Source: an optimization exercise on an open RTL-to-GDS flow (aim: small area, a short achievable clock period and few clock cycles per item). Production flows keep margins and buffers that such runs may drop. Where RTL was checked, it was by simulation tests only, not by an equivalence proof against the original. Not every run is shown, and edits may drop behaviour that the tests do not exercise. No functional check of the RTL was part of run 19.

## flow/flow/run.sh

```bash
#!/bin/bash
# Layout flow: the standard flow (standard.sh), with the port buffers
# that global placement inserts made from sky130_fd_sc_hd__buf_1 instead of
# the default pick; the resizer upsizes them where timing or slew needs it.
set -e
export BUFFER_PORTS_ARGS="-buffer_cell sky130_fd_sc_hd__buf_1"
bash standard.sh > standard.log 2>&1
```

## flow/standard.sh

```bash
#!/bin/bash
# synth_recipe.tcl (not shown) runs the flow's synth.tcl, then flattens the netlist and writes it again
# the make line also repeats each setting of config.mk as NAME=value (left out here)
make -C /OpenROAD-flow-scripts/flow DESIGN_CONFIG=/design/flow/config.mk WORK_HOME=/design/flow/orfs CLKGATE_MAP_FILE= SYNTH_SCRIPT=/design/flow/synth_recipe.tcl "${@:-finish}"
```

## flow/config.mk

```make
export PLATFORM = sky130hd
export DESIGN_NAME = multipli
export DESIGN_NICKNAME = multipli
export VERILOG_FILES = /design/flow/design.v
export SDC_FILE = /design/flow/constraint.sdc
export NUM_CORES = 4
export LEC_CHECK = 0
export CAP_MARGIN = 20
export CORE_MARGIN = 2
export CORE_UTILIZATION = 40
export SLEW_MARGIN = 20
```

## flow/constraint.sdc

```tcl
create_clock -name core_clock -period 5.0 [get_ports {CLOCK}]
set_input_delay 1.0000 -clock core_clock [delete_from_list [all_inputs] [get_ports {CLOCK}]]
set_output_delay 1.0000 -clock core_clock [all_outputs]
set_load 0.01 [all_outputs]
```

## flow/design.v

```verilog
module multipli
#(parameter int N = 32)
(
	input  logic                        CLOCK,
	input  logic                        RESET,
	input  logic                        START,
	input  logic signed [N-1:0]         A,B,
	output logic signed [2*N-1:0]       S,
	output logic                        END_MULT
);
logic [1:0] COUNT;
logic [40:0] X, Y;
logic [23:0] LO;
logic XB;
logic go, first, last;
logic [0:0] NF;     
assign go    = START & ~END_MULT;
assign first = ~NF[0];
assign last  = (COUNT == 2'd3);
logic [8:0] ab [1];
always_comb
    for (int k = 0; k < 1; k++)
        ab[k] = NF[k] ? {LO[7:0], XB} : {A[7:0], 1'b0};
logic [3:0] one [1], two [1], ng [1];
logic [32:0] m [4];
logic [32:0] Bl, Bh;
assign Bl = {B[31], B};
assign Bh = {B, 1'b0};
always_comb begin
    for (int k = 0; k < 1; k++)
        for (int i = 0; i < 4; i++) begin
            one[k][i] = ab[k][2*i] ^ ab[k][2*i+1];
            two[k][i] = (ab[k][2*i+2] & ~ab[k][2*i+1] & ~ab[k][2*i]) | (~ab[k][2*i+2] & ab[k][2*i+1] & ab[k][2*i]);
            ng[k][i]  = ab[k][2*i+2] & ~(ab[k][2*i+1] & ab[k][2*i]);
        end
    for (int i = 0; i < 4; i++)
        for (int j = 0; j < 33; j++) begin
            int k;
            k = j * 1 / 33;
            m[i][j] = ((one[k][i] & Bl[j]) | (two[k][i] & Bh[j])) ^ ng[k][i];
        end
end
logic fa_p0, fa_g0;
assign fa_p0 = X[0] ^ Y[0];
assign fa_g0 = X[0] & Y[0];
logic fa_p1, fa_g1;
assign fa_p1 = X[1] ^ Y[1];
assign fa_g1 = X[1] & Y[1];
logic fa_p2, fa_g2;
assign fa_p2 = X[2] ^ Y[2];
assign fa_g2 = X[2] & Y[2];
logic fa_p3, fa_g3;
assign fa_p3 = X[3] ^ Y[3];
assign fa_g3 = X[3] & Y[3];
logic fa_p4, fa_g4;
assign fa_p4 = X[4] ^ Y[4];
assign fa_g4 = X[4] & Y[4];
logic fa_p5, fa_g5;
assign fa_p5 = X[5] ^ Y[5];
assign fa_g5 = X[5] & Y[5];
logic fa_p6, fa_g6;
assign fa_p6 = X[6] ^ Y[6];
assign fa_g6 = X[6] & Y[6];
logic fa_p7, fa_g7;
assign fa_p7 = X[7] ^ Y[7];
assign fa_g7 = X[7] & Y[7];
logic fa_p8, fa_g8;
assign fa_p8 = X[8] ^ Y[8];
assign fa_g8 = X[8] & Y[8];
logic fa_p9, fa_g9;
assign fa_p9 = X[9] ^ Y[9];
assign fa_g9 = X[9] & Y[9];
logic fa_p10, fa_g10;
assign fa_p10 = X[10] ^ Y[10];
assign fa_g10 = X[10] & Y[10];
logic fa_p11, fa_g11;
assign fa_p11 = X[11] ^ Y[11];
assign fa_g11 = X[11] & Y[11];
logic fa_p12, fa_g12;
assign fa_p12 = X[12] ^ Y[12];
assign fa_g12 = X[12] & Y[12];
logic fa_p13, fa_g13;
assign fa_p13 = X[13] ^ Y[13];
assign fa_g13 = X[13] & Y[13];
logic fa_p14, fa_g14;
assign fa_p14 = X[14] ^ Y[14];
assign fa_g14 = X[14] & Y[14];
logic fa_p15, fa_g15;
assign fa_p15 = X[15] ^ Y[15];
assign fa_g15 = X[15] & Y[15];
logic fa_p16, fa_g16;
assign fa_p16 = X[16] ^ Y[16];
assign fa_g16 = X[16] & Y[16];
logic fa_p17, fa_g17;
assign fa_p17 = X[17] ^ Y[17];
assign fa_g17 = X[17] & Y[17];
logic fa_p18, fa_g18;
assign fa_p18 = X[18] ^ Y[18];
assign fa_g18 = X[18] & Y[18];
logic fa_p19, fa_g19;
assign fa_p19 = X[19] ^ Y[19];
assign fa_g19 = X[19] & Y[19];
logic fa_p20, fa_g20;
assign fa_p20 = X[20] ^ Y[20];
assign fa_g20 = X[20] & Y[20];
logic fa_p21, fa_g21;
assign fa_p21 = X[21] ^ Y[21];
assign fa_g21 = X[21] & Y[21];
logic fa_p22, fa_g22;
assign fa_p22 = X[22] ^ Y[22];
assign fa_g22 = X[22] & Y[22];
logic fa_p23, fa_g23;
assign fa_p23 = X[23] ^ Y[23];
assign fa_g23 = X[23] & Y[23];
logic fa_p24, fa_g24;
assign fa_p24 = X[24] ^ Y[24];
assign fa_g24 = X[24] & Y[24];
logic fa_p25, fa_g25;
assign fa_p25 = X[25] ^ Y[25];
assign fa_g25 = X[25] & Y[25];
logic fa_p26, fa_g26;
assign fa_p26 = X[26] ^ Y[26];
assign fa_g26 = X[26] & Y[26];
logic fa_p27, fa_g27;
assign fa_p27 = X[27] ^ Y[27];
assign fa_g27 = X[27] & Y[27];
logic fa_p28, fa_g28;
assign fa_p28 = X[28] ^ Y[28];
assign fa_g28 = X[28] & Y[28];
logic fa_p29, fa_g29;
assign fa_p29 = X[29] ^ Y[29];
assign fa_g29 = X[29] & Y[29];
logic fa_p30, fa_g30;
assign fa_p30 = X[30] ^ Y[30];
assign fa_g30 = X[30] & Y[30];
logic fa_p31, fa_g31;
assign fa_p31 = X[31] ^ Y[31];
assign fa_g31 = X[31] & Y[31];
logic fa_p32, fa_g32;
assign fa_p32 = X[32] ^ Y[32];
assign fa_g32 = X[32] & Y[32];
logic fa_p33, fa_g33;
assign fa_p33 = X[33] ^ Y[33];
assign fa_g33 = X[33] & Y[33];
logic fa_p34, fa_g34;
assign fa_p34 = X[34] ^ Y[34];
assign fa_g34 = X[34] & Y[34];
logic fa_p35, fa_g35;
assign fa_p35 = X[35] ^ Y[35];
assign fa_g35 = X[35] & Y[35];
logic fa_p36, fa_g36;
assign fa_p36 = X[36] ^ Y[36];
assign fa_g36 = X[36] & Y[36];
logic fa_p37, fa_g37;
assign fa_p37 = X[37] ^ Y[37];
assign fa_g37 = X[37] & Y[37];
logic fa_p38, fa_g38;
assign fa_p38 = X[38] ^ Y[38];
assign fa_g38 = X[38] & Y[38];
logic fa_p39, fa_g39;
assign fa_p39 = X[39] ^ Y[39];
assign fa_g39 = X[39] & Y[39];
logic fa_p40, fa_g40;
assign fa_p40 = X[40] ^ Y[40];
assign fa_g40 = X[40] & Y[40];
logic fa_G0_1, fa_P0_1;
assign fa_G0_1 = fa_g0 | (fa_p0 & 1'b0);
assign fa_P0_1 = fa_p0 & 1'b0;
logic fa_G0_3, fa_P0_3;
assign fa_G0_3 = fa_g2 | (fa_p2 & fa_g1);
assign fa_P0_3 = fa_p2 & fa_p1;
logic fa_G0_5, fa_P0_5;
assign fa_G0_5 = fa_g4 | (fa_p4 & fa_g3);
assign fa_P0_5 = fa_p4 & fa_p3;
logic fa_G0_7, fa_P0_7;
assign fa_G0_7 = fa_g6 | (fa_p6 & fa_g5);
assign fa_P0_7 = fa_p6 & fa_p5;
logic fa_G0_9, fa_P0_9;
assign fa_G0_9 = fa_g8 | (fa_p8 & fa_g7);
assign fa_P0_9 = fa_p8 & fa_p7;
logic fa_G0_11, fa_P0_11;
assign fa_G0_11 = fa_g10 | (fa_p10 & fa_g9);
assign fa_P0_11 = fa_p10 & fa_p9;
logic fa_G0_13, fa_P0_13;
assign fa_G0_13 = fa_g12 | (fa_p12 & fa_g11);
assign fa_P0_13 = fa_p12 & fa_p11;
logic fa_G0_15, fa_P0_15;
assign fa_G0_15 = fa_g14 | (fa_p14 & fa_g13);
assign fa_P0_15 = fa_p14 & fa_p13;
logic fa_G0_17, fa_P0_17;
assign fa_G0_17 = fa_g16 | (fa_p16 & fa_g15);
assign fa_P0_17 = fa_p16 & fa_p15;
logic fa_G0_19, fa_P0_19;
assign fa_G0_19 = fa_g18 | (fa_p18 & fa_g17);
assign fa_P0_19 = fa_p18 & fa_p17;
logic fa_G0_21, fa_P0_21;
assign fa_G0_21 = fa_g20 | (fa_p20 & fa_g19);
assign fa_P0_21 = fa_p20 & fa_p19;
logic fa_G0_23, fa_P0_23;
assign fa_G0_23 = fa_g22 | (fa_p22 & fa_g21);
assign fa_P0_23 = fa_p22 & fa_p21;
logic fa_G0_25, fa_P0_25;
assign fa_G0_25 = fa_g24 | (fa_p24 & fa_g23);
assign fa_P0_25 = fa_p24 & fa_p23;
logic fa_G0_27, fa_P0_27;
assign fa_G0_27 = fa_g26 | (fa_p26 & fa_g25);
assign fa_P0_27 = fa_p26 & fa_p25;
logic fa_G0_29, fa_P0_29;
assign fa_G0_29 = fa_g28 | (fa_p28 & fa_g27);
assign fa_P0_29 = fa_p28 & fa_p27;
logic fa_G0_31, fa_P0_31;
assign fa_G0_31 = fa_g30 | (fa_p30 & fa_g29);
assign fa_P0_31 = fa_p30 & fa_p29;
logic fa_G0_33, fa_P0_33;
assign fa_G0_33 = fa_g32 | (fa_p32 & fa_g31);
assign fa_P0_33 = fa_p32 & fa_p31;
logic fa_G0_35, fa_P0_35;
assign fa_G0_35 = fa_g34 | (fa_p34 & fa_g33);
assign fa_P0_35 = fa_p34 & fa_p33;
logic fa_G0_37, fa_P0_37;
assign fa_G0_37 = fa_g36 | (fa_p36 & fa_g35);
assign fa_P0_37 = fa_p36 & fa_p35;
logic fa_G0_39, fa_P0_39;
assign fa_G0_39 = fa_g38 | (fa_p38 & fa_g37);
assign fa_P0_39 = fa_p38 & fa_p37;
logic fa_G0_41, fa_P0_41;
assign fa_G0_41 = fa_g40 | (fa_p40 & fa_g39);
assign fa_P0_41 = fa_p40 & fa_p39;
logic fa_G1_2, fa_P1_2;
assign fa_G1_2 = fa_g1 | (fa_p1 & fa_G0_1);
assign fa_P1_2 = fa_p1 & fa_P0_1;
logic fa_G1_3, fa_P1_3;
assign fa_G1_3 = fa_G0_3 | (fa_P0_3 & fa_G0_1);
assign fa_P1_3 = fa_P0_3 & fa_P0_1;
logic fa_G1_6, fa_P1_6;
assign fa_G1_6 = fa_g5 | (fa_p5 & fa_G0_5);
assign fa_P1_6 = fa_p5 & fa_P0_5;
logic fa_G1_7, fa_P1_7;
assign fa_G1_7 = fa_G0_7 | (fa_P0_7 & fa_G0_5);
assign fa_P1_7 = fa_P0_7 & fa_P0_5;
logic fa_G1_10, fa_P1_10;
assign fa_G1_10 = fa_g9 | (fa_p9 & fa_G0_9);
assign fa_P1_10 = fa_p9 & fa_P0_9;
logic fa_G1_11, fa_P1_11;
assign fa_G1_11 = fa_G0_11 | (fa_P0_11 & fa_G0_9);
assign fa_P1_11 = fa_P0_11 & fa_P0_9;
logic fa_G1_14, fa_P1_14;
assign fa_G1_14 = fa_g13 | (fa_p13 & fa_G0_13);
assign fa_P1_14 = fa_p13 & fa_P0_13;
logic fa_G1_15, fa_P1_15;
assign fa_G1_15 = fa_G0_15 | (fa_P0_15 & fa_G0_13);
assign fa_P1_15 = fa_P0_15 & fa_P0_13;
logic fa_G1_18, fa_P1_18;
assign fa_G1_18 = fa_g17 | (fa_p17 & fa_G0_17);
assign fa_P1_18 = fa_p17 & fa_P0_17;
logic fa_G1_19, fa_P1_19;
assign fa_G1_19 = fa_G0_19 | (fa_P0_19 & fa_G0_17);
assign fa_P1_19 = fa_P0_19 & fa_P0_17;
logic fa_G1_22, fa_P1_22;
assign fa_G1_22 = fa_g21 | (fa_p21 & fa_G0_21);
assign fa_P1_22 = fa_p21 & fa_P0_21;
logic fa_G1_23, fa_P1_23;
assign fa_G1_23 = fa_G0_23 | (fa_P0_23 & fa_G0_21);
assign fa_P1_23 = fa_P0_23 & fa_P0_21;
logic fa_G1_26, fa_P1_26;
assign fa_G1_26 = fa_g25 | (fa_p25 & fa_G0_25);
assign fa_P1_26 = fa_p25 & fa_P0_25;
logic fa_G1_27, fa_P1_27;
assign fa_G1_27 = fa_G0_27 | (fa_P0_27 & fa_G0_25);
assign fa_P1_27 = fa_P0_27 & fa_P0_25;
logic fa_G1_30, fa_P1_30;
assign fa_G1_30 = fa_g29 | (fa_p29 & fa_G0_29);
assign fa_P1_30 = fa_p29 & fa_P0_29;
logic fa_G1_31, fa_P1_31;
assign fa_G1_31 = fa_G0_31 | (fa_P0_31 & fa_G0_29);
assign fa_P1_31 = fa_P0_31 & fa_P0_29;
logic fa_G1_34, fa_P1_34;
assign fa_G1_34 = fa_g33 | (fa_p33 & fa_G0_33);
assign fa_P1_34 = fa_p33 & fa_P0_33;
logic fa_G1_35, fa_P1_35;
assign fa_G1_35 = fa_G0_35 | (fa_P0_35 & fa_G0_33);
assign fa_P1_35 = fa_P0_35 & fa_P0_33;
logic fa_G1_38, fa_P1_38;
assign fa_G1_38 = fa_g37 | (fa_p37 & fa_G0_37);
assign fa_P1_38 = fa_p37 & fa_P0_37;
logic fa_G1_39, fa_P1_39;
assign fa_G1_39 = fa_G0_39 | (fa_P0_39 & fa_G0_37);
assign fa_P1_39 = fa_P0_39 & fa_P0_37;
logic fa_G2_4, fa_P2_4;
assign fa_G2_4 = fa_g3 | (fa_p3 & fa_G1_3);
assign fa_P2_4 = fa_p3 & fa_P1_3;
logic fa_G2_5, fa_P2_5;
assign fa_G2_5 = fa_G0_5 | (fa_P0_5 & fa_G1_3);
assign fa_P2_5 = fa_P0_5 & fa_P1_3;
logic fa_G2_6, fa_P2_6;
assign fa_G2_6 = fa_G1_6 | (fa_P1_6 & fa_G1_3);
assign fa_P2_6 = fa_P1_6 & fa_P1_3;
logic fa_G2_7, fa_P2_7;
assign fa_G2_7 = fa_G1_7 | (fa_P1_7 & fa_G1_3);
assign fa_P2_7 = fa_P1_7 & fa_P1_3;
logic fa_G2_12, fa_P2_12;
assign fa_G2_12 = fa_g11 | (fa_p11 & fa_G1_11);
assign fa_P2_12 = fa_p11 & fa_P1_11;
logic fa_G2_13, fa_P2_13;
assign fa_G2_13 = fa_G0_13 | (fa_P0_13 & fa_G1_11);
assign fa_P2_13 = fa_P0_13 & fa_P1_11;
logic fa_G2_14, fa_P2_14;
assign fa_G2_14 = fa_G1_14 | (fa_P1_14 & fa_G1_11);
assign fa_P2_14 = fa_P1_14 & fa_P1_11;
logic fa_G2_15, fa_P2_15;
assign fa_G2_15 = fa_G1_15 | (fa_P1_15 & fa_G1_11);
assign fa_P2_15 = fa_P1_15 & fa_P1_11;
logic fa_G2_20, fa_P2_20;
assign fa_G2_20 = fa_g19 | (fa_p19 & fa_G1_19);
assign fa_P2_20 = fa_p19 & fa_P1_19;
logic fa_G2_21, fa_P2_21;
assign fa_G2_21 = fa_G0_21 | (fa_P0_21 & fa_G1_19);
assign fa_P2_21 = fa_P0_21 & fa_P1_19;
logic fa_G2_22, fa_P2_22;
assign fa_G2_22 = fa_G1_22 | (fa_P1_22 & fa_G1_19);
assign fa_P2_22 = fa_P1_22 & fa_P1_19;
logic fa_G2_23, fa_P2_23;
assign fa_G2_23 = fa_G1_23 | (fa_P1_23 & fa_G1_19);
assign fa_P2_23 = fa_P1_23 & fa_P1_19;
logic fa_G2_28, fa_P2_28;
assign fa_G2_28 = fa_g27 | (fa_p27 & fa_G1_27);
assign fa_P2_28 = fa_p27 & fa_P1_27;
logic fa_G2_29, fa_P2_29;
assign fa_G2_29 = fa_G0_29 | (fa_P0_29 & fa_G1_27);
assign fa_P2_29 = fa_P0_29 & fa_P1_27;
logic fa_G2_30, fa_P2_30;
assign fa_G2_30 = fa_G1_30 | (fa_P1_30 & fa_G1_27);
assign fa_P2_30 = fa_P1_30 & fa_P1_27;
logic fa_G2_31, fa_P2_31;
assign fa_G2_31 = fa_G1_31 | (fa_P1_31 & fa_G1_27);
assign fa_P2_31 = fa_P1_31 & fa_P1_27;
logic fa_G2_36, fa_P2_36;
assign fa_G2_36 = fa_g35 | (fa_p35 & fa_G1_35);
assign fa_P2_36 = fa_p35 & fa_P1_35;
logic fa_G2_37, fa_P2_37;
assign fa_G2_37 = fa_G0_37 | (fa_P0_37 & fa_G1_35);
assign fa_P2_37 = fa_P0_37 & fa_P1_35;
logic fa_G2_38, fa_P2_38;
assign fa_G2_38 = fa_G1_38 | (fa_P1_38 & fa_G1_35);
assign fa_P2_38 = fa_P1_38 & fa_P1_35;
logic fa_G2_39, fa_P2_39;
assign fa_G2_39 = fa_G1_39 | (fa_P1_39 & fa_G1_35);
assign fa_P2_39 = fa_P1_39 & fa_P1_35;
logic fa_G3_8, fa_P3_8;
assign fa_G3_8 = fa_g7 | (fa_p7 & fa_G2_7);
assign fa_P3_8 = fa_p7 & fa_P2_7;
logic fa_G3_9, fa_P3_9;
assign fa_G3_9 = fa_G0_9 | (fa_P0_9 & fa_G2_7);
assign fa_P3_9 = fa_P0_9 & fa_P2_7;
logic fa_G3_10, fa_P3_10;
assign fa_G3_10 = fa_G1_10 | (fa_P1_10 & fa_G2_7);
assign fa_P3_10 = fa_P1_10 & fa_P2_7;
logic fa_G3_11, fa_P3_11;
assign fa_G3_11 = fa_G1_11 | (fa_P1_11 & fa_G2_7);
assign fa_P3_11 = fa_P1_11 & fa_P2_7;
logic fa_G3_12, fa_P3_12;
assign fa_G3_12 = fa_G2_12 | (fa_P2_12 & fa_G2_7);
assign fa_P3_12 = fa_P2_12 & fa_P2_7;
logic fa_G3_13, fa_P3_13;
assign fa_G3_13 = fa_G2_13 | (fa_P2_13 & fa_G2_7);
assign fa_P3_13 = fa_P2_13 & fa_P2_7;
logic fa_G3_14, fa_P3_14;
assign fa_G3_14 = fa_G2_14 | (fa_P2_14 & fa_G2_7);
assign fa_P3_14 = fa_P2_14 & fa_P2_7;
logic fa_G3_15, fa_P3_15;
assign fa_G3_15 = fa_G2_15 | (fa_P2_15 & fa_G2_7);
assign fa_P3_15 = fa_P2_15 & fa_P2_7;
logic fa_G3_24, fa_P3_24;
assign fa_G3_24 = fa_g23 | (fa_p23 & fa_G2_23);
assign fa_P3_24 = fa_p23 & fa_P2_23;
logic fa_G3_25, fa_P3_25;
assign fa_G3_25 = fa_G0_25 | (fa_P0_25 & fa_G2_23);
assign fa_P3_25 = fa_P0_25 & fa_P2_23;
logic fa_G3_26, fa_P3_26;
assign fa_G3_26 = fa_G1_26 | (fa_P1_26 & fa_G2_23);
assign fa_P3_26 = fa_P1_26 & fa_P2_23;
logic fa_G3_27, fa_P3_27;
assign fa_G3_27 = fa_G1_27 | (fa_P1_27 & fa_G2_23);
assign fa_P3_27 = fa_P1_27 & fa_P2_23;
logic fa_G3_28, fa_P3_28;
assign fa_G3_28 = fa_G2_28 | (fa_P2_28 & fa_G2_23);
assign fa_P3_28 = fa_P2_28 & fa_P2_23;
logic fa_G3_29, fa_P3_29;
assign fa_G3_29 = fa_G2_29 | (fa_P2_29 & fa_G2_23);
assign fa_P3_29 = fa_P2_29 & fa_P2_23;
logic fa_G3_30, fa_P3_30;
assign fa_G3_30 = fa_G2_30 | (fa_P2_30 & fa_G2_23);
assign fa_P3_30 = fa_P2_30 & fa_P2_23;
logic fa_G3_31, fa_P3_31;
assign fa_G3_31 = fa_G2_31 | (fa_P2_31 & fa_G2_23);
assign fa_P3_31 = fa_P2_31 & fa_P2_23;
logic fa_G3_40, fa_P3_40;
assign fa_G3_40 = fa_g39 | (fa_p39 & fa_G2_39);
assign fa_P3_40 = fa_p39 & fa_P2_39;
logic fa_G3_41, fa_P3_41;
assign fa_G3_41 = fa_G0_41 | (fa_P0_41 & fa_G2_39);
assign fa_P3_41 = fa_P0_41 & fa_P2_39;
logic fa_G4_16, fa_P4_16;
assign fa_G4_16 = fa_g15 | (fa_p15 & fa_G3_15);
assign fa_P4_16 = fa_p15 & fa_P3_15;
logic fa_G4_17, fa_P4_17;
assign fa_G4_17 = fa_G0_17 | (fa_P0_17 & fa_G3_15);
assign fa_P4_17 = fa_P0_17 & fa_P3_15;
logic fa_G4_18, fa_P4_18;
assign fa_G4_18 = fa_G1_18 | (fa_P1_18 & fa_G3_15);
assign fa_P4_18 = fa_P1_18 & fa_P3_15;
logic fa_G4_19, fa_P4_19;
assign fa_G4_19 = fa_G1_19 | (fa_P1_19 & fa_G3_15);
assign fa_P4_19 = fa_P1_19 & fa_P3_15;
logic fa_G4_20, fa_P4_20;
assign fa_G4_20 = fa_G2_20 | (fa_P2_20 & fa_G3_15);
assign fa_P4_20 = fa_P2_20 & fa_P3_15;
logic fa_G4_21, fa_P4_21;
assign fa_G4_21 = fa_G2_21 | (fa_P2_21 & fa_G3_15);
assign fa_P4_21 = fa_P2_21 & fa_P3_15;
logic fa_G4_22, fa_P4_22;
assign fa_G4_22 = fa_G2_22 | (fa_P2_22 & fa_G3_15);
assign fa_P4_22 = fa_P2_22 & fa_P3_15;
logic fa_G4_23, fa_P4_23;
assign fa_G4_23 = fa_G2_23 | (fa_P2_23 & fa_G3_15);
assign fa_P4_23 = fa_P2_23 & fa_P3_15;
logic fa_G4_24, fa_P4_24;
assign fa_G4_24 = fa_G3_24 | (fa_P3_24 & fa_G3_15);
assign fa_P4_24 = fa_P3_24 & fa_P3_15;
logic fa_G4_25, fa_P4_25;
assign fa_G4_25 = fa_G3_25 | (fa_P3_25 & fa_G3_15);
assign fa_P4_25 = fa_P3_25 & fa_P3_15;
logic fa_G4_26, fa_P4_26;
assign fa_G4_26 = fa_G3_26 | (fa_P3_26 & fa_G3_15);
assign fa_P4_26 = fa_P3_26 & fa_P3_15;
logic fa_G4_27, fa_P4_27;
assign fa_G4_27 = fa_G3_27 | (fa_P3_27 & fa_G3_15);
assign fa_P4_27 = fa_P3_27 & fa_P3_15;
logic fa_G4_28, fa_P4_28;
assign fa_G4_28 = fa_G3_28 | (fa_P3_28 & fa_G3_15);
assign fa_P4_28 = fa_P3_28 & fa_P3_15;
logic fa_G4_29, fa_P4_29;
assign fa_G4_29 = fa_G3_29 | (fa_P3_29 & fa_G3_15);
assign fa_P4_29 = fa_P3_29 & fa_P3_15;
logic fa_G4_30, fa_P4_30;
assign fa_G4_30 = fa_G3_30 | (fa_P3_30 & fa_G3_15);
assign fa_P4_30 = fa_P3_30 & fa_P3_15;
logic fa_G4_31, fa_P4_31;
assign fa_G4_31 = fa_G3_31 | (fa_P3_31 & fa_G3_15);
assign fa_P4_31 = fa_P3_31 & fa_P3_15;
logic fa_G5_32, fa_P5_32;
assign fa_G5_32 = fa_g31 | (fa_p31 & fa_G4_31);
assign fa_P5_32 = fa_p31 & fa_P4_31;
logic fa_G5_33, fa_P5_33;
assign fa_G5_33 = fa_G0_33 | (fa_P0_33 & fa_G4_31);
assign fa_P5_33 = fa_P0_33 & fa_P4_31;
logic fa_G5_34, fa_P5_34;
assign fa_G5_34 = fa_G1_34 | (fa_P1_34 & fa_G4_31);
assign fa_P5_34 = fa_P1_34 & fa_P4_31;
logic fa_G5_35, fa_P5_35;
assign fa_G5_35 = fa_G1_35 | (fa_P1_35 & fa_G4_31);
assign fa_P5_35 = fa_P1_35 & fa_P4_31;
logic fa_G5_36, fa_P5_36;
assign fa_G5_36 = fa_G2_36 | (fa_P2_36 & fa_G4_31);
assign fa_P5_36 = fa_P2_36 & fa_P4_31;
logic fa_G5_37, fa_P5_37;
assign fa_G5_37 = fa_G2_37 | (fa_P2_37 & fa_G4_31);
assign fa_P5_37 = fa_P2_37 & fa_P4_31;
logic fa_G5_38, fa_P5_38;
assign fa_G5_38 = fa_G2_38 | (fa_P2_38 & fa_G4_31);
assign fa_P5_38 = fa_P2_38 & fa_P4_31;
logic fa_G5_39, fa_P5_39;
assign fa_G5_39 = fa_G2_39 | (fa_P2_39 & fa_G4_31);
assign fa_P5_39 = fa_P2_39 & fa_P4_31;
logic fa_G5_40, fa_P5_40;
assign fa_G5_40 = fa_G3_40 | (fa_P3_40 & fa_G4_31);
assign fa_P5_40 = fa_P3_40 & fa_P4_31;
logic fa_G5_41, fa_P5_41;
assign fa_G5_41 = fa_G3_41 | (fa_P3_41 & fa_G4_31);
assign fa_P5_41 = fa_P3_41 & fa_P4_31;
logic fa_s0;
assign fa_s0 = fa_p0 ^ 1'b0;
logic fa_s1;
assign fa_s1 = fa_p1 ^ fa_G0_1;
logic fa_s2;
assign fa_s2 = fa_p2 ^ fa_G1_2;
logic fa_s3;
assign fa_s3 = fa_p3 ^ fa_G1_3;
logic fa_s4;
assign fa_s4 = fa_p4 ^ fa_G2_4;
logic fa_s5;
assign fa_s5 = fa_p5 ^ fa_G2_5;
logic fa_s6;
assign fa_s6 = fa_p6 ^ fa_G2_6;
logic fa_s7;
assign fa_s7 = fa_p7 ^ fa_G2_7;
logic fa_s8;
assign fa_s8 = fa_p8 ^ fa_G3_8;
logic fa_s9;
assign fa_s9 = fa_p9 ^ fa_G3_9;
logic fa_s10;
assign fa_s10 = fa_p10 ^ fa_G3_10;
logic fa_s11;
assign fa_s11 = fa_p11 ^ fa_G3_11;
logic fa_s12;
assign fa_s12 = fa_p12 ^ fa_G3_12;
logic fa_s13;
assign fa_s13 = fa_p13 ^ fa_G3_13;
logic fa_s14;
assign fa_s14 = fa_p14 ^ fa_G3_14;
logic fa_s15;
assign fa_s15 = fa_p15 ^ fa_G3_15;
logic fa_s16;
assign fa_s16 = fa_p16 ^ fa_G4_16;
logic fa_s17;
assign fa_s17 = fa_p17 ^ fa_G4_17;
logic fa_s18;
assign fa_s18 = fa_p18 ^ fa_G4_18;
logic fa_s19;
assign fa_s19 = fa_p19 ^ fa_G4_19;
logic fa_s20;
assign fa_s20 = fa_p20 ^ fa_G4_20;
logic fa_s21;
assign fa_s21 = fa_p21 ^ fa_G4_21;
logic fa_s22;
assign fa_s22 = fa_p22 ^ fa_G4_22;
logic fa_s23;
assign fa_s23 = fa_p23 ^ fa_G4_23;
logic fa_s24;
assign fa_s24 = fa_p24 ^ fa_G4_24;
logic fa_s25;
assign fa_s25 = fa_p25 ^ fa_G4_25;
logic fa_s26;
assign fa_s26 = fa_p26 ^ fa_G4_26;
logic fa_s27;
assign fa_s27 = fa_p27 ^ fa_G4_27;
logic fa_s28;
assign fa_s28 = fa_p28 ^ fa_G4_28;
logic fa_s29;
assign fa_s29 = fa_p29 ^ fa_G4_29;
logic fa_s30;
assign fa_s30 = fa_p30 ^ fa_G4_30;
logic fa_s31;
assign fa_s31 = fa_p31 ^ fa_G4_31;
logic fa_s32;
assign fa_s32 = fa_p32 ^ fa_G5_32;
logic fa_s33;
assign fa_s33 = fa_p33 ^ fa_G5_33;
logic fa_s34;
assign fa_s34 = fa_p34 ^ fa_G5_34;
logic fa_s35;
assign fa_s35 = fa_p35 ^ fa_G5_35;
logic fa_s36;
assign fa_s36 = fa_p36 ^ fa_G5_36;
logic fa_s37;
assign fa_s37 = fa_p37 ^ fa_G5_37;
logic fa_s38;
assign fa_s38 = fa_p38 ^ fa_G5_38;
logic fa_s39;
assign fa_s39 = fa_p39 ^ fa_G5_39;
logic fa_s40;
assign fa_s40 = fa_p40 ^ fa_G5_40;
logic [40:0] F;
assign F = {fa_s40, fa_s39, fa_s38, fa_s37, fa_s36, fa_s35, fa_s34, fa_s33, fa_s32, fa_s31, fa_s30, fa_s29, fa_s28, fa_s27, fa_s26, fa_s25, fa_s24, fa_s23, fa_s22, fa_s21, fa_s20, fa_s19, fa_s18, fa_s17, fa_s16, fa_s15, fa_s14, fa_s13, fa_s12, fa_s11, fa_s10, fa_s9, fa_s8, fa_s7, fa_s6, fa_s5, fa_s4, fa_s3, fa_s2, fa_s1, fa_s0};
logic [32:0] na;
always_comb begin
    na = '0;
    for (int k = 0; k < 16; k++)
        na[2*k] = A[2*k+1] & ~(A[2*k] & (k == 0 ? 1'b0 : A[2*k-1]));
end
logic [32:0] ag;
assign ag = first ? na : F[40:8];
logic hs0;
logic hc0;
logic fs0;
logic fc0;
logic fs1;
logic fc1;
logic fs2;
logic fc2;
logic fs3;
logic fc3;
logic fs4;
logic fc4;
logic fs5;
logic fc5;
logic fs6;
logic fc6;
logic fs7;
logic fc7;
logic fs8;
logic fc8;
logic fs9;
logic fc9;
logic fs10;
logic fc10;
logic fs11;
logic fc11;
logic fs12;
logic fc12;
logic fs13;
logic fc13;
logic fs14;
logic fc14;
logic fs15;
logic fc15;
logic fs16;
logic fc16;
logic fs17;
logic fc17;
logic fs18;
logic fc18;
logic fs19;
logic fc19;
logic fs20;
logic fc20;
logic fs21;
logic fc21;
logic fs22;
logic fc22;
logic fs23;
logic fc23;
logic fs24;
logic fc24;
logic fs25;
logic fc25;
logic hs1;
logic hc1;
logic hs2;
logic hc2;
logic fs26;
logic fc26;
logic fs27;
logic fc27;
logic fs28;
logic fc28;
logic fs29;
logic fc29;
logic fs30;
logic fc30;
logic fs31;
logic fc31;
logic fs32;
logic fc32;
logic fs33;
logic fc33;
logic fs34;
logic fc34;
logic fs35;
logic fc35;
logic fs36;
logic fc36;
logic fs37;
logic fc37;
logic fs38;
logic fc38;
logic fs39;
logic fc39;
logic fs40;
logic fc40;
logic fs41;
logic fc41;
logic fs42;
logic fc42;
logic fs43;
logic fc43;
logic fs44;
logic fc44;
logic fs45;
logic fc45;
logic fs46;
logic fc46;
logic fs47;
logic fc47;
logic fs48;
logic fc48;
logic fs49;
logic fc49;
logic fs50;
logic fc50;
logic fs51;
logic fc51;
logic fs52;
logic fc52;
logic fs53;
logic fc53;
logic fs54;
logic fc54;
logic fs55;
logic fc55;
logic hs3;
logic hc3;
logic hs4;
logic hc4;
logic fs56;
logic fc56;
logic fs57;
logic fc57;
logic fs58;
logic fc58;
logic fs59;
logic fc59;
logic fs60;
logic fc60;
logic fs61;
logic fc61;
logic fs62;
logic fc62;
logic fs63;
logic fc63;
logic fs64;
logic fc64;
logic fs65;
logic fc65;
logic fs66;
logic fc66;
logic fs67;
logic fc67;
logic fs68;
logic fc68;
logic fs69;
logic fc69;
logic fs70;
logic fc70;
logic fs71;
logic fc71;
logic fs72;
logic fc72;
logic fs73;
logic fc73;
logic fs74;
logic fc74;
logic fs75;
logic fc75;
logic fs76;
logic fc76;
logic fs77;
logic fc77;
logic fs78;
logic fc78;
logic fs79;
logic fc79;
logic fs80;
logic fc80;
logic fs81;
logic fc81;
logic fs82;
logic fc82;
logic fs83;
logic fc83;
logic fs84;
logic fc84;
logic fs85;
logic fc85;
logic fs86;
logic fc86;
logic fs87;
logic fc87;
logic fs88;
logic fc88;
logic fs89;
logic fc89;
logic hs5;
logic hc5;
assign hs0 = m[0][6] ^ m[1][4];
assign hc0 = m[0][6] & m[1][4];
assign fs0 = m[0][7] ^ m[1][5] ^ m[2][3];
assign fc0 = (m[0][7] & m[1][5]) | (m[0][7] & m[2][3]) | (m[1][5] & m[2][3]);
assign fs1 = m[0][8] ^ m[1][6] ^ m[2][4];
assign fc1 = (m[0][8] & m[1][6]) | (m[0][8] & m[2][4]) | (m[1][6] & m[2][4]);
assign fs2 = m[0][9] ^ m[1][7] ^ m[2][5];
assign fc2 = (m[0][9] & m[1][7]) | (m[0][9] & m[2][5]) | (m[1][7] & m[2][5]);
assign fs3 = m[0][10] ^ m[1][8] ^ m[2][6];
assign fc3 = (m[0][10] & m[1][8]) | (m[0][10] & m[2][6]) | (m[1][8] & m[2][6]);
assign fs4 = m[0][11] ^ m[1][9] ^ m[2][7];
assign fc4 = (m[0][11] & m[1][9]) | (m[0][11] & m[2][7]) | (m[1][9] & m[2][7]);
assign fs5 = m[0][12] ^ m[1][10] ^ m[2][8];
assign fc5 = (m[0][12] & m[1][10]) | (m[0][12] & m[2][8]) | (m[1][10] & m[2][8]);
assign fs6 = m[0][13] ^ m[1][11] ^ m[2][9];
assign fc6 = (m[0][13] & m[1][11]) | (m[0][13] & m[2][9]) | (m[1][11] & m[2][9]);
assign fs7 = m[0][14] ^ m[1][12] ^ m[2][10];
assign fc7 = (m[0][14] & m[1][12]) | (m[0][14] & m[2][10]) | (m[1][12] & m[2][10]);
assign fs8 = m[0][15] ^ m[1][13] ^ m[2][11];
assign fc8 = (m[0][15] & m[1][13]) | (m[0][15] & m[2][11]) | (m[1][13] & m[2][11]);
assign fs9 = m[0][16] ^ m[1][14] ^ m[2][12];
assign fc9 = (m[0][16] & m[1][14]) | (m[0][16] & m[2][12]) | (m[1][14] & m[2][12]);
assign fs10 = m[0][17] ^ m[1][15] ^ m[2][13];
assign fc10 = (m[0][17] & m[1][15]) | (m[0][17] & m[2][13]) | (m[1][15] & m[2][13]);
assign fs11 = m[0][18] ^ m[1][16] ^ m[2][14];
assign fc11 = (m[0][18] & m[1][16]) | (m[0][18] & m[2][14]) | (m[1][16] & m[2][14]);
assign fs12 = m[0][19] ^ m[1][17] ^ m[2][15];
assign fc12 = (m[0][19] & m[1][17]) | (m[0][19] & m[2][15]) | (m[1][17] & m[2][15]);
assign fs13 = m[0][20] ^ m[1][18] ^ m[2][16];
assign fc13 = (m[0][20] & m[1][18]) | (m[0][20] & m[2][16]) | (m[1][18] & m[2][16]);
assign fs14 = m[0][21] ^ m[1][19] ^ m[2][17];
assign fc14 = (m[0][21] & m[1][19]) | (m[0][21] & m[2][17]) | (m[1][19] & m[2][17]);
assign fs15 = m[0][22] ^ m[1][20] ^ m[2][18];
assign fc15 = (m[0][22] & m[1][20]) | (m[0][22] & m[2][18]) | (m[1][20] & m[2][18]);
assign fs16 = m[0][23] ^ m[1][21] ^ m[2][19];
assign fc16 = (m[0][23] & m[1][21]) | (m[0][23] & m[2][19]) | (m[1][21] & m[2][19]);
assign fs17 = m[0][24] ^ m[1][22] ^ m[2][20];
assign fc17 = (m[0][24] & m[1][22]) | (m[0][24] & m[2][20]) | (m[1][22] & m[2][20]);
assign fs18 = m[0][25] ^ m[1][23] ^ m[2][21];
assign fc18 = (m[0][25] & m[1][23]) | (m[0][25] & m[2][21]) | (m[1][23] & m[2][21]);
assign fs19 = m[0][26] ^ m[1][24] ^ m[2][22];
assign fc19 = (m[0][26] & m[1][24]) | (m[0][26] & m[2][22]) | (m[1][24] & m[2][22]);
assign fs20 = m[0][27] ^ m[1][25] ^ m[2][23];
assign fc20 = (m[0][27] & m[1][25]) | (m[0][27] & m[2][23]) | (m[1][25] & m[2][23]);
assign fs21 = m[0][28] ^ m[1][26] ^ m[2][24];
assign fc21 = (m[0][28] & m[1][26]) | (m[0][28] & m[2][24]) | (m[1][26] & m[2][24]);
assign fs22 = m[0][29] ^ m[1][27] ^ m[2][25];
assign fc22 = (m[0][29] & m[1][27]) | (m[0][29] & m[2][25]) | (m[1][27] & m[2][25]);
assign fs23 = m[0][30] ^ m[1][28] ^ m[2][26];
assign fc23 = (m[0][30] & m[1][28]) | (m[0][30] & m[2][26]) | (m[1][28] & m[2][26]);
assign fs24 = m[0][31] ^ m[1][29] ^ m[2][27];
assign fc24 = (m[0][31] & m[1][29]) | (m[0][31] & m[2][27]) | (m[1][29] & m[2][27]);
assign fs25 = ~m[0][32] ^ m[1][30] ^ m[2][28];
assign fc25 = (~m[0][32] & m[1][30]) | (~m[0][32] & m[2][28]) | (m[1][30] & m[2][28]);
assign hs1 = 1'b1 ^ m[1][31];
assign hc1 = 1'b1 & m[1][31];
assign hs2 = m[0][4] ^ m[1][2];
assign hc2 = m[0][4] & m[1][2];
assign fs26 = m[0][5] ^ m[1][3] ^ m[2][1];
assign fc26 = (m[0][5] & m[1][3]) | (m[0][5] & m[2][1]) | (m[1][3] & m[2][1]);
assign fs27 = m[2][2] ^ m[3][0] ^ hs0;
assign fc27 = (m[2][2] & m[3][0]) | (m[2][2] & hs0) | (m[3][0] & hs0);
assign fs28 = m[3][1] ^ hc0 ^ ag[7];
assign fc28 = (m[3][1] & hc0) | (m[3][1] & ag[7]) | (hc0 & ag[7]);
assign fs29 = m[3][2] ^ ag[8] ^ fc0;
assign fc29 = (m[3][2] & ag[8]) | (m[3][2] & fc0) | (ag[8] & fc0);
assign fs30 = m[3][3] ^ ag[9] ^ fc1;
assign fc30 = (m[3][3] & ag[9]) | (m[3][3] & fc1) | (ag[9] & fc1);
assign fs31 = m[3][4] ^ ag[10] ^ fc2;
assign fc31 = (m[3][4] & ag[10]) | (m[3][4] & fc2) | (ag[10] & fc2);
assign fs32 = m[3][5] ^ ag[11] ^ fc3;
assign fc32 = (m[3][5] & ag[11]) | (m[3][5] & fc3) | (ag[11] & fc3);
assign fs33 = m[3][6] ^ ag[12] ^ fc4;
assign fc33 = (m[3][6] & ag[12]) | (m[3][6] & fc4) | (ag[12] & fc4);
assign fs34 = m[3][7] ^ ag[13] ^ fc5;
assign fc34 = (m[3][7] & ag[13]) | (m[3][7] & fc5) | (ag[13] & fc5);
assign fs35 = m[3][8] ^ ag[14] ^ fc6;
assign fc35 = (m[3][8] & ag[14]) | (m[3][8] & fc6) | (ag[14] & fc6);
assign fs36 = m[3][9] ^ ag[15] ^ fc7;
assign fc36 = (m[3][9] & ag[15]) | (m[3][9] & fc7) | (ag[15] & fc7);
assign fs37 = m[3][10] ^ ag[16] ^ fc8;
assign fc37 = (m[3][10] & ag[16]) | (m[3][10] & fc8) | (ag[16] & fc8);
assign fs38 = m[3][11] ^ ag[17] ^ fc9;
assign fc38 = (m[3][11] & ag[17]) | (m[3][11] & fc9) | (ag[17] & fc9);
assign fs39 = m[3][12] ^ ag[18] ^ fc10;
assign fc39 = (m[3][12] & ag[18]) | (m[3][12] & fc10) | (ag[18] & fc10);
assign fs40 = m[3][13] ^ ag[19] ^ fc11;
assign fc40 = (m[3][13] & ag[19]) | (m[3][13] & fc11) | (ag[19] & fc11);
assign fs41 = m[3][14] ^ ag[20] ^ fc12;
assign fc41 = (m[3][14] & ag[20]) | (m[3][14] & fc12) | (ag[20] & fc12);
assign fs42 = m[3][15] ^ ag[21] ^ fc13;
assign fc42 = (m[3][15] & ag[21]) | (m[3][15] & fc13) | (ag[21] & fc13);
assign fs43 = m[3][16] ^ ag[22] ^ fc14;
assign fc43 = (m[3][16] & ag[22]) | (m[3][16] & fc14) | (ag[22] & fc14);
assign fs44 = m[3][17] ^ ag[23] ^ fc15;
assign fc44 = (m[3][17] & ag[23]) | (m[3][17] & fc15) | (ag[23] & fc15);
assign fs45 = m[3][18] ^ ag[24] ^ fc16;
assign fc45 = (m[3][18] & ag[24]) | (m[3][18] & fc16) | (ag[24] & fc16);
assign fs46 = m[3][19] ^ ag[25] ^ fc17;
assign fc46 = (m[3][19] & ag[25]) | (m[3][19] & fc17) | (ag[25] & fc17);
assign fs47 = m[3][20] ^ ag[26] ^ fc18;
assign fc47 = (m[3][20] & ag[26]) | (m[3][20] & fc18) | (ag[26] & fc18);
assign fs48 = m[3][21] ^ ag[27] ^ fc19;
assign fc48 = (m[3][21] & ag[27]) | (m[3][21] & fc19) | (ag[27] & fc19);
assign fs49 = m[3][22] ^ ag[28] ^ fc20;
assign fc49 = (m[3][22] & ag[28]) | (m[3][22] & fc20) | (ag[28] & fc20);
assign fs50 = m[3][23] ^ ag[29] ^ fc21;
assign fc50 = (m[3][23] & ag[29]) | (m[3][23] & fc21) | (ag[29] & fc21);
assign fs51 = m[3][24] ^ ag[30] ^ fc22;
assign fc51 = (m[3][24] & ag[30]) | (m[3][24] & fc22) | (ag[30] & fc22);
assign fs52 = m[3][25] ^ ag[31] ^ fc23;
assign fc52 = (m[3][25] & ag[31]) | (m[3][25] & fc23) | (ag[31] & fc23);
assign fs53 = m[3][26] ^ ~ag[32] ^ fc24;
assign fc53 = (m[3][26] & ~ag[32]) | (m[3][26] & fc24) | (~ag[32] & fc24);
assign fs54 = m[2][29] ^ m[3][27] ^ hs1;
assign fc54 = (m[2][29] & m[3][27]) | (m[2][29] & hs1) | (m[3][27] & hs1);
assign fs55 = ~m[1][32] ^ m[2][30] ^ m[3][28];
assign fc55 = (~m[1][32] & m[2][30]) | (~m[1][32] & m[3][28]) | (m[2][30] & m[3][28]);
assign hs3 = 1'b1 ^ m[2][31];
assign hc3 = 1'b1 & m[2][31];
assign hs4 = m[0][2] ^ m[1][0];
assign hc4 = m[0][2] & m[1][0];
assign fs56 = m[0][3] ^ m[1][1] ^ ag[3];
assign fc56 = (m[0][3] & m[1][1]) | (m[0][3] & ag[3]) | (m[1][1] & ag[3]);
assign fs57 = m[2][0] ^ hs2 ^ ag[4];
assign fc57 = (m[2][0] & hs2) | (m[2][0] & ag[4]) | (hs2 & ag[4]);
assign fs58 = hc2 ^ ag[5] ^ fs26;
assign fc58 = (hc2 & ag[5]) | (hc2 & fs26) | (ag[5] & fs26);
assign fs59 = ag[6] ^ fc26 ^ fs27;
assign fc59 = (ag[6] & fc26) | (ag[6] & fs27) | (fc26 & fs27);
assign fs60 = fs0 ^ fc27 ^ fs28;
assign fc60 = (fs0 & fc27) | (fs0 & fs28) | (fc27 & fs28);
assign fs61 = fs1 ^ fc28 ^ fs29;
assign fc61 = (fs1 & fc28) | (fs1 & fs29) | (fc28 & fs29);
assign fs62 = fs2 ^ fc29 ^ fs30;
assign fc62 = (fs2 & fc29) | (fs2 & fs30) | (fc29 & fs30);
assign fs63 = fs3 ^ fc30 ^ fs31;
assign fc63 = (fs3 & fc30) | (fs3 & fs31) | (fc30 & fs31);
assign fs64 = fs4 ^ fc31 ^ fs32;
assign fc64 = (fs4 & fc31) | (fs4 & fs32) | (fc31 & fs32);
assign fs65 = fs5 ^ fc32 ^ fs33;
assign fc65 = (fs5 & fc32) | (fs5 & fs33) | (fc32 & fs33);
assign fs66 = fs6 ^ fc33 ^ fs34;
assign fc66 = (fs6 & fc33) | (fs6 & fs34) | (fc33 & fs34);
assign fs67 = fs7 ^ fc34 ^ fs35;
assign fc67 = (fs7 & fc34) | (fs7 & fs35) | (fc34 & fs35);
assign fs68 = fs8 ^ fc35 ^ fs36;
assign fc68 = (fs8 & fc35) | (fs8 & fs36) | (fc35 & fs36);
assign fs69 = fs9 ^ fc36 ^ fs37;
assign fc69 = (fs9 & fc36) | (fs9 & fs37) | (fc36 & fs37);
assign fs70 = fs10 ^ fc37 ^ fs38;
assign fc70 = (fs10 & fc37) | (fs10 & fs38) | (fc37 & fs38);
assign fs71 = fs11 ^ fc38 ^ fs39;
assign fc71 = (fs11 & fc38) | (fs11 & fs39) | (fc38 & fs39);
assign fs72 = fs12 ^ fc39 ^ fs40;
assign fc72 = (fs12 & fc39) | (fs12 & fs40) | (fc39 & fs40);
assign fs73 = fs13 ^ fc40 ^ fs41;
assign fc73 = (fs13 & fc40) | (fs13 & fs41) | (fc40 & fs41);
assign fs74 = fs14 ^ fc41 ^ fs42;
assign fc74 = (fs14 & fc41) | (fs14 & fs42) | (fc41 & fs42);
assign fs75 = fs15 ^ fc42 ^ fs43;
assign fc75 = (fs15 & fc42) | (fs15 & fs43) | (fc42 & fs43);
assign fs76 = fs16 ^ fc43 ^ fs44;
assign fc76 = (fs16 & fc43) | (fs16 & fs44) | (fc43 & fs44);
assign fs77 = fs17 ^ fc44 ^ fs45;
assign fc77 = (fs17 & fc44) | (fs17 & fs45) | (fc44 & fs45);
assign fs78 = fs18 ^ fc45 ^ fs46;
assign fc78 = (fs18 & fc45) | (fs18 & fs46) | (fc45 & fs46);
assign fs79 = fs19 ^ fc46 ^ fs47;
assign fc79 = (fs19 & fc46) | (fs19 & fs47) | (fc46 & fs47);
assign fs80 = fs20 ^ fc47 ^ fs48;
assign fc80 = (fs20 & fc47) | (fs20 & fs48) | (fc47 & fs48);
assign fs81 = fs21 ^ fc48 ^ fs49;
assign fc81 = (fs21 & fc48) | (fs21 & fs49) | (fc48 & fs49);
assign fs82 = fs22 ^ fc49 ^ fs50;
assign fc82 = (fs22 & fc49) | (fs22 & fs50) | (fc49 & fs50);
assign fs83 = fs23 ^ fc50 ^ fs51;
assign fc83 = (fs23 & fc50) | (fs23 & fs51) | (fc50 & fs51);
assign fs84 = fs24 ^ fc51 ^ fs52;
assign fc84 = (fs24 & fc51) | (fs24 & fs52) | (fc51 & fs52);
assign fs85 = fs25 ^ fc52 ^ fs53;
assign fc85 = (fs25 & fc52) | (fs25 & fs53) | (fc52 & fs53);
assign fs86 = fc25 ^ fc53 ^ fs54;
assign fc86 = (fc25 & fc53) | (fc25 & fs54) | (fc53 & fs54);
assign fs87 = hc1 ^ fs55 ^ fc54;
assign fc87 = (hc1 & fs55) | (hc1 & fc54) | (fs55 & fc54);
assign fs88 = m[3][29] ^ hs3 ^ fc55;
assign fc88 = (m[3][29] & hs3) | (m[3][29] & fc55) | (hs3 & fc55);
assign fs89 = ~m[2][32] ^ m[3][30] ^ hc3;
assign fc89 = (~m[2][32] & m[3][30]) | (~m[2][32] & hc3) | (m[3][30] & hc3);
assign hs5 = 1'b1 ^ m[3][31];
assign hc5 = 1'b1 & m[3][31];
always_ff @(posedge CLOCK or negedge RESET) begin
    if (!RESET) begin
        END_MULT <= 1'b0;
        COUNT    <= '0;
        NF       <= '0;
    end else begin
        if (go) begin
            COUNT    <= last ? '0 : COUNT + 1'b1;
            END_MULT <= last;
            NF       <= {1{~last}};
        end else if (!START) begin
            END_MULT <= 1'b0;
        end
    end
end
always_ff @(posedge CLOCK) begin
    if (!END_MULT) begin
        X[0] <= m[0][0];
        X[1] <= m[0][1];
        X[2] <= hs4;
        X[3] <= hc4;
        X[4] <= fc56;
        X[5] <= fc57;
        X[6] <= fc58;
        X[7] <= fc59;
        X[8] <= fc60;
        X[9] <= fc61;
        X[10] <= fc62;
        X[11] <= fc63;
        X[12] <= fc64;
        X[13] <= fc65;
        X[14] <= fc66;
        X[15] <= fc67;
        X[16] <= fc68;
        X[17] <= fc69;
        X[18] <= fc70;
        X[19] <= fc71;
        X[20] <= fc72;
        X[21] <= fc73;
        X[22] <= fc74;
        X[23] <= fc75;
        X[24] <= fc76;
        X[25] <= fc77;
        X[26] <= fc78;
        X[27] <= fc79;
        X[28] <= fc80;
        X[29] <= fc81;
        X[30] <= fc82;
        X[31] <= fc83;
        X[32] <= fc84;
        X[33] <= fc85;
        X[34] <= fc86;
        X[35] <= fc87;
        X[36] <= fc88;
        X[37] <= fc89;
        X[38] <= hc5;
        X[39] <= 1'b1;
        X[40] <= 1'b1;
        Y[0] <= ag[0];
        Y[1] <= ag[1];
        Y[2] <= ag[2];
        Y[3] <= fs56;
        Y[4] <= fs57;
        Y[5] <= fs58;
        Y[6] <= fs59;
        Y[7] <= fs60;
        Y[8] <= fs61;
        Y[9] <= fs62;
        Y[10] <= fs63;
        Y[11] <= fs64;
        Y[12] <= fs65;
        Y[13] <= fs66;
        Y[14] <= fs67;
        Y[15] <= fs68;
        Y[16] <= fs69;
        Y[17] <= fs70;
        Y[18] <= fs71;
        Y[19] <= fs72;
        Y[20] <= fs73;
        Y[21] <= fs74;
        Y[22] <= fs75;
        Y[23] <= fs76;
        Y[24] <= fs77;
        Y[25] <= fs78;
        Y[26] <= fs79;
        Y[27] <= fs80;
        Y[28] <= fs81;
        Y[29] <= fs82;
        Y[30] <= fs83;
        Y[31] <= fs84;
        Y[32] <= fs85;
        Y[33] <= fs86;
        Y[34] <= fs87;
        Y[35] <= fs88;
        Y[36] <= fs89;
        Y[37] <= hs5;
        Y[38] <= ~m[3][32];
        Y[39] <= 1'b0;
        Y[40] <= 1'b0;
        LO <= first ? A[31:8] : {F[7:0], LO[23:8]};
    end
end
always_ff @(posedge CLOCK) begin
    XB <= NF[0] ? LO[7] : A[7];
end
assign S = {F[39:0], LO};
endmodule
```

==> run_1/port_trees.png <==
(3 px per µm)
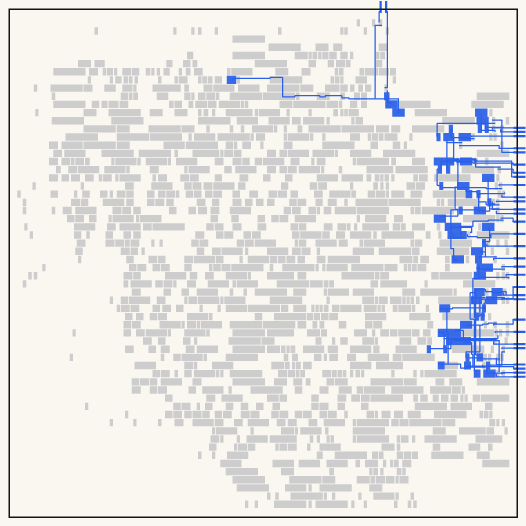
- blue: `A` (bits 32; direction input; end cells 61; buffers 32; wire 1060 µm)

==> run_1/cts.png <==
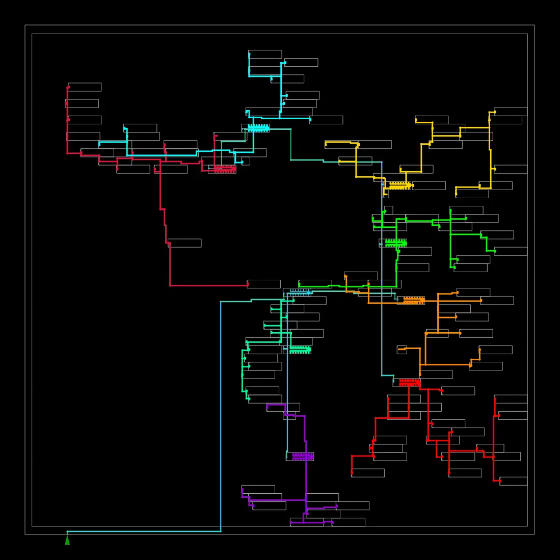
CTS root buffer: clkbuf_16
clock tree sinks: 107
total clock buffers created by CTS: 9

==> run_1/util_map.png <==
(2 px per µm) 17 x 17 tiles, from black (low) to pale yellow (high), 0 to 100% covered.
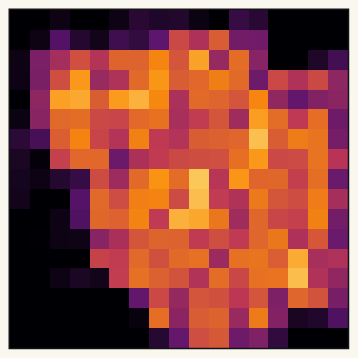
- mean over tiles: 40%
- tiles over 75% full: 6.2%
- fullest tile: 88%
- emptiest ninth of the die: lower left
- nearly empty tiles: 18%
placeable core region: 26800 µm²
core occupancy in the finished layout: 0.4378
starting density of the core: 0.4055

==> run_1/ff_map.png <==
(3 px per µm) Other sequential cells in the stronger gray, the rest of the logic in the fainter gray.
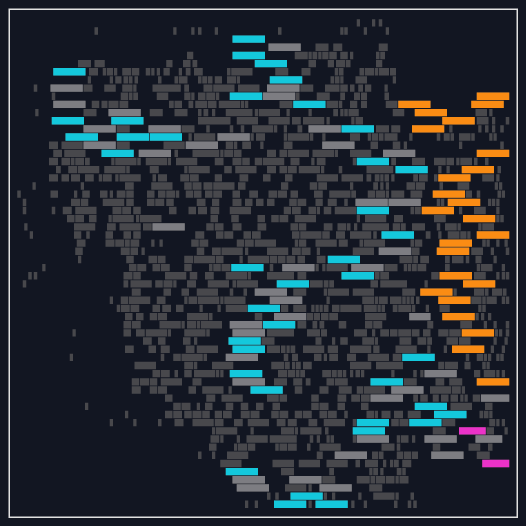
- magenta: `COUNT` (sequential cells 2)
- orange: `LO` (sequential cells 24)
- cyan: `X` (sequential cells 39)

==> run 1: kinds of logic after synthesis <==
kind of cell / synth area share
buffers and inverters: 0.09786
AO/OA/AOI/OAI: 0.1551
XOR/XNOR: 0.1273
AND/OR/NAND/NOR: 0.06551
adder cells (fa/ha/maj): 0.2291
flip-flops: 0.2929
multiplexers: 0.03224
==> run 1: metal layers <==
metal  wire, µm  up-vias
met5         13        -
met4        431        2
met3       2152       26
met2      12980      331
met1      13050     3860
li1           -     3684
==> run 1: cell type report <==
cell class,instances,area [µm²]
Inverter,115,434.2
Tap cell,341,426.7
Multi-Input combinational cell,717,6665
Clock buffer,9,225.2
Fill cell,2573,15070
Clock inverter,7,77.57
Sequential cell,107,3184
Antenna cell,2,5.005
Timing Repair Buffer,149,714.4
==> run 1: critical path: stages, from the launching register on <==
cell	delay [ps]
edfxtp_1	380
ha_1	360
a21oi_1	100
o21ai_0	250
nand3_1	210
a211oi_2	270
buf_4	180
o211a_1	310
o2111a_1	270
nor2_1	90
o311ai_0	300
buf_1	190
==> run 1: placed cells by master, fill, tap and decap left out, types with 3 or more instances in the layout <==
| cell type | instances |
|---|---|
| ha_1 | 47 |
| buf_1 | 131 |
| mux2_2 | 24 |
| and2_1 | 6 |
| a21o_1 | 15 |
| clkinvlp_4 | 3 |
| or3_1 | 3 |
| a22oi_1 | 122 |
| edfxtp_1 | 102 |
| o21ai_0 | 18 |
| nor3_1 | 11 |
| nand4_1 | 5 |
| xnor2_1 | 109 |
| nand2b_1 | 4 |
| fa_1 | 95 |
| nor2_4 | 4 |
| mux2i_1 | 8 |
| dfrtp_1 | 3 |
| buf_12 | 7 |
| nand3_1 | 10 |
| o2111a_1 | 3 |
| xor2_1 | 49 |
| nor2_1 | 32 |
| inv_1 | 114 |
| and3_1 | 14 |
| o21a_1 | 4 |
| nand2_1 | 58 |
| buf_4 | 11 |
| a21oi_1 | 29 |
| clkbuf_16 | 9 |
| o21bai_1 | 4 |
==> run 1: sequential cells by signal (all words and copies together), names as in the netlist <==
name / count
X: 39
Y: 39
LO: 24
COUNT: 2
END_MULT: 1
NF: 1
XB: 1
==> parameters.txt, run 1 <==
Parameter                              Value

Routing
  Post-route DRC violation count    0
  Initial DRC Count    between 800 and 900
  DR WL/cell    approximately 20 µm
  Number of iterations in the first detailed-routing pass    5
  DRT Wirelength    roughly 29000 µm
  Routed vias/inst    ~5.5

Place
  RD Place Congestion    approximately 0.85
  Post-detailed-placement cell area    ~11000 µm²
  Estimated wirelength of the detail-placed design    between 20000 and 25000 µm
  Pre-CTS WS    about 700 ps

CTS
  Clock transition at the registers of the reported paths    80 ps
  Maximum buffer depth of the clock tree    2
  Clock insertion delay at the later pin of the skew report    roughly 360 ps

Worst setup path
  FF-to-FF setup slack    around 830 ps
  Reg-to-reg critical path endpoint    Y[14]
  CP arrival    roughly 3300 ps
  Top fanout value on the critical path    5
  Crit path to    S[62]
  Number of cell instances on the worst register-to-register path    13
  Kind of start point of the critical path    flip-flop
  Classification of the worst setup path    flip-flop to output pin
  Critical path startpoint    X[6]

Final layout
  Layout cells sized above 1    0.06975
  Post-route standard cell area excluding fillers    ~12000 µm²
  Non-Filler Instances    roughly 1400

STA
  Shortest clock period the worst path allows after layout    approximately 4300 ps
  Transition time of the tightest slew-check pin    ~750 ps
  Final setup slack of the worst path    between 700 and 800 ps
  Setup total negative slack    0 ps
  Worst Hold Slack    ~450 ps

Synth
  Cell area after technology mapping    approximately 11000 µm²
  Cell types with the largest area share after synthesis    edfxtp_1 28%, fa_1 17%, xnor2_1 8.8%
  Count of different cell masters after synthesis    between 60 and 70
  Cell with the most instances after synthesis    a22oi_1
  Total of warnings raised by yosys    6
  Mean instance size in the synthesized netlist    10.23 µm²
  #FFs+latches synth    between 100 and 150
  Cell count after synthesis    1062
  Commonest cells post-synth    122 x a22oi_1, 115 x inv_1, 109 x xnor2_1, 102 x edfxtp_1, 95 x fa_1
  Largest area contributor in the synthesized netlist    edfxtp_1
  Sequential area share after synthesis    0.2929

Status
  Status    finished clean

Floorplan
  Number of rows created at floorplan    60

Global routing
  Pin count of the biggest net entering global routing    56

Worst hold path
  Type of the worst min-delay path    primary input to asynchronous set/reset pin

Flow run
  Number of maximum-capacitance constraint violations    0
Testbench counts for the RTL of run 1, summed over its fixed seeds: cycles 7,992, items 1,600.
==> run_1/pinout.png <==
(3 px per µm) Pins as bars across the die edge, other pins in gray.
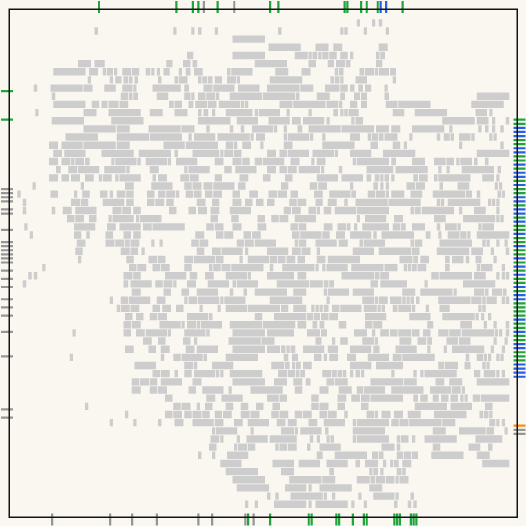

==> run 2: changes to the inputs <==
--- a/flow/config.mk
+++ b/flow/config.mk
@@ -5,6 +5,7 @@
 export SDC_FILE = /design/flow/constraint.sdc
 export NUM_CORES = 4
 export LEC_CHECK = 0
+export ABC_AREA = 1
 export CAP_MARGIN = 20
 export CORE_MARGIN = 2
 export CORE_UTILIZATION = 40
==> run_2/pinout.png <==
(3 px per µm) Pins as bars across the die edge, other pins in gray.
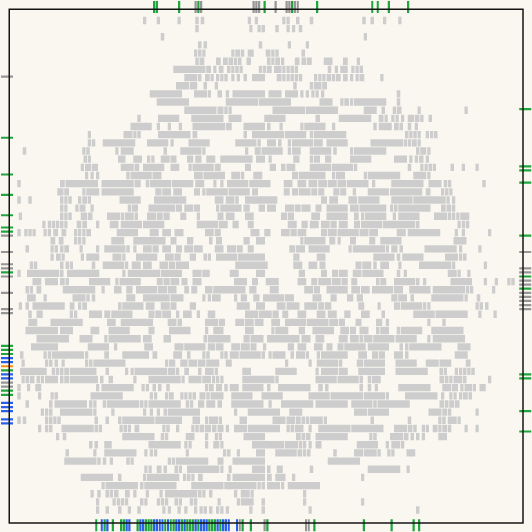
- green: `S` (pins 64; direction output; edge 29 bottom, 13 left, 11 right, 11 top)
- blue: `A` (pins 32; direction input; edge 23 bottom, 9 left)
- orange: `RESET` (pins 1; direction input; edge left)

==> run_2/cts.png <==
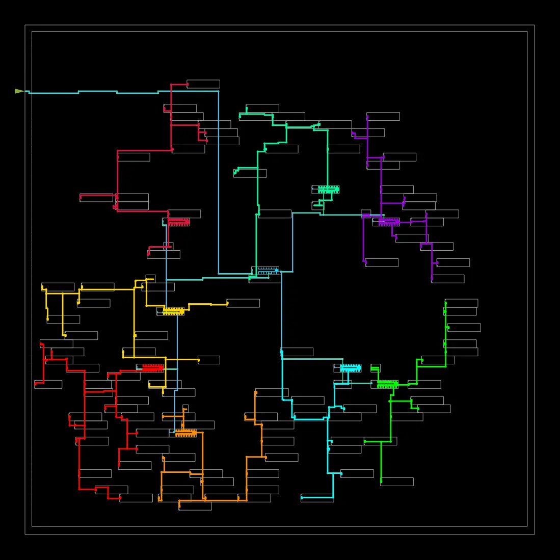
level count of the clock H-tree: 3
num sequential: 107

==> run_2/port_trees.png <==
(3 px per µm)
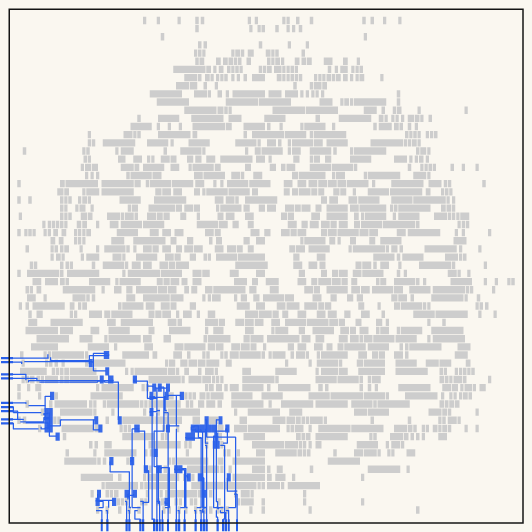
- blue: `A` (bits 32; direction input; end cells 54; buffers 32; wire 1040 µm)
Top-Level Pins: 132
number of input and output port buffers inserted: 131

==> run 2 against run 1 <==
  * Sequential cell count unchanged
  * Register-to-register slack better by 50 ps
  * Worst setup slack better by 170 ps
  * First-iteration DRC count down 18%
  * Design area up 1.1%
  * Global-route usage up 0.32 points
  * Non-clock buffer count down 5
  * Sequential share of layout area down 0.31 points
  * Largest cell class unchanged
==> parameters.txt, run 2 <==
Parameter                              Value

Worst hold path
  Type of the worst min-delay path    primary input to asynchronous set/reset pin

Final layout
  Non-Filler Instances    1698 (+17%)
  Leading cell type in the layout, fill and taps excluded    nand2_1
  N_diodes    0 (-2)
  Largest registers in the final layout    X: 39 flops, Y: 39 flops, LO: 24 flops

Synth
  Count of different cell masters after synthesis    42 (-31%)
  Total of warnings raised by yosys    6 (unchanged)
  #FFs+latches synth    107 (unchanged)

Routing
  DRT Wirelength    29530 µm (+3.2%)
  Routed vias/inst    5.060 (-7.4%)
  Post-route DRC violation count    0 (unchanged)

CTS
  CTS root buffer    clkbuf_16
  Clock transition at the registers of the reported paths    80 ps (about the same)
  Maximum buffer depth of the clock tree    2 (unchanged)
  Total clock buffers created by CTS    9 (unchanged)
  Clock tree sinks    107 (unchanged)
  Clock insertion delay at the later pin of the skew report    370 ps (about the same)

Place
  Pre-CTS WS    648.0 ps (-70.02 ps)
  Post-detailed-placement cell area    11570 µm² (+1.3%)
  RD Place Congestion    0.8914 (+4.8%)

Global routing
  Pin count of the biggest net entering global routing    58 (+3.6%)

Flow run
  Number of maximum-capacitance constraint violations    0 (unchanged)

Status
  Status    finished clean

Worst setup path
  FF-to-FF setup slack    880 ps (+50 ps)
  Kind of start point of the critical path    flip-flop
  CP arrival    4220 ps (+940 ps)

STA
  Setup total negative slack    0 ps (unchanged)
  Final setup slack of the worst path    883.8 ps (+166.8 ps)
run 2: changes by cell type in the layout (fill, tap and decap cells not counted), sizes merged, moves of 9 or more:
cell | before | now
mux2 | 24 | 0
nand3 | 10 | 41
a21oi | 31 | 46
and3 | 14 | 1
o21ai | 20 | 11
inv | 116 | 222
a22oi | 122 | 0
o22ai | 3 | 124
a21o | 15 | 2
nor3 | 11 | 2
nand2 | 59 | 269
xnor2 | 109 | 99
run 2: critical path, stage by stage, from the launching register on:
cell	delay, ps
dfrtp_2	760
inv_4	170
nand2_2	120
nand2_2	80
inv_2	130
nor3_2	70
a31oi_4	660
o22ai_1	170
xnor2_1	210
fa_1	480
inv_1	80
fa_1	410
inv_1	80
fa_1	410
run 2: per-layer routing:
| layer | wire (µm) | vias up |
|---|---|---|
| li1 | - | 4130 |
| met5 | 0 | - |
| met1 | 12870 | 4168 |
| met3 | 1624 | 40 |
| met2 | 14190 | 254 |
| met4 | 849 | 0 |
run 2: path summary, 6_finish.rpt:
kind	startpoint	to	cells past startpoint
hold / removal	RESET	END_MULT	1
setup reg to reg	NF	Y[11]	13
setup / recovery	NF	Y[11]	13
hold reg to reg	COUNT[1]	COUNT[1]	2
min in group core_clock	COUNT[1]	COUNT[1]	2
max in group asynchronous	RESET	NF	1
run 2: logic make-up (layout without fill, tap and decap cells):
logic type | Yosys count | in the layout | share of synthesized area
AND/OR/NAND/NOR | 359 | 359 | 0.1336
buffers and inverters | 309 | 378 | 0.1295
AO/OA/AOI/OAI | 188 | 188 | 0.1120
XOR/XNOR | 146 | 146 | 0.1149
adder cells (fa/ha/maj) | 142 | 142 | 0.2238
flip-flops | 107 | 107 | 0.2861
run 2: cell type report:
| class | instances | area [µm²] |
|---|---|---|
| clock buffers | 9 | 225.2 |
| clock inverters | 7 | 67.56 |
| fillers | 2729 | 15690 |
| inverters | 218 | 823.3 |
| multi-input cells | 835 | 6504 |
| flip-flops and latches | 107 | 3184 |
| well taps | 378 | 473.0 |
| repair buffers | 144 | 589.3 |
==> run_2/ff_map.png <==
(3 px per µm) Other sequential cells in the stronger gray, the rest of the logic in the fainter gray.
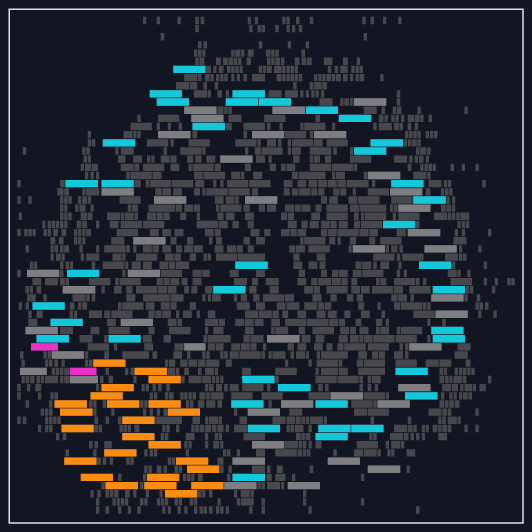

==> run 3: changes to the inputs <==
--- a/flow/config.mk
+++ b/flow/config.mk
@@ -9,4 +9,5 @@
 export CAP_MARGIN = 20
 export CORE_MARGIN = 2
 export CORE_UTILIZATION = 40
+export SETUP_SLACK_MARGIN = 1.0
 export SLEW_MARGIN = 20
==> run_3/ff_map.png <==
(3 px per µm) Other sequential cells in the stronger gray, the rest of the logic in the fainter gray.
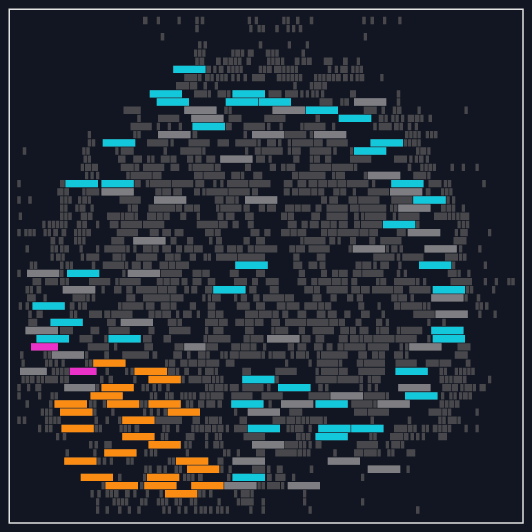
- orange: `LO` (sequential cells 24; where lower left)
- magenta: `COUNT` (sequential cells 2)
- cyan: `X` (sequential cells 39; where all over the die)
- not colored: 42

==> run_3/util_map.png <==
(2 px per µm) 17 x 17 tiles, from black (low) to pale yellow (high), 0 to 100% covered.
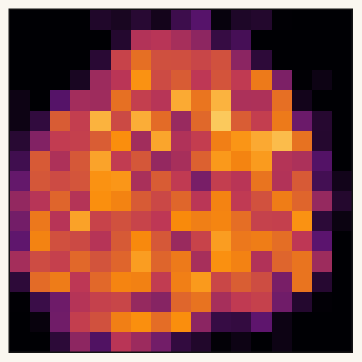
- nearly empty tiles: 19%
- tiles over 75% full: 8.7%
- densest ninth of the die: center
- mean over tiles: 39%
- fullest tile: 88%
placeable core region: 27550 µm²
starting density of the core: 0.4038

==> run_3/pinout.png <==
(3 px per µm) Pins as bars across the die edge, other pins in gray.
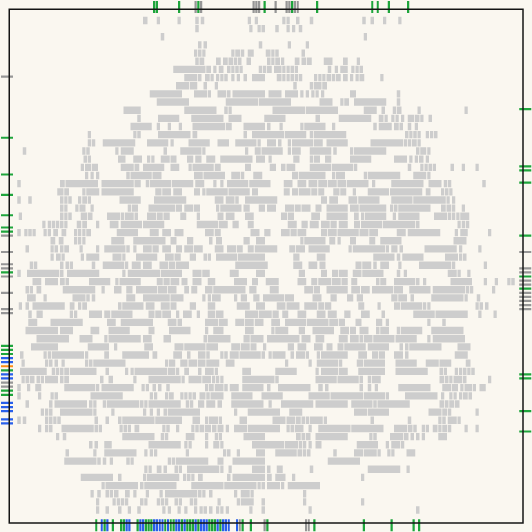
- orange: `RESET` (pins 1; direction input; edge left)
- green: `S` (pins 64; direction output; edge 29 bottom, 13 left, 11 right, 11 top)
- blue: `A` (pins 32; direction input; edge 23 bottom, 9 left)
- all pins by edge: 56 bottom, 34 left, 21 right, 21 top

==> run 3 against run 2 <==
  * Worst setup slack improved by 280 ps
  * Utilization grew 0.30 points
  * Critical path depth did not move
  * Fmax grew 7.4%
  * Hold slack about the same
  * Area after synthesis did not move
  * Count of clock-buffer cells in the layout stayed put
  * Wire length rose by 1.3%
  * Critical endpoint is now S[56]
  * Largest cell class unchanged
  * Highest routed layer unchanged
==> parameters.txt, run 3 <==
Parameter                              Value

Worst setup path
  Largest incremental delay on the critical path    480 ps (-280 ps)
  CP Buf/Inv Count    2 (-2)
  Kind of start point of the critical path    flip-flop
  Worst path cell trace    ha_1 -> nand3_1 -> nand3_2 -> nand2_1 -> nand2_2 -> nand2_1 -> nand2_4 -> nand2_2 -> nand2_4 -> inv_1 -> fa_1 -> xnor2_2 -> clkbuf_2
  Kind of cell with the highest combined delay on the critical path    simple AND/OR/NAND/NOR gates
  CP arrival    2830 ps (-1390 ps)

CTS
  Maximum buffer depth of the clock tree    2 (unchanged)
  Total clock buffers created by CTS    9 (unchanged)
  Level count of the clock H-tree    3 (unchanged)
  Clock transition at the registers of the reported paths    80 ps (about the same)
  Clock insertion delay at the later pin of the skew report    370 ps (about the same)
  CTS root buffer    clkbuf_16

Final layout
  Number of nets in the layout    between 1500 and 2000
  Area of the multi-input gates    6551 µm² (+0.73%)
  Largest registers in the final layout    X: 39 flops, Y: 39 flops, LO: 24 flops
  Leading cell type in the layout, fill and taps excluded    nand2_1
  N_diodes    0 (unchanged)
  Flip-flop and latch area    3187 µm² (about the same)
  Count of fill cells added during filler insertion    2721 (-0.29%)

Global routing
  Pin count of the biggest net entering global routing    58 (unchanged)

Status
  Status    finished clean

STA
  Setup total negative slack    0 ps (unchanged)
  Clock skew    between 9 and 10 ps
  Final setup slack of the worst path    1166 ps (+281.9 ps)

Synth
  Count of different cell masters after synthesis    42 (unchanged)
  Number of enable flip-flop cells after synthesis    between 100 and 150
  Cell types with the largest area share after synthesis    edfxtp_1 28%, fa_1 17%, nand2_1 8.7%
  #FFs+latches synth    107 (unchanged)
  Mean instance size in the synthesized netlist    a little under 9 µm²
  Total of warnings raised by yosys    6 (unchanged)

Routing
  Uppermost metal layer occupied by signal nets    met4
  Routed vias/inst    5.084 (+0.47%)
  Met3 layer wire length in the routed design    1832 µm (+13%)
  Post-route DRC violation count    0 (unchanged)
  DRT Wirelength    29920 µm (+1.3%)
  Met2 wire length    14490 µm (+2.2%)
  Met1 wire length    12710 µm (-1.3%)

Worst hold path
  Type of the worst min-delay path    primary input to asynchronous set/reset pin

Floorplan
  Top-Level Pins    132 (unchanged)

Place
  Pre-CTS WS    648.0 ps (unchanged)
  RD Place Congestion    0.8914 (unchanged)

Flow run
  Number of maximum-capacitance constraint violations    0 (unchanged)
-- run 3: what timing repair did --
action                                  CTS  global route
cloned                                    0             1
endpoints found under the setup margin   37            42
hold buffers                              0             0
setup buffers                             1             2
resized for setup                         2            12
pin swaps                                 1             1
-- run 3: final cells by class --
cell class	instances	share of cell area
Clock buffer	9	0.01885
Timing Repair Buffer	147	0.05163
Sequential cell	107	0.2667
Clock inverter	7	0.005655
Tap cell	378	0.03959
Multi-Input combinational cell	836	0.5483
Inverter	218	0.06922
-- run 3: routing by layer --
layer,vias to the layer above,GRT usage
met5,-,0
met4,0,0.07432
met3,43,0.03400
met2,260,0.3459
met1,4211,0.2738
li1,4139,-
-- run 3: cell families after synthesis --
kind of cell / synth area share
AO/OA/AOI/OAI: 0.1120
buffers and inverters: 0.1295
flip-flops: 0.2861
adder cells (fa/ha/maj): 0.2238
XOR/XNOR: 0.1149
AND/OR/NAND/NOR: 0.1336
-- run 3: worst paths after layout --
kind	cells after the start	from	endpoint	slack (ps)
setup / recovery	13	X[1]	S[56]	1170
hold / removal	1	RESET	COUNT[1]	450
setup reg to reg	13	NF	Y[12]	1210
hold reg to reg	2	COUNT[1]	COUNT[1]	500
max in group asynchronous	1	RESET	NF	4320
min in group core_clock	2	COUNT[1]	COUNT[1]	500
-- run 3: worst register-to-register path: cells and delay by family (launching register included) --
| kind | cells | cell delay, ps |
|---|---|---|
| xor gates and xnor gates | 1 | 200 |
| AOI/OAI and AO/OA | 1 | 170 |
| DFF | 1 | 660 |
| adders and majority gates | 4 | 1570 |
| and+or+nand+nor | 2 | 210 |
| buffers and inverters | 5 | 730 |
-- run 3: through the flow --
stage                     cells  cell area (µm²)    util
after floorplan            1251            11120       -
after global placement     1682            11570  0.4200
after detailed placement   1682            11570  0.4200
after CTS                  1699            11880  0.4312
after global routing       1702            11950  0.4336
final                      1702            11950  0.4336
==> run_3/port_trees.png <==
(3 px per µm)
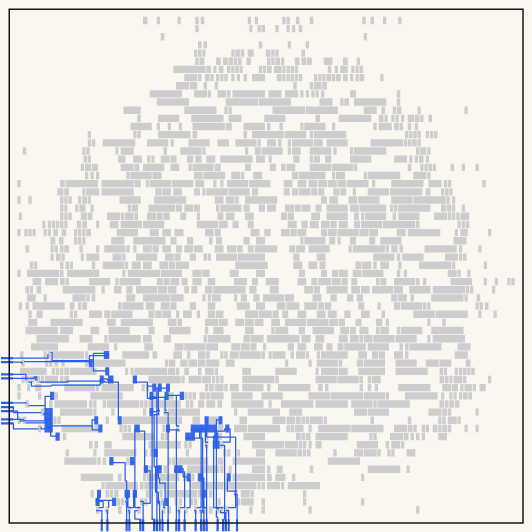

==> run 4: changes to the inputs <==
--- a/flow/config.mk
+++ b/flow/config.mk
@@ -5,9 +5,8 @@
 export SDC_FILE = /design/flow/constraint.sdc
 export NUM_CORES = 4
 export LEC_CHECK = 0
-export ABC_AREA = 1
 export CAP_MARGIN = 20
 export CORE_MARGIN = 2
 export CORE_UTILIZATION = 40
-export SETUP_SLACK_MARGIN = 1.0
+export SETUP_SLACK_MARGIN = 0.8
 export SLEW_MARGIN = 20
==> run_4/port_trees.png <==
(3 px per µm)
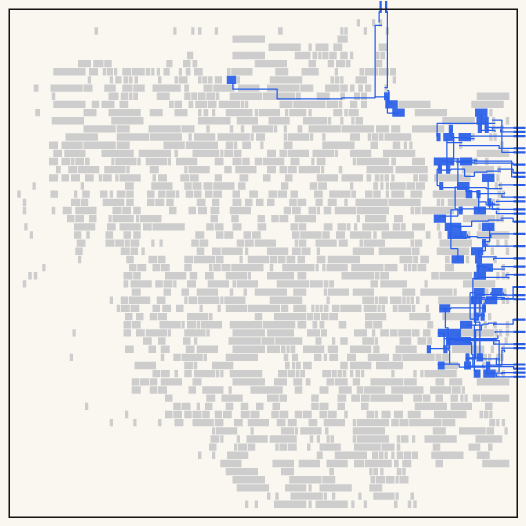
- blue: `A` (bits 32; direction input; end cells 61; buffers 32; wire 1050 µm)

==> run_4/cts.png <==
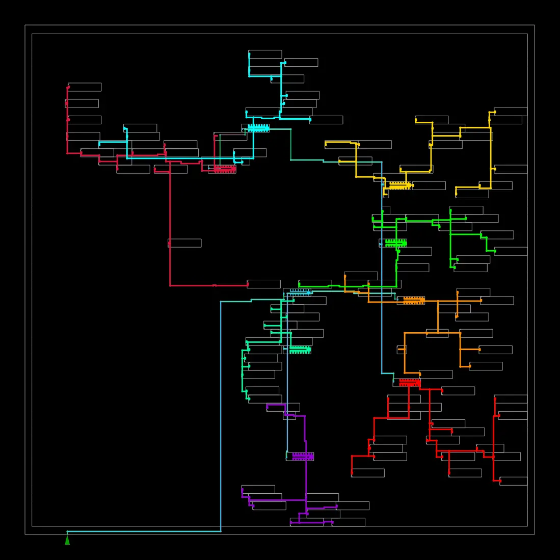

==> run 4 against run 3 <==
  * Global-route usage fell by 0.40 points
  * Worst setup slack got worse by 320 ps
  * Via count fell by 8.1%
  * Register-to-register slack got worse by 230 ps
  * Design area fell by 0.38%
  * Hold slack got worse by 2.1 ps
  * Utilization rose by 1.0 points
  * Sequential share of layout area rose by 0.080 points
  * Highest routed layer is now met5
==> parameters.txt, run 4 <==
Parameter                              Value

Synth
  Mean instance size in the synthesized netlist    10.23 µm² (+15%)
  Total of warnings raised by yosys    6 (unchanged)
  Cell with the most instances after synthesis    a22oi_1
  #FFs+latches synth    107 (unchanged)
  Number of enable flip-flop cells after synthesis    102 (unchanged)
  Post-synth top flop    edfxtp_1
  Count of different cell masters after synthesis    61 (+45%)
  Cell types with the largest area share after synthesis    edfxtp_1 28%, fa_1 17%, xnor2_1 8.8%

Final layout
  Leading cell types in the layout, fill and taps excluded    127 x buf_1, 122 x a22oi_1, 114 x inv_1
  Largest registers in the final layout    X: 39 flops, Y: 39 flops, LO: 24 flops
  Number of nets in the layout    1314 (-14%)
  Count of fill cells added during filler insertion    2558 (-6.0%)
  Leading cell type in the layout, fill and taps excluded    buf_1
  Area growth from synthesis to layout    9.521%

STA
  Number of failing setup endpoints in the final timing report    0
  Slew Limit Fails    0
  Clock skew    15.03 ps (+5.664 ps)
  Setup total negative slack    0 ps (unchanged)

Routing
  DR WL/cell    19.82 µm
  DRT Wirelength    28800 µm (-3.7%)
  Via Count    7954
  Initial DRC Count    815
  Post-route DRC violation count    0 (unchanged)
  Routed vias/inst    5.474 (+7.7%)

Worst setup path
  CP Buf/Inv Count    2 (unchanged)
  CP arrival    3150 ps (+320 ps)
  Number of cell instances on the worst register-to-register path    12 (-1)
  Largest incremental delay on the critical path    410 ps (-70 ps)
  Worst path cell trace    ha_1 -> a21o_1 -> nand4_1 -> a21o_1 -> a211oi_2 -> buf_4 -> o211a_2 -> nor2_2 -> o21ai_0 -> xor2_1 -> buf_1
  FF-to-FF Start    X[24]
  Data required time at the worst endpoint    around 4000 ps
  Kind of start point of the critical path    flip-flop
  FF-to-FF setup slack    980 ps (-230 ps)
  Kind of cell with the highest combined delay on the critical path    compound AO/OA/AOI/OAI gates
  Reg-to-reg critical path endpoint    Y[32]

Floorplan
  Vertical die dimension    approximately 170 µm
  Top-Level Pins    132 (unchanged)
  Die area    around 29000 µm²

CTS
  Clock tree sinks    about 110
  Total clock buffers created by CTS    9 (unchanged)
  Maximum buffer depth of the clock tree    2 (unchanged)
  Quantity of hold-fixing buffers added after cts    0 (unchanged)
  Level count of the clock H-tree    3 (unchanged)
  Clock insertion delay at the later pin of the skew report    360 ps (about the same)
  CTS root buffer    clkbuf_16
  Clock transition at the registers of the reported paths    80 ps (about the same)

Place
  RD Place Congestion    0.8502 (-4.6%)
  Estimated wirelength of the detail-placed design    about 22000 µm

Global routing
  Wire length of the first global-routing pass    44770 µm
  Pin count of the biggest net entering global routing    56 (-3.4%)

Flow run
  Number of maximum-capacitance constraint violations    0 (unchanged)

Status
  Status    finished clean

Worst hold path
  Type of the worst min-delay path    primary input to asynchronous set/reset pin
==> run_4/util_map.png <==
(2 px per µm) 17 x 17 tiles, from black (low) to pale yellow (high), 0 to 100% covered.
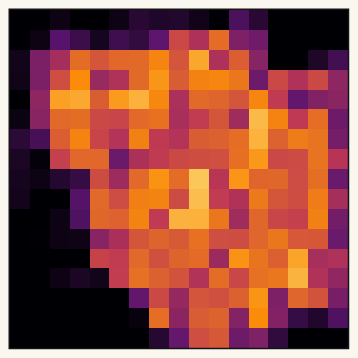
- mean over tiles: 40%
- tiles over 75% full: 7.3%
- fullest tile: 88%
- emptiest ninth of the die: lower left
starting density of the core: 0.4055
placeable core region: 26800 µm²
core occupancy in the finished layout: 0.4441

run 4: timing repair:
item	in CTS	in global routing
resized for setup	6	25
hold endpoints to repair	0	0
gates cloned	0	0
pin swaps	1	7
setup buffers	1	5
setup endpoints to repair	7	27
run 4: cells by family (layout without fill, tap and decap cells):
logic type               count (synthesis)  after routing  synth area share
buffers and inverters                  238            286           0.09786
AO/OA/AOI/OAI                          232            232            0.1551
XOR/XNOR                               158            158            0.1273
AND/OR/NAND/NOR                        153            153           0.06551
adder cells (fa/ha/maj)                142            142            0.2291
flip-flops                             107            107            0.2929
multiplexers                            32             32           0.03224
other                                    0              2                 0
run 4: worst max path at each step:
stage	start	to	slack, ps	depth (start not counted)
global route	X[1]	S[62]	760	11
CTS	X[6]	S[62]	790	11
floorplan	A[1]	Y[8]	930	11
detailed placement	A[1]	Y[28]	720	14
finish	Y[1]	S[58]	850	11
global placement	A[1]	Y[28]	740	14
run 4: metal layers:
layer | up-vias | wire length, µm | GRT usage
met5 | - | 13 | 0
met4 | 2 | 416 | 0.05172
met3 | 24 | 2220 | 0.04349
met2 | 334 | 13140 | 0.3222
met1 | 3900 | 13010 | 0.2855
li1 | 3694 | - | -
run 4: cell type report:
cell class	count	area, µm²	share of cell area
multi-input combinational	717	6785	0.5701
sequential	107	3184	0.2675
timing repair buffer	155	764.5	0.06423
inverter	115	434.2	0.03648
tap	341	426.7	0.03585
clock buffer	9	225.2	0.01892
clock inverter	7	77.57	0.006517
antenna	2	5.005	0.0004205
run 4: metrics by stage:
step | instance area (µm²) | hold slack, ps | util | instances | setup slack [ps]
4_1_cts | 11750 | 445.6 | 0.4383 | 1446 | 785.9
3_3_place_gp | 11420 | 491.8 | 0.4263 | 1429 | 742.6
6_report | 11900 | 451.8 | 0.4441 | 1453 | 847.2
2_1_floorplan | 10870 | 479.8 | - | 1062 | 925.4
5_1_grt | 11900 | 450.6 | 0.4439 | 1451 | 756.2
3_5_place_dp | 11420 | 509.1 | 0.4263 | 1429 | 718.1
==> run_4/pinout.png <==
(3 px per µm) Pins as bars across the die edge, other pins in gray.
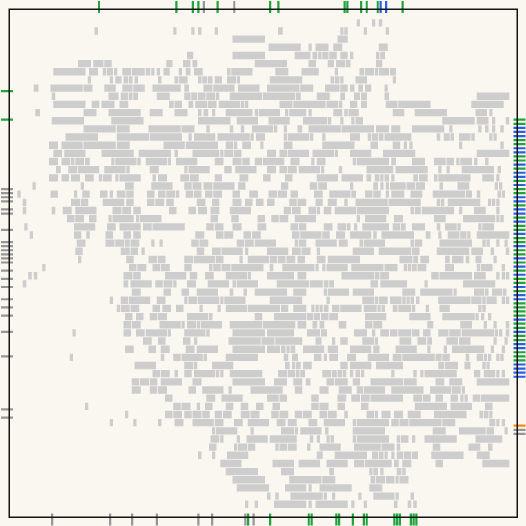

==> run 5: changes to the inputs <==
==> flow/flow/run.sh (replaced) <==
#!/bin/bash
# Layout flow: the standard flow (standard.sh) with two changes.
# 1. The port buffers that global placement inserts are made from
#    sky130_fd_sc_hd__buf_1 instead of the default pick; the resizer upsizes
#    them where timing or slew needs it.
# 2. After the standard synthesis, flow/fixinv.py removes inverters around
#    the full-adder cells (an adder with all inputs and outputs complemented
#    is the same adder) and swaps gates for their complements where that
#    saves an inverter. Registers are not touched.
# Each tool's output goes to a log of its own in this folder.
set -e
export BUFFER_PORTS_ARGS="-buffer_cell sky130_fd_sc_hd__buf_1"
RES=orfs/results/sky130hd/multipli/base
OR=$(command -v openroad || echo /OpenROAD-flow-scripts/tools/install/OpenROAD/bin/openroad)
bash standard.sh synth > synth.log 2>&1
cp $RES/1_synth.odb $RES/1_synth_std.odb
"$OR" -python -no_init flow/fixinv.py $RES/1_synth_std.odb $RES/1_synth.odb > fixinv.log 2>&1
bash standard.sh > standard.log 2>&1
==> flow/flow/fixinv.py (new file) <==
"""Remove inverters around full-adder cells.

A full adder is self-dual: FA(~a, ~b, ~c) = (~sum, ~cout). Each adder gets
a polarity (flipped or not), chosen by local search to minimise the number
of inverters needed; then every net that feeds or leaves an adder is rewired
with at most one inverter for the loads that need its complement.

usage: openroad -python -no_init fixinv.py IN.odb OUT.odb
"""
import sys
import random
import odb

db = odb.dbDatabase.create()
odb.read_db(db, sys.argv[1])
blk = db.getChip().getBlock()
INV_MASTER = db.findMaster("sky130_fd_sc_hd__inv_1")
FA_IN = ("A", "B", "CIN")
FA_OUT = ("SUM", "COUT")
INV_AREA = 3.7536
# drivers whose complement is another cell with the same inputs:
# cell -> (complement cell, output pin, complement's output pin, area change)
PAIRS = {}
def pair(a, b, pa, pb, da):
    PAIRS["sky130_fd_sc_hd__" + a] = ("sky130_fd_sc_hd__" + b, pa, pb, da)
    PAIRS["sky130_fd_sc_hd__" + b] = ("sky130_fd_sc_hd__" + a, pb, pa, -da)
pair("xor2_1", "xnor2_1", "X", "Y", 0.0)
pair("nand2_1", "and2_1", "Y", "X", 2.5024)
pair("nor2_1", "or2_1", "Y", "X", 2.5024)
pair("a21oi_1", "a21o_1", "Y", "X", 2.5024)
pair("o21ai_0", "o21a_1", "Y", "X", 2.5024)
pair("a22oi_1", "a22o_1", "Y", "X", 1.2512)


def mname(inst):
    return inst.getMaster().getName()


def is_inv(inst):
    return mname(inst).startswith("sky130_fd_sc_hd__inv_")


def is_fa(inst):
    return mname(inst).startswith("sky130_fd_sc_hd__fa_")


def driver(net):
    for it in net.getITerms():
        if it.isOutputSignal():
            return it
    return None


def loads(net):
    return [it for it in net.getITerms() if it.isInputSignal()]


fas = [i for i in blk.getInsts() if is_fa(i)]
fa_id = {f.getId(): k for k, f in enumerate(fas)}
NFA = len(fas)

# source nets: nets driven by an adder, or feeding an adder pin directly or
# through one inverter
src = {}
for f in fas:
    for p in FA_OUT:
        n = f.findITerm(p).getNet()
        if n is not None:
            src[n.getId()] = n
    for p in FA_IN:
        n = f.findITerm(p).getNet()
        d = driver(n)
        if d is not None and is_inv(d.getInst()):
            n = d.getInst().findITerm("A").getNet()
        src[n.getId()] = n

# per source net: driver adder (or None) and consumers (iterm, inv)
nets = []
frozen_fa = set()
for nid, n in src.items():
    d = driver(n)
    dfa = fa_id.get(d.getInst().getId()) if d is not None and is_fa(d.getInst()) else None
    if dfa is None and d is not None and mname(d.getInst()) in PAIRS and d.getMTerm().getName() == PAIRS[mname(d.getInst())][1]:
        fas.append(d.getInst())
        dfa = len(fas) - 1
        fa_id[d.getInst().getId()] = dfa
    cons = []
    invs = []
    frozen = len(n.getBTerms()) > 0
    for it in loads(n):
        g = it.getInst()
        if is_inv(g):
            y = g.findITerm("Y").getNet()
            invs.append(g)
            if y is None:
                continue
            if len(y.getBTerms()) > 0:
                frozen = True
            for it2 in loads(y):
                cons.append((it2, 1))
        else:
            cons.append((it, 0))
    nets.append(dict(net=n, dfa=dfa, cons=cons, invs=invs, frozen=frozen))

for e in nets:
    if e["frozen"]:
        if e["dfa"] is not None:
            frozen_fa.add(e["dfa"])
        for it, inv in e["cons"]:
            g = it.getInst()
            if is_fa(g):
                frozen_fa.add(fa_id[g.getId()])


def cons_fa(it):
    g = it.getInst()
    if is_fa(g) and it.getMTerm().getName() in FA_IN:
        return fa_id[g.getId()]
    return None

fas_all = fas


for e in nets:
    e["cf"] = [(cons_fa(it), inv) for it, inv in e["cons"]]

# nets touching each adder
touch = [[] for _ in fas]
for k, e in enumerate(nets):
    s = set()
    if e["dfa"] is not None:
        s.add(e["dfa"])
    for f, inv in e["cf"]:
        if f is not None:
            s.add(f)
    for f in s:
        touch[f].append(k)

pol = [0] * len(fas)


def need(e, f, inv):
    pd = pol[e["dfa"]] if e["dfa"] is not None else 0
    pc = pol[f] if f is not None else 0
    return inv ^ pc ^ pd


def cost_net(e):
    if e["frozen"]:
        return INV_AREA * len(e["invs"])
    return INV_AREA if any(need(e, f, inv) for f, inv in e["cf"]) else 0


def swap_cost(f):
    if f < NFA or not pol[f]:
        return 0.0
    return PAIRS[mname(fas[f])][3]


def total():
    return sum(cost_net(e) for e in nets) + sum(swap_cost(f) for f in range(len(fas)))


def delta(f):
    before = sum(cost_net(nets[k]) for k in touch[f]) + swap_cost(f)
    pol[f] ^= 1
    after = sum(cost_net(nets[k]) for k in touch[f]) + swap_cost(f)
    pol[f] ^= 1
    return after - before


orig_inv = sum(1 for i in blk.getInsts() if is_inv(i))
best = total()
best_pol = list(pol)
print("adders %d, flippable drivers %d, managed nets %d, inverters now %d, model %.1f" % (NFA, len(fas) - NFA, len(nets), orig_inv, best))
rng = random.Random(1)
free = [f for f in range(len(fas)) if f not in frozen_fa]
cur = best
for rnd in range(200):
    improved = True
    while improved:
        improved = False
        rng.shuffle(free)
        for f in free:
            d = delta(f)
            if d < -1e-9:
                pol[f] ^= 1
                cur += d
                improved = True
    if cur < best - 1e-9:
        best = cur
        best_pol = list(pol)
    # perturb
    pol = list(best_pol)
    cur = best
    for f in rng.sample(free, max(1, len(free) // 10)):
        pol[f] ^= 1
    cur = total()
pol = best_pol
print("model after search: %.1f" % total())

nid = [0]
def new_net():
    nid[0] += 1
    return odb.dbNet_create(blk, "fxn_%d" % nid[0])


for e in nets:
    if e["frozen"]:
        continue
    n = e["net"]
    # detach consumers and drop the old inverters
    for it, inv in e["cons"]:
        it.disconnect()
    for g in e["invs"]:
        y = g.findITerm("Y").getNet()
        odb.dbInst_destroy(g)
        if y is not None and len(y.getITerms()) == 0 and len(y.getBTerms()) == 0:
            odb.dbNet_destroy(y)
    comp = None
    for (it, inv), (f, _) in zip(e["cons"], e["cf"]):
        if need(e, f, inv):
            if comp is None:
                comp = new_net()
                nid[0] += 1
                g = odb.dbInst_create(blk, INV_MASTER, "fxi_%d" % nid[0])
                g.findITerm("A").connect(n)
                g.findITerm("Y").connect(comp)
            it.connect(comp)
        else:
            it.connect(n)
# apply: swap flipped drivers for their complements
for f in range(NFA, len(fas)):
    if not pol[f]:
        continue
    old = fas[f]
    cm, po, pn, _ = PAIRS[mname(old)]
    nid[0] += 1
    new = odb.dbInst_create(blk, db.findMaster(cm), "fxs_%d" % nid[0])
    for it in old.getITerms():
        n = it.getNet()
        nm = it.getMTerm().getName()
        if n is None or nm in ("VPWR", "VGND", "VPB", "VNB"):
            continue
        it.disconnect()
        new.findITerm(pn if nm == po else nm).connect(n)
    odb.dbInst_destroy(old)



print("flipped %d adders, swapped %d drivers; inverters %d -> %d" % (sum(pol[:NFA]), sum(pol[NFA:]), orig_inv, sum(1 for i in blk.getInsts() if is_inv(i))))
odb.write_db(db, sys.argv[2])
--- a/flow/config.mk
+++ b/flow/config.mk
@@ -8,5 +8,4 @@
 export CAP_MARGIN = 20
 export CORE_MARGIN = 2
 export CORE_UTILIZATION = 40
-export SETUP_SLACK_MARGIN = 0.8
 export SLEW_MARGIN = 20
==> run_5/pinout.png <==
(3 px per µm) Pins as bars across the die edge, other pins in gray.
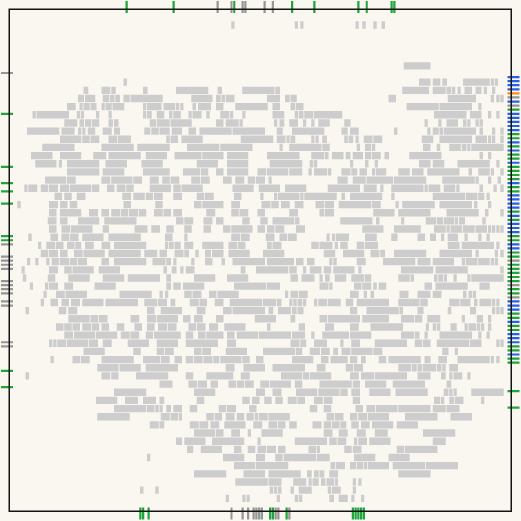
- blue: `A` (pins 32; direction input; edge right)
- green: `S` (pins 64; direction output; edge 35 right, 11 bottom, 9 left, 9 top)
- orange: `RESET` (pins 1; direction input; edge right)
floorplan die width: 166.9 µm
vertical die dimension: 166.9 µm

==> run_5/cts.png <==
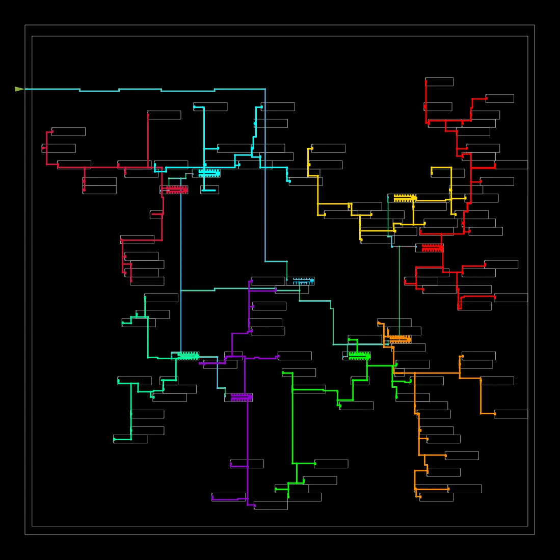

==> run 5 against run 4 <==
  * Still clean
  * Highest routed layer is now met4
  * Clock skew up 3.6 ps
  * Hold slack worse by 13 ps
  * Final cell count down 6.2%
  * Utilization down 0.40 points
==> parameters.txt, run 5 <==
Parameter                              Value

Final layout
  Area growth from synthesis to layout    8.115%
  Leading cell type in the layout, fill and taps excluded    xnor2_1
  Largest registers in the final layout    X: 39 flops, Y: 39 flops, LO: 24 flops
  Number of nets in the layout    1231 (-6.3%)
  Count of fill cells added during filler insertion    2530 (-1.1%)
  Non-Filler Instances    1363 (-6.2%)
  Leading cell types in the layout, fill and taps excluded    139 x xnor2_1, 131 x buf_1, 122 x a22oi_1

Worst setup path
  Kind of start point of the critical path    flip-flop
  Number of cell instances on the worst register-to-register path    12 (unchanged)
  Data required time at the worst endpoint    4000 ps (about the same)
  FF-to-FF setup slack    730 ps (-250 ps)
  FF-to-FF Start    X[14]
  Crit path to    S[62]
  Reg-to-reg critical path endpoint    Y[30]
  CP arrival    3620 ps (+470 ps)
  Critical path startpoint    X[14]

CTS
  Clock tree sinks    107 (unchanged)
  Maximum buffer depth of the clock tree    2 (unchanged)
  Buffer count from post-CTS setup fixing    0 (-1)
  Clock insertion delay at the later pin of the skew report    380 ps (+20 ps)
  Clock transition at the registers of the reported paths    90 ps (about the same)
  CTS root buffer    clkbuf_16
  Total clock buffers created by CTS    9 (unchanged)
  TritonCTS clock tree    built
  Level count of the clock H-tree    3 (unchanged)
  Quantity of hold-fixing buffers added after cts    0 (unchanged)
  Post_cts resized    0 (-6)

Place
  Estimated wirelength of the detail-placed design    22160 µm (+0.36%)
  Cell count after placement    1346 (-5.8%)

Routing
  Post-route DRC violation count    0 (unchanged)
  Via Count    7768 (-2.3%)
  Initial DRC Count    796 (-2.3%)
  DRT Wirelength    29200 µm (+1.4%)
  DR WL/cell    21.42 µm (+8.1%)

Floorplan
  Placeable core region    26060 µm² (-2.8%)
  Die area    27840 µm² (-2.3%)
  Top-Level Pins    132 (unchanged)
  Starting density of the core    0.4071 (+0.001607)

Status
  Status    finished clean

STA
  Number of failing setup endpoints in the final timing report    0 (unchanged)
  Clock skew    18.67 ps (+3.640 ps)
  Transition time of the tightest slew-check pin    720.5 ps
  Slew Limit Fails    0 (unchanged)
  Setup total negative slack    0 ps (unchanged)

Synth
  Mean instance size in the synthesized netlist    10.79 µm² (+5.5%)
  Total of warnings raised by yosys    6 (unchanged)

Global routing
  Pin count of the biggest net entering global routing    55 (-1.8%)

Worst hold path
  Type of the worst min-delay path    primary input to asynchronous set/reset pin

Flow run
  Number of maximum-capacitance constraint violations    0 (unchanged)
==> run_5/port_trees.png <==
(3 px per µm)
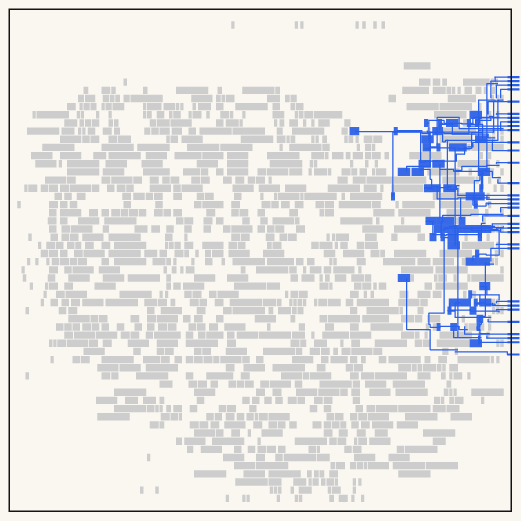
- blue: `A` (bits 32; direction input; end cells 61; buffers 32; wire 1260 µm)

-- run 5: routing by layer --
layer,track usage,vias up,wire (µm)
met2,0.3374,368,13740
met5,0,-,0
li1,-,3536,-
met4,0.04423,0,343
met3,0.03755,27,2366
met1,0.3021,3837,12750
-- run 5: critical path: stages, from the launching register on --
cell and delay [ps]:
edfxtp_1 420, ha_1 370, nand2_1 60, o21ai_0 340, o21ba_2 220, nor2_1 450, o211a_1 420, o2111a_1 280
nor2_1 90, o311ai_0 390, buf_1 200
-- run 5: cell type report --
| type | count | area (µm²) | share of cell area |
|---|---|---|---|
| clock inverters | 7 | 93.84 | 0.008181 |
| multi-input cells | 717 | 6703 | 0.5844 |
| inverters | 36 | 137.6 | 0.01200 |
| flip-flops and latches | 107 | 3184 | 0.2776 |
| clock buffers | 9 | 225.2 | 0.01964 |
| diodes | 1 | 2.502 | 0.0002182 |
| well taps | 335 | 419.2 | 0.03654 |
| repair buffers | 151 | 704.4 | 0.06142 |
-- run 5: how the worst min path moves through the flow --
stage	from	cells past startpoint	endpoint	slack (ps)
detailed placement	COUNT[1]	1	COUNT[1]	500
global route	RESET	1	COUNT[1]	450
finish	RESET	1	END_MULT	440
global placement	COUNT[0]	1	COUNT[0]	490
CTS	RESET	1	END_MULT	440
floorplan	COUNT[0]	1	COUNT[0]	480
-- run 5: metrics by stage --
| step | hold WS, ps | setup slack [ps] | cell area, µm² | utilization |
|---|---|---|---|---|
| 3_5_place_dp | 503.3 | 692.8 | 11150 | 0.4278 |
| 6_report | 439.1 | 383.3 | 11470 | 0.4402 |
| 4_1_cts | 436.5 | 307.3 | 11470 | 0.4401 |
| 5_1_grt | 452.7 | 107.0 | 11470 | 0.4401 |
| 3_3_place_gp | 492.0 | 716.7 | 11150 | 0.4278 |
| 2_1_floorplan | 479.8 | 928.4 | 10610 | - |
==> run_5/util_map.png <==
(2 px per µm) 17 x 17 tiles, from black (low) to pale yellow (high), 0 to 100% covered.
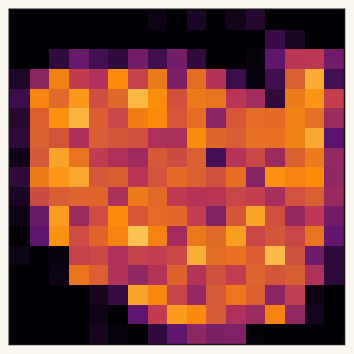

==> run 6: changes to the inputs <==
--- a/flow/design.v
+++ b/flow/design.v
@@ -824,58 +824,58 @@
 assign fc26 = (m[0][5] & m[1][3]) | (m[0][5] & m[2][1]) | (m[1][3] & m[2][1]);
 assign fs27 = m[2][2] ^ m[3][0] ^ hs0;
 assign fc27 = (m[2][2] & m[3][0]) | (m[2][2] & hs0) | (m[3][0] & hs0);
-assign fs28 = m[3][1] ^ hc0 ^ ag[7];
-assign fc28 = (m[3][1] & hc0) | (m[3][1] & ag[7]) | (hc0 & ag[7]);
-assign fs29 = m[3][2] ^ ag[8] ^ fc0;
-assign fc29 = (m[3][2] & ag[8]) | (m[3][2] & fc0) | (ag[8] & fc0);
-assign fs30 = m[3][3] ^ ag[9] ^ fc1;
-assign fc30 = (m[3][3] & ag[9]) | (m[3][3] & fc1) | (ag[9] & fc1);
-assign fs31 = m[3][4] ^ ag[10] ^ fc2;
-assign fc31 = (m[3][4] & ag[10]) | (m[3][4] & fc2) | (ag[10] & fc2);
-assign fs32 = m[3][5] ^ ag[11] ^ fc3;
-assign fc32 = (m[3][5] & ag[11]) | (m[3][5] & fc3) | (ag[11] & fc3);
-assign fs33 = m[3][6] ^ ag[12] ^ fc4;
-assign fc33 = (m[3][6] & ag[12]) | (m[3][6] & fc4) | (ag[12] & fc4);
-assign fs34 = m[3][7] ^ ag[13] ^ fc5;
-assign fc34 = (m[3][7] & ag[13]) | (m[3][7] & fc5) | (ag[13] & fc5);
-assign fs35 = m[3][8] ^ ag[14] ^ fc6;
-assign fc35 = (m[3][8] & ag[14]) | (m[3][8] & fc6) | (ag[14] & fc6);
-assign fs36 = m[3][9] ^ ag[15] ^ fc7;
-assign fc36 = (m[3][9] & ag[15]) | (m[3][9] & fc7) | (ag[15] & fc7);
-assign fs37 = m[3][10] ^ ag[16] ^ fc8;
-assign fc37 = (m[3][10] & ag[16]) | (m[3][10] & fc8) | (ag[16] & fc8);
-assign fs38 = m[3][11] ^ ag[17] ^ fc9;
-assign fc38 = (m[3][11] & ag[17]) | (m[3][11] & fc9) | (ag[17] & fc9);
-assign fs39 = m[3][12] ^ ag[18] ^ fc10;
-assign fc39 = (m[3][12] & ag[18]) | (m[3][12] & fc10) | (ag[18] & fc10);
-assign fs40 = m[3][13] ^ ag[19] ^ fc11;
-assign fc40 = (m[3][13] & ag[19]) | (m[3][13] & fc11) | (ag[19] & fc11);
-assign fs41 = m[3][14] ^ ag[20] ^ fc12;
-assign fc41 = (m[3][14] & ag[20]) | (m[3][14] & fc12) | (ag[20] & fc12);
-assign fs42 = m[3][15] ^ ag[21] ^ fc13;
-assign fc42 = (m[3][15] & ag[21]) | (m[3][15] & fc13) | (ag[21] & fc13);
-assign fs43 = m[3][16] ^ ag[22] ^ fc14;
-assign fc43 = (m[3][16] & ag[22]) | (m[3][16] & fc14) | (ag[22] & fc14);
-assign fs44 = m[3][17] ^ ag[23] ^ fc15;
-assign fc44 = (m[3][17] & ag[23]) | (m[3][17] & fc15) | (ag[23] & fc15);
-assign fs45 = m[3][18] ^ ag[24] ^ fc16;
-assign fc45 = (m[3][18] & ag[24]) | (m[3][18] & fc16) | (ag[24] & fc16);
-assign fs46 = m[3][19] ^ ag[25] ^ fc17;
-assign fc46 = (m[3][19] & ag[25]) | (m[3][19] & fc17) | (ag[25] & fc17);
-assign fs47 = m[3][20] ^ ag[26] ^ fc18;
-assign fc47 = (m[3][20] & ag[26]) | (m[3][20] & fc18) | (ag[26] & fc18);
-assign fs48 = m[3][21] ^ ag[27] ^ fc19;
-assign fc48 = (m[3][21] & ag[27]) | (m[3][21] & fc19) | (ag[27] & fc19);
-assign fs49 = m[3][22] ^ ag[28] ^ fc20;
-assign fc49 = (m[3][22] & ag[28]) | (m[3][22] & fc20) | (ag[28] & fc20);
-assign fs50 = m[3][23] ^ ag[29] ^ fc21;
-assign fc50 = (m[3][23] & ag[29]) | (m[3][23] & fc21) | (ag[29] & fc21);
-assign fs51 = m[3][24] ^ ag[30] ^ fc22;
-assign fc51 = (m[3][24] & ag[30]) | (m[3][24] & fc22) | (ag[30] & fc22);
-assign fs52 = m[3][25] ^ ag[31] ^ fc23;
-assign fc52 = (m[3][25] & ag[31]) | (m[3][25] & fc23) | (ag[31] & fc23);
-assign fs53 = m[3][26] ^ ~ag[32] ^ fc24;
-assign fc53 = (m[3][26] & ~ag[32]) | (m[3][26] & fc24) | (~ag[32] & fc24);
+assign fs28 = m[3][1] ^ hc0 ^ fs0;
+assign fc28 = (m[3][1] & hc0) | (m[3][1] & fs0) | (hc0 & fs0);
+assign fs29 = m[3][2] ^ fc0 ^ fs1;
+assign fc29 = (m[3][2] & fc0) | (m[3][2] & fs1) | (fc0 & fs1);
+assign fs30 = m[3][3] ^ fc1 ^ fs2;
+assign fc30 = (m[3][3] & fc1) | (m[3][3] & fs2) | (fc1 & fs2);
+assign fs31 = m[3][4] ^ fc2 ^ fs3;
+assign fc31 = (m[3][4] & fc2) | (m[3][4] & fs3) | (fc2 & fs3);
+assign fs32 = m[3][5] ^ fc3 ^ fs4;
+assign fc32 = (m[3][5] & fc3) | (m[3][5] & fs4) | (fc3 & fs4);
+assign fs33 = m[3][6] ^ fc4 ^ fs5;
+assign fc33 = (m[3][6] & fc4) | (m[3][6] & fs5) | (fc4 & fs5);
+assign fs34 = m[3][7] ^ fc5 ^ fs6;
+assign fc34 = (m[3][7] & fc5) | (m[3][7] & fs6) | (fc5 & fs6);
+assign fs35 = m[3][8] ^ fc6 ^ fs7;
+assign fc35 = (m[3][8] & fc6) | (m[3][8] & fs7) | (fc6 & fs7);
+assign fs36 = m[3][9] ^ fc7 ^ fs8;
+assign fc36 = (m[3][9] & fc7) | (m[3][9] & fs8) | (fc7 & fs8);
+assign fs37 = m[3][10] ^ fc8 ^ fs9;
+assign fc37 = (m[3][10] & fc8) | (m[3][10] & fs9) | (fc8 & fs9);
+assign fs38 = m[3][11] ^ fc9 ^ fs10;
+assign fc38 = (m[3][11] & fc9) | (m[3][11] & fs10) | (fc9 & fs10);
+assign fs39 = m[3][12] ^ fc10 ^ fs11;
+assign fc39 = (m[3][12] & fc10) | (m[3][12] & fs11) | (fc10 & fs11);
+assign fs40 = m[3][13] ^ fc11 ^ fs12;
+assign fc40 = (m[3][13] & fc11) | (m[3][13] & fs12) | (fc11 & fs12);
+assign fs41 = m[3][14] ^ fc12 ^ fs13;
+assign fc41 = (m[3][14] & fc12) | (m[3][14] & fs13) | (fc12 & fs13);
+assign fs42 = m[3][15] ^ fc13 ^ fs14;
+assign fc42 = (m[3][15] & fc13) | (m[3][15] & fs14) | (fc13 & fs14);
+assign fs43 = m[3][16] ^ fc14 ^ fs15;
+assign fc43 = (m[3][16] & fc14) | (m[3][16] & fs15) | (fc14 & fs15);
+assign fs44 = m[3][17] ^ fc15 ^ fs16;
+assign fc44 = (m[3][17] & fc15) | (m[3][17] & fs16) | (fc15 & fs16);
+assign fs45 = m[3][18] ^ fc16 ^ fs17;
+assign fc45 = (m[3][18] & fc16) | (m[3][18] & fs17) | (fc16 & fs17);
+assign fs46 = m[3][19] ^ fc17 ^ fs18;
+assign fc46 = (m[3][19] & fc17) | (m[3][19] & fs18) | (fc17 & fs18);
+assign fs47 = m[3][20] ^ fc18 ^ fs19;
+assign fc47 = (m[3][20] & fc18) | (m[3][20] & fs19) | (fc18 & fs19);
+assign fs48 = m[3][21] ^ fc19 ^ fs20;
+assign fc48 = (m[3][21] & fc19) | (m[3][21] & fs20) | (fc19 & fs20);
+assign fs49 = m[3][22] ^ fc20 ^ fs21;
+assign fc49 = (m[3][22] & fc20) | (m[3][22] & fs21) | (fc20 & fs21);
+assign fs50 = m[3][23] ^ fc21 ^ fs22;
+assign fc50 = (m[3][23] & fc21) | (m[3][23] & fs22) | (fc21 & fs22);
+assign fs51 = m[3][24] ^ fc22 ^ fs23;
+assign fc51 = (m[3][24] & fc22) | (m[3][24] & fs23) | (fc22 & fs23);
+assign fs52 = m[3][25] ^ fc23 ^ fs24;
+assign fc52 = (m[3][25] & fc23) | (m[3][25] & fs24) | (fc23 & fs24);
+assign fs53 = m[3][26] ^ fc24 ^ fs25;
+assign fc53 = (m[3][26] & fc24) | (m[3][26] & fs25) | (fc24 & fs25);
 assign fs54 = m[2][29] ^ m[3][27] ^ hs1;
 assign fc54 = (m[2][29] & m[3][27]) | (m[2][29] & hs1) | (m[3][27] & hs1);
 assign fs55 = ~m[1][32] ^ m[2][30] ^ m[3][28];
@@ -888,64 +888,64 @@
 assign fc56 = (m[0][3] & m[1][1]) | (m[0][3] & ag[3]) | (m[1][1] & ag[3]);
 assign fs57 = m[2][0] ^ hs2 ^ ag[4];
 assign fc57 = (m[2][0] & hs2) | (m[2][0] & ag[4]) | (hs2 & ag[4]);
-assign fs58 = hc2 ^ ag[5] ^ fs26;
-assign fc58 = (hc2 & ag[5]) | (hc2 & fs26) | (ag[5] & fs26);
-assign fs59 = ag[6] ^ fc26 ^ fs27;
-assign fc59 = (ag[6] & fc26) | (ag[6] & fs27) | (fc26 & fs27);
-assign fs60 = fs0 ^ fc27 ^ fs28;
-assign fc60 = (fs0 & fc27) | (fs0 & fs28) | (fc27 & fs28);
-assign fs61 = fs1 ^ fc28 ^ fs29;
-assign fc61 = (fs1 & fc28) | (fs1 & fs29) | (fc28 & fs29);
-assign fs62 = fs2 ^ fc29 ^ fs30;
-assign fc62 = (fs2 & fc29) | (fs2 & fs30) | (fc29 & fs30);
-assign fs63 = fs3 ^ fc30 ^ fs31;
-assign fc63 = (fs3 & fc30) | (fs3 & fs31) | (fc30 & fs31);
-assign fs64 = fs4 ^ fc31 ^ fs32;
-assign fc64 = (fs4 & fc31) | (fs4 & fs32) | (fc31 & fs32);
-assign fs65 = fs5 ^ fc32 ^ fs33;
-assign fc65 = (fs5 & fc32) | (fs5 & fs33) | (fc32 & fs33);
-assign fs66 = fs6 ^ fc33 ^ fs34;
-assign fc66 = (fs6 & fc33) | (fs6 & fs34) | (fc33 & fs34);
-assign fs67 = fs7 ^ fc34 ^ fs35;
-assign fc67 = (fs7 & fc34) | (fs7 & fs35) | (fc34 & fs35);
-assign fs68 = fs8 ^ fc35 ^ fs36;
-assign fc68 = (fs8 & fc35) | (fs8 & fs36) | (fc35 & fs36);
-assign fs69 = fs9 ^ fc36 ^ fs37;
-assign fc69 = (fs9 & fc36) | (fs9 & fs37) | (fc36 & fs37);
-assign fs70 = fs10 ^ fc37 ^ fs38;
-assign fc70 = (fs10 & fc37) | (fs10 & fs38) | (fc37 & fs38);
-assign fs71 = fs11 ^ fc38 ^ fs39;
-assign fc71 = (fs11 & fc38) | (fs11 & fs39) | (fc38 & fs39);
-assign fs72 = fs12 ^ fc39 ^ fs40;
-assign fc72 = (fs12 & fc39) | (fs12 & fs40) | (fc39 & fs40);
-assign fs73 = fs13 ^ fc40 ^ fs41;
-assign fc73 = (fs13 & fc40) | (fs13 & fs41) | (fc40 & fs41);
-assign fs74 = fs14 ^ fc41 ^ fs42;
-assign fc74 = (fs14 & fc41) | (fs14 & fs42) | (fc41 & fs42);
-assign fs75 = fs15 ^ fc42 ^ fs43;
-assign fc75 = (fs15 & fc42) | (fs15 & fs43) | (fc42 & fs43);
-assign fs76 = fs16 ^ fc43 ^ fs44;
-assign fc76 = (fs16 & fc43) | (fs16 & fs44) | (fc43 & fs44);
-assign fs77 = fs17 ^ fc44 ^ fs45;
-assign fc77 = (fs17 & fc44) | (fs17 & fs45) | (fc44 & fs45);
-assign fs78 = fs18 ^ fc45 ^ fs46;
-assign fc78 = (fs18 & fc45) | (fs18 & fs46) | (fc45 & fs46);
-assign fs79 = fs19 ^ fc46 ^ fs47;
-assign fc79 = (fs19 & fc46) | (fs19 & fs47) | (fc46 & fs47);
-assign fs80 = fs20 ^ fc47 ^ fs48;
-assign fc80 = (fs20 & fc47) | (fs20 & fs48) | (fc47 & fs48);
-assign fs81 = fs21 ^ fc48 ^ fs49;
-assign fc81 = (fs21 & fc48) | (fs21 & fs49) | (fc48 & fs49);
-assign fs82 = fs22 ^ fc49 ^ fs50;
-assign fc82 = (fs22 & fc49) | (fs22 & fs50) | (fc49 & fs50);
-assign fs83 = fs23 ^ fc50 ^ fs51;
-assign fc83 = (fs23 & fc50) | (fs23 & fs51) | (fc50 & fs51);
-assign fs84 = fs24 ^ fc51 ^ fs52;
-assign fc84 = (fs24 & fc51) | (fs24 & fs52) | (fc51 & fs52);
-assign fs85 = fs25 ^ fc52 ^ fs53;
-assign fc85 = (fs25 & fc52) | (fs25 & fs53) | (fc52 & fs53);
-assign fs86 = fc25 ^ fc53 ^ fs54;
-assign fc86 = (fc25 & fc53) | (fc25 & fs54) | (fc53 & fs54);
+assign fs58 = hc2 ^ fs26 ^ ag[5];
+assign fc58 = (hc2 & fs26) | (hc2 & ag[5]) | (fs26 & ag[5]);
+assign fs59 = fc26 ^ fs27 ^ ag[6];
+assign fc59 = (fc26 & fs27) | (fc26 & ag[6]) | (fs27 & ag[6]);
+assign fs60 = fc27 ^ ag[7] ^ fs28;
+assign fc60 = (fc27 & ag[7]) | (fc27 & fs28) | (ag[7] & fs28);
+assign fs61 = fc28 ^ ag[8] ^ fs29;
+assign fc61 = (fc28 & ag[8]) | (fc28 & fs29) | (ag[8] & fs29);
+assign fs62 = fc29 ^ ag[9] ^ fs30;
+assign fc62 = (fc29 & ag[9]) | (fc29 & fs30) | (ag[9] & fs30);
+assign fs63 = fc30 ^ ag[10] ^ fs31;
+assign fc63 = (fc30 & ag[10]) | (fc30 & fs31) | (ag[10] & fs31);
+assign fs64 = fc31 ^ ag[11] ^ fs32;
+assign fc64 = (fc31 & ag[11]) | (fc31 & fs32) | (ag[11] & fs32);
+assign fs65 = fc32 ^ ag[12] ^ fs33;
+assign fc65 = (fc32 & ag[12]) | (fc32 & fs33) | (ag[12] & fs33);
+assign fs66 = fc33 ^ ag[13] ^ fs34;
+assign fc66 = (fc33 & ag[13]) | (fc33 & fs34) | (ag[13] & fs34);
+assign fs67 = fc34 ^ ag[14] ^ fs35;
+assign fc67 = (fc34 & ag[14]) | (fc34 & fs35) | (ag[14] & fs35);
+assign fs68 = fc35 ^ ag[15] ^ fs36;
+assign fc68 = (fc35 & ag[15]) | (fc35 & fs36) | (ag[15] & fs36);
+assign fs69 = fc36 ^ ag[16] ^ fs37;
+assign fc69 = (fc36 & ag[16]) | (fc36 & fs37) | (ag[16] & fs37);
+assign fs70 = fc37 ^ ag[17] ^ fs38;
+assign fc70 = (fc37 & ag[17]) | (fc37 & fs38) | (ag[17] & fs38);
+assign fs71 = fc38 ^ ag[18] ^ fs39;
+assign fc71 = (fc38 & ag[18]) | (fc38 & fs39) | (ag[18] & fs39);
+assign fs72 = fc39 ^ ag[19] ^ fs40;
+assign fc72 = (fc39 & ag[19]) | (fc39 & fs40) | (ag[19] & fs40);
+assign fs73 = fc40 ^ ag[20] ^ fs41;
+assign fc73 = (fc40 & ag[20]) | (fc40 & fs41) | (ag[20] & fs41);
+assign fs74 = fc41 ^ ag[21] ^ fs42;
+assign fc74 = (fc41 & ag[21]) | (fc41 & fs42) | (ag[21] & fs42);
+assign fs75 = fc42 ^ ag[22] ^ fs43;
+assign fc75 = (fc42 & ag[22]) | (fc42 & fs43) | (ag[22] & fs43);
+assign fs76 = fc43 ^ ag[23] ^ fs44;
+assign fc76 = (fc43 & ag[23]) | (fc43 & fs44) | (ag[23] & fs44);
+assign fs77 = fc44 ^ ag[24] ^ fs45;
+assign fc77 = (fc44 & ag[24]) | (fc44 & fs45) | (ag[24] & fs45);
+assign fs78 = fc45 ^ ag[25] ^ fs46;
+assign fc78 = (fc45 & ag[25]) | (fc45 & fs46) | (ag[25] & fs46);
+assign fs79 = fc46 ^ ag[26] ^ fs47;
+assign fc79 = (fc46 & ag[26]) | (fc46 & fs47) | (ag[26] & fs47);
+assign fs80 = fc47 ^ ag[27] ^ fs48;
+assign fc80 = (fc47 & ag[27]) | (fc47 & fs48) | (ag[27] & fs48);
+assign fs81 = fc48 ^ ag[28] ^ fs49;
+assign fc81 = (fc48 & ag[28]) | (fc48 & fs49) | (ag[28] & fs49);
+assign fs82 = fc49 ^ ag[29] ^ fs50;
+assign fc82 = (fc49 & ag[29]) | (fc49 & fs50) | (ag[29] & fs50);
+assign fs83 = fc50 ^ ag[30] ^ fs51;
+assign fc83 = (fc50 & ag[30]) | (fc50 & fs51) | (ag[30] & fs51);
+assign fs84 = fc51 ^ ag[31] ^ fs52;
+assign fc84 = (fc51 & ag[31]) | (fc51 & fs52) | (ag[31] & fs52);
+assign fs85 = fc52 ^ ~ag[32] ^ fs53;
+assign fc85 = (fc52 & ~ag[32]) | (fc52 & fs53) | (~ag[32] & fs53);
+assign fs86 = fc25 ^ fs54 ^ fc53;
+assign fc86 = (fc25 & fs54) | (fc25 & fc53) | (fs54 & fc53);
 assign fs87 = hc1 ^ fs55 ^ fc54;
 assign fc87 = (hc1 & fs55) | (hc1 & fc54) | (fs55 & fc54);
 assign fs88 = m[3][29] ^ hs3 ^ fc55;
==> run_6/util_map.png <==
(2 px per µm) 16 x 16 tiles, from black (low) to pale yellow (high), 0 to 100% covered.
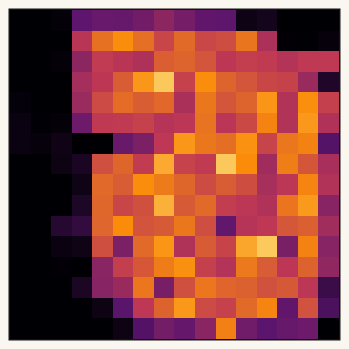
- nearly empty tiles: 22%
- fullest tile: 88%
- emptiest ninth of the die: lower left
- mean over tiles: 40%
- tiles over 75% full: 7.4%

==> run_6/ff_map.png <==
(3 px per µm) Other sequential cells in the stronger gray, the rest of the logic in the fainter gray.
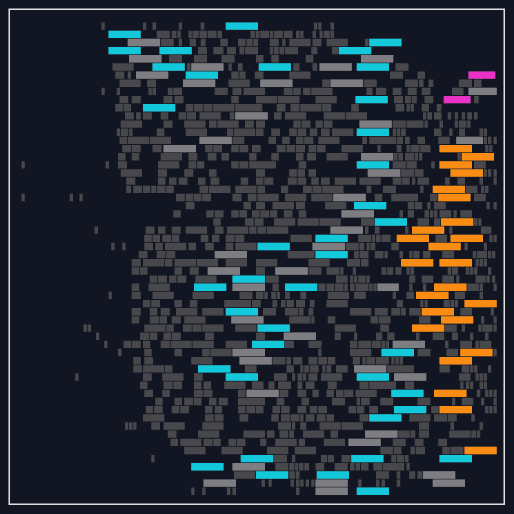
- cyan: `X` (sequential cells 39)
- magenta: `COUNT` (sequential cells 2)
- orange: `LO` (sequential cells 24; where middle right)
- not colored: 42
core occupancy in the finished layout: 0.4404
flip-flop and latch area: 3184 µm²
register fraction of the total cell area: 0.2863

==> run_6/port_trees.png <==
(3 px per µm)
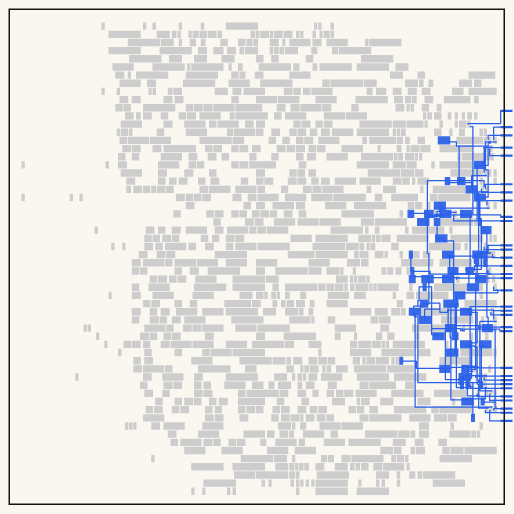
- blue: `A` (bits 32; direction input; end cells 60; buffers 32; wire 1410 µm)

==> run 6 against run 5 <==
  * Still clean on timing, DRC and antenna
  * Non-clock buffer count fell by 4
  * Count of clock-buffer cells in the layout did not move
  * Wire length fell by 3.4%
  * Final cell count fell by 4.5%
  * First-iteration DRC count rose by 1.4%
  * Utilization barely moved
  * Clock skew rose by 1.1 ps
  * Design area fell by 3.0%
  * Largest cell class unchanged
==> parameters.txt, run 6 <==
Parameter                              Value

Flow run
  Number of maximum-capacitance constraint violations    0 (unchanged)

Worst hold path
  Type of the worst min-delay path    primary input to asynchronous set/reset pin

Worst setup path
  Master of the slowest instance on the critical path    a21oi_1
  Largest incremental delay on the critical path    520 ps (+70 ps)
  Most used cell, CP    a21oi_1
  Reg-to-reg critical path endpoint    Y[22]
  FF-to-FF Start    NF
  Number of cell instances on the worst register-to-register path    9 (-3)
  Crit path to    S[58]
  Worst path cell trace    ha_1 -> and4_1 -> nand4_1 -> or3_1 -> a21oi_1 -> o21ai_0 -> a21oi_1 -> a211oi_1 -> nor3_1 -> buf_1

Final layout
  Post-route standard cell area excluding fillers    11120 µm² (-3.0%)
  Count of fill cells added during filler insertion    2408 (-4.8%)
  Leading cell types in the layout, fill and taps excluded    141 x xnor2_1, 131 x buf_1, 122 x a22oi_1
  N_diodes    0 (-1)

Synth
  Mean instance size in the synthesized netlist    11.09 µm² (+2.8%)

Routing
  Post-route DRC violation count    0 (unchanged)
  Via Count    7373 (-5.1%)

CTS
  Clock insertion delay at the later pin of the skew report    370 ps (about the same)
  Post_cts resized    0 (unchanged)
  Total clock buffers created by CTS    9 (unchanged)
  Buffer count from post-CTS setup fixing    0 (unchanged)
  Clock transition at the registers of the reported paths    80 ps (about the same)
  TritonCTS clock tree    built
  Level count of the clock H-tree    3 (unchanged)

STA
  Slew Limit Fails    0 (unchanged)
  Clock skew    19.78 ps (+1.111 ps)
  Number of failing setup endpoints in the final timing report    0 (unchanged)

Floorplan
  Die area    27060 µm² (-2.8%)
  Starting density of the core    0.4080 (+0.0009302)
  Floorplan die width    164.5 µm (-1.4%)

Status
  Status    finished clean

Global routing
  Global-route met3 utilization    0.04194 (+0.004391)
  Pin count of the biggest net entering global routing    64 (+16%)
  Highest-utilization routing layer at the global route stage    met2
Testbench counts for the RTL of run 6, summed over its fixed seeds: cycles 7,992, items 1,600.
run 6: routing by layer:
metal / wire [µm] / vias to the layer above
met4: 540 / 0
met5: 0 / -
met3: 2138 / 25
li1: - / 3350
met1: 12580 / 3691
met2: 12930 / 307
run 6: per-stage QoR:
step / hold WS, ps / instances / worst slack, ps / util
3_5_place_dp: 503.3 / 1286 / 522.2 / 0.4292
2_1_floorplan: 479.8 / 929 / 861.1 / -
5_1_grt: 451.9 / 1302 / 72.85 / 0.4404
4_1_cts: 448.2 / 1302 / 248.7 / 0.4404
6_report: 450.7 / 1302 / 248.3 / 0.4404
3_3_place_gp: 491.6 / 1286 / 594.7 / 0.4292
run 6: final cells by class:
class                      instances  share of cell area
clock buffer                       9             0.02025
clock inverter                     7            0.005399
inverter                          22            0.007649
multi-input combinational        680              0.5816
sequential                       107              0.2863
tap                              330             0.03712
timing repair buffer             147             0.06175
run 6: critical path, delay by kind of cell, from the launching register on:
| kind | cells | cell delay (ps) |
|---|---|---|
| AOI/OAI and AO/OA | 4 | 1230 |
| adders and majority gates | 1 | 380 |
| buffers and inverters | 1 | 210 |
| DFF | 1 | 390 |
| and+or+nand+nor | 4 | 1180 |
run 6: how the worst min path moves through the flow:
stage	end	slack, ps	cells past startpoint
floorplan	COUNT[0]	480	1
global placement	COUNT[1]	490	1
detailed placement	COUNT[1]	500	1
CTS	END_MULT	450	1
global route	COUNT[0]	450	1
finish	END_MULT	450	1
==> run_6/pinout.png <==
(3 px per µm) Pins as bars across the die edge, other pins in gray.
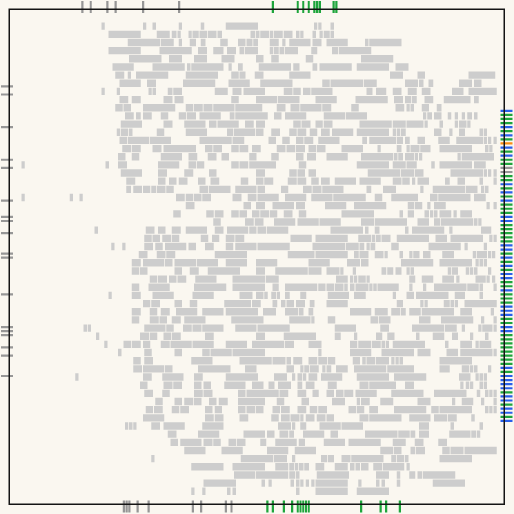

==> run 7: changes to the inputs <==
--- a/flow/config.mk
+++ b/flow/config.mk
@@ -8,4 +8,5 @@
 export CAP_MARGIN = 20
 export CORE_MARGIN = 2
 export CORE_UTILIZATION = 40
+export SETUP_SLACK_MARGIN = 0.8
 export SLEW_MARGIN = 20
==> run_7/pinout.png <==
(3 px per µm) Pins as bars across the die edge, other pins in gray.
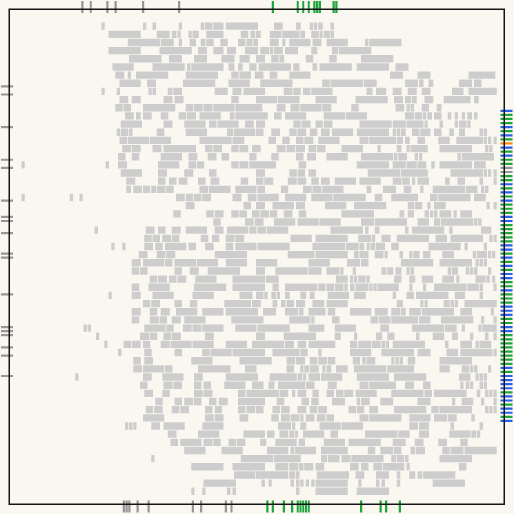
- green: `S` (pins 64; direction output; edge 42 right, 13 bottom, 9 top)
- orange: `RESET` (pins 1; direction input; edge right)
- blue: `A` (pins 32; direction input; edge right)

==> run_7/port_trees.png <==
(3 px per µm)
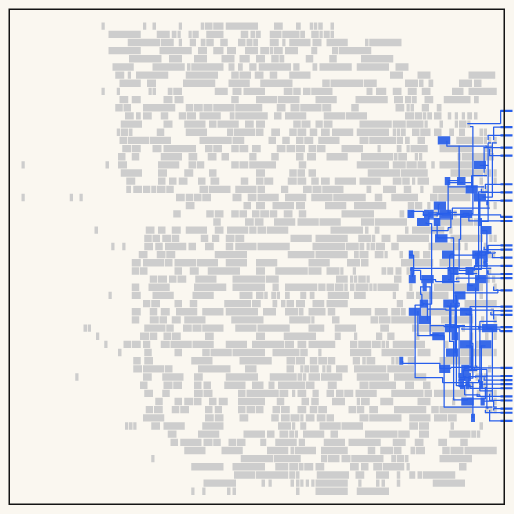
- blue: `A` (bits 32; direction input; end cells 60; buffers 32; wire 1410 µm)

==> run_7/cts.png <==
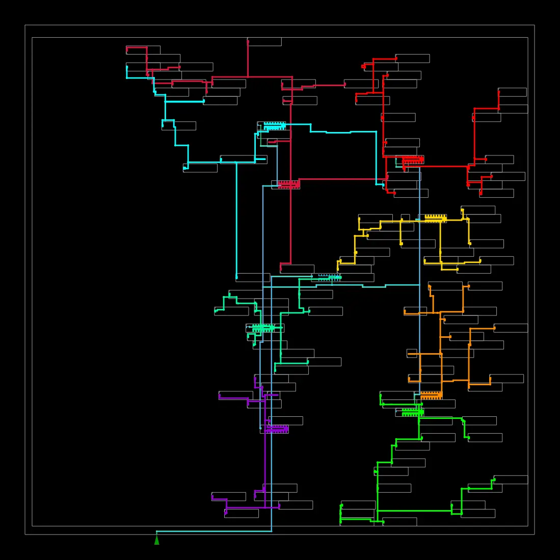

==> run 7 against run 6 <==
  * Critical path type unchanged
  * Area after synthesis is the same
  * Still clean on timing, DRC and antenna
  * Critical endpoint is now S[62]
  * Count of clock-buffer cells in the layout is the same
  * Sequential cell count is the same
==> parameters.txt, run 7 <==
Parameter                              Value

STA
  Number of failing setup endpoints in the final timing report    0 (unchanged)
  Clock skew    18.28 ps (-1.501 ps)
  Slew Limit Fails    0 (unchanged)

Global routing
  Total track usage    0.2152
  Congestion Overflow GR    0
  Wire length of the first global-routing pass    around 44000 µm
  Pin count of the biggest net entering global routing    64 (unchanged)

Worst setup path
  Reg-to-reg critical path endpoint    Y[18]
  Most used cell, CP    a21oi_2
  Kind of cell with the highest combined delay on the critical path    compound AO/OA/AOI/OAI gates
  CP Buf/Inv Count    1 (unchanged)
  Largest incremental delay on the critical path    420 ps (-100 ps)
  Worst path cell trace    ha_4 -> a211o_1 -> a21oi_4 -> a21oi_2 -> a221o_1 -> a21oi_2 -> a21oi_2 -> o311a_1 -> or3_4 -> and2_4 -> buf_6
  Master of the slowest instance on the critical path    edfxtp_1
  FF-to-FF Start    NF
  Number of cell instances on the worst register-to-register path    9 (unchanged)

Routing
  Post-route DRC violation count    0 (unchanged)
  Via Count    7544 (+2.3%)

Final layout
  N_diodes    0 (unchanged)
  Flip-flop and latch area    3184 µm² (unchanged)
  Count of fill cells added during filler insertion    2381 (-1.1%)
  Post-route standard cell area excluding fillers    11520 µm² (+3.5%)
  Leading cell types in the layout, fill and taps excluded    139 x xnor2_1, 124 x buf_1, 122 x a22oi_1

CTS
  TritonCTS clock tree    built
  Level count of the clock H-tree    3 (unchanged)
  Clock transition at the registers of the reported paths    80 ps (about the same)
  Clock insertion delay at the later pin of the skew report    370 ps (about the same)

Status
  Status    finished clean

Floorplan
  Die area    27060 µm² (unchanged)
  Starting density of the core    0.4080 (unchanged)
  Floorplan die width    164.5 µm (unchanged)

Flow run
  Number of maximum-capacitance constraint violations    0 (unchanged)

Worst hold path
  Type of the worst min-delay path    primary input to asynchronous set/reset pin
==> run 7: cell types whose count changed in the layout (fill, tap and decap cells not counted), sizes merged <==
cell | before | now
buf | 147 | 167
clkbuf | 9 | 10
==> run 7: final cells by class <==
type	count	area share
Multi-Input combinational cell	680	0.5805
Sequential cell	107	0.2765
Timing Repair Buffer	168	0.07497
Tap cell	330	0.03585
Clock buffer	9	0.01956
Inverter	22	0.007388
Clock inverter	7	0.005215
==> run 7: worst max-delay path by stage <==
stage	start	endpoint	slack [ps]	cells past startpoint
after floorplan	A[1]	Y[12]	860	9
after global placement	A[3]	Y[8]	590	10
after detailed placement	A[3]	Y[8]	520	10
after CTS	Y[4]	S[62]	760	11
after global routing	Y[24]	S[62]	620	11
final	Y[24]	S[62]	740	11
==> run 7: layer usage <==
metal  track usage  vias to the layer above  wire [µm]
met1        0.2979                     3817      12800
met4       0.07115                        0        564
met2        0.3402                      308      13280
li1              -                     3389          -
met5             0                        -          0
met3       0.04169                       30       2188
==> run 7: metrics by stage <==
stage                 util  hold slack [ps]  cells  setup WS (ps)
floorplan                -            479.8    929          861.1
global placement    0.4292            491.6   1286          594.7
detailed placement  0.4292            503.3   1286          522.2
CTS                 0.4506            448.2   1316          755.6
global route        0.4560            451.9   1323          624.9
finish              0.4560            449.3   1323          743.9
==> run 7: repair_timing <==
item,in CTS,in global routing
gates cloned,0,0
setup buffers,14,7
pin swaps,20,13
resized for setup,27,23
setup endpoints to repair,25,67
==> run_7/ff_map.png <==
(3 px per µm) Other sequential cells in the stronger gray, the rest of the logic in the fainter gray.
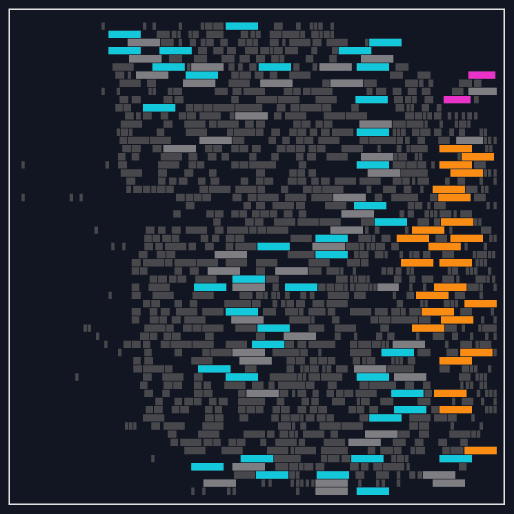

==> run 8: changes to the inputs <==
--- a/flow/config.mk
+++ b/flow/config.mk
@@ -5,8 +5,8 @@
 export SDC_FILE = /design/flow/constraint.sdc
 export NUM_CORES = 4
 export LEC_CHECK = 0
+export ABC_AREA = 1
 export CAP_MARGIN = 20
 export CORE_MARGIN = 2
 export CORE_UTILIZATION = 40
-export SETUP_SLACK_MARGIN = 0.8
 export SLEW_MARGIN = 20
==> run_8/ff_map.png <==
(3 px per µm) Other sequential cells in the stronger gray, the rest of the logic in the fainter gray.
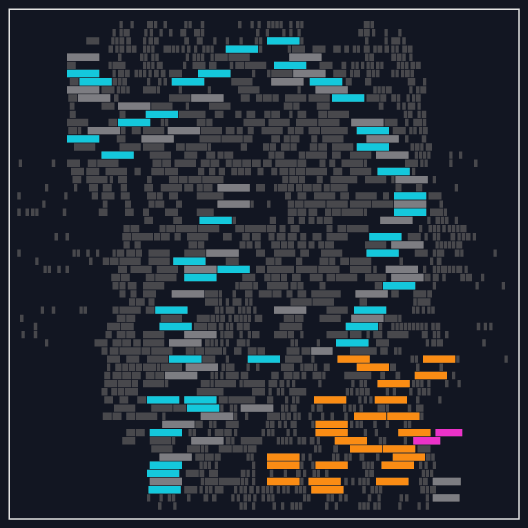
- orange: `LO` (sequential cells 24)
- cyan: `X` (sequential cells 39)
- magenta: `COUNT` (sequential cells 2)

==> run_8/cts.png <==
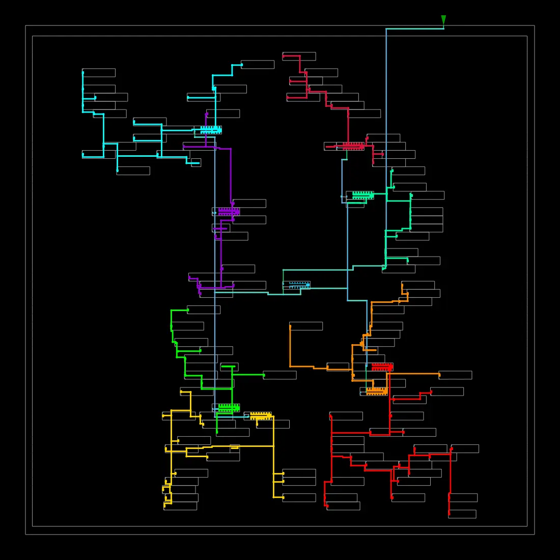

==> run_8/port_trees.png <==
(3 px per µm)
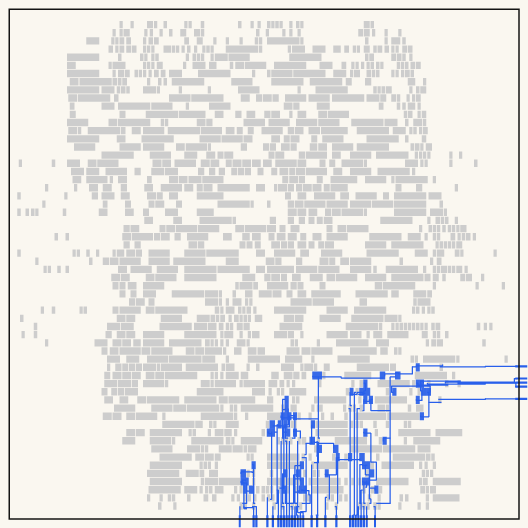
- blue: `A` (bits 32; direction input; end cells 58; buffers 32; wire 1110 µm)

==> run 8 against run 7 <==
  * Via count increased by 8.8%
  * Non-clock buffer count decreased by 21
  * Design area increased by 1.4%
  * Sequential share of layout area decreased by 0.37 points
  * Area after synthesis increased by 6.2%
  * Still clean on timing, DRC and antenna
  * Highest routed layer unchanged
  * Count of clock-buffer cells in the layout unchanged
  * Clock skew increased by 0.55 ps
  * Hold slack got worse by 17 ps
==> parameters.txt, run 8 <==
Parameter                              Value

Floorplan
  Floorplan die width    169.4 µm (+3.0%)
  Die area    28700 µm² (+6.1%)
  Placeable core region    ~27000 µm²
  Number of rows created at floorplan    60
  Top-Level Pins    about 130
  Starting density of the core    0.4073 (-0.0007834)

Flow run
  Number of maximum-capacitance constraint violations    0 (unchanged)

CTS
  Clock tree sinks    between 100 and 150
  Clock transition at the registers of the reported paths    90 ps (about the same)
  TritonCTS clock tree    built
  Post_cts resized    0 (-100%)
  Level count of the clock H-tree    3 (unchanged)
  Clock insertion delay at the later pin of the skew report    380 ps (about the same)
  Buffer count from post-CTS setup fixing    0 (-14)

Synth
  Mapped Nets    around 1400
  Mean instance size in the synthesized netlist    roughly 9.5 µm²
  Total of warnings raised by yosys    6

Status
  Status    finished clean

Routing
  Via Count    8205 (+8.8%)
  DRT Wirelength    around 28000 µm
  Post-route DRC violation count    0 (unchanged)

Final layout
  Leading cell types in the layout, fill and taps excluded    237 x nand2_1, 131 x buf_1, 123 x xnor2_1
  Largest registers in the final layout    X: 39 flops, Y: 39 flops, LO: 24 flops
  Flip-flop and latch area    3184 µm² (unchanged)
  Count of fill cells added during filler insertion    2664 (+12%)
  Non-Filler Instances    1572 (+19%)
  N_diodes    0 (unchanged)

Worst setup path
  Data required time at the worst endpoint    5110 ps

STA
  RSZ-0062 raised after global routing    false
  Setup total negative slack    0 ps
  Slew Limit Fails    0 (unchanged)
  Final setup slack of the worst path    686.4 ps (-57.54 ps)
  Clock skew    18.82 ps (+0.5463 ps)
  Number of failing setup endpoints in the final timing report    0 (unchanged)

Global routing
  Pin count of the biggest net entering global routing    53 (-17%)
  Number of antenna violations at the first check in global routing    0
  Wire length of the first global-routing pass    43750 µm (-1.4%)
  Congestion Overflow GR    0 (unchanged)
  Total track usage    0.1973 (-0.01790)

Worst hold path
  Type of the worst min-delay path    primary input to asynchronous set/reset pin

Place
  Cell count after placement    1555 (+21%)
  Pre-CTS WS    665.7 ps (+143.4 ps)
==> run 8: path summary, 6_finish.rpt <==
check                              start       end  slack (ps)  cells past startpoint
worst max register to register        NF      Y[9]         690                      9
max in group asynchronous          RESET        NF        4370                      1
worst min-delay path               RESET  END_MULT         430                      1
min in group core_clock         COUNT[1]  COUNT[1]         500                      2
worst min register to register  COUNT[1]  COUNT[1]         500                      2
worst max-delay path                  NF      Y[9]         690                      9
==> run 8: per-stage QoR <==
| stage | instance area, µm² | hold WS (ps) | utilization |
|---|---|---|---|
| global route | 11670 | 450.9 | 0.4343 |
| CTS | 11640 | 444.2 | 0.4332 |
| floorplan | 10950 | 445.7 | - |
| finish | 11670 | 432.7 | 0.4343 |
| detailed placement | 11330 | 483.8 | 0.4215 |
| global placement | 11330 | 460.3 | 0.4215 |
==> run 8: cell type report <==
class / count / share of cell area
clock buffer: 9 / 0.01929
clock inverter: 7 / 0.007611
inverter: 128 / 0.04138
multi-input combinational: 833 / 0.5672
sequential: 107 / 0.2728
tap: 341 / 0.03655
timing repair buffer: 147 / 0.05520
==> run 8: layer usage <==
layer	GRT usage	vias up	wire length [µm]
met3	0.02076	39	1089
met2	0.3398	237	13880
met4	0.07469	0	819
li1	-	3946	-
met1	0.2569	3983	12350
met5	0	-	0
==> run 8: worst max-delay path, cell delays in order, from the launching register on <==
cell	delay (ps)
dfrtp_2	610
buf_4	340
nand2_1	150
nand2_1	200
ha_1	170
or2_2	830
xnor2_1	230
fa_1	510
fa_1	530
fa_1	410
==> run_8/pinout.png <==
(3 px per µm) Pins as bars across the die edge, other pins in gray.
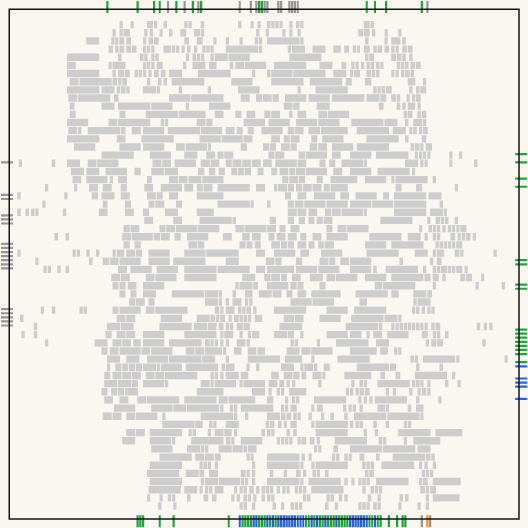

==> run 9: changes to the inputs <==
--- a/flow/config.mk
+++ b/flow/config.mk
@@ -5,8 +5,8 @@
 export SDC_FILE = /design/flow/constraint.sdc
 export NUM_CORES = 4
 export LEC_CHECK = 0
-export ABC_AREA = 1
 export CAP_MARGIN = 20
 export CORE_MARGIN = 2
 export CORE_UTILIZATION = 40
+export SETUP_SLACK_MARGIN = 1.2
 export SLEW_MARGIN = 20
==> run_9/pinout.png <==
(3 px per µm) Pins as bars across the die edge, other pins in gray.
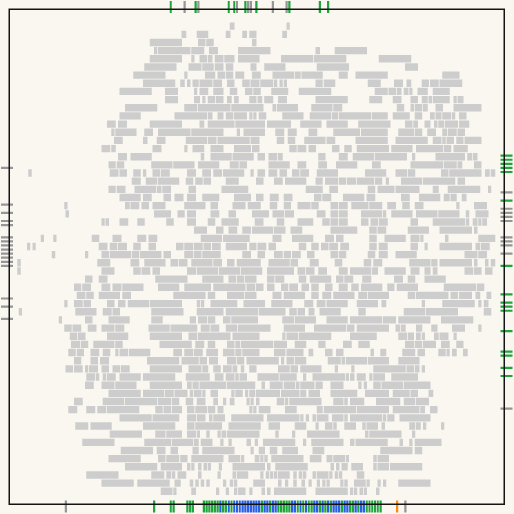
- green: `S` (pins 64; direction output; edge 39 bottom, 16 right, 9 top)
- orange: `RESET` (pins 1; direction input; edge bottom)
- blue: `A` (pins 32; direction input; edge bottom)

==> run_9/ff_map.png <==
(3 px per µm) Other sequential cells in the stronger gray, the rest of the logic in the fainter gray.
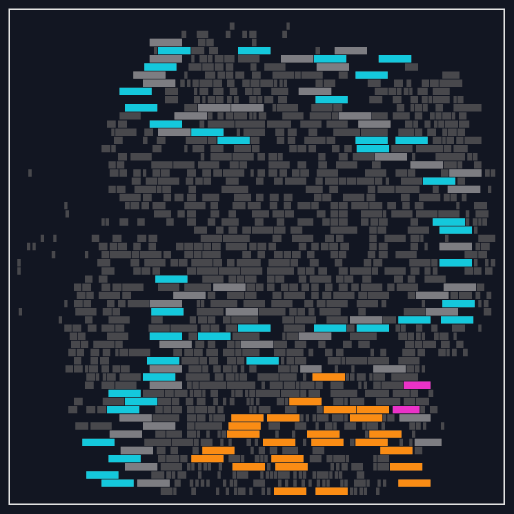
- cyan: `X` (sequential cells 39; where all over the die)
- orange: `LO` (sequential cells 24)
- magenta: `COUNT` (sequential cells 2)
- not colored: 42

==> run_9/port_trees.png <==
(3 px per µm)
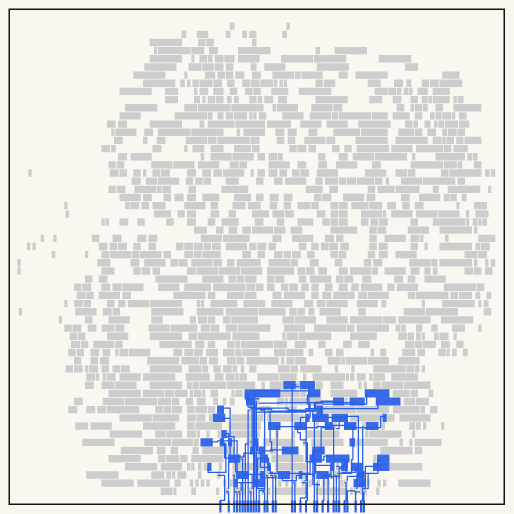
- blue: `A` (bits 32; direction input; end cells 60; buffers 33; wire 1250 µm)

==> run 9 against run 8 <==
  * Critical endpoint is now S[62]
  * Sequential cell count did not move
  * Final cell count fell by 12%
  * Clock skew fell by 4.4 ps
  * Global-route usage rose by 1.6 points
  * Still clean on timing, DRC and antenna
  * Highest routed layer unchanged
  * Wire length rose by 3.6%
  * Fmax rose by 2.7%
  * Via count fell by 6.3%
  * Synthesized cell count fell by 20%
==> parameters.txt, run 9 <==
Parameter                              Value

Global routing
  Pin count of the biggest net entering global routing    61 (+15%)
  Wire length of the first global-routing pass    43880 µm (+0.30%)
  Congestion Overflow GR    0 (unchanged)
  Number of antenna violations at the first check in global routing    0 (unchanged)

CTS
  Clock insertion delay at the later pin of the skew report    370 ps (about the same)
  Maximum buffer depth of the clock tree    2
  TritonCTS clock tree    built
  Level count of the clock H-tree    3 (unchanged)

Final layout
  Flip-flop and latch area    3187 µm² (about the same)
  Count of fill cells added during filler insertion    2324 (-13%)
  N_diodes    0 (unchanged)
  Largest registers in the final layout    X: 39 flops, Y: 39 flops, LO: 24 flops
  Leading cell types in the layout, fill and taps excluded    128 x xnor2_1, 112 x a22oi_1, 103 x buf_1

STA
  RSZ-0062 raised after global routing    true
  Clock skew    14.42 ps (-4.399 ps)
  Number of failing setup endpoints in the final timing report    0 (unchanged)
  Setup total negative slack    0 ps (unchanged)
  Slew Limit Fails    0 (unchanged)

Worst setup path
  Data required time at the worst endpoint    4000 ps (-1110 ps)

Status
  Status    finished clean

Floorplan
  Die area    27060 µm² (-5.7%)
  Number of rows created at floorplan    58 (-3.3%)
  Top-Level Pins    132 (unchanged)
  Starting density of the core    0.4080 (+0.0007834)

Worst hold path
  Type of the worst min-delay path    primary input to asynchronous set/reset pin

Routing
  DRT Wirelength    29170 µm (+3.6%)

Synth
  Mapped Nets    1138 (-17%)
  Mean instance size in the synthesized netlist    11.09 µm² (+17%)
  Total of warnings raised by yosys    6 (unchanged)

Flow run
  Number of maximum-capacitance constraint violations    0 (unchanged)
==> run 9: critical path: stages, from the launching register on <==
cell	delay (ps)
edfxtp_1	420
ha_4	260
a211o_1	300
a21oi_4	170
a21oi_2	80
a221o_1	410
a21oi_2	170
a21oi_2	80
o311a_1	310
or3_4	370
and2_4	160
buf_6	110
==> run 9: worst paths after layout <==
check / from / end / slack, ps / cells past startpoint
min in group core_clock: COUNT[1] / COUNT[1] / 520 / 1
max in group asynchronous: RESET / NF / 4350 / 1
hold reg to reg: COUNT[1] / COUNT[1] / 520 / 1
hold / removal: RESET / END_MULT / 440 / 1
setup / recovery: Y[24] / S[62] / 800 / 11
setup reg to reg: NF / Y[12] / 1230 / 10
==> run 9: metal layers <==
layer,track usage,vias up,routed length (µm),part of all wire
li1,-,3495,-,-
met1,0.2930,3876,12660,0.43
met2,0.3440,274,13870,0.48
met3,0.03742,43,1697,0.058
met4,0.07075,0,932,0.032
met5,0,-,0,0
==> run 9: layout make-up <==
class,instances,area share
multi-input cells,681,0.5708
flip-flops and latches,107,0.2553
repair buffers,220,0.1102
well taps,330,0.03308
clock buffers,10,0.01835
inverters,22,0.006817
clock inverters,6,0.005414
==> run 9: repair_timing <==
| item | CTS | global route |
|---|---|---|
| resized for setup | 77 | 92 |
| pin swaps | 42 | 81 |
| buffers inserted | 35 | 36 |
| hold buffers | 0 | 0 |
| setup endpoints to repair | 88 | 85 |
| gates cloned | 1 | 2 |
==> run 9: per-stage QoR <==
stage	util	worst slack [ps]	instances	area, µm²	hold slack (ps)
2_1_floorplan	-	1174	929	10460	479.8
3_3_place_gp	0.4295	442.1	1286	10850	491.7
3_5_place_dp	0.4295	467.7	1286	10850	500.4
4_1_cts	0.4657	795.8	1338	11760	445.1
5_1_grt	0.4942	662.1	1376	12480	451.8
6_report	0.4942	798.7	1376	12480	444.8
==> run_9/util_map.png <==
(2 px per µm) 16 x 16 tiles, from black (low) to pale yellow (high), 0 to 100% covered.
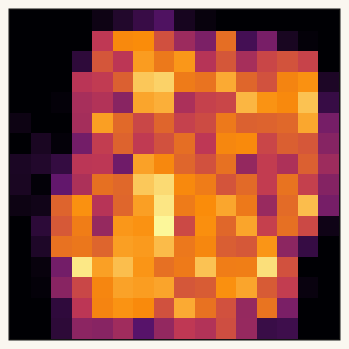

==> run 10: changes to the inputs <==
--- a/flow/config.mk
+++ b/flow/config.mk
@@ -5,8 +5,9 @@
 export SDC_FILE = /design/flow/constraint.sdc
 export NUM_CORES = 4
 export LEC_CHECK = 0
+export ABC_AREA = 1
 export CAP_MARGIN = 20
 export CORE_MARGIN = 2
 export CORE_UTILIZATION = 40
-export SETUP_SLACK_MARGIN = 1.2
+export SETUP_SLACK_MARGIN = 1.0
 export SLEW_MARGIN = 20
==> run_10/util_map.png <==
(2 px per µm) 17 x 17 tiles, from black (low) to pale yellow (high), 0 to 100% covered.
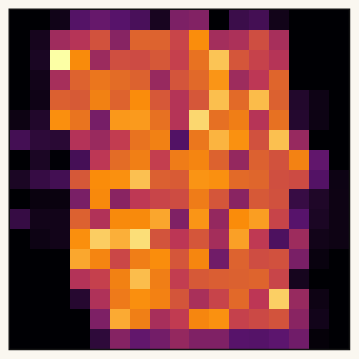
- fullest tile: 100%
- tiles over 75% full: 12%
- densest ninth of the die: center
- mean over tiles: 40%
- nearly empty tiles: 18%
core occupancy in the finished layout: 0.4415
placeable core region: 26880 µm²
starting density of the core: 0.4073

==> run_10/cts.png <==
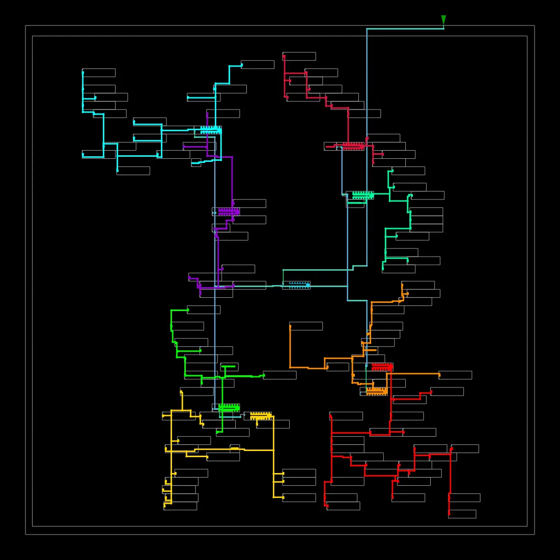

==> run_10/ff_map.png <==
(3 px per µm) Other sequential cells in the stronger gray, the rest of the logic in the fainter gray.
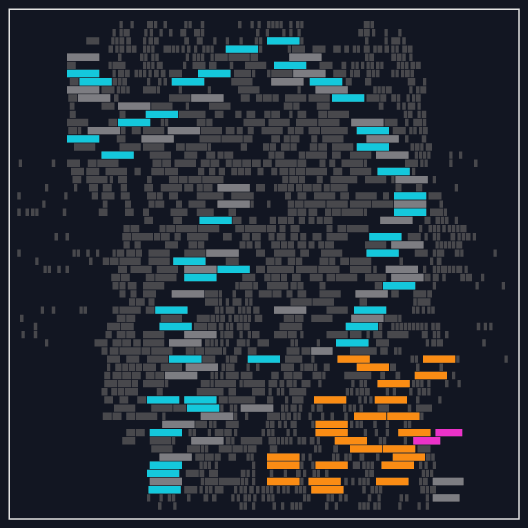
- magenta: `COUNT` (sequential cells 2)
- orange: `LO` (sequential cells 24)
- cyan: `X` (sequential cells 39)
register fraction of the total cell area: 0.2686

==> run 10 against run 9 <==
  * Non-clock buffer count fell by 62
  * Sequential cell count did not move
  * Critical path depth did not move
  * Final cell count rose by 15%
  * Highest routed layer unchanged
==> parameters.txt, run 10 <==
Parameter                              Value

Floorplan
  Number of rows created at floorplan    60 (+3.4%)
  Top-Level Pins    132 (unchanged)
  Die area    28700 µm² (+6.1%)

Routing
  DRT Wirelength    29490 µm (+1.1%)
  Initial DRC Count    roughly 720

Status
  Status    finished clean

CTS
  Level count of the clock H-tree    3 (unchanged)
  Quantity of hold-fixing buffers added after cts    0 (unchanged)
  TritonCTS clock tree    built
  Clock insertion delay at the later pin of the skew report    370 ps (about the same)
  Maximum buffer depth of the clock tree    2 (unchanged)

Synth
  Mean instance size in the synthesized netlist    9.452 µm² (-15%)
  Mapped Nets    1367 (+20%)
  Total of warnings raised by yosys    6 (unchanged)

Global routing
  Number of antenna violations at the first check in global routing    0 (unchanged)
  Pin count of the biggest net entering global routing    53 (-13%)
  Wire length of the first global-routing pass    44790 µm (+2.1%)
  Congestion Overflow GR    0 (unchanged)

STA
  Clock skew    17.84 ps (+3.413 ps)
  RSZ-0062 raised after global routing    true
  Setup total negative slack    0 ps (unchanged)
  Number of failing setup endpoints in the final timing report    0 (unchanged)
  Slew Limit Fails    0 (unchanged)

Worst hold path
  Type of the worst min-delay path    primary input to asynchronous set/reset pin

Worst setup path
  Number of gates on the worst path with buffers counted    11 (unchanged)
  Worst path cell trace    buf_6 -> nand2_1 -> nand2_2 -> inv_2 -> nor2_2 -> o21ai_4 -> o22ai_1 -> xnor2_1 -> fa_1 -> fa_1 -> fa_1
  Number of cell instances on the worst register-to-register path    11 (+1)
  Most used cell, CP    fa_1
  CP Buf/Inv Count    2 (+1)
  Master of the slowest instance on the critical path    dfrtp_4

Flow run
  Number of maximum-capacitance constraint violations    0 (unchanged)

Place
  Estimated wirelength of the detail-placed design    21750 µm

Final layout
  Largest registers in the final layout    X: 39 flops, Y: 39 flops, LO: 24 flops
  N_diodes    0 (unchanged)
  Count of fill cells added during filler insertion    2663 (+15%)
  Layout cells sized above 1    0.09157
run 10: cell types whose count changed in the layout (fill, tap and decap cells not counted), moves of 21 or more:
cell / previous run / this run
nand2_1: 42 / 234
a22oi_1: 112 / 0
o22ai_1: 0 / 102
inv_1: 18 / 115
buf_4: 70 / 20
nand3_1: 7 / 43
buf_1: 103 / 131
a21oi_1: 9 / 34
mux2_2: 25 / 0
o22ai_2: 1 / 22
run 10: worst paths after layout:
| check | startpoint | slack (ps) | to |
|---|---|---|---|
| min | RESET | 440 | END_MULT |
| max reg2reg | NF | 1090 | Y[21] |
| max | NF | 1090 | Y[21] |
| min reg2reg | COUNT[1] | 500 | COUNT[1] |
| max in group asynchronous | RESET | 4360 | NF |
| min in group core_clock | COUNT[1] | 500 | COUNT[1] |
run 10: final cells by class:
cell class	instances	area, µm²	area share
multi-input cells	836	6705	0.5651
flip-flops and latches	107	3187	0.2686
repair buffers	158	742.0	0.06253
inverters	128	490.5	0.04134
well taps	341	426.7	0.03596
clock buffers	9	225.2	0.01898
clock inverters	7	88.84	0.007487
run 10: per-layer routing:
| metal | track usage | part of all wire | wire (µm) |
|---|---|---|---|
| met1 | 0.2625 | 0.43 | 12570 |
| met2 | 0.3462 | 0.49 | 14490 |
| met3 | 0.02565 | 0.049 | 1448 |
| met4 | 0.08733 | 0.033 | 982 |
| met5 | 0 | 0 | 0 |
run 10: repair_timing:
item	4_1_cts	5_1_grt
pin swaps	2	4
cloned	2	1
setup endpoints to repair	59	56
resized for setup	13	11
buffers inserted	0	12
run 10: metrics by stage:
| step | hold WS (ps) | area (µm²) | std cells | setup WS (ps) |
|---|---|---|---|---|
| detailed placement | 483.8 | 11330 | 1555 | 665.7 |
| global placement | 460.3 | 11330 | 1555 | 647.8 |
| CTS | 444.3 | 11710 | 1573 | 983.4 |
| floorplan | 445.7 | 10950 | 1158 | 1180 |
| finish | 435.1 | 11870 | 1586 | 1092 |
| global route | 450.9 | 11870 | 1586 | 980.6 |
==> run_10/port_trees.png <==
(3 px per µm)
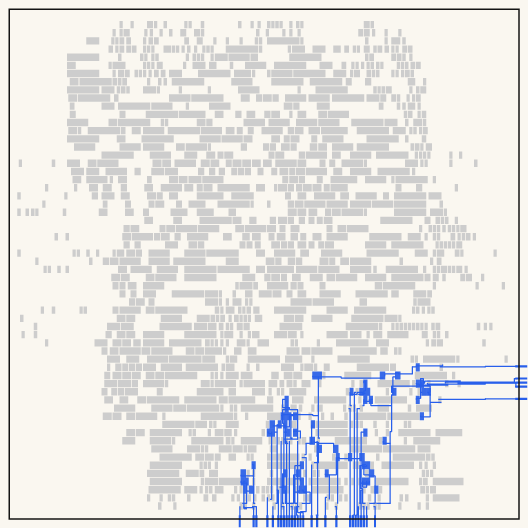

==> run 11: changes to the inputs <==
--- a/flow/config.mk
+++ b/flow/config.mk
@@ -9,5 +9,5 @@
 export CAP_MARGIN = 20
 export CORE_MARGIN = 2
 export CORE_UTILIZATION = 40
-export SETUP_SLACK_MARGIN = 1.0
+export SETUP_SLACK_MARGIN = 1.3
 export SLEW_MARGIN = 20
==> run_11/port_trees.png <==
(3 px per µm)
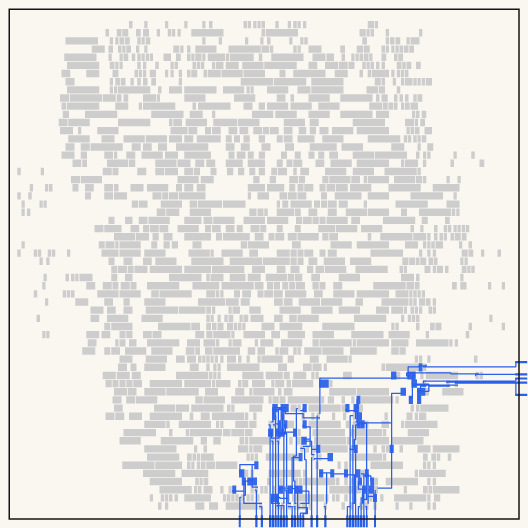
- blue: `A` (bits 32; direction input; end cells 58; buffers 32; wire 1090 µm)

==> run_11/pinout.png <==
(3 px per µm) Pins as bars across the die edge, other pins in gray.
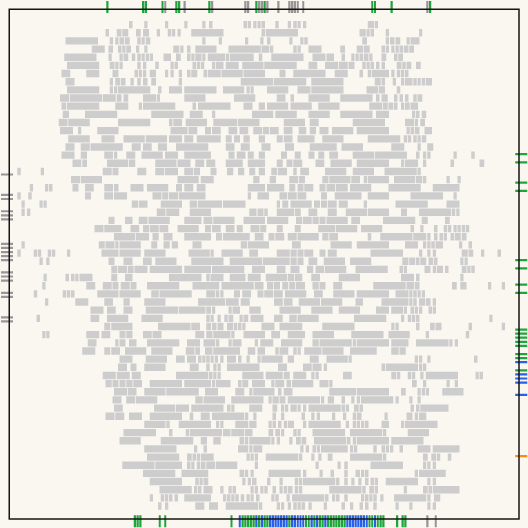
- blue: `A` (pins 32; direction input; edge 27 bottom, 5 right)
- green: `S` (pins 64; direction output; edge 35 bottom, 16 right, 13 top)
- orange: `RESET` (pins 1; direction input; edge right)
- all pins by edge: 64 bottom, 28 top, 22 right, 18 left
floorplan die width: 169.4 µm
vertical die dimension: 169.4 µm

==> run 11 against run 10 <==
  * Still clean
  * Worst setup slack better by 250 ps
  * Final cell count rose by 0.88%
  * Sequential share of layout area fell by 1.3 points
  * Hold slack improved by 5.4 ps
  * Sequential cell count unchanged
  * Non-clock buffer count rose by 14
  * Global-route usage grew 0.31 points
  * Clock skew shrank 3.2 ps
  * Wire length is 2.2% higher
==> parameters.txt, run 11 <==
Parameter                              Value

CTS
  Quantity of hold-fixing buffers added after cts    0 (unchanged)
  TritonCTS clock tree    built
  Clock transition at the registers of the reported paths    roughly 90 ps
  Clock insertion delay at the later pin of the skew report    370 ps (about the same)
  Maximum buffer depth of the clock tree    2 (unchanged)
  CTS root buffer    clkbuf_16
  Level count of the clock H-tree    3 (unchanged)

STA
  Worst Hold Slack    440.5 ps (+5.364 ps)
  Clock skew    14.67 ps (-3.165 ps)
  Peak clock frequency supported by timing    around 270 MHz
  Transition time of the tightest slew-check pin    just under 800 ps
  RSZ-0062 raised after global routing    true
  Number of failing setup endpoints in the final timing report    0 (unchanged)
  Slew Limit Fails    0 (unchanged)
  Final period util    0.7317
  Final setup slack of the worst path    1341 ps (+249.7 ps)
  Shortest clock period the worst path allows after layout    3659 ps
  Setup total negative slack    0 ps (unchanged)

Synth
  Total of warnings raised by yosys    6 (unchanged)
  Mean instance size in the synthesized netlist    9.452 µm² (unchanged)
  Mapped Nets    1367 (unchanged)

Global routing
  Number of antenna violations at the first check in global routing    0 (unchanged)
  Congestion Overflow GR    0 (unchanged)
  Pin count of the biggest net entering global routing    61 (+15%)
  Total track usage    0.2069
  Wire length of the first global-routing pass    45890 µm (+2.5%)

Floorplan
  Number of rows created at floorplan    60 (unchanged)
  Die area    28700 µm² (unchanged)
  Top-Level Pins    132 (unchanged)
  Placeable core region    26880 µm² (unchanged)
  Starting density of the core    0.4073 (unchanged)

Worst setup path
  Kind of start point of the critical path    primary input

Place
  Pre-CTS WS    716.1 ps (+50.43 ps)
  Estimated wirelength of the detail-placed design    21520 µm (-1.1%)

Routing
  Via Count    approximately 8400
  Initial DRC Count    777 (+7.3%)
  DRT Wirelength    30140 µm (+2.2%)

Final layout
  N_diodes    0 (unchanged)
  Number of nets in the layout    1463
  Count of fill cells added during filler insertion    2600 (-2.4%)
  Largest registers in the final layout    X: 39 flops, Y: 39 flops, LO: 24 flops
  Layout cells sized above 1    0.1326 (+0.04108)

Worst hold path
  Type of the worst min-delay path    primary input to asynchronous set/reset pin

Status
  Status    finished clean

Flow run
  Number of maximum-capacitance constraint violations    0 (unchanged)
==> run_11/ff_map.png <==
(3 px per µm) Other sequential cells in the stronger gray, the rest of the logic in the fainter gray.
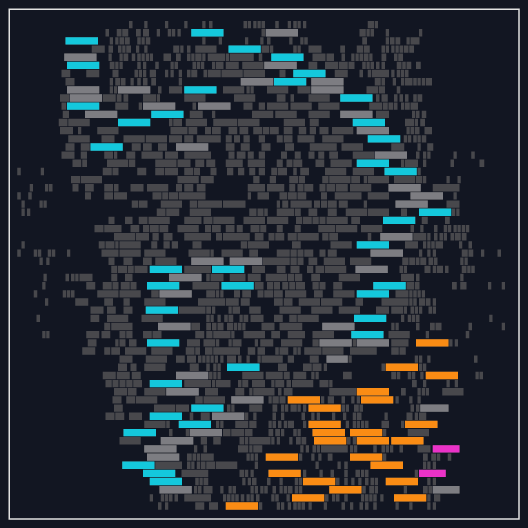
- magenta: `COUNT` (sequential cells 2)
- orange: `LO` (sequential cells 24)
- cyan: `X` (sequential cells 39)
- not colored: 42
register fraction of the total cell area: 0.2561
core occupancy in the finished layout: 0.4627

## run 11: cell types whose count changed in the layout (fill, tap and decap cells not counted), moves of 5 or more
cell     previous run  this run
a21oi_1            34        29
ha_4                0         8
ha_1               47        38
xnor2_1           123       113
buf_12              2        14
o22ai_2            22        27
o22ai_1           102        97
xnor2_2             0        10
## run 11: final cells by class
cell class              instances  area (µm²)  share of cell area
multi-input cells             836        6967              0.5602
flip-flops and latches        107        3184              0.2561
repair buffers                172        1054             0.08472
inverters                     128       500.5             0.04025
well taps                     341       426.7             0.03431
clock buffers                  10       239.0             0.01922
clock inverters                 6       65.06            0.005232
## run 11: per-layer routing
layer / GRT usage / routed length, µm / up-vias
met5: 0 / 0 / -
met4: 0.07841 / 1101 / 0
met3: 0.03895 / 1854 / 49
met2: 0.3436 / 14540 / 297
met1: 0.2691 / 12640 / 4088
li1: - / - / 4008
## run 11: timing repair
item / 4_1_cts / 5_1_grt
cloned: 2 / 5
pin swaps: 9 / 26
setup buffers: 9 / 11
endpoints found under the setup margin: 67 / 63
gates resized for setup: 24 / 60
## run 11: worst max-delay path: stages
cell and delay, ps:
buf_1 110, nand2_1 90, nand2_2 130, inv_6 70
nor3_4 190, buf_4 150, a31oi_4 40, buf_12 190
o22ai_1 220, xnor2_2 120, fa_1 570, fa_1 430
fa_1 430
## run 11: worst paths after layout
check / from / endpoint / slack [ps] / cells past startpoint
setup / recovery: A[1] / Y[21] / 1340 / 13
hold / removal: RESET / COUNT[0] / 440 / 1
setup reg to reg: NF / Y[21] / 1380 / 13
hold reg to reg: COUNT[1] / COUNT[1] / 500 / 2
max in group asynchronous: RESET / NF / 4360 / 1
min in group core_clock: COUNT[1] / COUNT[1] / 500 / 2
## run 11: through the flow
step                cells  instance area [µm²]
global placement     1557                11370
finish               1600                12440
CTS                  1584                11950
detailed placement   1557                11380
global route         1600                12440
floorplan            1158                10990
==> run_11/cts.png <==
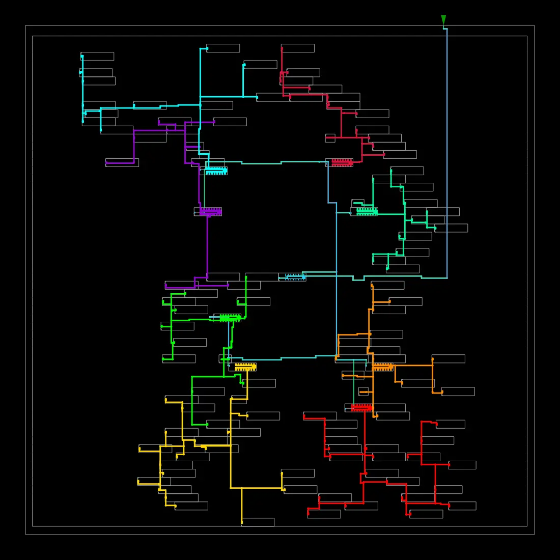

==> run 12: changes to the inputs <==
--- a/flow/design.v
+++ b/flow/design.v
@@ -17,22 +17,32 @@
 assign go    = START & ~END_MULT;
 assign first = ~NF[0];
 assign last  = (COUNT == 2'd3);
-logic [8:0] ab [1];
-always_comb
-    for (int k = 0; k < 1; k++)
-        ab[k] = NF[k] ? {LO[7:0], XB} : {A[7:0], 1'b0};
+logic [8:0] aa, al;
+assign aa = {A[7:0], 1'b0};
+assign al = {LO[7:0], XB};
+logic [3:0] oneA, twoA, ngA, oneL, twoL, ngL;
+always_comb begin
+    for (int i = 0; i < 4; i++) begin
+        oneA[i] = aa[2*i] ^ aa[2*i+1];
+        twoA[i] = (aa[2*i+2] & ~aa[2*i+1] & ~aa[2*i]) | (~aa[2*i+2] & aa[2*i+1] & aa[2*i]);
+        ngA[i]  = aa[2*i+2] & ~(aa[2*i+1] & aa[2*i]);
+        oneL[i] = al[2*i] ^ al[2*i+1];
+        twoL[i] = (al[2*i+2] & ~al[2*i+1] & ~al[2*i]) | (~al[2*i+2] & al[2*i+1] & al[2*i]);
+        ngL[i]  = al[2*i+2] & ~(al[2*i+1] & al[2*i]);
+    end
+end
 logic [3:0] one [1], two [1], ng [1];
+always_comb
+    for (int k = 0; k < 1; k++) begin
+        one[k] = NF[k] ? oneL : oneA;
+        two[k] = NF[k] ? twoL : twoA;
+        ng[k]  = NF[k] ? ngL : ngA;
+    end
 logic [32:0] m [4];
 logic [32:0] Bl, Bh;
 assign Bl = {B[31], B};
 assign Bh = {B, 1'b0};
 always_comb begin
-    for (int k = 0; k < 1; k++)
-        for (int i = 0; i < 4; i++) begin
-            one[k][i] = ab[k][2*i] ^ ab[k][2*i+1];
-            two[k][i] = (ab[k][2*i+2] & ~ab[k][2*i+1] & ~ab[k][2*i]) | (~ab[k][2*i+2] & ab[k][2*i+1] & ab[k][2*i]);
-            ng[k][i]  = ab[k][2*i+2] & ~(ab[k][2*i+1] & ab[k][2*i]);
-        end
     for (int i = 0; i < 4; i++)
         for (int j = 0; j < 33; j++) begin
             int k;
--- a/flow/config.mk
+++ b/flow/config.mk
@@ -9,5 +9,5 @@
 export CAP_MARGIN = 20
 export CORE_MARGIN = 2
 export CORE_UTILIZATION = 40
-export SETUP_SLACK_MARGIN = 1.3
+export SETUP_SLACK_MARGIN = 1.7
 export SLEW_MARGIN = 20
==> run_12/cts.png <==
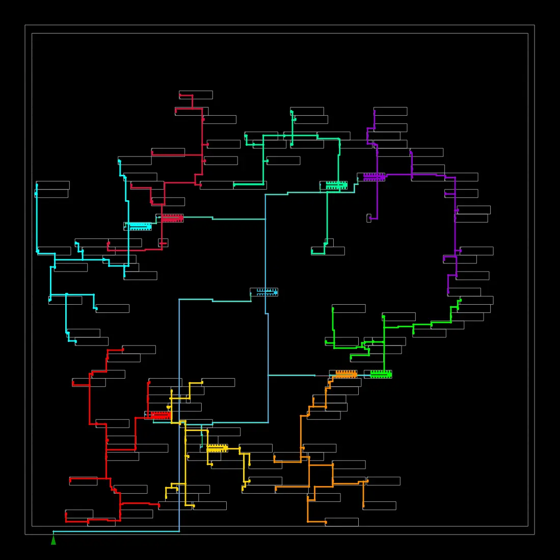

==> run_12/pinout.png <==
(3 px per µm) Pins as bars across the die edge, other pins in gray.
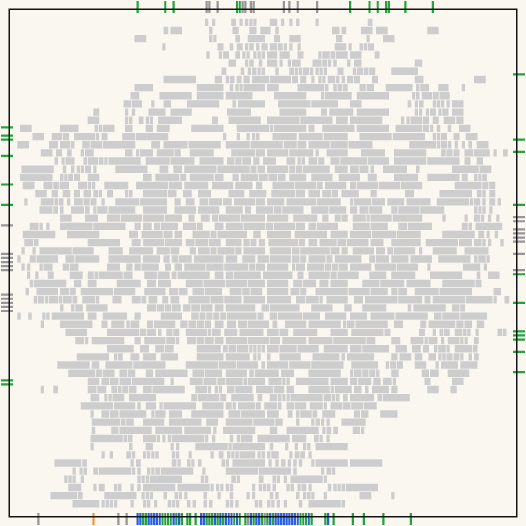
- orange: `RESET` (pins 1; direction input; edge bottom)
- blue: `A` (pins 32; direction input; edge bottom)
- green: `S` (pins 64; direction output; edge 33 bottom, 12 top, 11 right, 8 left)
- all pins by edge: 71 bottom, 23 top, 19 left, 19 right
vertical die dimension: 168.7 µm
floorplan die width: 168.7 µm

==> run_12/ff_map.png <==
(3 px per µm) Other sequential cells in the stronger gray, the rest of the logic in the fainter gray.
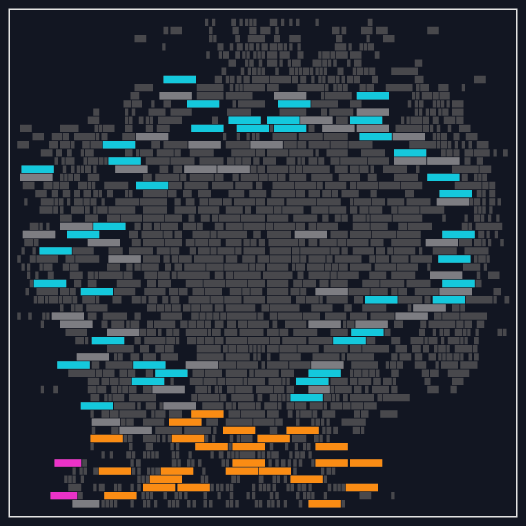
- magenta: `COUNT` (sequential cells 2)
- cyan: `X` (sequential cells 39)
- orange: `LO` (sequential cells 24)
- not colored: 42

==> run 12 against run 11 <==
  * Still clean on timing, DRC and antenna
  * Non-clock buffer count grew 84
  * Synthesized cell count grew 0.52%
  * Utilization grew 11 points
  * Hold slack gained 19 ps
  * Clock skew shrank 4.5 ps
  * Global-route usage grew 3.2 points
  * Critical endpoint is now Y[12]
  * Highest routed layer unchanged
==> parameters.txt, run 12 <==
Parameter                              Value

Worst setup path
  FF-to-FF Start    NF
  Most used cell, CP    fa_2
  CP Buf/Inv Count    4 (unchanged)
  Reg-to-reg critical path endpoint    Y[12]
  Kind of cell with the highest combined delay on the critical path    adder cells
  Kind of start point of the critical path    primary input
  Number of cell instances on the worst register-to-register path    10 (-3)

Floorplan
  Number of rows created at floorplan    60 (unchanged)
  Top-Level Pins    132 (unchanged)

Global routing
  Total track usage    0.2392 (+0.03233)
  Number of antenna violations at the first check in global routing    1 (+1)
  Pin count of the biggest net entering global routing    63 (+3.3%)

STA
  Shortest clock period the worst path allows after layout    3670 ps (+11.70 ps)
  Final period util    0.7341 (+0.002340)
  Peak clock frequency supported by timing    272.5 MHz (-0.32%)
  Number of failing setup endpoints in the final timing report    0 (unchanged)
  Setup total negative slack    0 ps (unchanged)

Final layout
  Number of nets in the layout    1559 (+6.6%)

Synth
  Mean instance size in the synthesized netlist    9.318 µm² (-1.4%)

Routing
  Via Count    9341 (+11%)

CTS
  CTS root buffer    clkbuf_16
  Clock transition at the registers of the reported paths    80 ps (about the same)
  TritonCTS clock tree    built

Status
  Status    finished clean
Testbench counts for the RTL of run 12, summed over its fixed seeds: cycles 7,992, items 1,600.
## run 12: per-layer routing
layer | global-route usage | routed length (µm) | part of all wire | up-vias
met3 | 0.03998 | 2276 | 0.064 | 62
met4 | 0.08471 | 1173 | 0.033 | 0
li1 | - | - | - | 4220
met5 | 0 | 0 | 0 | -
met2 | 0.4034 | 17840 | 0.50 | 380
met1 | 0.3120 | 14140 | 0.40 | 4679
## run 12: worst max-delay path by stage
stage,startpoint,end,slack (ps),cells after the start
2_1_floorplan,A[1],Y[16],1430,10
3_3_place_gp,A[1],Y[16],710,11
3_5_place_dp,A[1],Y[17],620,11
4_1_cts,X[17],S[56],1390,14
5_1_grt,A[4],Y[12],1310,11
6_report,A[4],Y[12],1330,11
## run 12: final cells by class
| cell class | count | area [µm²] |
|---|---|---|
| Antenna cell | 1 | 2.502 |
| Clock buffer | 13 | 260.3 |
| Clock inverter | 3 | 23.77 |
| Fill cell | 2191 | 11540 |
| Inverter | 128 | 534.3 |
| Multi-Input combinational cell | 844 | 8702 |
| Sequential cell | 107 | 3184 |
| Tap cell | 341 | 426.7 |
| Timing Repair Buffer | 256 | 2116 |
| Timing Repair inverter | 1 | 8.758 |
## run 12: stage by stage
step                      instances  setup slack [ps]  hold WS (ps)    util
after floorplan                1164              1431         445.7       -
after global placement         1565             712.9         458.7  0.4374
after detailed placement       1565             615.7         472.0  0.4374
after CTS                      1654              1385         465.8  0.5211
after global routing           1694              1305         469.2  0.5693
final                          1694              1330         459.2  0.5693
## run 12: repair_timing
item,in CTS,in global routing
setup buffers,61,38
resized for setup,263,197
cloned,12,1
hold buffers,0,0
pin swaps,116,117
endpoints found under the setup margin,90,95
==> run_12/port_trees.png <==
(3 px per µm)
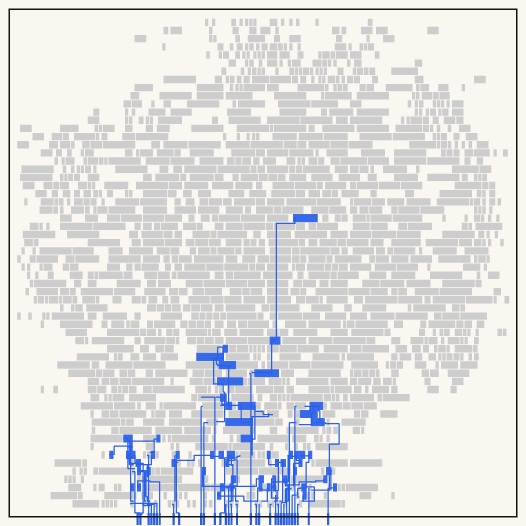

==> run 13: changes to the inputs <==
--- a/flow/config.mk
+++ b/flow/config.mk
@@ -9,5 +9,5 @@
 export CAP_MARGIN = 20
 export CORE_MARGIN = 2
 export CORE_UTILIZATION = 40
-export SETUP_SLACK_MARGIN = 1.7
+export SETUP_SLACK_MARGIN = 1.5
 export SLEW_MARGIN = 20
==> run_13/port_trees.png <==
(3 px per µm)
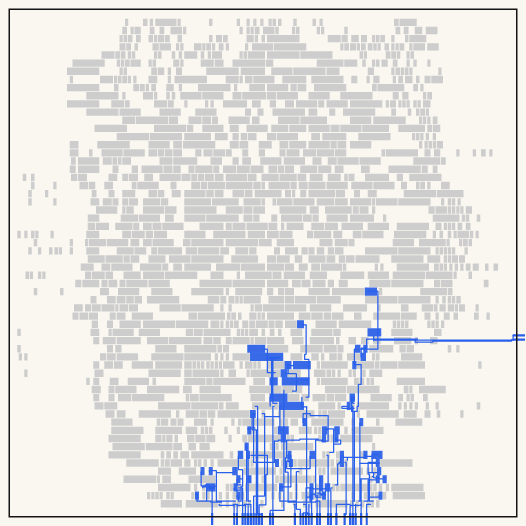
- blue: `A` (bits 32; direction input; end cells 63; buffers 33; wire 1260 µm)

==> run_13/ff_map.png <==
(3 px per µm) Other sequential cells in the stronger gray, the rest of the logic in the fainter gray.
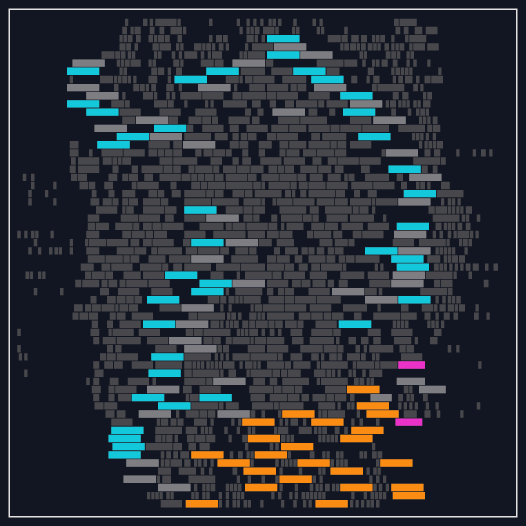
- cyan: `X` (sequential cells 39)
- orange: `LO` (sequential cells 24)
- magenta: `COUNT` (sequential cells 2)
core occupancy in the finished layout: 0.5155

==> run_13/cts.png <==
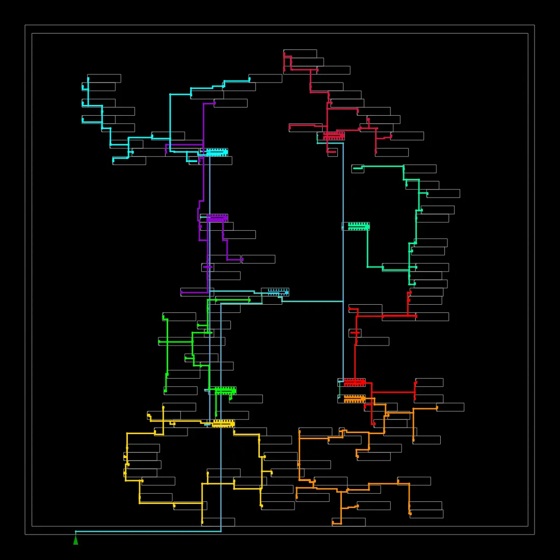

==> run 13 against run 12 <==
  * Via count is 5.7% lower
  * Synthesized cell count is the same
  * Area after synthesis is the same
  * Fmax rose by 2.5%
  * Non-clock buffer count decreased by 47
==> parameters.txt, run 13 <==
Parameter                              Value

Status
  Status    finished clean

STA
  Final period util    0.7158 (-0.01821)
  Setup total negative slack    0 ps (unchanged)
  Number of failing setup endpoints in the final timing report    0 (unchanged)
  Worst Hold Slack    443.1 ps (-16.09 ps)
  Shortest clock period the worst path allows after layout    3579 ps (-91.05 ps)
  Peak clock frequency supported by timing    279.4 MHz (+2.5%)
  Max transition margin    0.4739
  Transition time of the tightest slew-check pin    789.2 ps

Routing
  Post-route DRC violation count    0
  Routed vias/inst    approximately 5.3
  Via Count    8806 (-5.7%)
  Routed Antenna Nets    0
  DRT Wirelength    approximately 32000 µm
  Number of iterations in the first detailed-routing pass    5

Floorplan
  Floorplan die width    168.7 µm (unchanged)
  Number of rows created at floorplan    60 (unchanged)
  Die area    28450 µm²
  Vertical die dimension    168.7 µm (unchanged)
  Top-Level Pins    132 (unchanged)
  Starting density of the core    0.4047

Final layout
  Area of the multi-input gates    7928 µm² (-8.9%)
  Count of fill cells added during filler insertion    2361 (+7.8%)
  N_diodes    0 (-1)
  Number of nets in the layout    1512 (-3.0%)
  Flip-flop and latch area    3184 µm² (unchanged)

CTS
  Clock insertion delay at the later pin of the skew report    370 ps
  Quantity of hold-fixing buffers added after cts    0 (unchanged)
  CTS root buffer    clkbuf_16
  Clock transition at the registers of the reported paths    90 ps (about the same)
  TritonCTS clock tree    built

Synth
  Cell area after technology mapping    approximately 11000 µm²
  Mean instance size in the synthesized netlist    9.318 µm² (unchanged)

Worst setup path
  CP Buf/Inv Count    3 (-1)
  Master of the slowest instance on the critical path    edfxtp_1
  Kind of cell with the highest combined delay on the critical path    adder cells
  Kind of start point of the critical path    flip-flop
  Most used cell, CP    nand2_4

Global routing
  Congestion Overflow GR    0
  Total track usage    0.2149 (-0.02436)
  Number of antenna violations at the first check in global routing    0 (-1)
  Pin count of the biggest net entering global routing    61 (-3.2%)

Place
  Number of input and output port buffers inserted    131
  RD Place Congestion    approximately 0.81
run 13: timing repair:
item	in CTS	in global routing
setup endpoints to repair	72	77
pin swaps	20	105
resized for setup	95	168
cloned	1	10
buffers inserted	26	27
run 13: final timing paths:
| check | start | to | slack [ps] | cells after the start |
|---|---|---|---|---|
| min reg2reg | COUNT[1] | COUNT[1] | 490 | 2 |
| max | X[4] | S[56] | 1420 | 14 |
| max in group asynchronous | RESET | NF | 4340 | 1 |
| min in group core_clock | COUNT[1] | COUNT[1] | 490 | 2 |
| min | RESET | COUNT[1] | 440 | 1 |
| max reg2reg | LO[3] | Y[29] | 1460 | 11 |
run 13: area by class of cell:
type | instances | area share
clock buffer | 9 | 0.01630
sequential | 107 | 0.2305
timing repair buffer | 209 | 0.1032
timing repair inverter | 2 | 0.001268
multi-input combinational | 843 | 0.5738
inverter | 128 | 0.03939
tap | 341 | 0.03088
clock inverter | 7 | 0.004709
run 13: metrics by stage:
step           std cells  setup WS (ps)
2_1_floorplan       1164           1431
3_3_place_gp        1566          563.8
3_5_place_dp        1566          463.1
4_1_cts             1609           1457
5_1_grt             1646           1327
6_report            1646           1421
run 13: routing by layer:
metal  vias to the layer above  track usage  share of wire
met5                         -            0              0
met4                         0      0.09820          0.039
met3                        59      0.01987          0.044
met2                       286       0.3633           0.49
met1                      4345       0.2807           0.42
li1                       4116            -              -
==> run_13/util_map.png <==
(2 px per µm) 17 x 17 tiles, from black (low) to pale yellow (high), 0 to 100% covered.
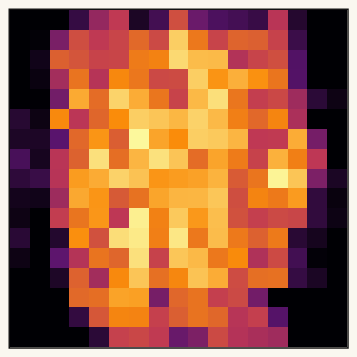

==> run 14: changes to the inputs <==
--- a/flow/config.mk
+++ b/flow/config.mk
@@ -9,5 +9,5 @@
 export CAP_MARGIN = 20
 export CORE_MARGIN = 2
 export CORE_UTILIZATION = 40
-export SETUP_SLACK_MARGIN = 1.5
+export SETUP_SLACK_MARGIN = 1.0
 export SLEW_MARGIN = 20
==> run_14/util_map.png <==
(2 px per µm) 17 x 17 tiles, from black (low) to pale yellow (high), 0 to 100% covered.
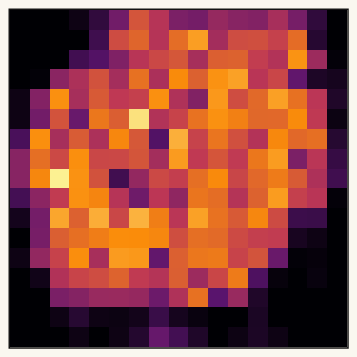
- mean over tiles: 40%
- nearly empty tiles: 17%
- fullest tile: 97%
- emptiest ninth of the die: lower right
- tiles over 75% full: 9.7%

==> run_14/port_trees.png <==
(3 px per µm)
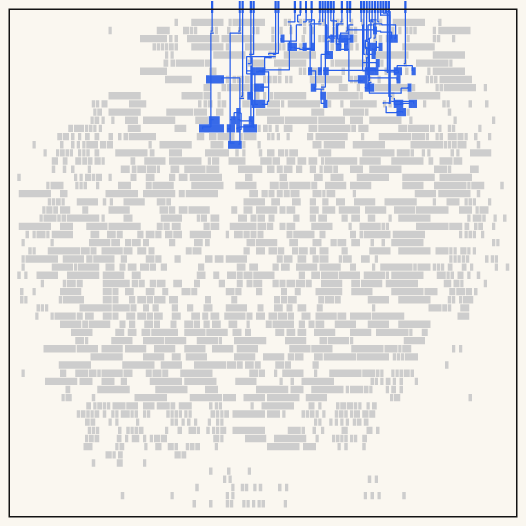
- blue: `A` (bits 32; direction input; end cells 63; buffers 32; wire 1040 µm)

==> run 14 against run 13 <==
  * First-iteration DRC count up 30%
  * Area after synthesis unchanged
==> parameters.txt, run 14 <==
Parameter                              Value

Worst setup path
  Data required time at the worst endpoint    roughly 4000 ps
  Kind of start point of the critical path    flip-flop
  FF-to-FF setup slack    1290 ps (-170 ps)

Routing
  DRT Wirelength    28620 µm (-11%)
  DR WL/cell    around 18 µm
  Post-route DRC violation count    0 (unchanged)
  Number of iterations in the first detailed-routing pass    5 (unchanged)
  Routed vias/inst    5.179 (-3.2%)
  Via Count    8183 (-7.1%)
  Routed Antenna Nets    0 (unchanged)

STA
  Peak clock frequency supported by timing    256.2 MHz (-8.3%)
  Max transition margin    0.5274 (+0.05351)
  Final period util    0.7806 (+0.06476)
  Number of failing setup endpoints in the final timing report    0 (unchanged)
  Setup total negative slack    0 ps (unchanged)
  Shortest clock period the worst path allows after layout    3903 ps (+323.8 ps)
  Transition time of the tightest slew-check pin    708.9 ps (-80.26 ps)
  Final hold viol count    0
  Worst Hold Slack    455.8 ps (+12.66 ps)
  Final setup slack of the worst path    1097 ps (-323.8 ps)

CTS
  TritonCTS clock tree    built
  Buffer count from post-CTS setup fixing    0 (-100%)
  CTS root buffer    clkbuf_16
  Clock transition at the registers of the reported paths    90 ps (about the same)
  Maximum buffer depth of the clock tree    2
  Clock insertion delay at the later pin of the skew report    380 ps (about the same)

Final layout
  Core occupancy in the finished layout    0.4360 (-0.07955)
  Leading cell type in the layout, fill and taps excluded    nand2_1
  Number of nets in the layout    1445 (-4.4%)
  Layout cells sized above 1    0.06381

Floorplan
  Floorplan die width    168.7 µm (unchanged)
  Top-Level Pins    132 (unchanged)
  Vertical die dimension    168.7 µm (unchanged)
  Starting density of the core    0.4047 (unchanged)
  Die area    28450 µm² (unchanged)
  Number of rows created at floorplan    60 (unchanged)

Place
  RD Place Congestion    0.8377 (+2.9%)
  Pre-CTS WS    758.9 ps (+295.8 ps)
  Number of input and output port buffers inserted    131 (unchanged)
  Post-detailed-placement cell area    ~11000 µm²

Global routing
  Congestion Overflow GR    0 (unchanged)
  Total track usage    0.2023 (-0.01260)
  Number of antenna violations at the first check in global routing    0 (unchanged)
  Number of global-route vias before repair    approximately 8000
  Pin count of the biggest net entering global routing    56 (-8.2%)

Synth
  Cell area after technology mapping    10850 µm² (unchanged)
  Mean instance size in the synthesized netlist    9.318 µm² (unchanged)
  Total of warnings raised by yosys    5

Status
  Status    finished clean
==> run_14/cts.png <==
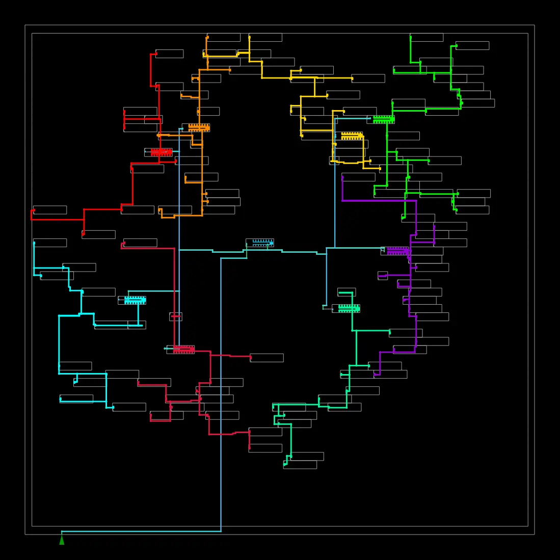

run 14: metal layers:
metal  routed length (µm)  track usage  share of wire  vias up
li1                     -            -              -     3983
met1                12790       0.2844           0.45     3925
met2                13820       0.3321           0.48      252
met3                 1603      0.02852          0.056       23
met4                  398      0.04723          0.014        0
met5                    0            0              0        -
run 14: final timing paths:
kind | cells past startpoint | to | from
max | 14 | S[56] | X[2]
min reg2reg | 2 | COUNT[1] | COUNT[1]
max reg2reg | 9 | Y[30] | NF
min in group core_clock | 2 | COUNT[1] | COUNT[1]
min | 1 | END_MULT | RESET
max in group asynchronous | 1 | NF | RESET
run 14: through the flow:
step | cells
after floorplan | 1164
after CTS | 1579
after global placement | 1563
after detailed placement | 1563
after global routing | 1579
final | 1580
run 14: repair_timing:
action                                  CTS  global route
hold buffers                              0             0
endpoints found under the setup margin    0            17
resized for setup                         0             2
run 14: worst max-delay path, stage by stage, from the launching register on:
cell      delay, ps
edfxtp_1        390
ha_1            360
nand2_1          90
nand3_2         110
nand2_1         100
nand2_2         100
nand2_2         100
nand2_4         130
nand2_4         100
nand2_4         100
fa_1            370
inv_1            70
xor2_1          270
inv_1            70
buf_1           130
run 14: cell type report:
type                       instances  area, µm²
timing repair buffer             145      596.8
antenna                            1      2.502
multi-input combinational        842       6673
sequential                       107       3184
inverter                         128      488.0
clock buffer                       9      225.2
fill                            2621      15120
clock inverter                     7      88.84
tap                              341      426.7
==> run_14/pinout.png <==
(3 px per µm) Pins as bars across the die edge, other pins in gray.
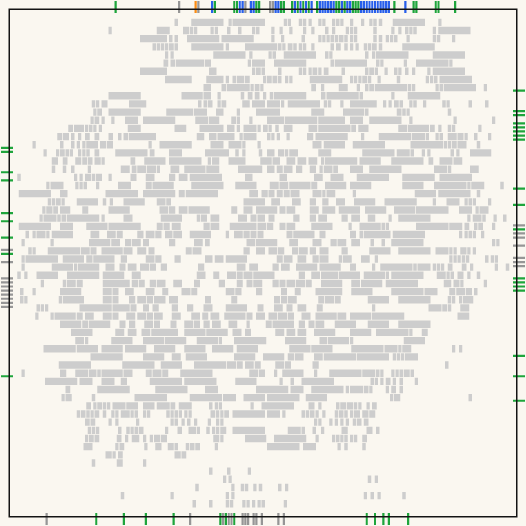

==> run 15: changes to the inputs <==
--- a/flow/config.mk
+++ b/flow/config.mk
@@ -9,5 +9,5 @@
 export CAP_MARGIN = 20
 export CORE_MARGIN = 2
 export CORE_UTILIZATION = 40
-export SETUP_SLACK_MARGIN = 1.0
+export SETUP_SLACK_MARGIN = 1.15
 export SLEW_MARGIN = 20
==> run_15/pinout.png <==
(3 px per µm) Pins as bars across the die edge, other pins in gray.
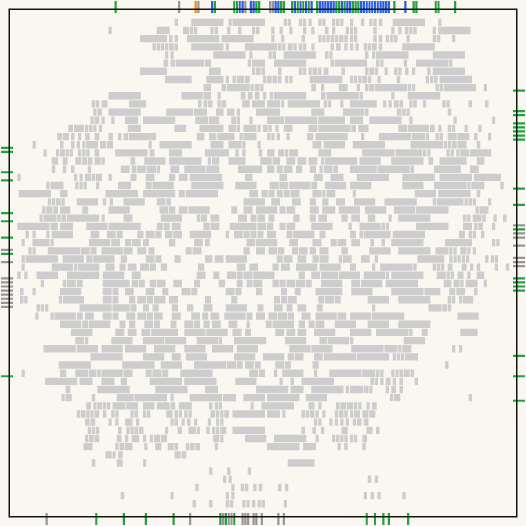
- green: `S` (pins 64; direction output; edge 25 top, 18 right, 12 bottom, 9 left)
- blue: `A` (pins 32; direction input; edge top)
- orange: `RESET` (pins 1; direction input; edge top)

==> run_15/port_trees.png <==
(3 px per µm)
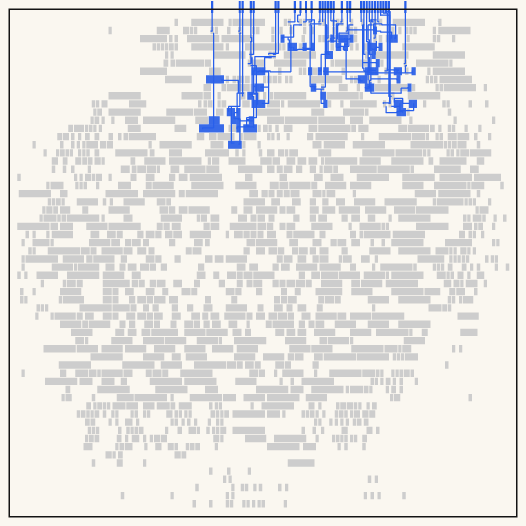
- blue: `A` (bits 32; direction input; end cells 63; buffers 32; wire 1040 µm)

==> run_15/cts.png <==
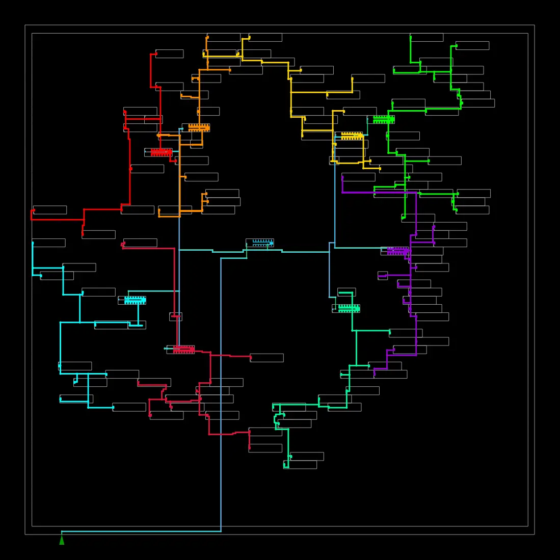

==> run 15 against run 14 <==
  * Still clean
  * Count of clock-buffer cells in the layout did not move
  * Fmax is 5.0% higher
  * Sequential share of layout area decreased by 0.51 points
  * Critical path type is now primary input to flip-flop
  * Largest cell class unchanged
==> parameters.txt, run 15 <==
Parameter                              Value

STA
  Final period util    0.7437 (-0.03687)
  Max transition margin    0.5266 (-0.0008160)
  Peak clock frequency supported by timing    268.9 MHz (+5.0%)

Final layout
  Flip-flop and latch area    3184 µm² (unchanged)
  Non-Filler Instances    1586 (+0.38%)
  Layout cells sized above 1    0.08112 (+0.01731)
  N_diodes    0 (-1)
  Leading cell type in the layout, fill and taps excluded    nand2_1
  Area of the multi-input gates    6847 µm² (+2.6%)

Place
  Cell count after placement    1563 (unchanged)

Floorplan
  Floorplan die width    168.7 µm (unchanged)
  Top-Level Pins    132 (unchanged)
  Vertical die dimension    168.7 µm (unchanged)
  Starting density of the core    0.4047 (unchanged)

Routing
  Post-route DRC violation count    0 (unchanged)
  DRT Wirelength    29060 µm (+1.6%)
  Routed Antenna Nets    0 (unchanged)
  Number of iterations in the first detailed-routing pass    5 (unchanged)

CTS
  TritonCTS clock tree    built

Global routing
  Number of antenna violations at the first check in global routing    0 (unchanged)
  Total track usage    0.2025 (+0.0002127)

Worst setup path
  Most used cell, CP    fa_1
  Worst path cell trace    clkbuf_2 -> inv_1 -> nand2_1 -> o211ai_1 -> o21ai_4 -> buf_4 -> o22ai_1 -> xnor2_1 -> fa_1 -> fa_1 -> fa_1
  CP Buf/Inv Count    3 (unchanged)
  Critical path startpoint    A[1]

Status
  Status    finished clean

Synth
  Mean instance size in the synthesized netlist    9.318 µm² (unchanged)
-- run 15: area by class of cell --
class | count | area share
repair buffers | 151 | 0.05433
well taps | 341 | 0.03583
clock buffers | 9 | 0.01892
multi-input cells | 843 | 0.5750
flip-flops and latches | 107 | 0.2674
inverters | 128 | 0.04098
clock inverters | 7 | 0.007461
-- run 15: final timing paths --
check | endpoint | slack [ps] | cells past startpoint
max | Y[30] | 1280 | 11
max in group asynchronous | NF | 4330 | 1
min reg2reg | COUNT[1] | 490 | 2
min in group core_clock | COUNT[1] | 490 | 2
min | END_MULT | 460 | 1
max reg2reg | Y[8] | 1310 | 8
-- run 15: what timing repair did --
action                     in CTS  in global routing
gates cloned                    0                  1
pin swaps                       0                  4
setup endpoints to repair       3                 32
hold endpoints to repair        0                  0
setup buffers                   1                  5
gates resized for setup         3                 20
-- run 15: worst register-to-register path, delay by kind of cell (launching register included) --
family	cells	cell delay [ps]
flops	1	440
simple gates	1	180
fa+ha+maj	3	1520
buf+inv	2	930
compound gates	1	150
xor+xnor	1	230
-- run 15: per-stage QoR --
stage	hold WS [ps]	instance area (µm²)	setup WS (ps)
global route	469.8	11910	1120
finish	457.1	11910	1281
CTS	451.7	11700	1194
detailed placement	469.3	11360	758.9
floorplan	445.7	10850	1322
global placement	464.0	11360	839.5
-- run 15: per-layer routing --
layer | routed length (µm) | share of wire | track usage
met5 | 0 | 0 | 0
met4 | 436 | 0.015 | 0.04723
met3 | 1640 | 0.056 | 0.02852
met2 | 14180 | 0.49 | 0.3332
met1 | 12800 | 0.44 | 0.2842
==> run_15/ff_map.png <==
(3 px per µm) Other sequential cells in the stronger gray, the rest of the logic in the fainter gray.
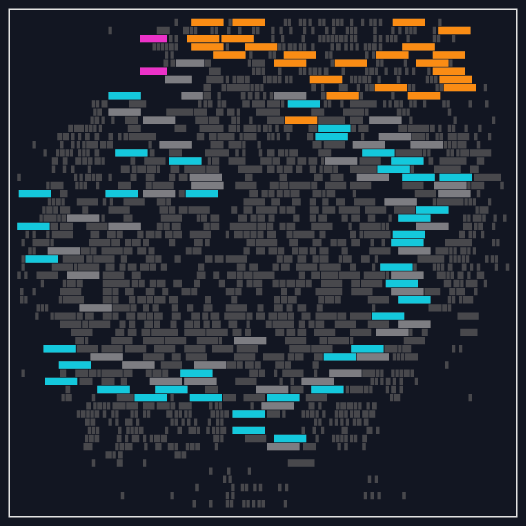

==> run 16: changes to the inputs <==
--- a/flow/config.mk
+++ b/flow/config.mk
@@ -9,5 +9,5 @@
 export CAP_MARGIN = 20
 export CORE_MARGIN = 2
 export CORE_UTILIZATION = 40
-export SETUP_SLACK_MARGIN = 1.15
+export SETUP_SLACK_MARGIN = 1.3
 export SLEW_MARGIN = 20
==> run_16/ff_map.png <==
(3 px per µm) Other sequential cells in the stronger gray, the rest of the logic in the fainter gray.
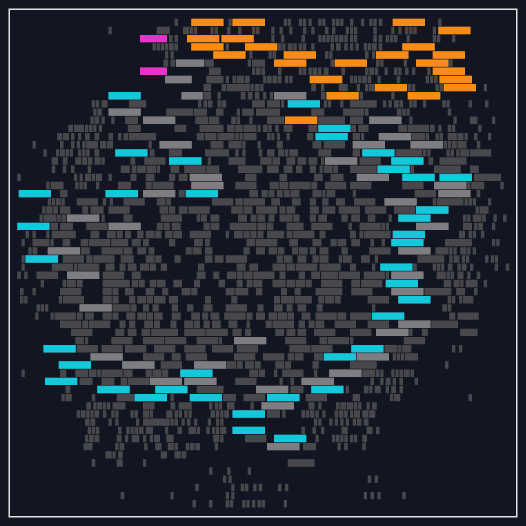
- orange: `LO` (sequential cells 24)
- magenta: `COUNT` (sequential cells 2)
- cyan: `X` (sequential cells 39)
- not colored: 42
register fraction of the total cell area: 0.2622
core occupancy in the finished layout: 0.4531

==> run_16/cts.png <==
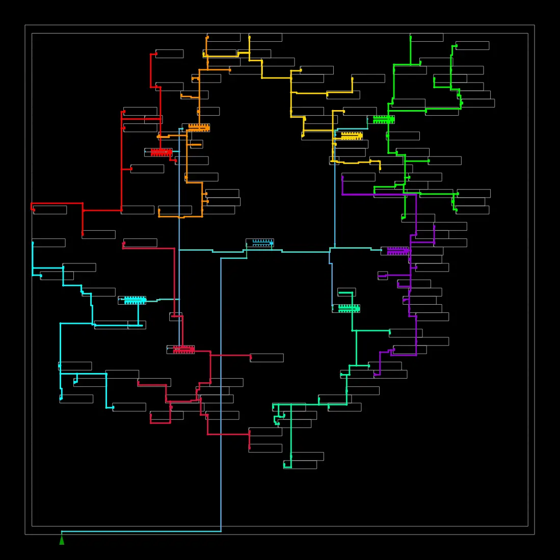

==> run_16/pinout.png <==
(3 px per µm) Pins as bars across the die edge, other pins in gray.
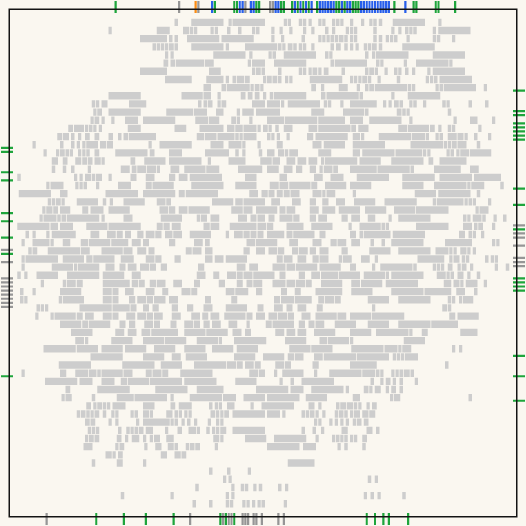
- green: `S` (pins 64; direction output; edge 25 top, 18 right, 12 bottom, 9 left)
- blue: `A` (pins 32; direction input; edge top)
- orange: `RESET` (pins 1; direction input; edge top)
- all pins by edge: 63 top, 25 bottom, 25 right, 19 left

==> run 16 against run 15 <==
  * Utilization grew 0.88 points
  * Count of clock-buffer cells in the layout is the same
  * Synthesized cell count is the same
  * Register-to-register slack gained 120 ps
  * Design area grew 2.0%
  * Still clean
  * Wire length grew 1.2%
  * Sequential share of layout area shrank 0.52 points
==> parameters.txt, run 16 <==
Parameter                              Value

Routing
  DR WL/cell    around 18 µm
  Initial DRC Count    approximately 840
  Number of iterations in the first detailed-routing pass    5 (unchanged)
  Routed Antenna Nets    0 (unchanged)
  Post-route DRC violation count    0 (unchanged)
  DRT Wirelength    29420 µm (+1.2%)

Final layout
  Leading cell type in the layout, fill and taps excluded    nand2_1
  Layout cells sized above 1    0.1022 (+0.02111)
  Number of nets in the layout    about 1500
  N_diodes    0 (unchanged)

Global routing
  Total track usage    0.2053 (+0.002784)
  Wire length of the first global-routing pass    44770 µm
  Number of antenna violations at the first check in global routing    0 (unchanged)

Floorplan
  Placeable core region    26800 µm²
  Vertical die dimension    168.7 µm (unchanged)
  Top-Level Pins    132 (unchanged)
  Floorplan die width    168.7 µm (unchanged)

Synth
  Total of warnings raised by yosys    5
  Mean instance size in the synthesized netlist    9.318 µm² (unchanged)

Worst setup path
  Crit path to    S[56]
  Critical path startpoint    X[17]
  Reg-to-reg critical path endpoint    Y[28]
  Number of cell instances on the worst register-to-register path    8 (unchanged)
  FF-to-FF setup slack    1430 ps (+120 ps)

STA
  RSZ-0062 raised after global routing    true
  Worst Hold Slack    458.9 ps (+1.738 ps)
  Final period util    0.7232 (-0.02058)
  Transition time of the tightest slew-check pin    696.5 ps
  Peak clock frequency supported by timing    276.6 MHz (+2.8%)

CTS
  TritonCTS clock tree    built
  Quantity of hold-fixing buffers added after cts    0

Place
  Estimated wirelength of the detail-placed design    21820 µm

Flow run
  Number of maximum-capacitance constraint violations    0

Status
  Status    finished clean
run 16: what timing repair did:
action	CTS	global route
gates cloned	1	0
resized for setup	16	39
pin swaps	4	6
setup endpoints to repair	42	55
setup buffers	7	6
run 16: per-layer routing:
| layer | global-route usage | part of all wire |
|---|---|---|
| met3 | 0.03040 | 0.054 |
| met2 | 0.3403 | 0.49 |
| met4 | 0.04610 | 0.013 |
| met1 | 0.2857 | 0.44 |
| met5 | 0 | 0 |
run 16: how the worst min path moves through the flow:
stage	cells after the start	end	slack (ps)	startpoint
after floorplan	2	COUNT[1]	450	COUNT[1]
after global placement	2	COUNT[1]	460	COUNT[1]
after detailed placement	2	COUNT[1]	470	COUNT[1]
after CTS	1	END_MULT	450	RESET
after global routing	1	COUNT[1]	470	RESET
final	1	END_MULT	460	RESET
run 16: stage by stage:
| step | setup slack, ps | util | instances | cell area, µm² |
|---|---|---|---|---|
| finish | 1384 | 0.4531 | 1593 | 12140 |
| global route | 1218 | 0.4531 | 1593 | 12140 |
| CTS | 1301 | 0.4426 | 1587 | 11860 |
| detailed placement | 758.9 | 0.4238 | 1563 | 11360 |
| global placement | 839.5 | 0.4238 | 1563 | 11360 |
| floorplan | 1322 | - | 1164 | 10850 |
run 16: final cells by class:
class | count | area (µm²)
clock inverter | 7 | 88.84
sequential | 107 | 3184
inverter | 128 | 495.5
tap | 341 | 426.7
timing repair buffer | 158 | 728.2
fill | 2584 | 14660
clock buffer | 9 | 225.2
multi-input combinational | 843 | 6994
run 16: critical path, stage by stage, from the launching register on:
cell and delay, ps:
edfxtp_1 380, ha_1 340, nand2_1 110, inv_1 40, nand2_1 60, nand2_1 70, nand2_1 80, nand2_2 100
a21oi_4 210, nand2_8 80, fa_2 380, inv_2 70, xor2_2 140, inv_1 50, buf_1 120
==> run_16/util_map.png <==
(2 px per µm) 17 x 17 tiles, from black (low) to pale yellow (high), 0 to 100% covered.
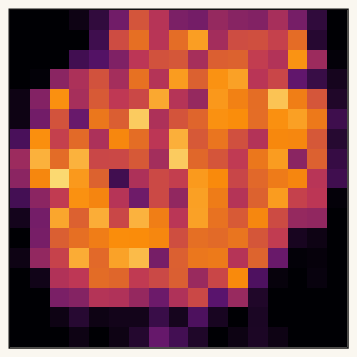

==> run 17: changes to the inputs <==
--- a/flow/config.mk
+++ b/flow/config.mk
@@ -9,5 +9,6 @@
 export CAP_MARGIN = 20
 export CORE_MARGIN = 2
 export CORE_UTILIZATION = 40
+export PLACE_DENSITY = 0.7
 export SETUP_SLACK_MARGIN = 1.3
 export SLEW_MARGIN = 20
==> run_17/util_map.png <==
(2 px per µm) 17 x 17 tiles, from black (low) to pale yellow (high), 0 to 100% covered.
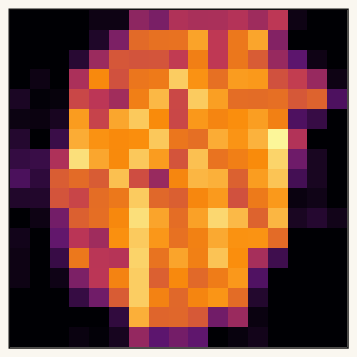
- fullest tile: 98%
- mean over tiles: 41%
- tiles over 75% full: 20%
- densest ninth of the die: center
- nearly empty tiles: 23%
- emptiest ninth of the die: lower right

==> run_17/cts.png <==
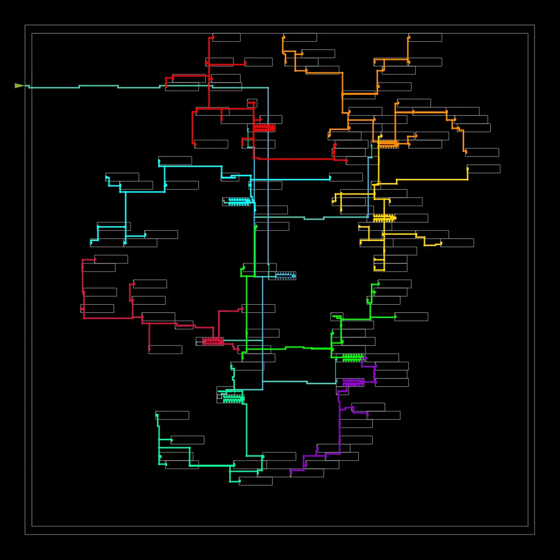

==> run 17 against run 16 <==
  * Register-to-register slack got worse by 30 ps
  * Critical path type unchanged
  * Global-route usage rose by 0.24 points
  * Critical endpoint unchanged
  * Sequential cell count did not move
  * Wire length rose by 2.5%
==> parameters.txt, run 17 <==
Parameter                              Value

CTS
  Quantity of hold-fixing buffers added after cts    0 (unchanged)
  CTS root buffer    clkbuf_16
  Clock tree sinks    around 110
  Level count of the clock H-tree    3
  TritonCTS clock tree    built
  Clock insertion delay at the later pin of the skew report    about 370 ps

Synth
  Cell area after technology mapping    approximately 11000 µm²
  Mapped Nets    between 1000 and 1500
  Total of warnings raised by yosys    5 (unchanged)
  Mean instance size in the synthesized netlist    9.318 µm² (unchanged)

Floorplan
  Top-Level Pins    132 (unchanged)
  Vertical die dimension    168.7 µm (unchanged)
  Floorplan die width    168.7 µm (unchanged)
  Placeable core region    26800 µm² (unchanged)

Global routing
  Number of antenna violations at the first check in global routing    0 (unchanged)
  Wire length of the first global-routing pass    45770 µm (+2.2%)
  Total track usage    0.2076 (+0.002381)

Flow run
  Number of maximum-capacitance constraint violations    0 (unchanged)

Worst setup path
  Critical path startpoint    X[5]
  FF-to-FF Start    NF
  Data required time at the worst endpoint    around 4000 ps
  Top fanout value on the critical path    5
  Kind of start point of the critical path    flip-flop
  FF-to-FF setup slack    1400 ps (-30 ps)

Final layout
  Number of nets in the layout    1458 (-0.069%)
  Largest registers in the final layout    X: 39 flops, Y: 39 flops, LO: 24 flops
  Layout cells sized above 1    0.09752 (-0.004714)
  N_diodes    0 (unchanged)
  Leading cell type in the layout, fill and taps excluded    nand2_1

STA
  Shortest clock period the worst path allows after layout    approximately 3600 ps
  RSZ-0062 raised after global routing    true
  Setup total negative slack    0 ps
  Transition time of the tightest slew-check pin    724.1 ps (+27.62 ps)
  Peak clock frequency supported by timing    274.0 MHz (-0.93%)
  Number of failing setup endpoints in the final timing report    0
  Final period util    0.7299 (+0.006774)

Place
  Estimated wirelength of the detail-placed design    22200 µm (+1.7%)
  Number of input and output port buffers inserted    approximately 130

Routing
  DRT Wirelength    30150 µm (+2.5%)
  Post-route DRC violation count    0 (unchanged)
  Initial DRC Count    846 (+0.95%)
  Number of iterations in the first detailed-routing pass    5 (unchanged)
  Routed Antenna Nets    0 (unchanged)
  DR WL/cell    18.94 µm (+2.5%)

Status
  Status    finished clean
==> run_17/ff_map.png <==
(3 px per µm) Other sequential cells in the stronger gray, the rest of the logic in the fainter gray.
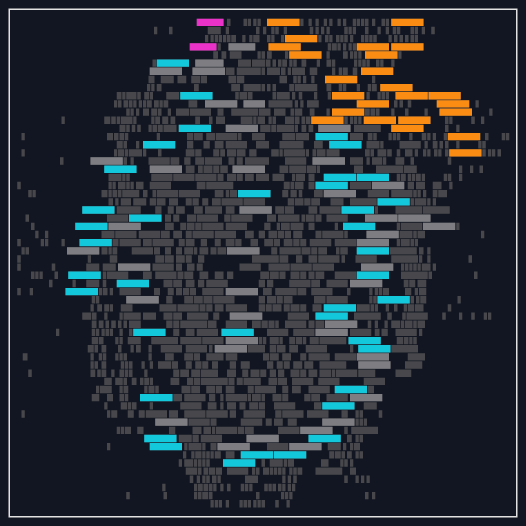
- orange: `LO` (sequential cells 24)
- magenta: `COUNT` (sequential cells 2)
- cyan: `X` (sequential cells 39)
- not colored: 42
register fraction of the total cell area: 0.2627
core occupancy in the finished layout: 0.4522

[run 17: per-layer routing]
metal	routed length, µm	vias up	GRT usage
met4	912	0	0.07309
met3	2440	57	0.03437
met2	14220	447	0.3387
met5	0	-	0
met1	12570	4217	0.2807
li1	-	4013	-
[run 17: what timing repair did]
item,CTS,global route
pin swaps,4,7
endpoints found under the setup margin,7,49
buffers inserted,5,6
gates resized for setup,23,30
gates cloned,0,1
[run 17: per-stage QoR]
stage | setup WS, ps | std cells | hold slack, ps | area [µm²]
floorplan | 1322 | 1164 | 445.7 | 10850
global placement | 928.6 | 1564 | 456.9 | 11380
detailed placement | 899.2 | 1564 | 467.8 | 11380
CTS | 1266 | 1585 | 449.6 | 11910
global route | 1221 | 1592 | 452.3 | 12120
finish | 1350 | 1592 | 451.1 | 12120
[run 17: final cells by class]
type	instances	area (µm²)
flip-flops and latches	107	3184
repair buffers	157	753.2
inverters	128	495.5
clock inverters	7	88.84
well taps	341	426.7
multi-input cells	843	6947
fillers	2455	14680
clock buffers	9	225.2
[run 17: worst paths after layout]
| kind | endpoint | cells past startpoint |
|---|---|---|
| worst max-delay path | S[56] | 14 |
| worst min-delay path | END_MULT | 1 |
| worst max register to register | Y[28] | 8 |
| worst min register to register | COUNT[1] | 2 |
| max in group asynchronous | NF | 1 |
| min in group core_clock | COUNT[1] | 2 |
[run 17: worst max-delay path, cell delays in order (launching register included)]
cell	delay, ps
edfxtp_1	460
ha_4	280
nand2_1	90
inv_1	60
a21oi_2	180
nand2_4	100
nand2_8	100
nand2_8	90
nand2_4	80
nand2_4	70
fa_2	340
inv_2	70
xor2_2	160
inv_1	60
buf_1	120
==> run_17/pinout.png <==
(3 px per µm) Pins as bars across the die edge, other pins in gray.
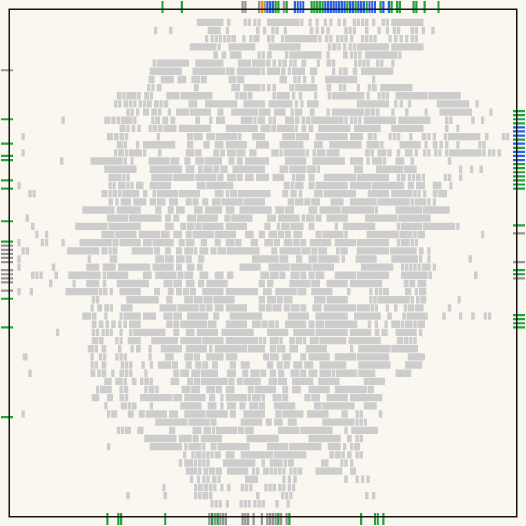

==> run 18: changes to the inputs <==
--- a/flow/config.mk
+++ b/flow/config.mk
@@ -8,7 +8,6 @@
 export ABC_AREA = 1
 export CAP_MARGIN = 20
 export CORE_MARGIN = 2
-export CORE_UTILIZATION = 40
-export PLACE_DENSITY = 0.7
+export CORE_UTILIZATION = 55
 export SETUP_SLACK_MARGIN = 1.3
 export SLEW_MARGIN = 20
==> run_18/pinout.png <==
(3 px per µm) Pins as bars across the die edge, other pins in gray.
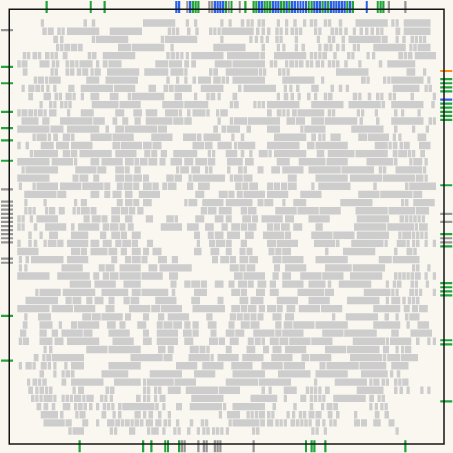
- green: `S` (pins 64; direction output; edge 26 top, 19 right, 11 bottom, 8 left)
- blue: `A` (pins 32; direction input; edge 31 top, 1 right)
- orange: `RESET` (pins 1; direction input; edge right)
- all pins by edge: 64 top, 25 right, 23 left, 20 bottom
vertical die dimension: 144.4 µm
floorplan die width: 144.4 µm

==> run_18/port_trees.png <==
(4 px per µm)
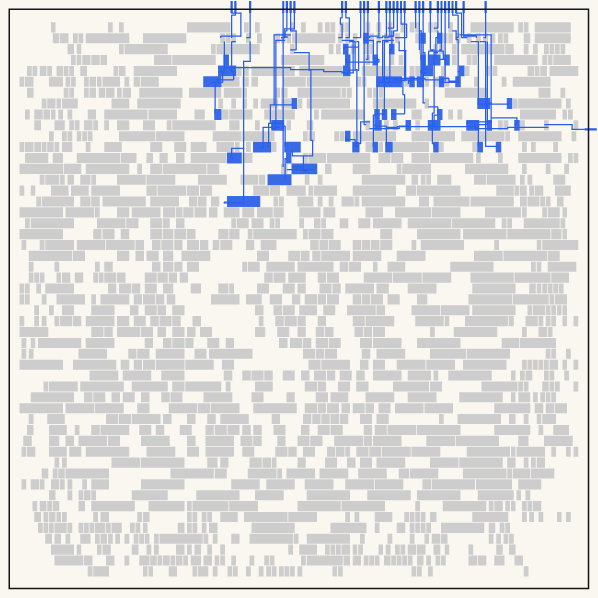
- blue: `A` (bits 32; direction input; end cells 63; buffers 32; wire 1130 µm)

==> run_18/cts.png <==
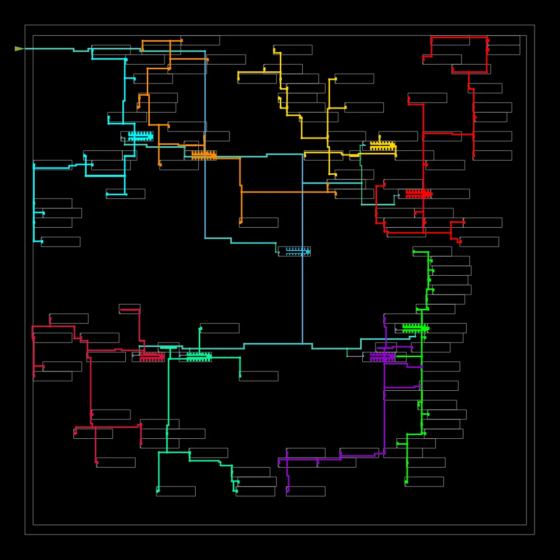

==> run 18 against run 17 <==
  * Critical path depth decreased by 5
  * Design area about the same
  * Still clean on timing, DRC and antenna
  * Global-route usage rose by 7.0 points
  * Critical path type is now primary input to flip-flop
  * Non-clock buffer count rose by 10
==> parameters.txt, run 18 <==
Parameter                              Value

Routing
  DR WL/cell    19.10 µm (+0.84%)
  Initial DRC Count    634 (-25%)
  Number of iterations in the first detailed-routing pass    5 (unchanged)
  Routed Antenna Nets    0 (unchanged)
  Post-route DRC violation count    0 (unchanged)
  DRT Wirelength    29120 µm (-3.4%)

Place
  Cell count after placement    1487 (-4.9%)
  Number of input and output port buffers inserted    131 (unchanged)
  Estimated wirelength of the detail-placed design    21280 µm (-4.1%)
  Post-detailed-placement cell area    11270 µm² (-0.98%)

Final layout
  Leading cell type in the layout, fill and taps excluded    nand2_1
  Number of nets in the layout    1467 (+0.62%)
  Non-Filler Instances    1525 (-4.2%)
  N_diodes    0 (unchanged)
  Layout cells sized above 1    0.1071 (+0.009621)

Flow run
  Number of maximum-capacitance constraint violations    0 (unchanged)

Synth
  Mean instance size in the synthesized netlist    9.318 µm² (unchanged)
  Cell area after technology mapping    10850 µm² (unchanged)
  Mapped Nets    1376 (unchanged)

STA
  Peak clock frequency supported by timing    273.9 MHz (about the same)
  Final period util    0.7301 (about the same)
  Transition time of the tightest slew-check pin    879.2 ps (+155.1 ps)
  Number of failing setup endpoints in the final timing report    0 (unchanged)
  Shortest clock period the worst path allows after layout    3650 ps (+0.8400 ps)

Worst setup path
  Data required time at the worst endpoint    5120 ps (+1120 ps)
  Top fanout value on the critical path    33 (+28)
  Kind of start point of the critical path    primary input

CTS
  Level count of the clock H-tree    3 (unchanged)
  Clock tree sinks    107 (unchanged)
  CTS root buffer    clkbuf_16
  Clock insertion delay at the later pin of the skew report    370 ps (about the same)
  TritonCTS clock tree    built

Floorplan
  Placeable core region    19400 µm² (-28%)
  Top-Level Pins    132 (unchanged)

Status
  Status    finished clean

Global routing
  Total track usage    0.2780 (+0.07038)
-- run 18: worst paths after layout --
check | slack (ps) | depth (start not counted) | end | startpoint
max | 1350 | 9 | Y[25] | A[3]
min | 440 | 1 | COUNT[1] | RESET
max reg2reg | 1400 | 8 | Y[28] | NF
min reg2reg | 480 | 2 | COUNT[1] | COUNT[1]
max in group asynchronous | 4350 | 1 | NF | RESET
min in group core_clock | 480 | 2 | COUNT[1] | COUNT[1]
-- run 18: critical path, cell delays in order --
cell and delay (ps):
buf_1 200, ha_1 300, mux2i_4 160, buf_6 290
o22ai_1 140, xor2_1 290, fa_1 480, fa_1 510
fa_1 400
-- run 18: final cells by class --
cell class	count	area [µm²]
tap	265	331.6
inverter	128	495.5
timing repair buffer	167	810.8
fill	1703	7271
clock inverter	7	88.84
clock buffer	9	225.2
sequential	107	3184
multi-input combinational	842	6992
-- run 18: metrics by stage --
stage          worst slack, ps  utilization  hold slack [ps]
3_3_place_gp             789.9       0.5808            466.0
6_report                  1350       0.6252            444.5
5_1_grt                   1266       0.6252            442.5
3_5_place_dp             785.5       0.5808            467.2
2_1_floorplan             1322            -            445.7
4_1_cts                   1302       0.6056            441.6
-- run 18: what timing repair did --
item	CTS	global route
setup buffers	3	19
gates resized for setup	21	35
setup endpoints to repair	57	63
hold buffers	0	0
pin swaps	2	12
-- run 18: layer usage --
layer,GRT usage,share of wire
met2,0.4502,0.47
met3,0.05331,0.064
met5,0,0
met1,0.3911,0.44
met4,0.06234,0.020
==> run_18/ff_map.png <==
(4 px per µm) Other sequential cells in the stronger gray, the rest of the logic in the fainter gray.
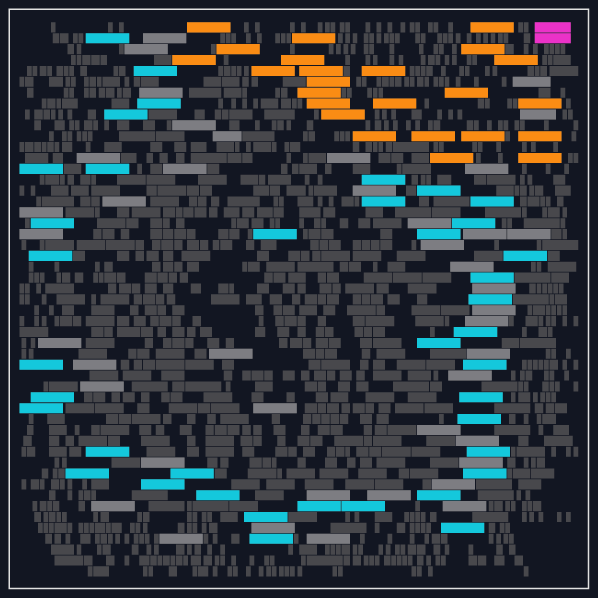

==> run 19: changes to the inputs <==
--- a/flow/design.v
+++ b/flow/design.v
@@ -13,7 +13,7 @@
 logic [23:0] LO;
 logic XB;
 logic go, first, last;
-logic [0:0] NF;     
+logic [1:0] NF;     
 assign go    = START & ~END_MULT;
 assign first = ~NF[0];
 assign last  = (COUNT == 2'd3);
@@ -31,9 +31,9 @@
         ngL[i]  = al[2*i+2] & ~(al[2*i+1] & al[2*i]);
     end
 end
-logic [3:0] one [1], two [1], ng [1];
+logic [3:0] one [2], two [2], ng [2];
 always_comb
-    for (int k = 0; k < 1; k++) begin
+    for (int k = 0; k < 2; k++) begin
         one[k] = NF[k] ? oneL : oneA;
         two[k] = NF[k] ? twoL : twoA;
         ng[k]  = NF[k] ? ngL : ngA;
@@ -46,7 +46,7 @@
     for (int i = 0; i < 4; i++)
         for (int j = 0; j < 33; j++) begin
             int k;
-            k = j * 1 / 33;
+            k = j * 2 / 33;
             m[i][j] = ((one[k][i] & Bl[j]) | (two[k][i] & Bh[j])) ^ ng[k][i];
         end
 end
@@ -973,7 +973,7 @@
         if (go) begin
             COUNT    <= last ? '0 : COUNT + 1'b1;
             END_MULT <= last;
-            NF       <= {1{~last}};
+            NF       <= {2{~last}};
         end else if (!START) begin
             END_MULT <= 1'b0;
         end
--- a/flow/config.mk
+++ b/flow/config.mk
@@ -8,6 +8,6 @@
 export ABC_AREA = 1
 export CAP_MARGIN = 20
 export CORE_MARGIN = 2
-export CORE_UTILIZATION = 55
+export CORE_UTILIZATION = 40
 export SETUP_SLACK_MARGIN = 1.3
 export SLEW_MARGIN = 20
==> run_19/ff_map.png <==
(3 px per µm) Other sequential cells in the stronger gray, the rest of the logic in the fainter gray.
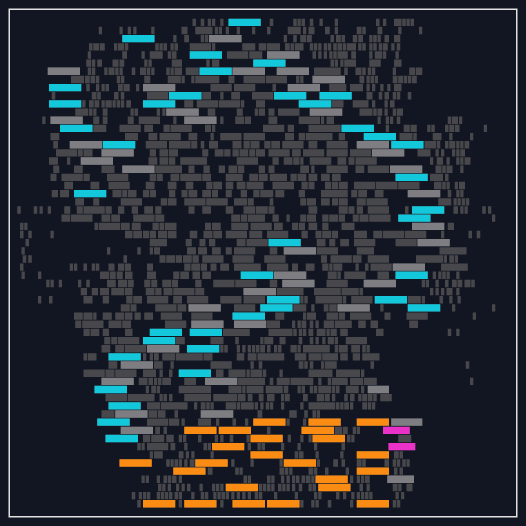
- cyan: `X` (sequential cells 39; where all over the die)
- orange: `LO` (sequential cells 24; where bottom center)
- magenta: `COUNT` (sequential cells 2)
- not colored: 42
flip-flop and latch area: 3187 µm²
core occupancy in the finished layout: 0.4561
register fraction of the total cell area: 0.2607

==> run_19/port_trees.png <==
(3 px per µm)
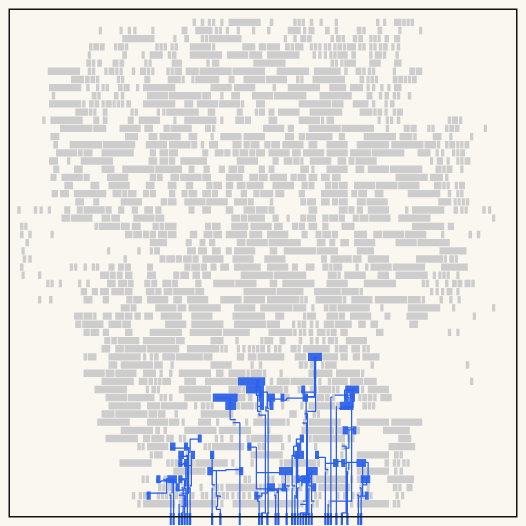
- blue: `A` (bits 32; direction input; end cells 62; buffers 32; wire 1030 µm)

==> run 19 against run 18 <==
  * Still clean
  * Synthesized cell count rose by 0.17%
  * Sequential share of layout area shrank 0.18 points
  * Final cell count rose by 5.1%
  * Hold slack gained 4.1 ps
  * Sequential cell count is the same
  * Via count shrank 0.89%
  * Global-route usage fell by 7.5 points
  * Utilization shrank 17 points
  * Register-to-register slack improved by 70 ps
  * Count of clock-buffer cells in the layout increased by 1
  * Critical path type is now flip-flop to output pin
  * Highest routed layer unchanged
==> parameters.txt, run 19 <==
Parameter                              Value

STA
  Final hold viol count    0
  Final period util    0.7257 (-0.004416)
  Transition time of the tightest slew-check pin    887.3 ps (+8.058 ps)
  Number of failing setup endpoints in the final timing report    0 (unchanged)
  Shortest clock period the worst path allows after layout    3628 ps (-22.08 ps)
  Peak clock frequency supported by timing    275.6 MHz (+0.61%)

Synth
  Mapped Nets    1378 (+0.15%)
  Cell area after technology mapping    10850 µm² (unchanged)
  Mean instance size in the synthesized netlist    9.302 µm² (-0.17%)

Global routing
  Total track usage    0.2030 (-0.07507)

Worst setup path
  Data required time at the worst endpoint    4000 ps (-1120 ps)
  Kind of start point of the critical path    flip-flop
  FF-to-FF setup slack    1470 ps (+70 ps)
  Top fanout value on the critical path    7 (-79%)

CTS
  Clock insertion delay at the later pin of the skew report    360 ps (about the same)
  Maximum buffer depth of the clock tree    2
  Total clock buffers created by CTS    9
  CTS root buffer    clkbuf_16
  Clock tree sinks    107 (unchanged)
  TritonCTS clock tree    built
  Quantity of hold-fixing buffers added after cts    0 (unchanged)
  Level count of the clock H-tree    3 (unchanged)

Routing
  Initial DRC Count    730 (+15%)
  Number of iterations in the first detailed-routing pass    5 (unchanged)
  Post-route DRC violation count    0 (unchanged)
  DR WL/cell    17.93 µm (-6.1%)
  Routed Antenna Nets    0 (unchanged)

Place
  Estimated wirelength of the detail-placed design    21630 µm (+1.7%)
  Cell count after placement    1571 (+5.6%)
  Number of input and output port buffers inserted    131 (unchanged)

Floorplan
  Placeable core region    26800 µm² (+38%)
  Die area    28450 µm²
  Vertical die dimension    168.7 µm (+17%)
  Top-Level Pins    132 (unchanged)
  Floorplan die width    168.7 µm (+17%)

Final layout
  Leading cell type in the layout, fill and taps excluded    nand2_1
  Non-Filler Instances    1603 (+5.1%)
  N_diodes    0 (unchanged)
  Number of nets in the layout    1469 (+0.14%)

Status
  Status    finished clean

Flow run
  Number of maximum-capacitance constraint violations    0 (unchanged)
==> run_19/util_map.png <==
(2 px per µm) 17 x 17 tiles, from black (low) to pale yellow (high), 0 to 100% covered.
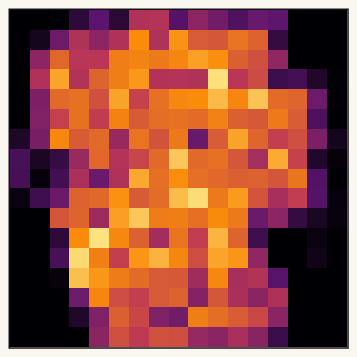
- emptiest ninth of the die: lower right
- fullest tile: 94%
- tiles over 75% full: 10%
- mean over tiles: 42%
- nearly empty tiles: 21%
- densest ninth of the die: center

-- run 19: metrics by stage --
| stage | worst slack (ps) | hold WS, ps | cell area, µm² |
|---|---|---|---|
| after floorplan | 1322 | 445.7 | 10850 |
| after CTS | 1304 | 450.4 | 11910 |
| final | 1372 | 448.7 | 12220 |
| after detailed placement | 741.6 | 486.0 | 11410 |
| after global placement | 800.0 | 461.0 | 11410 |
| after global routing | 1239 | 457.8 | 12220 |
-- run 19: area by class of cell --
type                            instances  area [µm²]
Fill cell                            2553       14580
Clock inverter                          6       95.09
Clock buffer                           10       229.0
Timing Repair Buffer                  167       800.8
Inverter                              131       504.2
Sequential cell                       107        3187
Multi-Input combinational cell        841        6980
Tap cell                              341       426.7
-- run 19: critical path: stages, from the launching register on --
cell and delay (ps):
edfxtp_1 380, ha_1 340, nand2_1 100, inv_1 50
a21oi_2 170, nand2_4 110, nand2_4 100, nand2_8 80
nand2_4 80, nand2_4 90, fa_2 350, inv_2 80
xor2_2 140, inv_1 50, buf_1 120
-- run 19: metal layers --
metal / vias to the layer above / GRT usage / wire length, µm
met1: 4081 / 0.2726 / 12420
met2: 237 / 0.3337 / 13950
met5: - / 0 / 0
met4: 0 / 0.08358 / 1041
li1: 4027 / - / -
met3: 43 / 0.02549 / 1324
-- run 19: final timing paths --
path | start | end | depth (start not counted)
max | X[5] | S[56] | 14
min | RESET | END_MULT | 1
max in group asynchronous | RESET | NF[0] | 1
min reg2reg | COUNT[0] | COUNT[0] | 1
max reg2reg | NF[0] | Y[14] | 9
min in group core_clock | COUNT[0] | COUNT[0] | 1
-- run 19: what timing repair did --
| item | CTS | global route |
|---|---|---|
| setup endpoints to repair | 57 | 58 |
| setup buffers | 4 | 12 |
| resized for setup | 21 | 38 |
| pin swaps | 3 | 9 |
==> run_19/cts.png <==
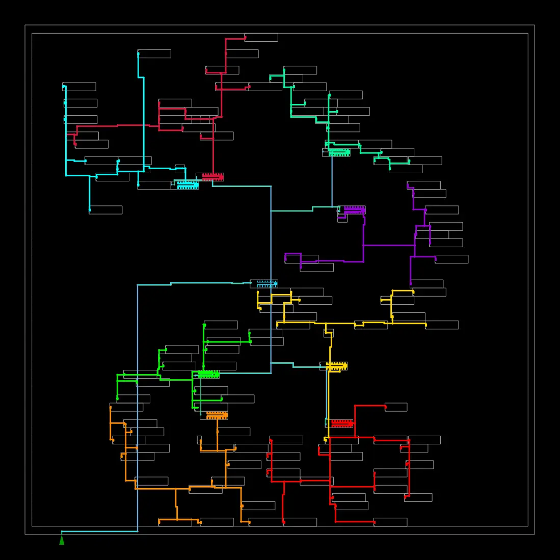

==> run 20: changes to the inputs <==
--- a/flow/design.v
+++ b/flow/design.v
@@ -13,40 +13,30 @@
 logic [23:0] LO;
 logic XB;
 logic go, first, last;
-logic [1:0] NF;     
+logic [0:0] NF;     
 assign go    = START & ~END_MULT;
 assign first = ~NF[0];
 assign last  = (COUNT == 2'd3);
-logic [8:0] aa, al;
-assign aa = {A[7:0], 1'b0};
-assign al = {LO[7:0], XB};
-logic [3:0] oneA, twoA, ngA, oneL, twoL, ngL;
-always_comb begin
-    for (int i = 0; i < 4; i++) begin
-        oneA[i] = aa[2*i] ^ aa[2*i+1];
-        twoA[i] = (aa[2*i+2] & ~aa[2*i+1] & ~aa[2*i]) | (~aa[2*i+2] & aa[2*i+1] & aa[2*i]);
-        ngA[i]  = aa[2*i+2] & ~(aa[2*i+1] & aa[2*i]);
-        oneL[i] = al[2*i] ^ al[2*i+1];
-        twoL[i] = (al[2*i+2] & ~al[2*i+1] & ~al[2*i]) | (~al[2*i+2] & al[2*i+1] & al[2*i]);
-        ngL[i]  = al[2*i+2] & ~(al[2*i+1] & al[2*i]);
-    end
-end
-logic [3:0] one [2], two [2], ng [2];
+logic [8:0] ab [1];
 always_comb
-    for (int k = 0; k < 2; k++) begin
-        one[k] = NF[k] ? oneL : oneA;
-        two[k] = NF[k] ? twoL : twoA;
-        ng[k]  = NF[k] ? ngL : ngA;
-    end
+    for (int k = 0; k < 1; k++)
+        ab[k] = NF[k] ? {LO[7:0], XB} : {A[7:0], 1'b0};
+logic [3:0] one [1], two [1], ng [1];
 logic [32:0] m [4];
 logic [32:0] Bl, Bh;
 assign Bl = {B[31], B};
 assign Bh = {B, 1'b0};
 always_comb begin
+    for (int k = 0; k < 1; k++)
+        for (int i = 0; i < 4; i++) begin
+            one[k][i] = ab[k][2*i] ^ ab[k][2*i+1];
+            two[k][i] = (ab[k][2*i+2] & ~ab[k][2*i+1] & ~ab[k][2*i]) | (~ab[k][2*i+2] & ab[k][2*i+1] & ab[k][2*i]);
+            ng[k][i]  = ab[k][2*i+2] & ~(ab[k][2*i+1] & ab[k][2*i]);
+        end
     for (int i = 0; i < 4; i++)
         for (int j = 0; j < 33; j++) begin
             int k;
-            k = j * 2 / 33;
+            k = j * 1 / 33;
             m[i][j] = ((one[k][i] & Bl[j]) | (two[k][i] & Bh[j])) ^ ng[k][i];
         end
 end
@@ -973,7 +963,7 @@
         if (go) begin
             COUNT    <= last ? '0 : COUNT + 1'b1;
             END_MULT <= last;
-            NF       <= {2{~last}};
+            NF       <= {1{~last}};
         end else if (!START) begin
             END_MULT <= 1'b0;
         end
==> flow/flow/run.sh (replaced) <==
#!/bin/bash
# Layout flow: the standard flow (standard.sh), with the port buffers
# that global placement inserts made from sky130_fd_sc_hd__buf_1 instead of
# the default pick; the resizer upsizes them where timing or slew needs it.
set -e
export BUFFER_PORTS_ARGS="-buffer_cell sky130_fd_sc_hd__buf_1"
bash standard.sh > standard.log 2>&1
--- a/flow/config.mk
+++ b/flow/config.mk
@@ -5,9 +5,7 @@
 export SDC_FILE = /design/flow/constraint.sdc
 export NUM_CORES = 4
 export LEC_CHECK = 0
-export ABC_AREA = 1
 export CAP_MARGIN = 20
 export CORE_MARGIN = 2
 export CORE_UTILIZATION = 40
-export SETUP_SLACK_MARGIN = 1.3
 export SLEW_MARGIN = 20
removed: flow/flow/fixinv.py
==> run_20/cts.png <==
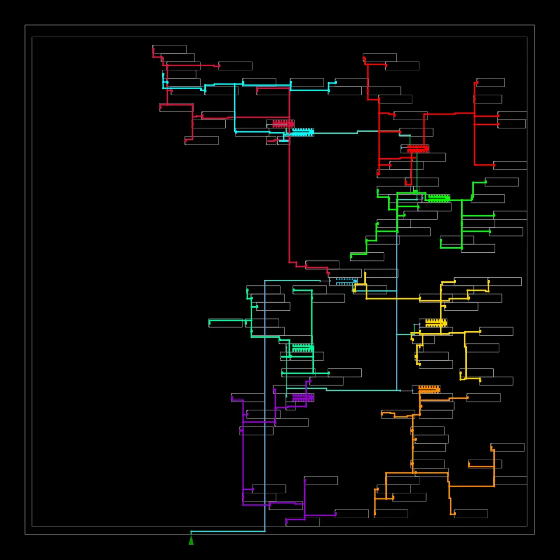

==> run_20/ff_map.png <==
(3 px per µm) Other sequential cells in the stronger gray, the rest of the logic in the fainter gray.
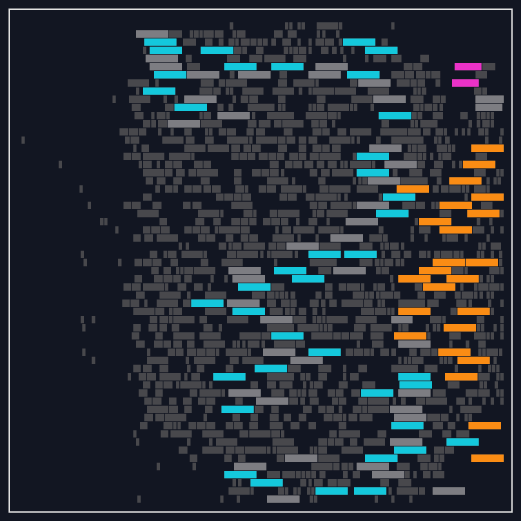
- cyan: `X` (sequential cells 39)
- magenta: `COUNT` (sequential cells 2)
- orange: `LO` (sequential cells 24; where middle right)

==> run 20 against run 19 <==
  * Design area shrank 6.0%
  * Count of clock-buffer cells in the layout decreased by 1
  * Sequential share of layout area up 1.6 points
  * Via count is 8.1% lower
  * Critical endpoint is now S[58]
  * Sequential cell count unchanged
  * Largest cell class unchanged
  * Utilization fell by 1.5 points
  * Still clean on timing, DRC and antenna
  * First-iteration DRC count is 9.5% higher
  * Non-clock buffer count is 17 lower
==> parameters.txt, run 20 <==
Parameter                              Value

Status
  Status    finished clean

Worst setup path
  Data required time at the worst endpoint    4000 ps (about the same)
  Most used cell, CP    a21oi_1
  Top fanout value on the critical path    5 (-2)
  Largest incremental delay on the critical path    560 ps (+180 ps)
  Master of the slowest instance on the critical path    a21oi_1

Routing
  DR WL/cell    20.34 µm (+13%)
  Initial DRC Count    799 (+9.5%)
  Number of iterations in the first detailed-routing pass    6 (+1)
  Routed Antenna Nets    0 (unchanged)

STA
  Final hold viol count    0 (unchanged)
  Peak clock frequency supported by timing    210.9 MHz (-23%)
  Shortest clock period the worst path allows after layout    4741 ps (+1113 ps)
  Transition time of the tightest slew-check pin    723.9 ps (-163.4 ps)

Floorplan
  Placeable core region    26060 µm² (-2.8%)
  Top-Level Pins    132 (unchanged)
  Die area    27930 µm² (-1.8%)

CTS
  Buffer count from post-CTS setup fixing    0 (-4)
  Clock tree sinks    107 (unchanged)
  Total clock buffers created by CTS    9 (unchanged)

Place
  Number of input and output port buffers inserted    131 (unchanged)
  Cell count after placement    1390 (-12%)
  Estimated wirelength of the detail-placed design    21520 µm (-0.51%)

Synth
  Cell area after technology mapping    10640 µm² (-1.9%)

Final layout
  Non-Filler Instances    1406 (-12%)
  N_diodes    0 (unchanged)
  Area of the multi-input gates    6446 µm² (-7.7%)
  Flip-flop and latch area    3184 µm² (about the same)
  Number of nets in the layout    1275 (-13%)
Testbench counts for the RTL of run 20, summed over its fixed seeds: cycles 7,992, items 1,600.
==> run_20/pinout.png <==
(3 px per µm) Pins as bars across the die edge, other pins in gray.
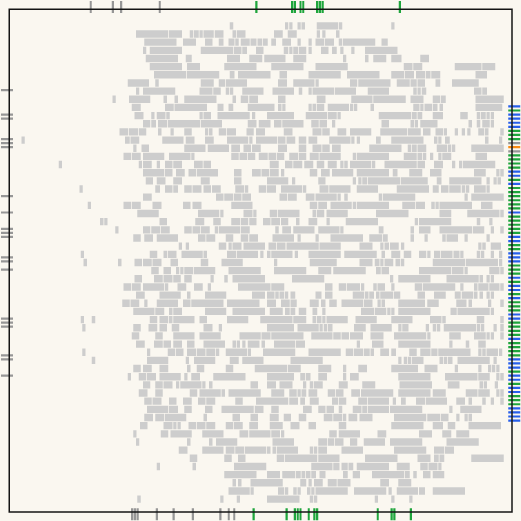
- orange: `RESET` (pins 1; direction input; edge right)
- green: `S` (pins 64; direction output; edge 43 right, 12 bottom, 9 top)
- blue: `A` (pins 32; direction input; edge right)
- all pins by edge: 78 right, 21 bottom, 20 left, 13 top
vertical die dimension: 167.1 µm
floorplan die width: 167.1 µm

## run 20: area by class of cell
class,instances,share of cell area
clock buffer,9,0.01960
clock inverter,7,0.006641
inverter,118,0.03875
multi-input combinational,680,0.5609
sequential,107,0.2771
tap,335,0.03647
timing repair buffer,150,0.06064
## run 20: metrics by stage
step                setup WS, ps  area [µm²]  hold WS (ps)
floorplan                  719.1       10640         479.8
global placement           559.7       11190         491.5
detailed placement         520.1       11190         502.6
CTS                        225.6       11490         450.5
global route               9.243       11490         462.9
finish                     258.8       11490         454.8
## run 20: metal layers
metal / routed length [µm] / share of wire / up-vias / GRT usage
li1: - / - / 3542 / -
met1: 13020 / 0.46 / 3827 / 0.2889
met2: 13020 / 0.46 / 305 / 0.3265
met3: 2192 / 0.077 / 27 / 0.04845
met4: 342 / 0.012 / 6 / 0.04348
met5: 30 / 0.0010 / - / 0
## run 20: kinds of logic after synthesis
| family | Yosys count | share of synthesized area |
|---|---|---|
| buffers and inverters | 238 | 0.09934 |
| AOI/OAI and AO/OA | 220 | 0.1481 |
| xor gates and xnor gates | 158 | 0.1300 |
| adders and majority gates | 142 | 0.2340 |
| and+or+nand+nor | 127 | 0.05537 |
| DFF | 107 | 0.2991 |
| muxes | 33 | 0.03409 |
## run 20: worst max-delay path: cells and delay by family (launching register included)
family                   cells  cell delay [ps]
AO/OA/AOI/OAI                4             1270
AND/OR/NAND/NOR              4             1140
flip-flops                   1              390
adder cells (fa/ha/maj)      1              380
buffers and inverters        1              200
## run 20: path summary, 6_finish.rpt
check / cells after the start / endpoint / start / slack, ps
max: 10 / S[58] / X[12] / 260
min: 1 / END_MULT / RESET / 450
max reg2reg: 12 / Y[17] / NF / 710
min reg2reg: 1 / COUNT[1] / COUNT[1] / 520
max in group asynchronous: 1 / NF / RESET / 4350
min in group core_clock: 1 / COUNT[1] / COUNT[1] / 520
==> run_20/port_trees.png <==
(3 px per µm)
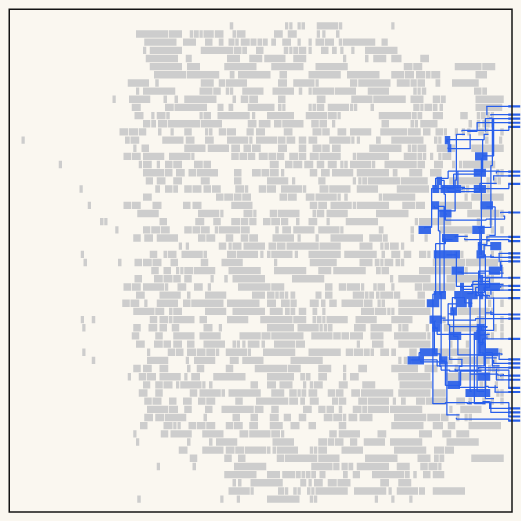

==> run 21: changes to the inputs <==
--- a/flow/design.v
+++ b/flow/design.v
@@ -17,22 +17,32 @@
 assign go    = START & ~END_MULT;
 assign first = ~NF[0];
 assign last  = (COUNT == 2'd3);
-logic [8:0] ab [1];
-always_comb
-    for (int k = 0; k < 1; k++)
-        ab[k] = NF[k] ? {LO[7:0], XB} : {A[7:0], 1'b0};
+logic [8:0] aa, al;
+assign aa = {A[7:0], 1'b0};
+assign al = {LO[7:0], XB};
+logic [3:0] oneA, twoA, ngA, oneL, twoL, ngL;
+always_comb begin
+    for (int i = 0; i < 4; i++) begin
+        oneA[i] = aa[2*i] ^ aa[2*i+1];
+        twoA[i] = (aa[2*i+2] & ~aa[2*i+1] & ~aa[2*i]) | (~aa[2*i+2] & aa[2*i+1] & aa[2*i]);
+        ngA[i]  = aa[2*i+2] & ~(aa[2*i+1] & aa[2*i]);
+        oneL[i] = al[2*i] ^ al[2*i+1];
+        twoL[i] = (al[2*i+2] & ~al[2*i+1] & ~al[2*i]) | (~al[2*i+2] & al[2*i+1] & al[2*i]);
+        ngL[i]  = al[2*i+2] & ~(al[2*i+1] & al[2*i]);
+    end
+end
 logic [3:0] one [1], two [1], ng [1];
+always_comb
+    for (int k = 0; k < 1; k++) begin
+        one[k] = NF[k] ? oneL : oneA;
+        two[k] = NF[k] ? twoL : twoA;
+        ng[k]  = NF[k] ? ngL : ngA;
+    end
 logic [32:0] m [4];
 logic [32:0] Bl, Bh;
 assign Bl = {B[31], B};
 assign Bh = {B, 1'b0};
 always_comb begin
-    for (int k = 0; k < 1; k++)
-        for (int i = 0; i < 4; i++) begin
-            one[k][i] = ab[k][2*i] ^ ab[k][2*i+1];
-            two[k][i] = (ab[k][2*i+2] & ~ab[k][2*i+1] & ~ab[k][2*i]) | (~ab[k][2*i+2] & ab[k][2*i+1] & ab[k][2*i]);
-            ng[k][i]  = ab[k][2*i+2] & ~(ab[k][2*i+1] & ab[k][2*i]);
-        end
     for (int i = 0; i < 4; i++)
         for (int j = 0; j < 33; j++) begin
             int k;
--- a/flow/config.mk
+++ b/flow/config.mk
@@ -5,7 +5,9 @@
 export SDC_FILE = /design/flow/constraint.sdc
 export NUM_CORES = 4
 export LEC_CHECK = 0
+export ABC_AREA = 1
 export CAP_MARGIN = 20
 export CORE_MARGIN = 2
 export CORE_UTILIZATION = 40
+export SETUP_SLACK_MARGIN = 1.0
 export SLEW_MARGIN = 20
==> run_21/port_trees.png <==
(3 px per µm)
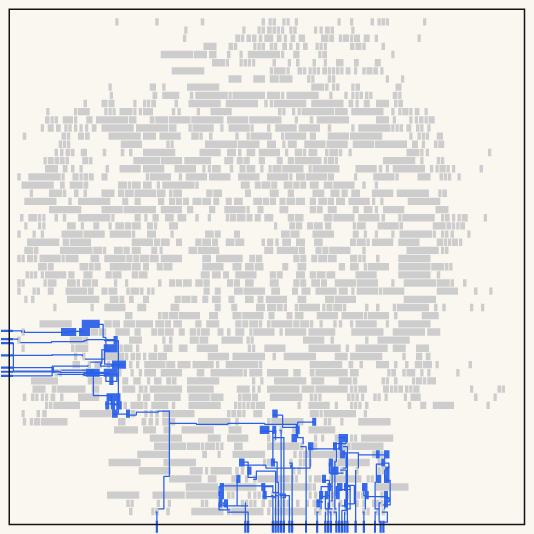
- blue: `A` (bits 32; direction input; end cells 63; buffers 32; wire 1140 µm)

==> run_21/util_map.png <==
(2 px per µm) 17 x 17 tiles, from black (low) to pale yellow (high), 0 to 100% covered.
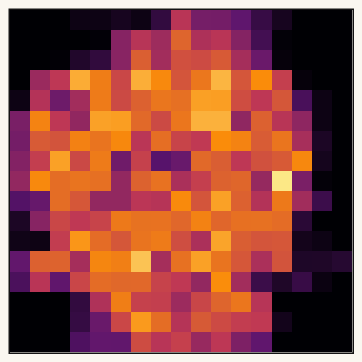
- nearly empty tiles: 20%
- fullest tile: 95%
- mean over tiles: 40%
- tiles over 75% full: 6.2%

==> run_21/ff_map.png <==
(3 px per µm) Other sequential cells in the stronger gray, the rest of the logic in the fainter gray.
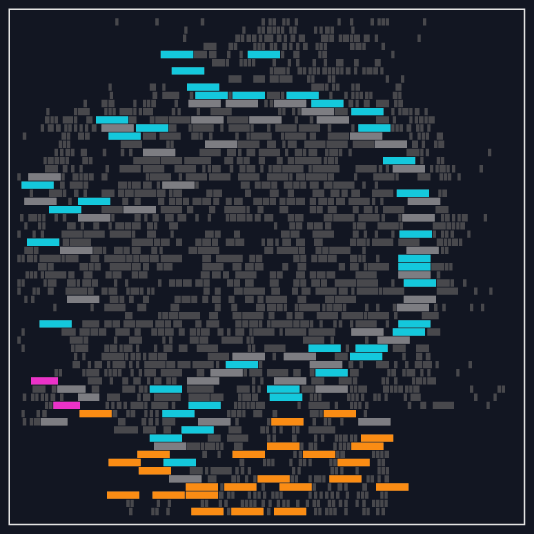
- magenta: `COUNT` (sequential cells 2)
- orange: `LO` (sequential cells 24; where bottom center)
- cyan: `X` (sequential cells 39; where all over the die)
flip-flop and latch area: 3184 µm²
register fraction of the total cell area: 0.2643

==> run 21 against run 20 <==
  * Still clean on timing, DRC and antenna
  * Wire length up 1.5%
  * Utilization fell by 0.50 points
  * Hold slack better by 9.0 ps
  * Count of clock-buffer cells in the layout unchanged
  * Fmax grew 23%
==> parameters.txt, run 21 <==
Parameter                              Value

Status
  Status    finished clean

Routing
  Met3 layer wire length in the routed design    1684 µm (-23%)
  DR WL/cell    16.96 µm (-17%)
  Uppermost metal layer occupied by signal nets    met4
  Routed Antenna Nets    0 (unchanged)

CTS
  Total clock buffers created by CTS    9 (unchanged)
  Clock tree sinks    107 (unchanged)
  Buffer count from post-CTS setup fixing    0 (unchanged)

Place
  Estimated wirelength of the detail-placed design    22510 µm (+4.6%)
  Cell count after placement    1696 (+22%)

Final layout
  Non-Filler Instances    1712 (+22%)
  Number of nets in the layout    1541 (+21%)

Global routing
  Met1 capacity usage during global routing    0.2836 (-0.005265)

Worst setup path
  FF-to-FF Start    NF
  Top fanout value on the critical path    10 (+5)

STA
  Transition time of the tightest slew-check pin    758.7 ps (+34.88 ps)
Testbench counts for the RTL of run 21, summed over its fixed seeds: cycles 7,992, items 1,600.
-- run 21: final timing paths --
kind | endpoint | slack (ps)
max reg2reg | Y[21] | 1240
min in group core_clock | COUNT[1] | 490
min | END_MULT | 460
max in group asynchronous | NF | 4320
max | S[56] | 1160
min reg2reg | COUNT[1] | 490
-- run 21: per-stage QoR --
step	hold slack [ps]	setup WS, ps	util
3_3_place_gp	456.7	830.5	0.4249
3_5_place_dp	476.1	764.2	0.4249
5_1_grt	464.3	981.8	0.4361
4_1_cts	456.1	1055	0.4349
2_1_floorplan	445.7	1168	-
6_report	463.8	1157	0.4361
-- run 21: area by class of cell --
cell class | count | share of cell area
clock buffers | 9 | 0.01869
clock inverters | 7 | 0.004258
inverters | 223 | 0.07009
multi-input cells | 842 | 0.5519
flip-flops and latches | 107 | 0.2643
well taps | 378 | 0.03925
repair buffers | 146 | 0.05151
-- run 21: critical path, stage by stage (launching register included) --
cell	delay [ps]
edfxtp_1	450
ha_1	310
nand3_1	80
nand3_2	100
nand2_1	70
nand2_2	140
nand2_2	110
nand2_8	130
nand2_4	60
nand2_4	120
inv_1	70
fa_1	410
xor2_2	210
inv_1	60
buf_1	140
-- run 21: cells by family after synthesis --
kind of cell	count (synthesis)	share of synthesized area
fa+ha+maj	145	0.2259
flops	107	0.2845
compound gates	189	0.1055
buf+inv	310	0.1274
mux	4	0.004697
simple gates	360	0.1393
xor+xnor	144	0.1127

==> layout pictures side by side <==
Sequential cells grouped by signal name.
(3 px per µm) Other sequential cells in the stronger gray, the rest of the logic in the fainter gray.
(a)
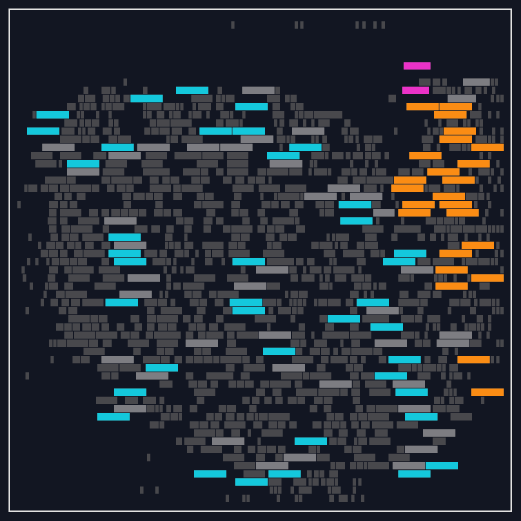
(b)
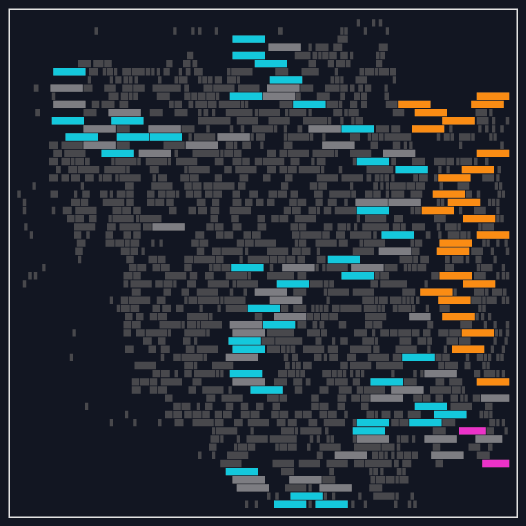
(c)
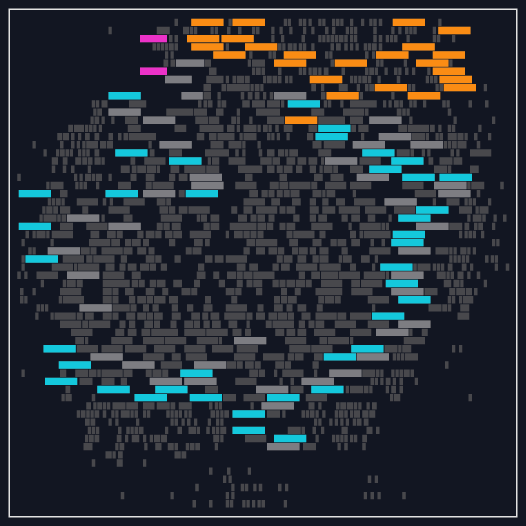
Run 4 is (b).
Run 5 is (a).
Run 14 is (c).

[afterwards: timing with drivers on the ports]
Ports are ideal in the flow. The routed layouts listed here were re-timed in OpenROAD.
Step 1 assumes that a clkbuf_16 drives the clock port and a buf_2 every other input.
Step 2 times the ports against the registers' clock, not the clock port: input delays grow and output delays shrink by t, the midpoint of the rising clock arrivals with the driver on.
Slacks: ideal ports / drivers / drivers and shift; pairs: ideal ports / drivers.
| run | shift t [ns] | setup WS [ns] | hold slack, ns | latest minus earliest clock arrival (ns) | cell pins on the clock port's net |
|---|---|---|---|---|---|
| run 1 | 0.398 | 0.717 / 0.672 / 0.664 | 0.455 / 0.435 / 0.524 | 0.016 / 0.016 | 1 |
| run 2 | 0.408 | 0.884 / 0.884 / 0.597 | 0.454 / 0.434 / 0.499 | 0.011 / 0.012 | 1 |
| run 3 | 0.413 | 1.166 / 1.120 / 0.831 | 0.454 / 0.432 / 0.500 | 0.010 / 0.010 | 1 |
| run 4 | 0.397 | 0.847 / 0.803 / 0.664 | 0.452 / 0.433 / 0.524 | 0.016 / 0.016 | 1 |
| run 5 | 0.411 | 0.383 / 0.338 / 0.669 | 0.439 / 0.418 / 0.521 | 0.018 / 0.019 | 1 |
| run 6 | 0.406 | 0.248 / 0.207 / 0.523 | 0.451 / 0.435 / 0.519 | 0.019 / 0.020 | 1 |
| run 7 | 0.406 | 0.744 / 0.702 / 0.621 | 0.449 / 0.432 / 0.519 | 0.018 / 0.019 | 1 |
| run 8 | 0.415 | 0.686 / 0.686 / 0.583 | 0.433 / 0.406 / 0.502 | 0.019 / 0.018 | 1 |
| run 9 | 0.407 | 0.799 / 0.752 / 0.746 | 0.445 / 0.434 / 0.521 | 0.015 / 0.015 | 1 |
| run 10 | 0.411 | 1.092 / 1.092 / 0.792 | 0.435 / 0.410 / 0.501 | 0.018 / 0.018 | 1 |
| run 11 | 0.409 | 1.341 / 1.348 / 0.952 | 0.440 / 0.427 / 0.496 | 0.015 / 0.015 | 1 |
| run 12 | 0.404 | 1.330 / 1.325 / 0.921 | 0.459 / 0.435 / 0.481 | 0.010 / 0.010 | 1 |
| run 13 | 0.412 | 1.421 / 1.373 / 1.017 | 0.443 / 0.433 / 0.489 | 0.017 / 0.017 | 1 |
| run 14 | 0.417 | 1.097 / 1.050 / 0.800 | 0.456 / 0.434 / 0.487 | 0.012 / 0.011 | 1 |
| run 15 | 0.415 | 1.281 / 1.242 / 0.879 | 0.457 / 0.435 / 0.487 | 0.012 / 0.013 | 1 |
| run 16 | 0.412 | 1.384 / 1.337 / 1.002 | 0.459 / 0.437 / 0.487 | 0.013 / 0.013 | 1 |
| run 17 | 0.408 | 1.350 / 1.306 / 0.977 | 0.451 / 0.430 / 0.489 | 0.019 / 0.018 | 1 |
| run 18 | 0.408 | 1.350 / 1.349 / 0.958 | 0.445 / 0.423 / 0.484 | 0.013 / 0.013 | 1 |
| run 19 | 0.402 | 1.372 / 1.324 / 1.004 | 0.449 / 0.424 / 0.498 | 0.010 / 0.011 | 1 |
| run 20 | 0.395 | 0.259 / 0.216 / 0.497 | 0.455 / 0.444 / 0.517 | 0.014 / 0.013 | 1 |
| run 21 | 0.400 | 1.157 / 1.112 / 0.769 | 0.464 / 0.440 / 0.491 | 0.015 / 0.014 | 1 |
After both steps setup and hold are still met in every run listed. For run 12, which loses most, drivers alone change the setup slack by -0.005 ns; drivers and shift together by -0.409 ns.
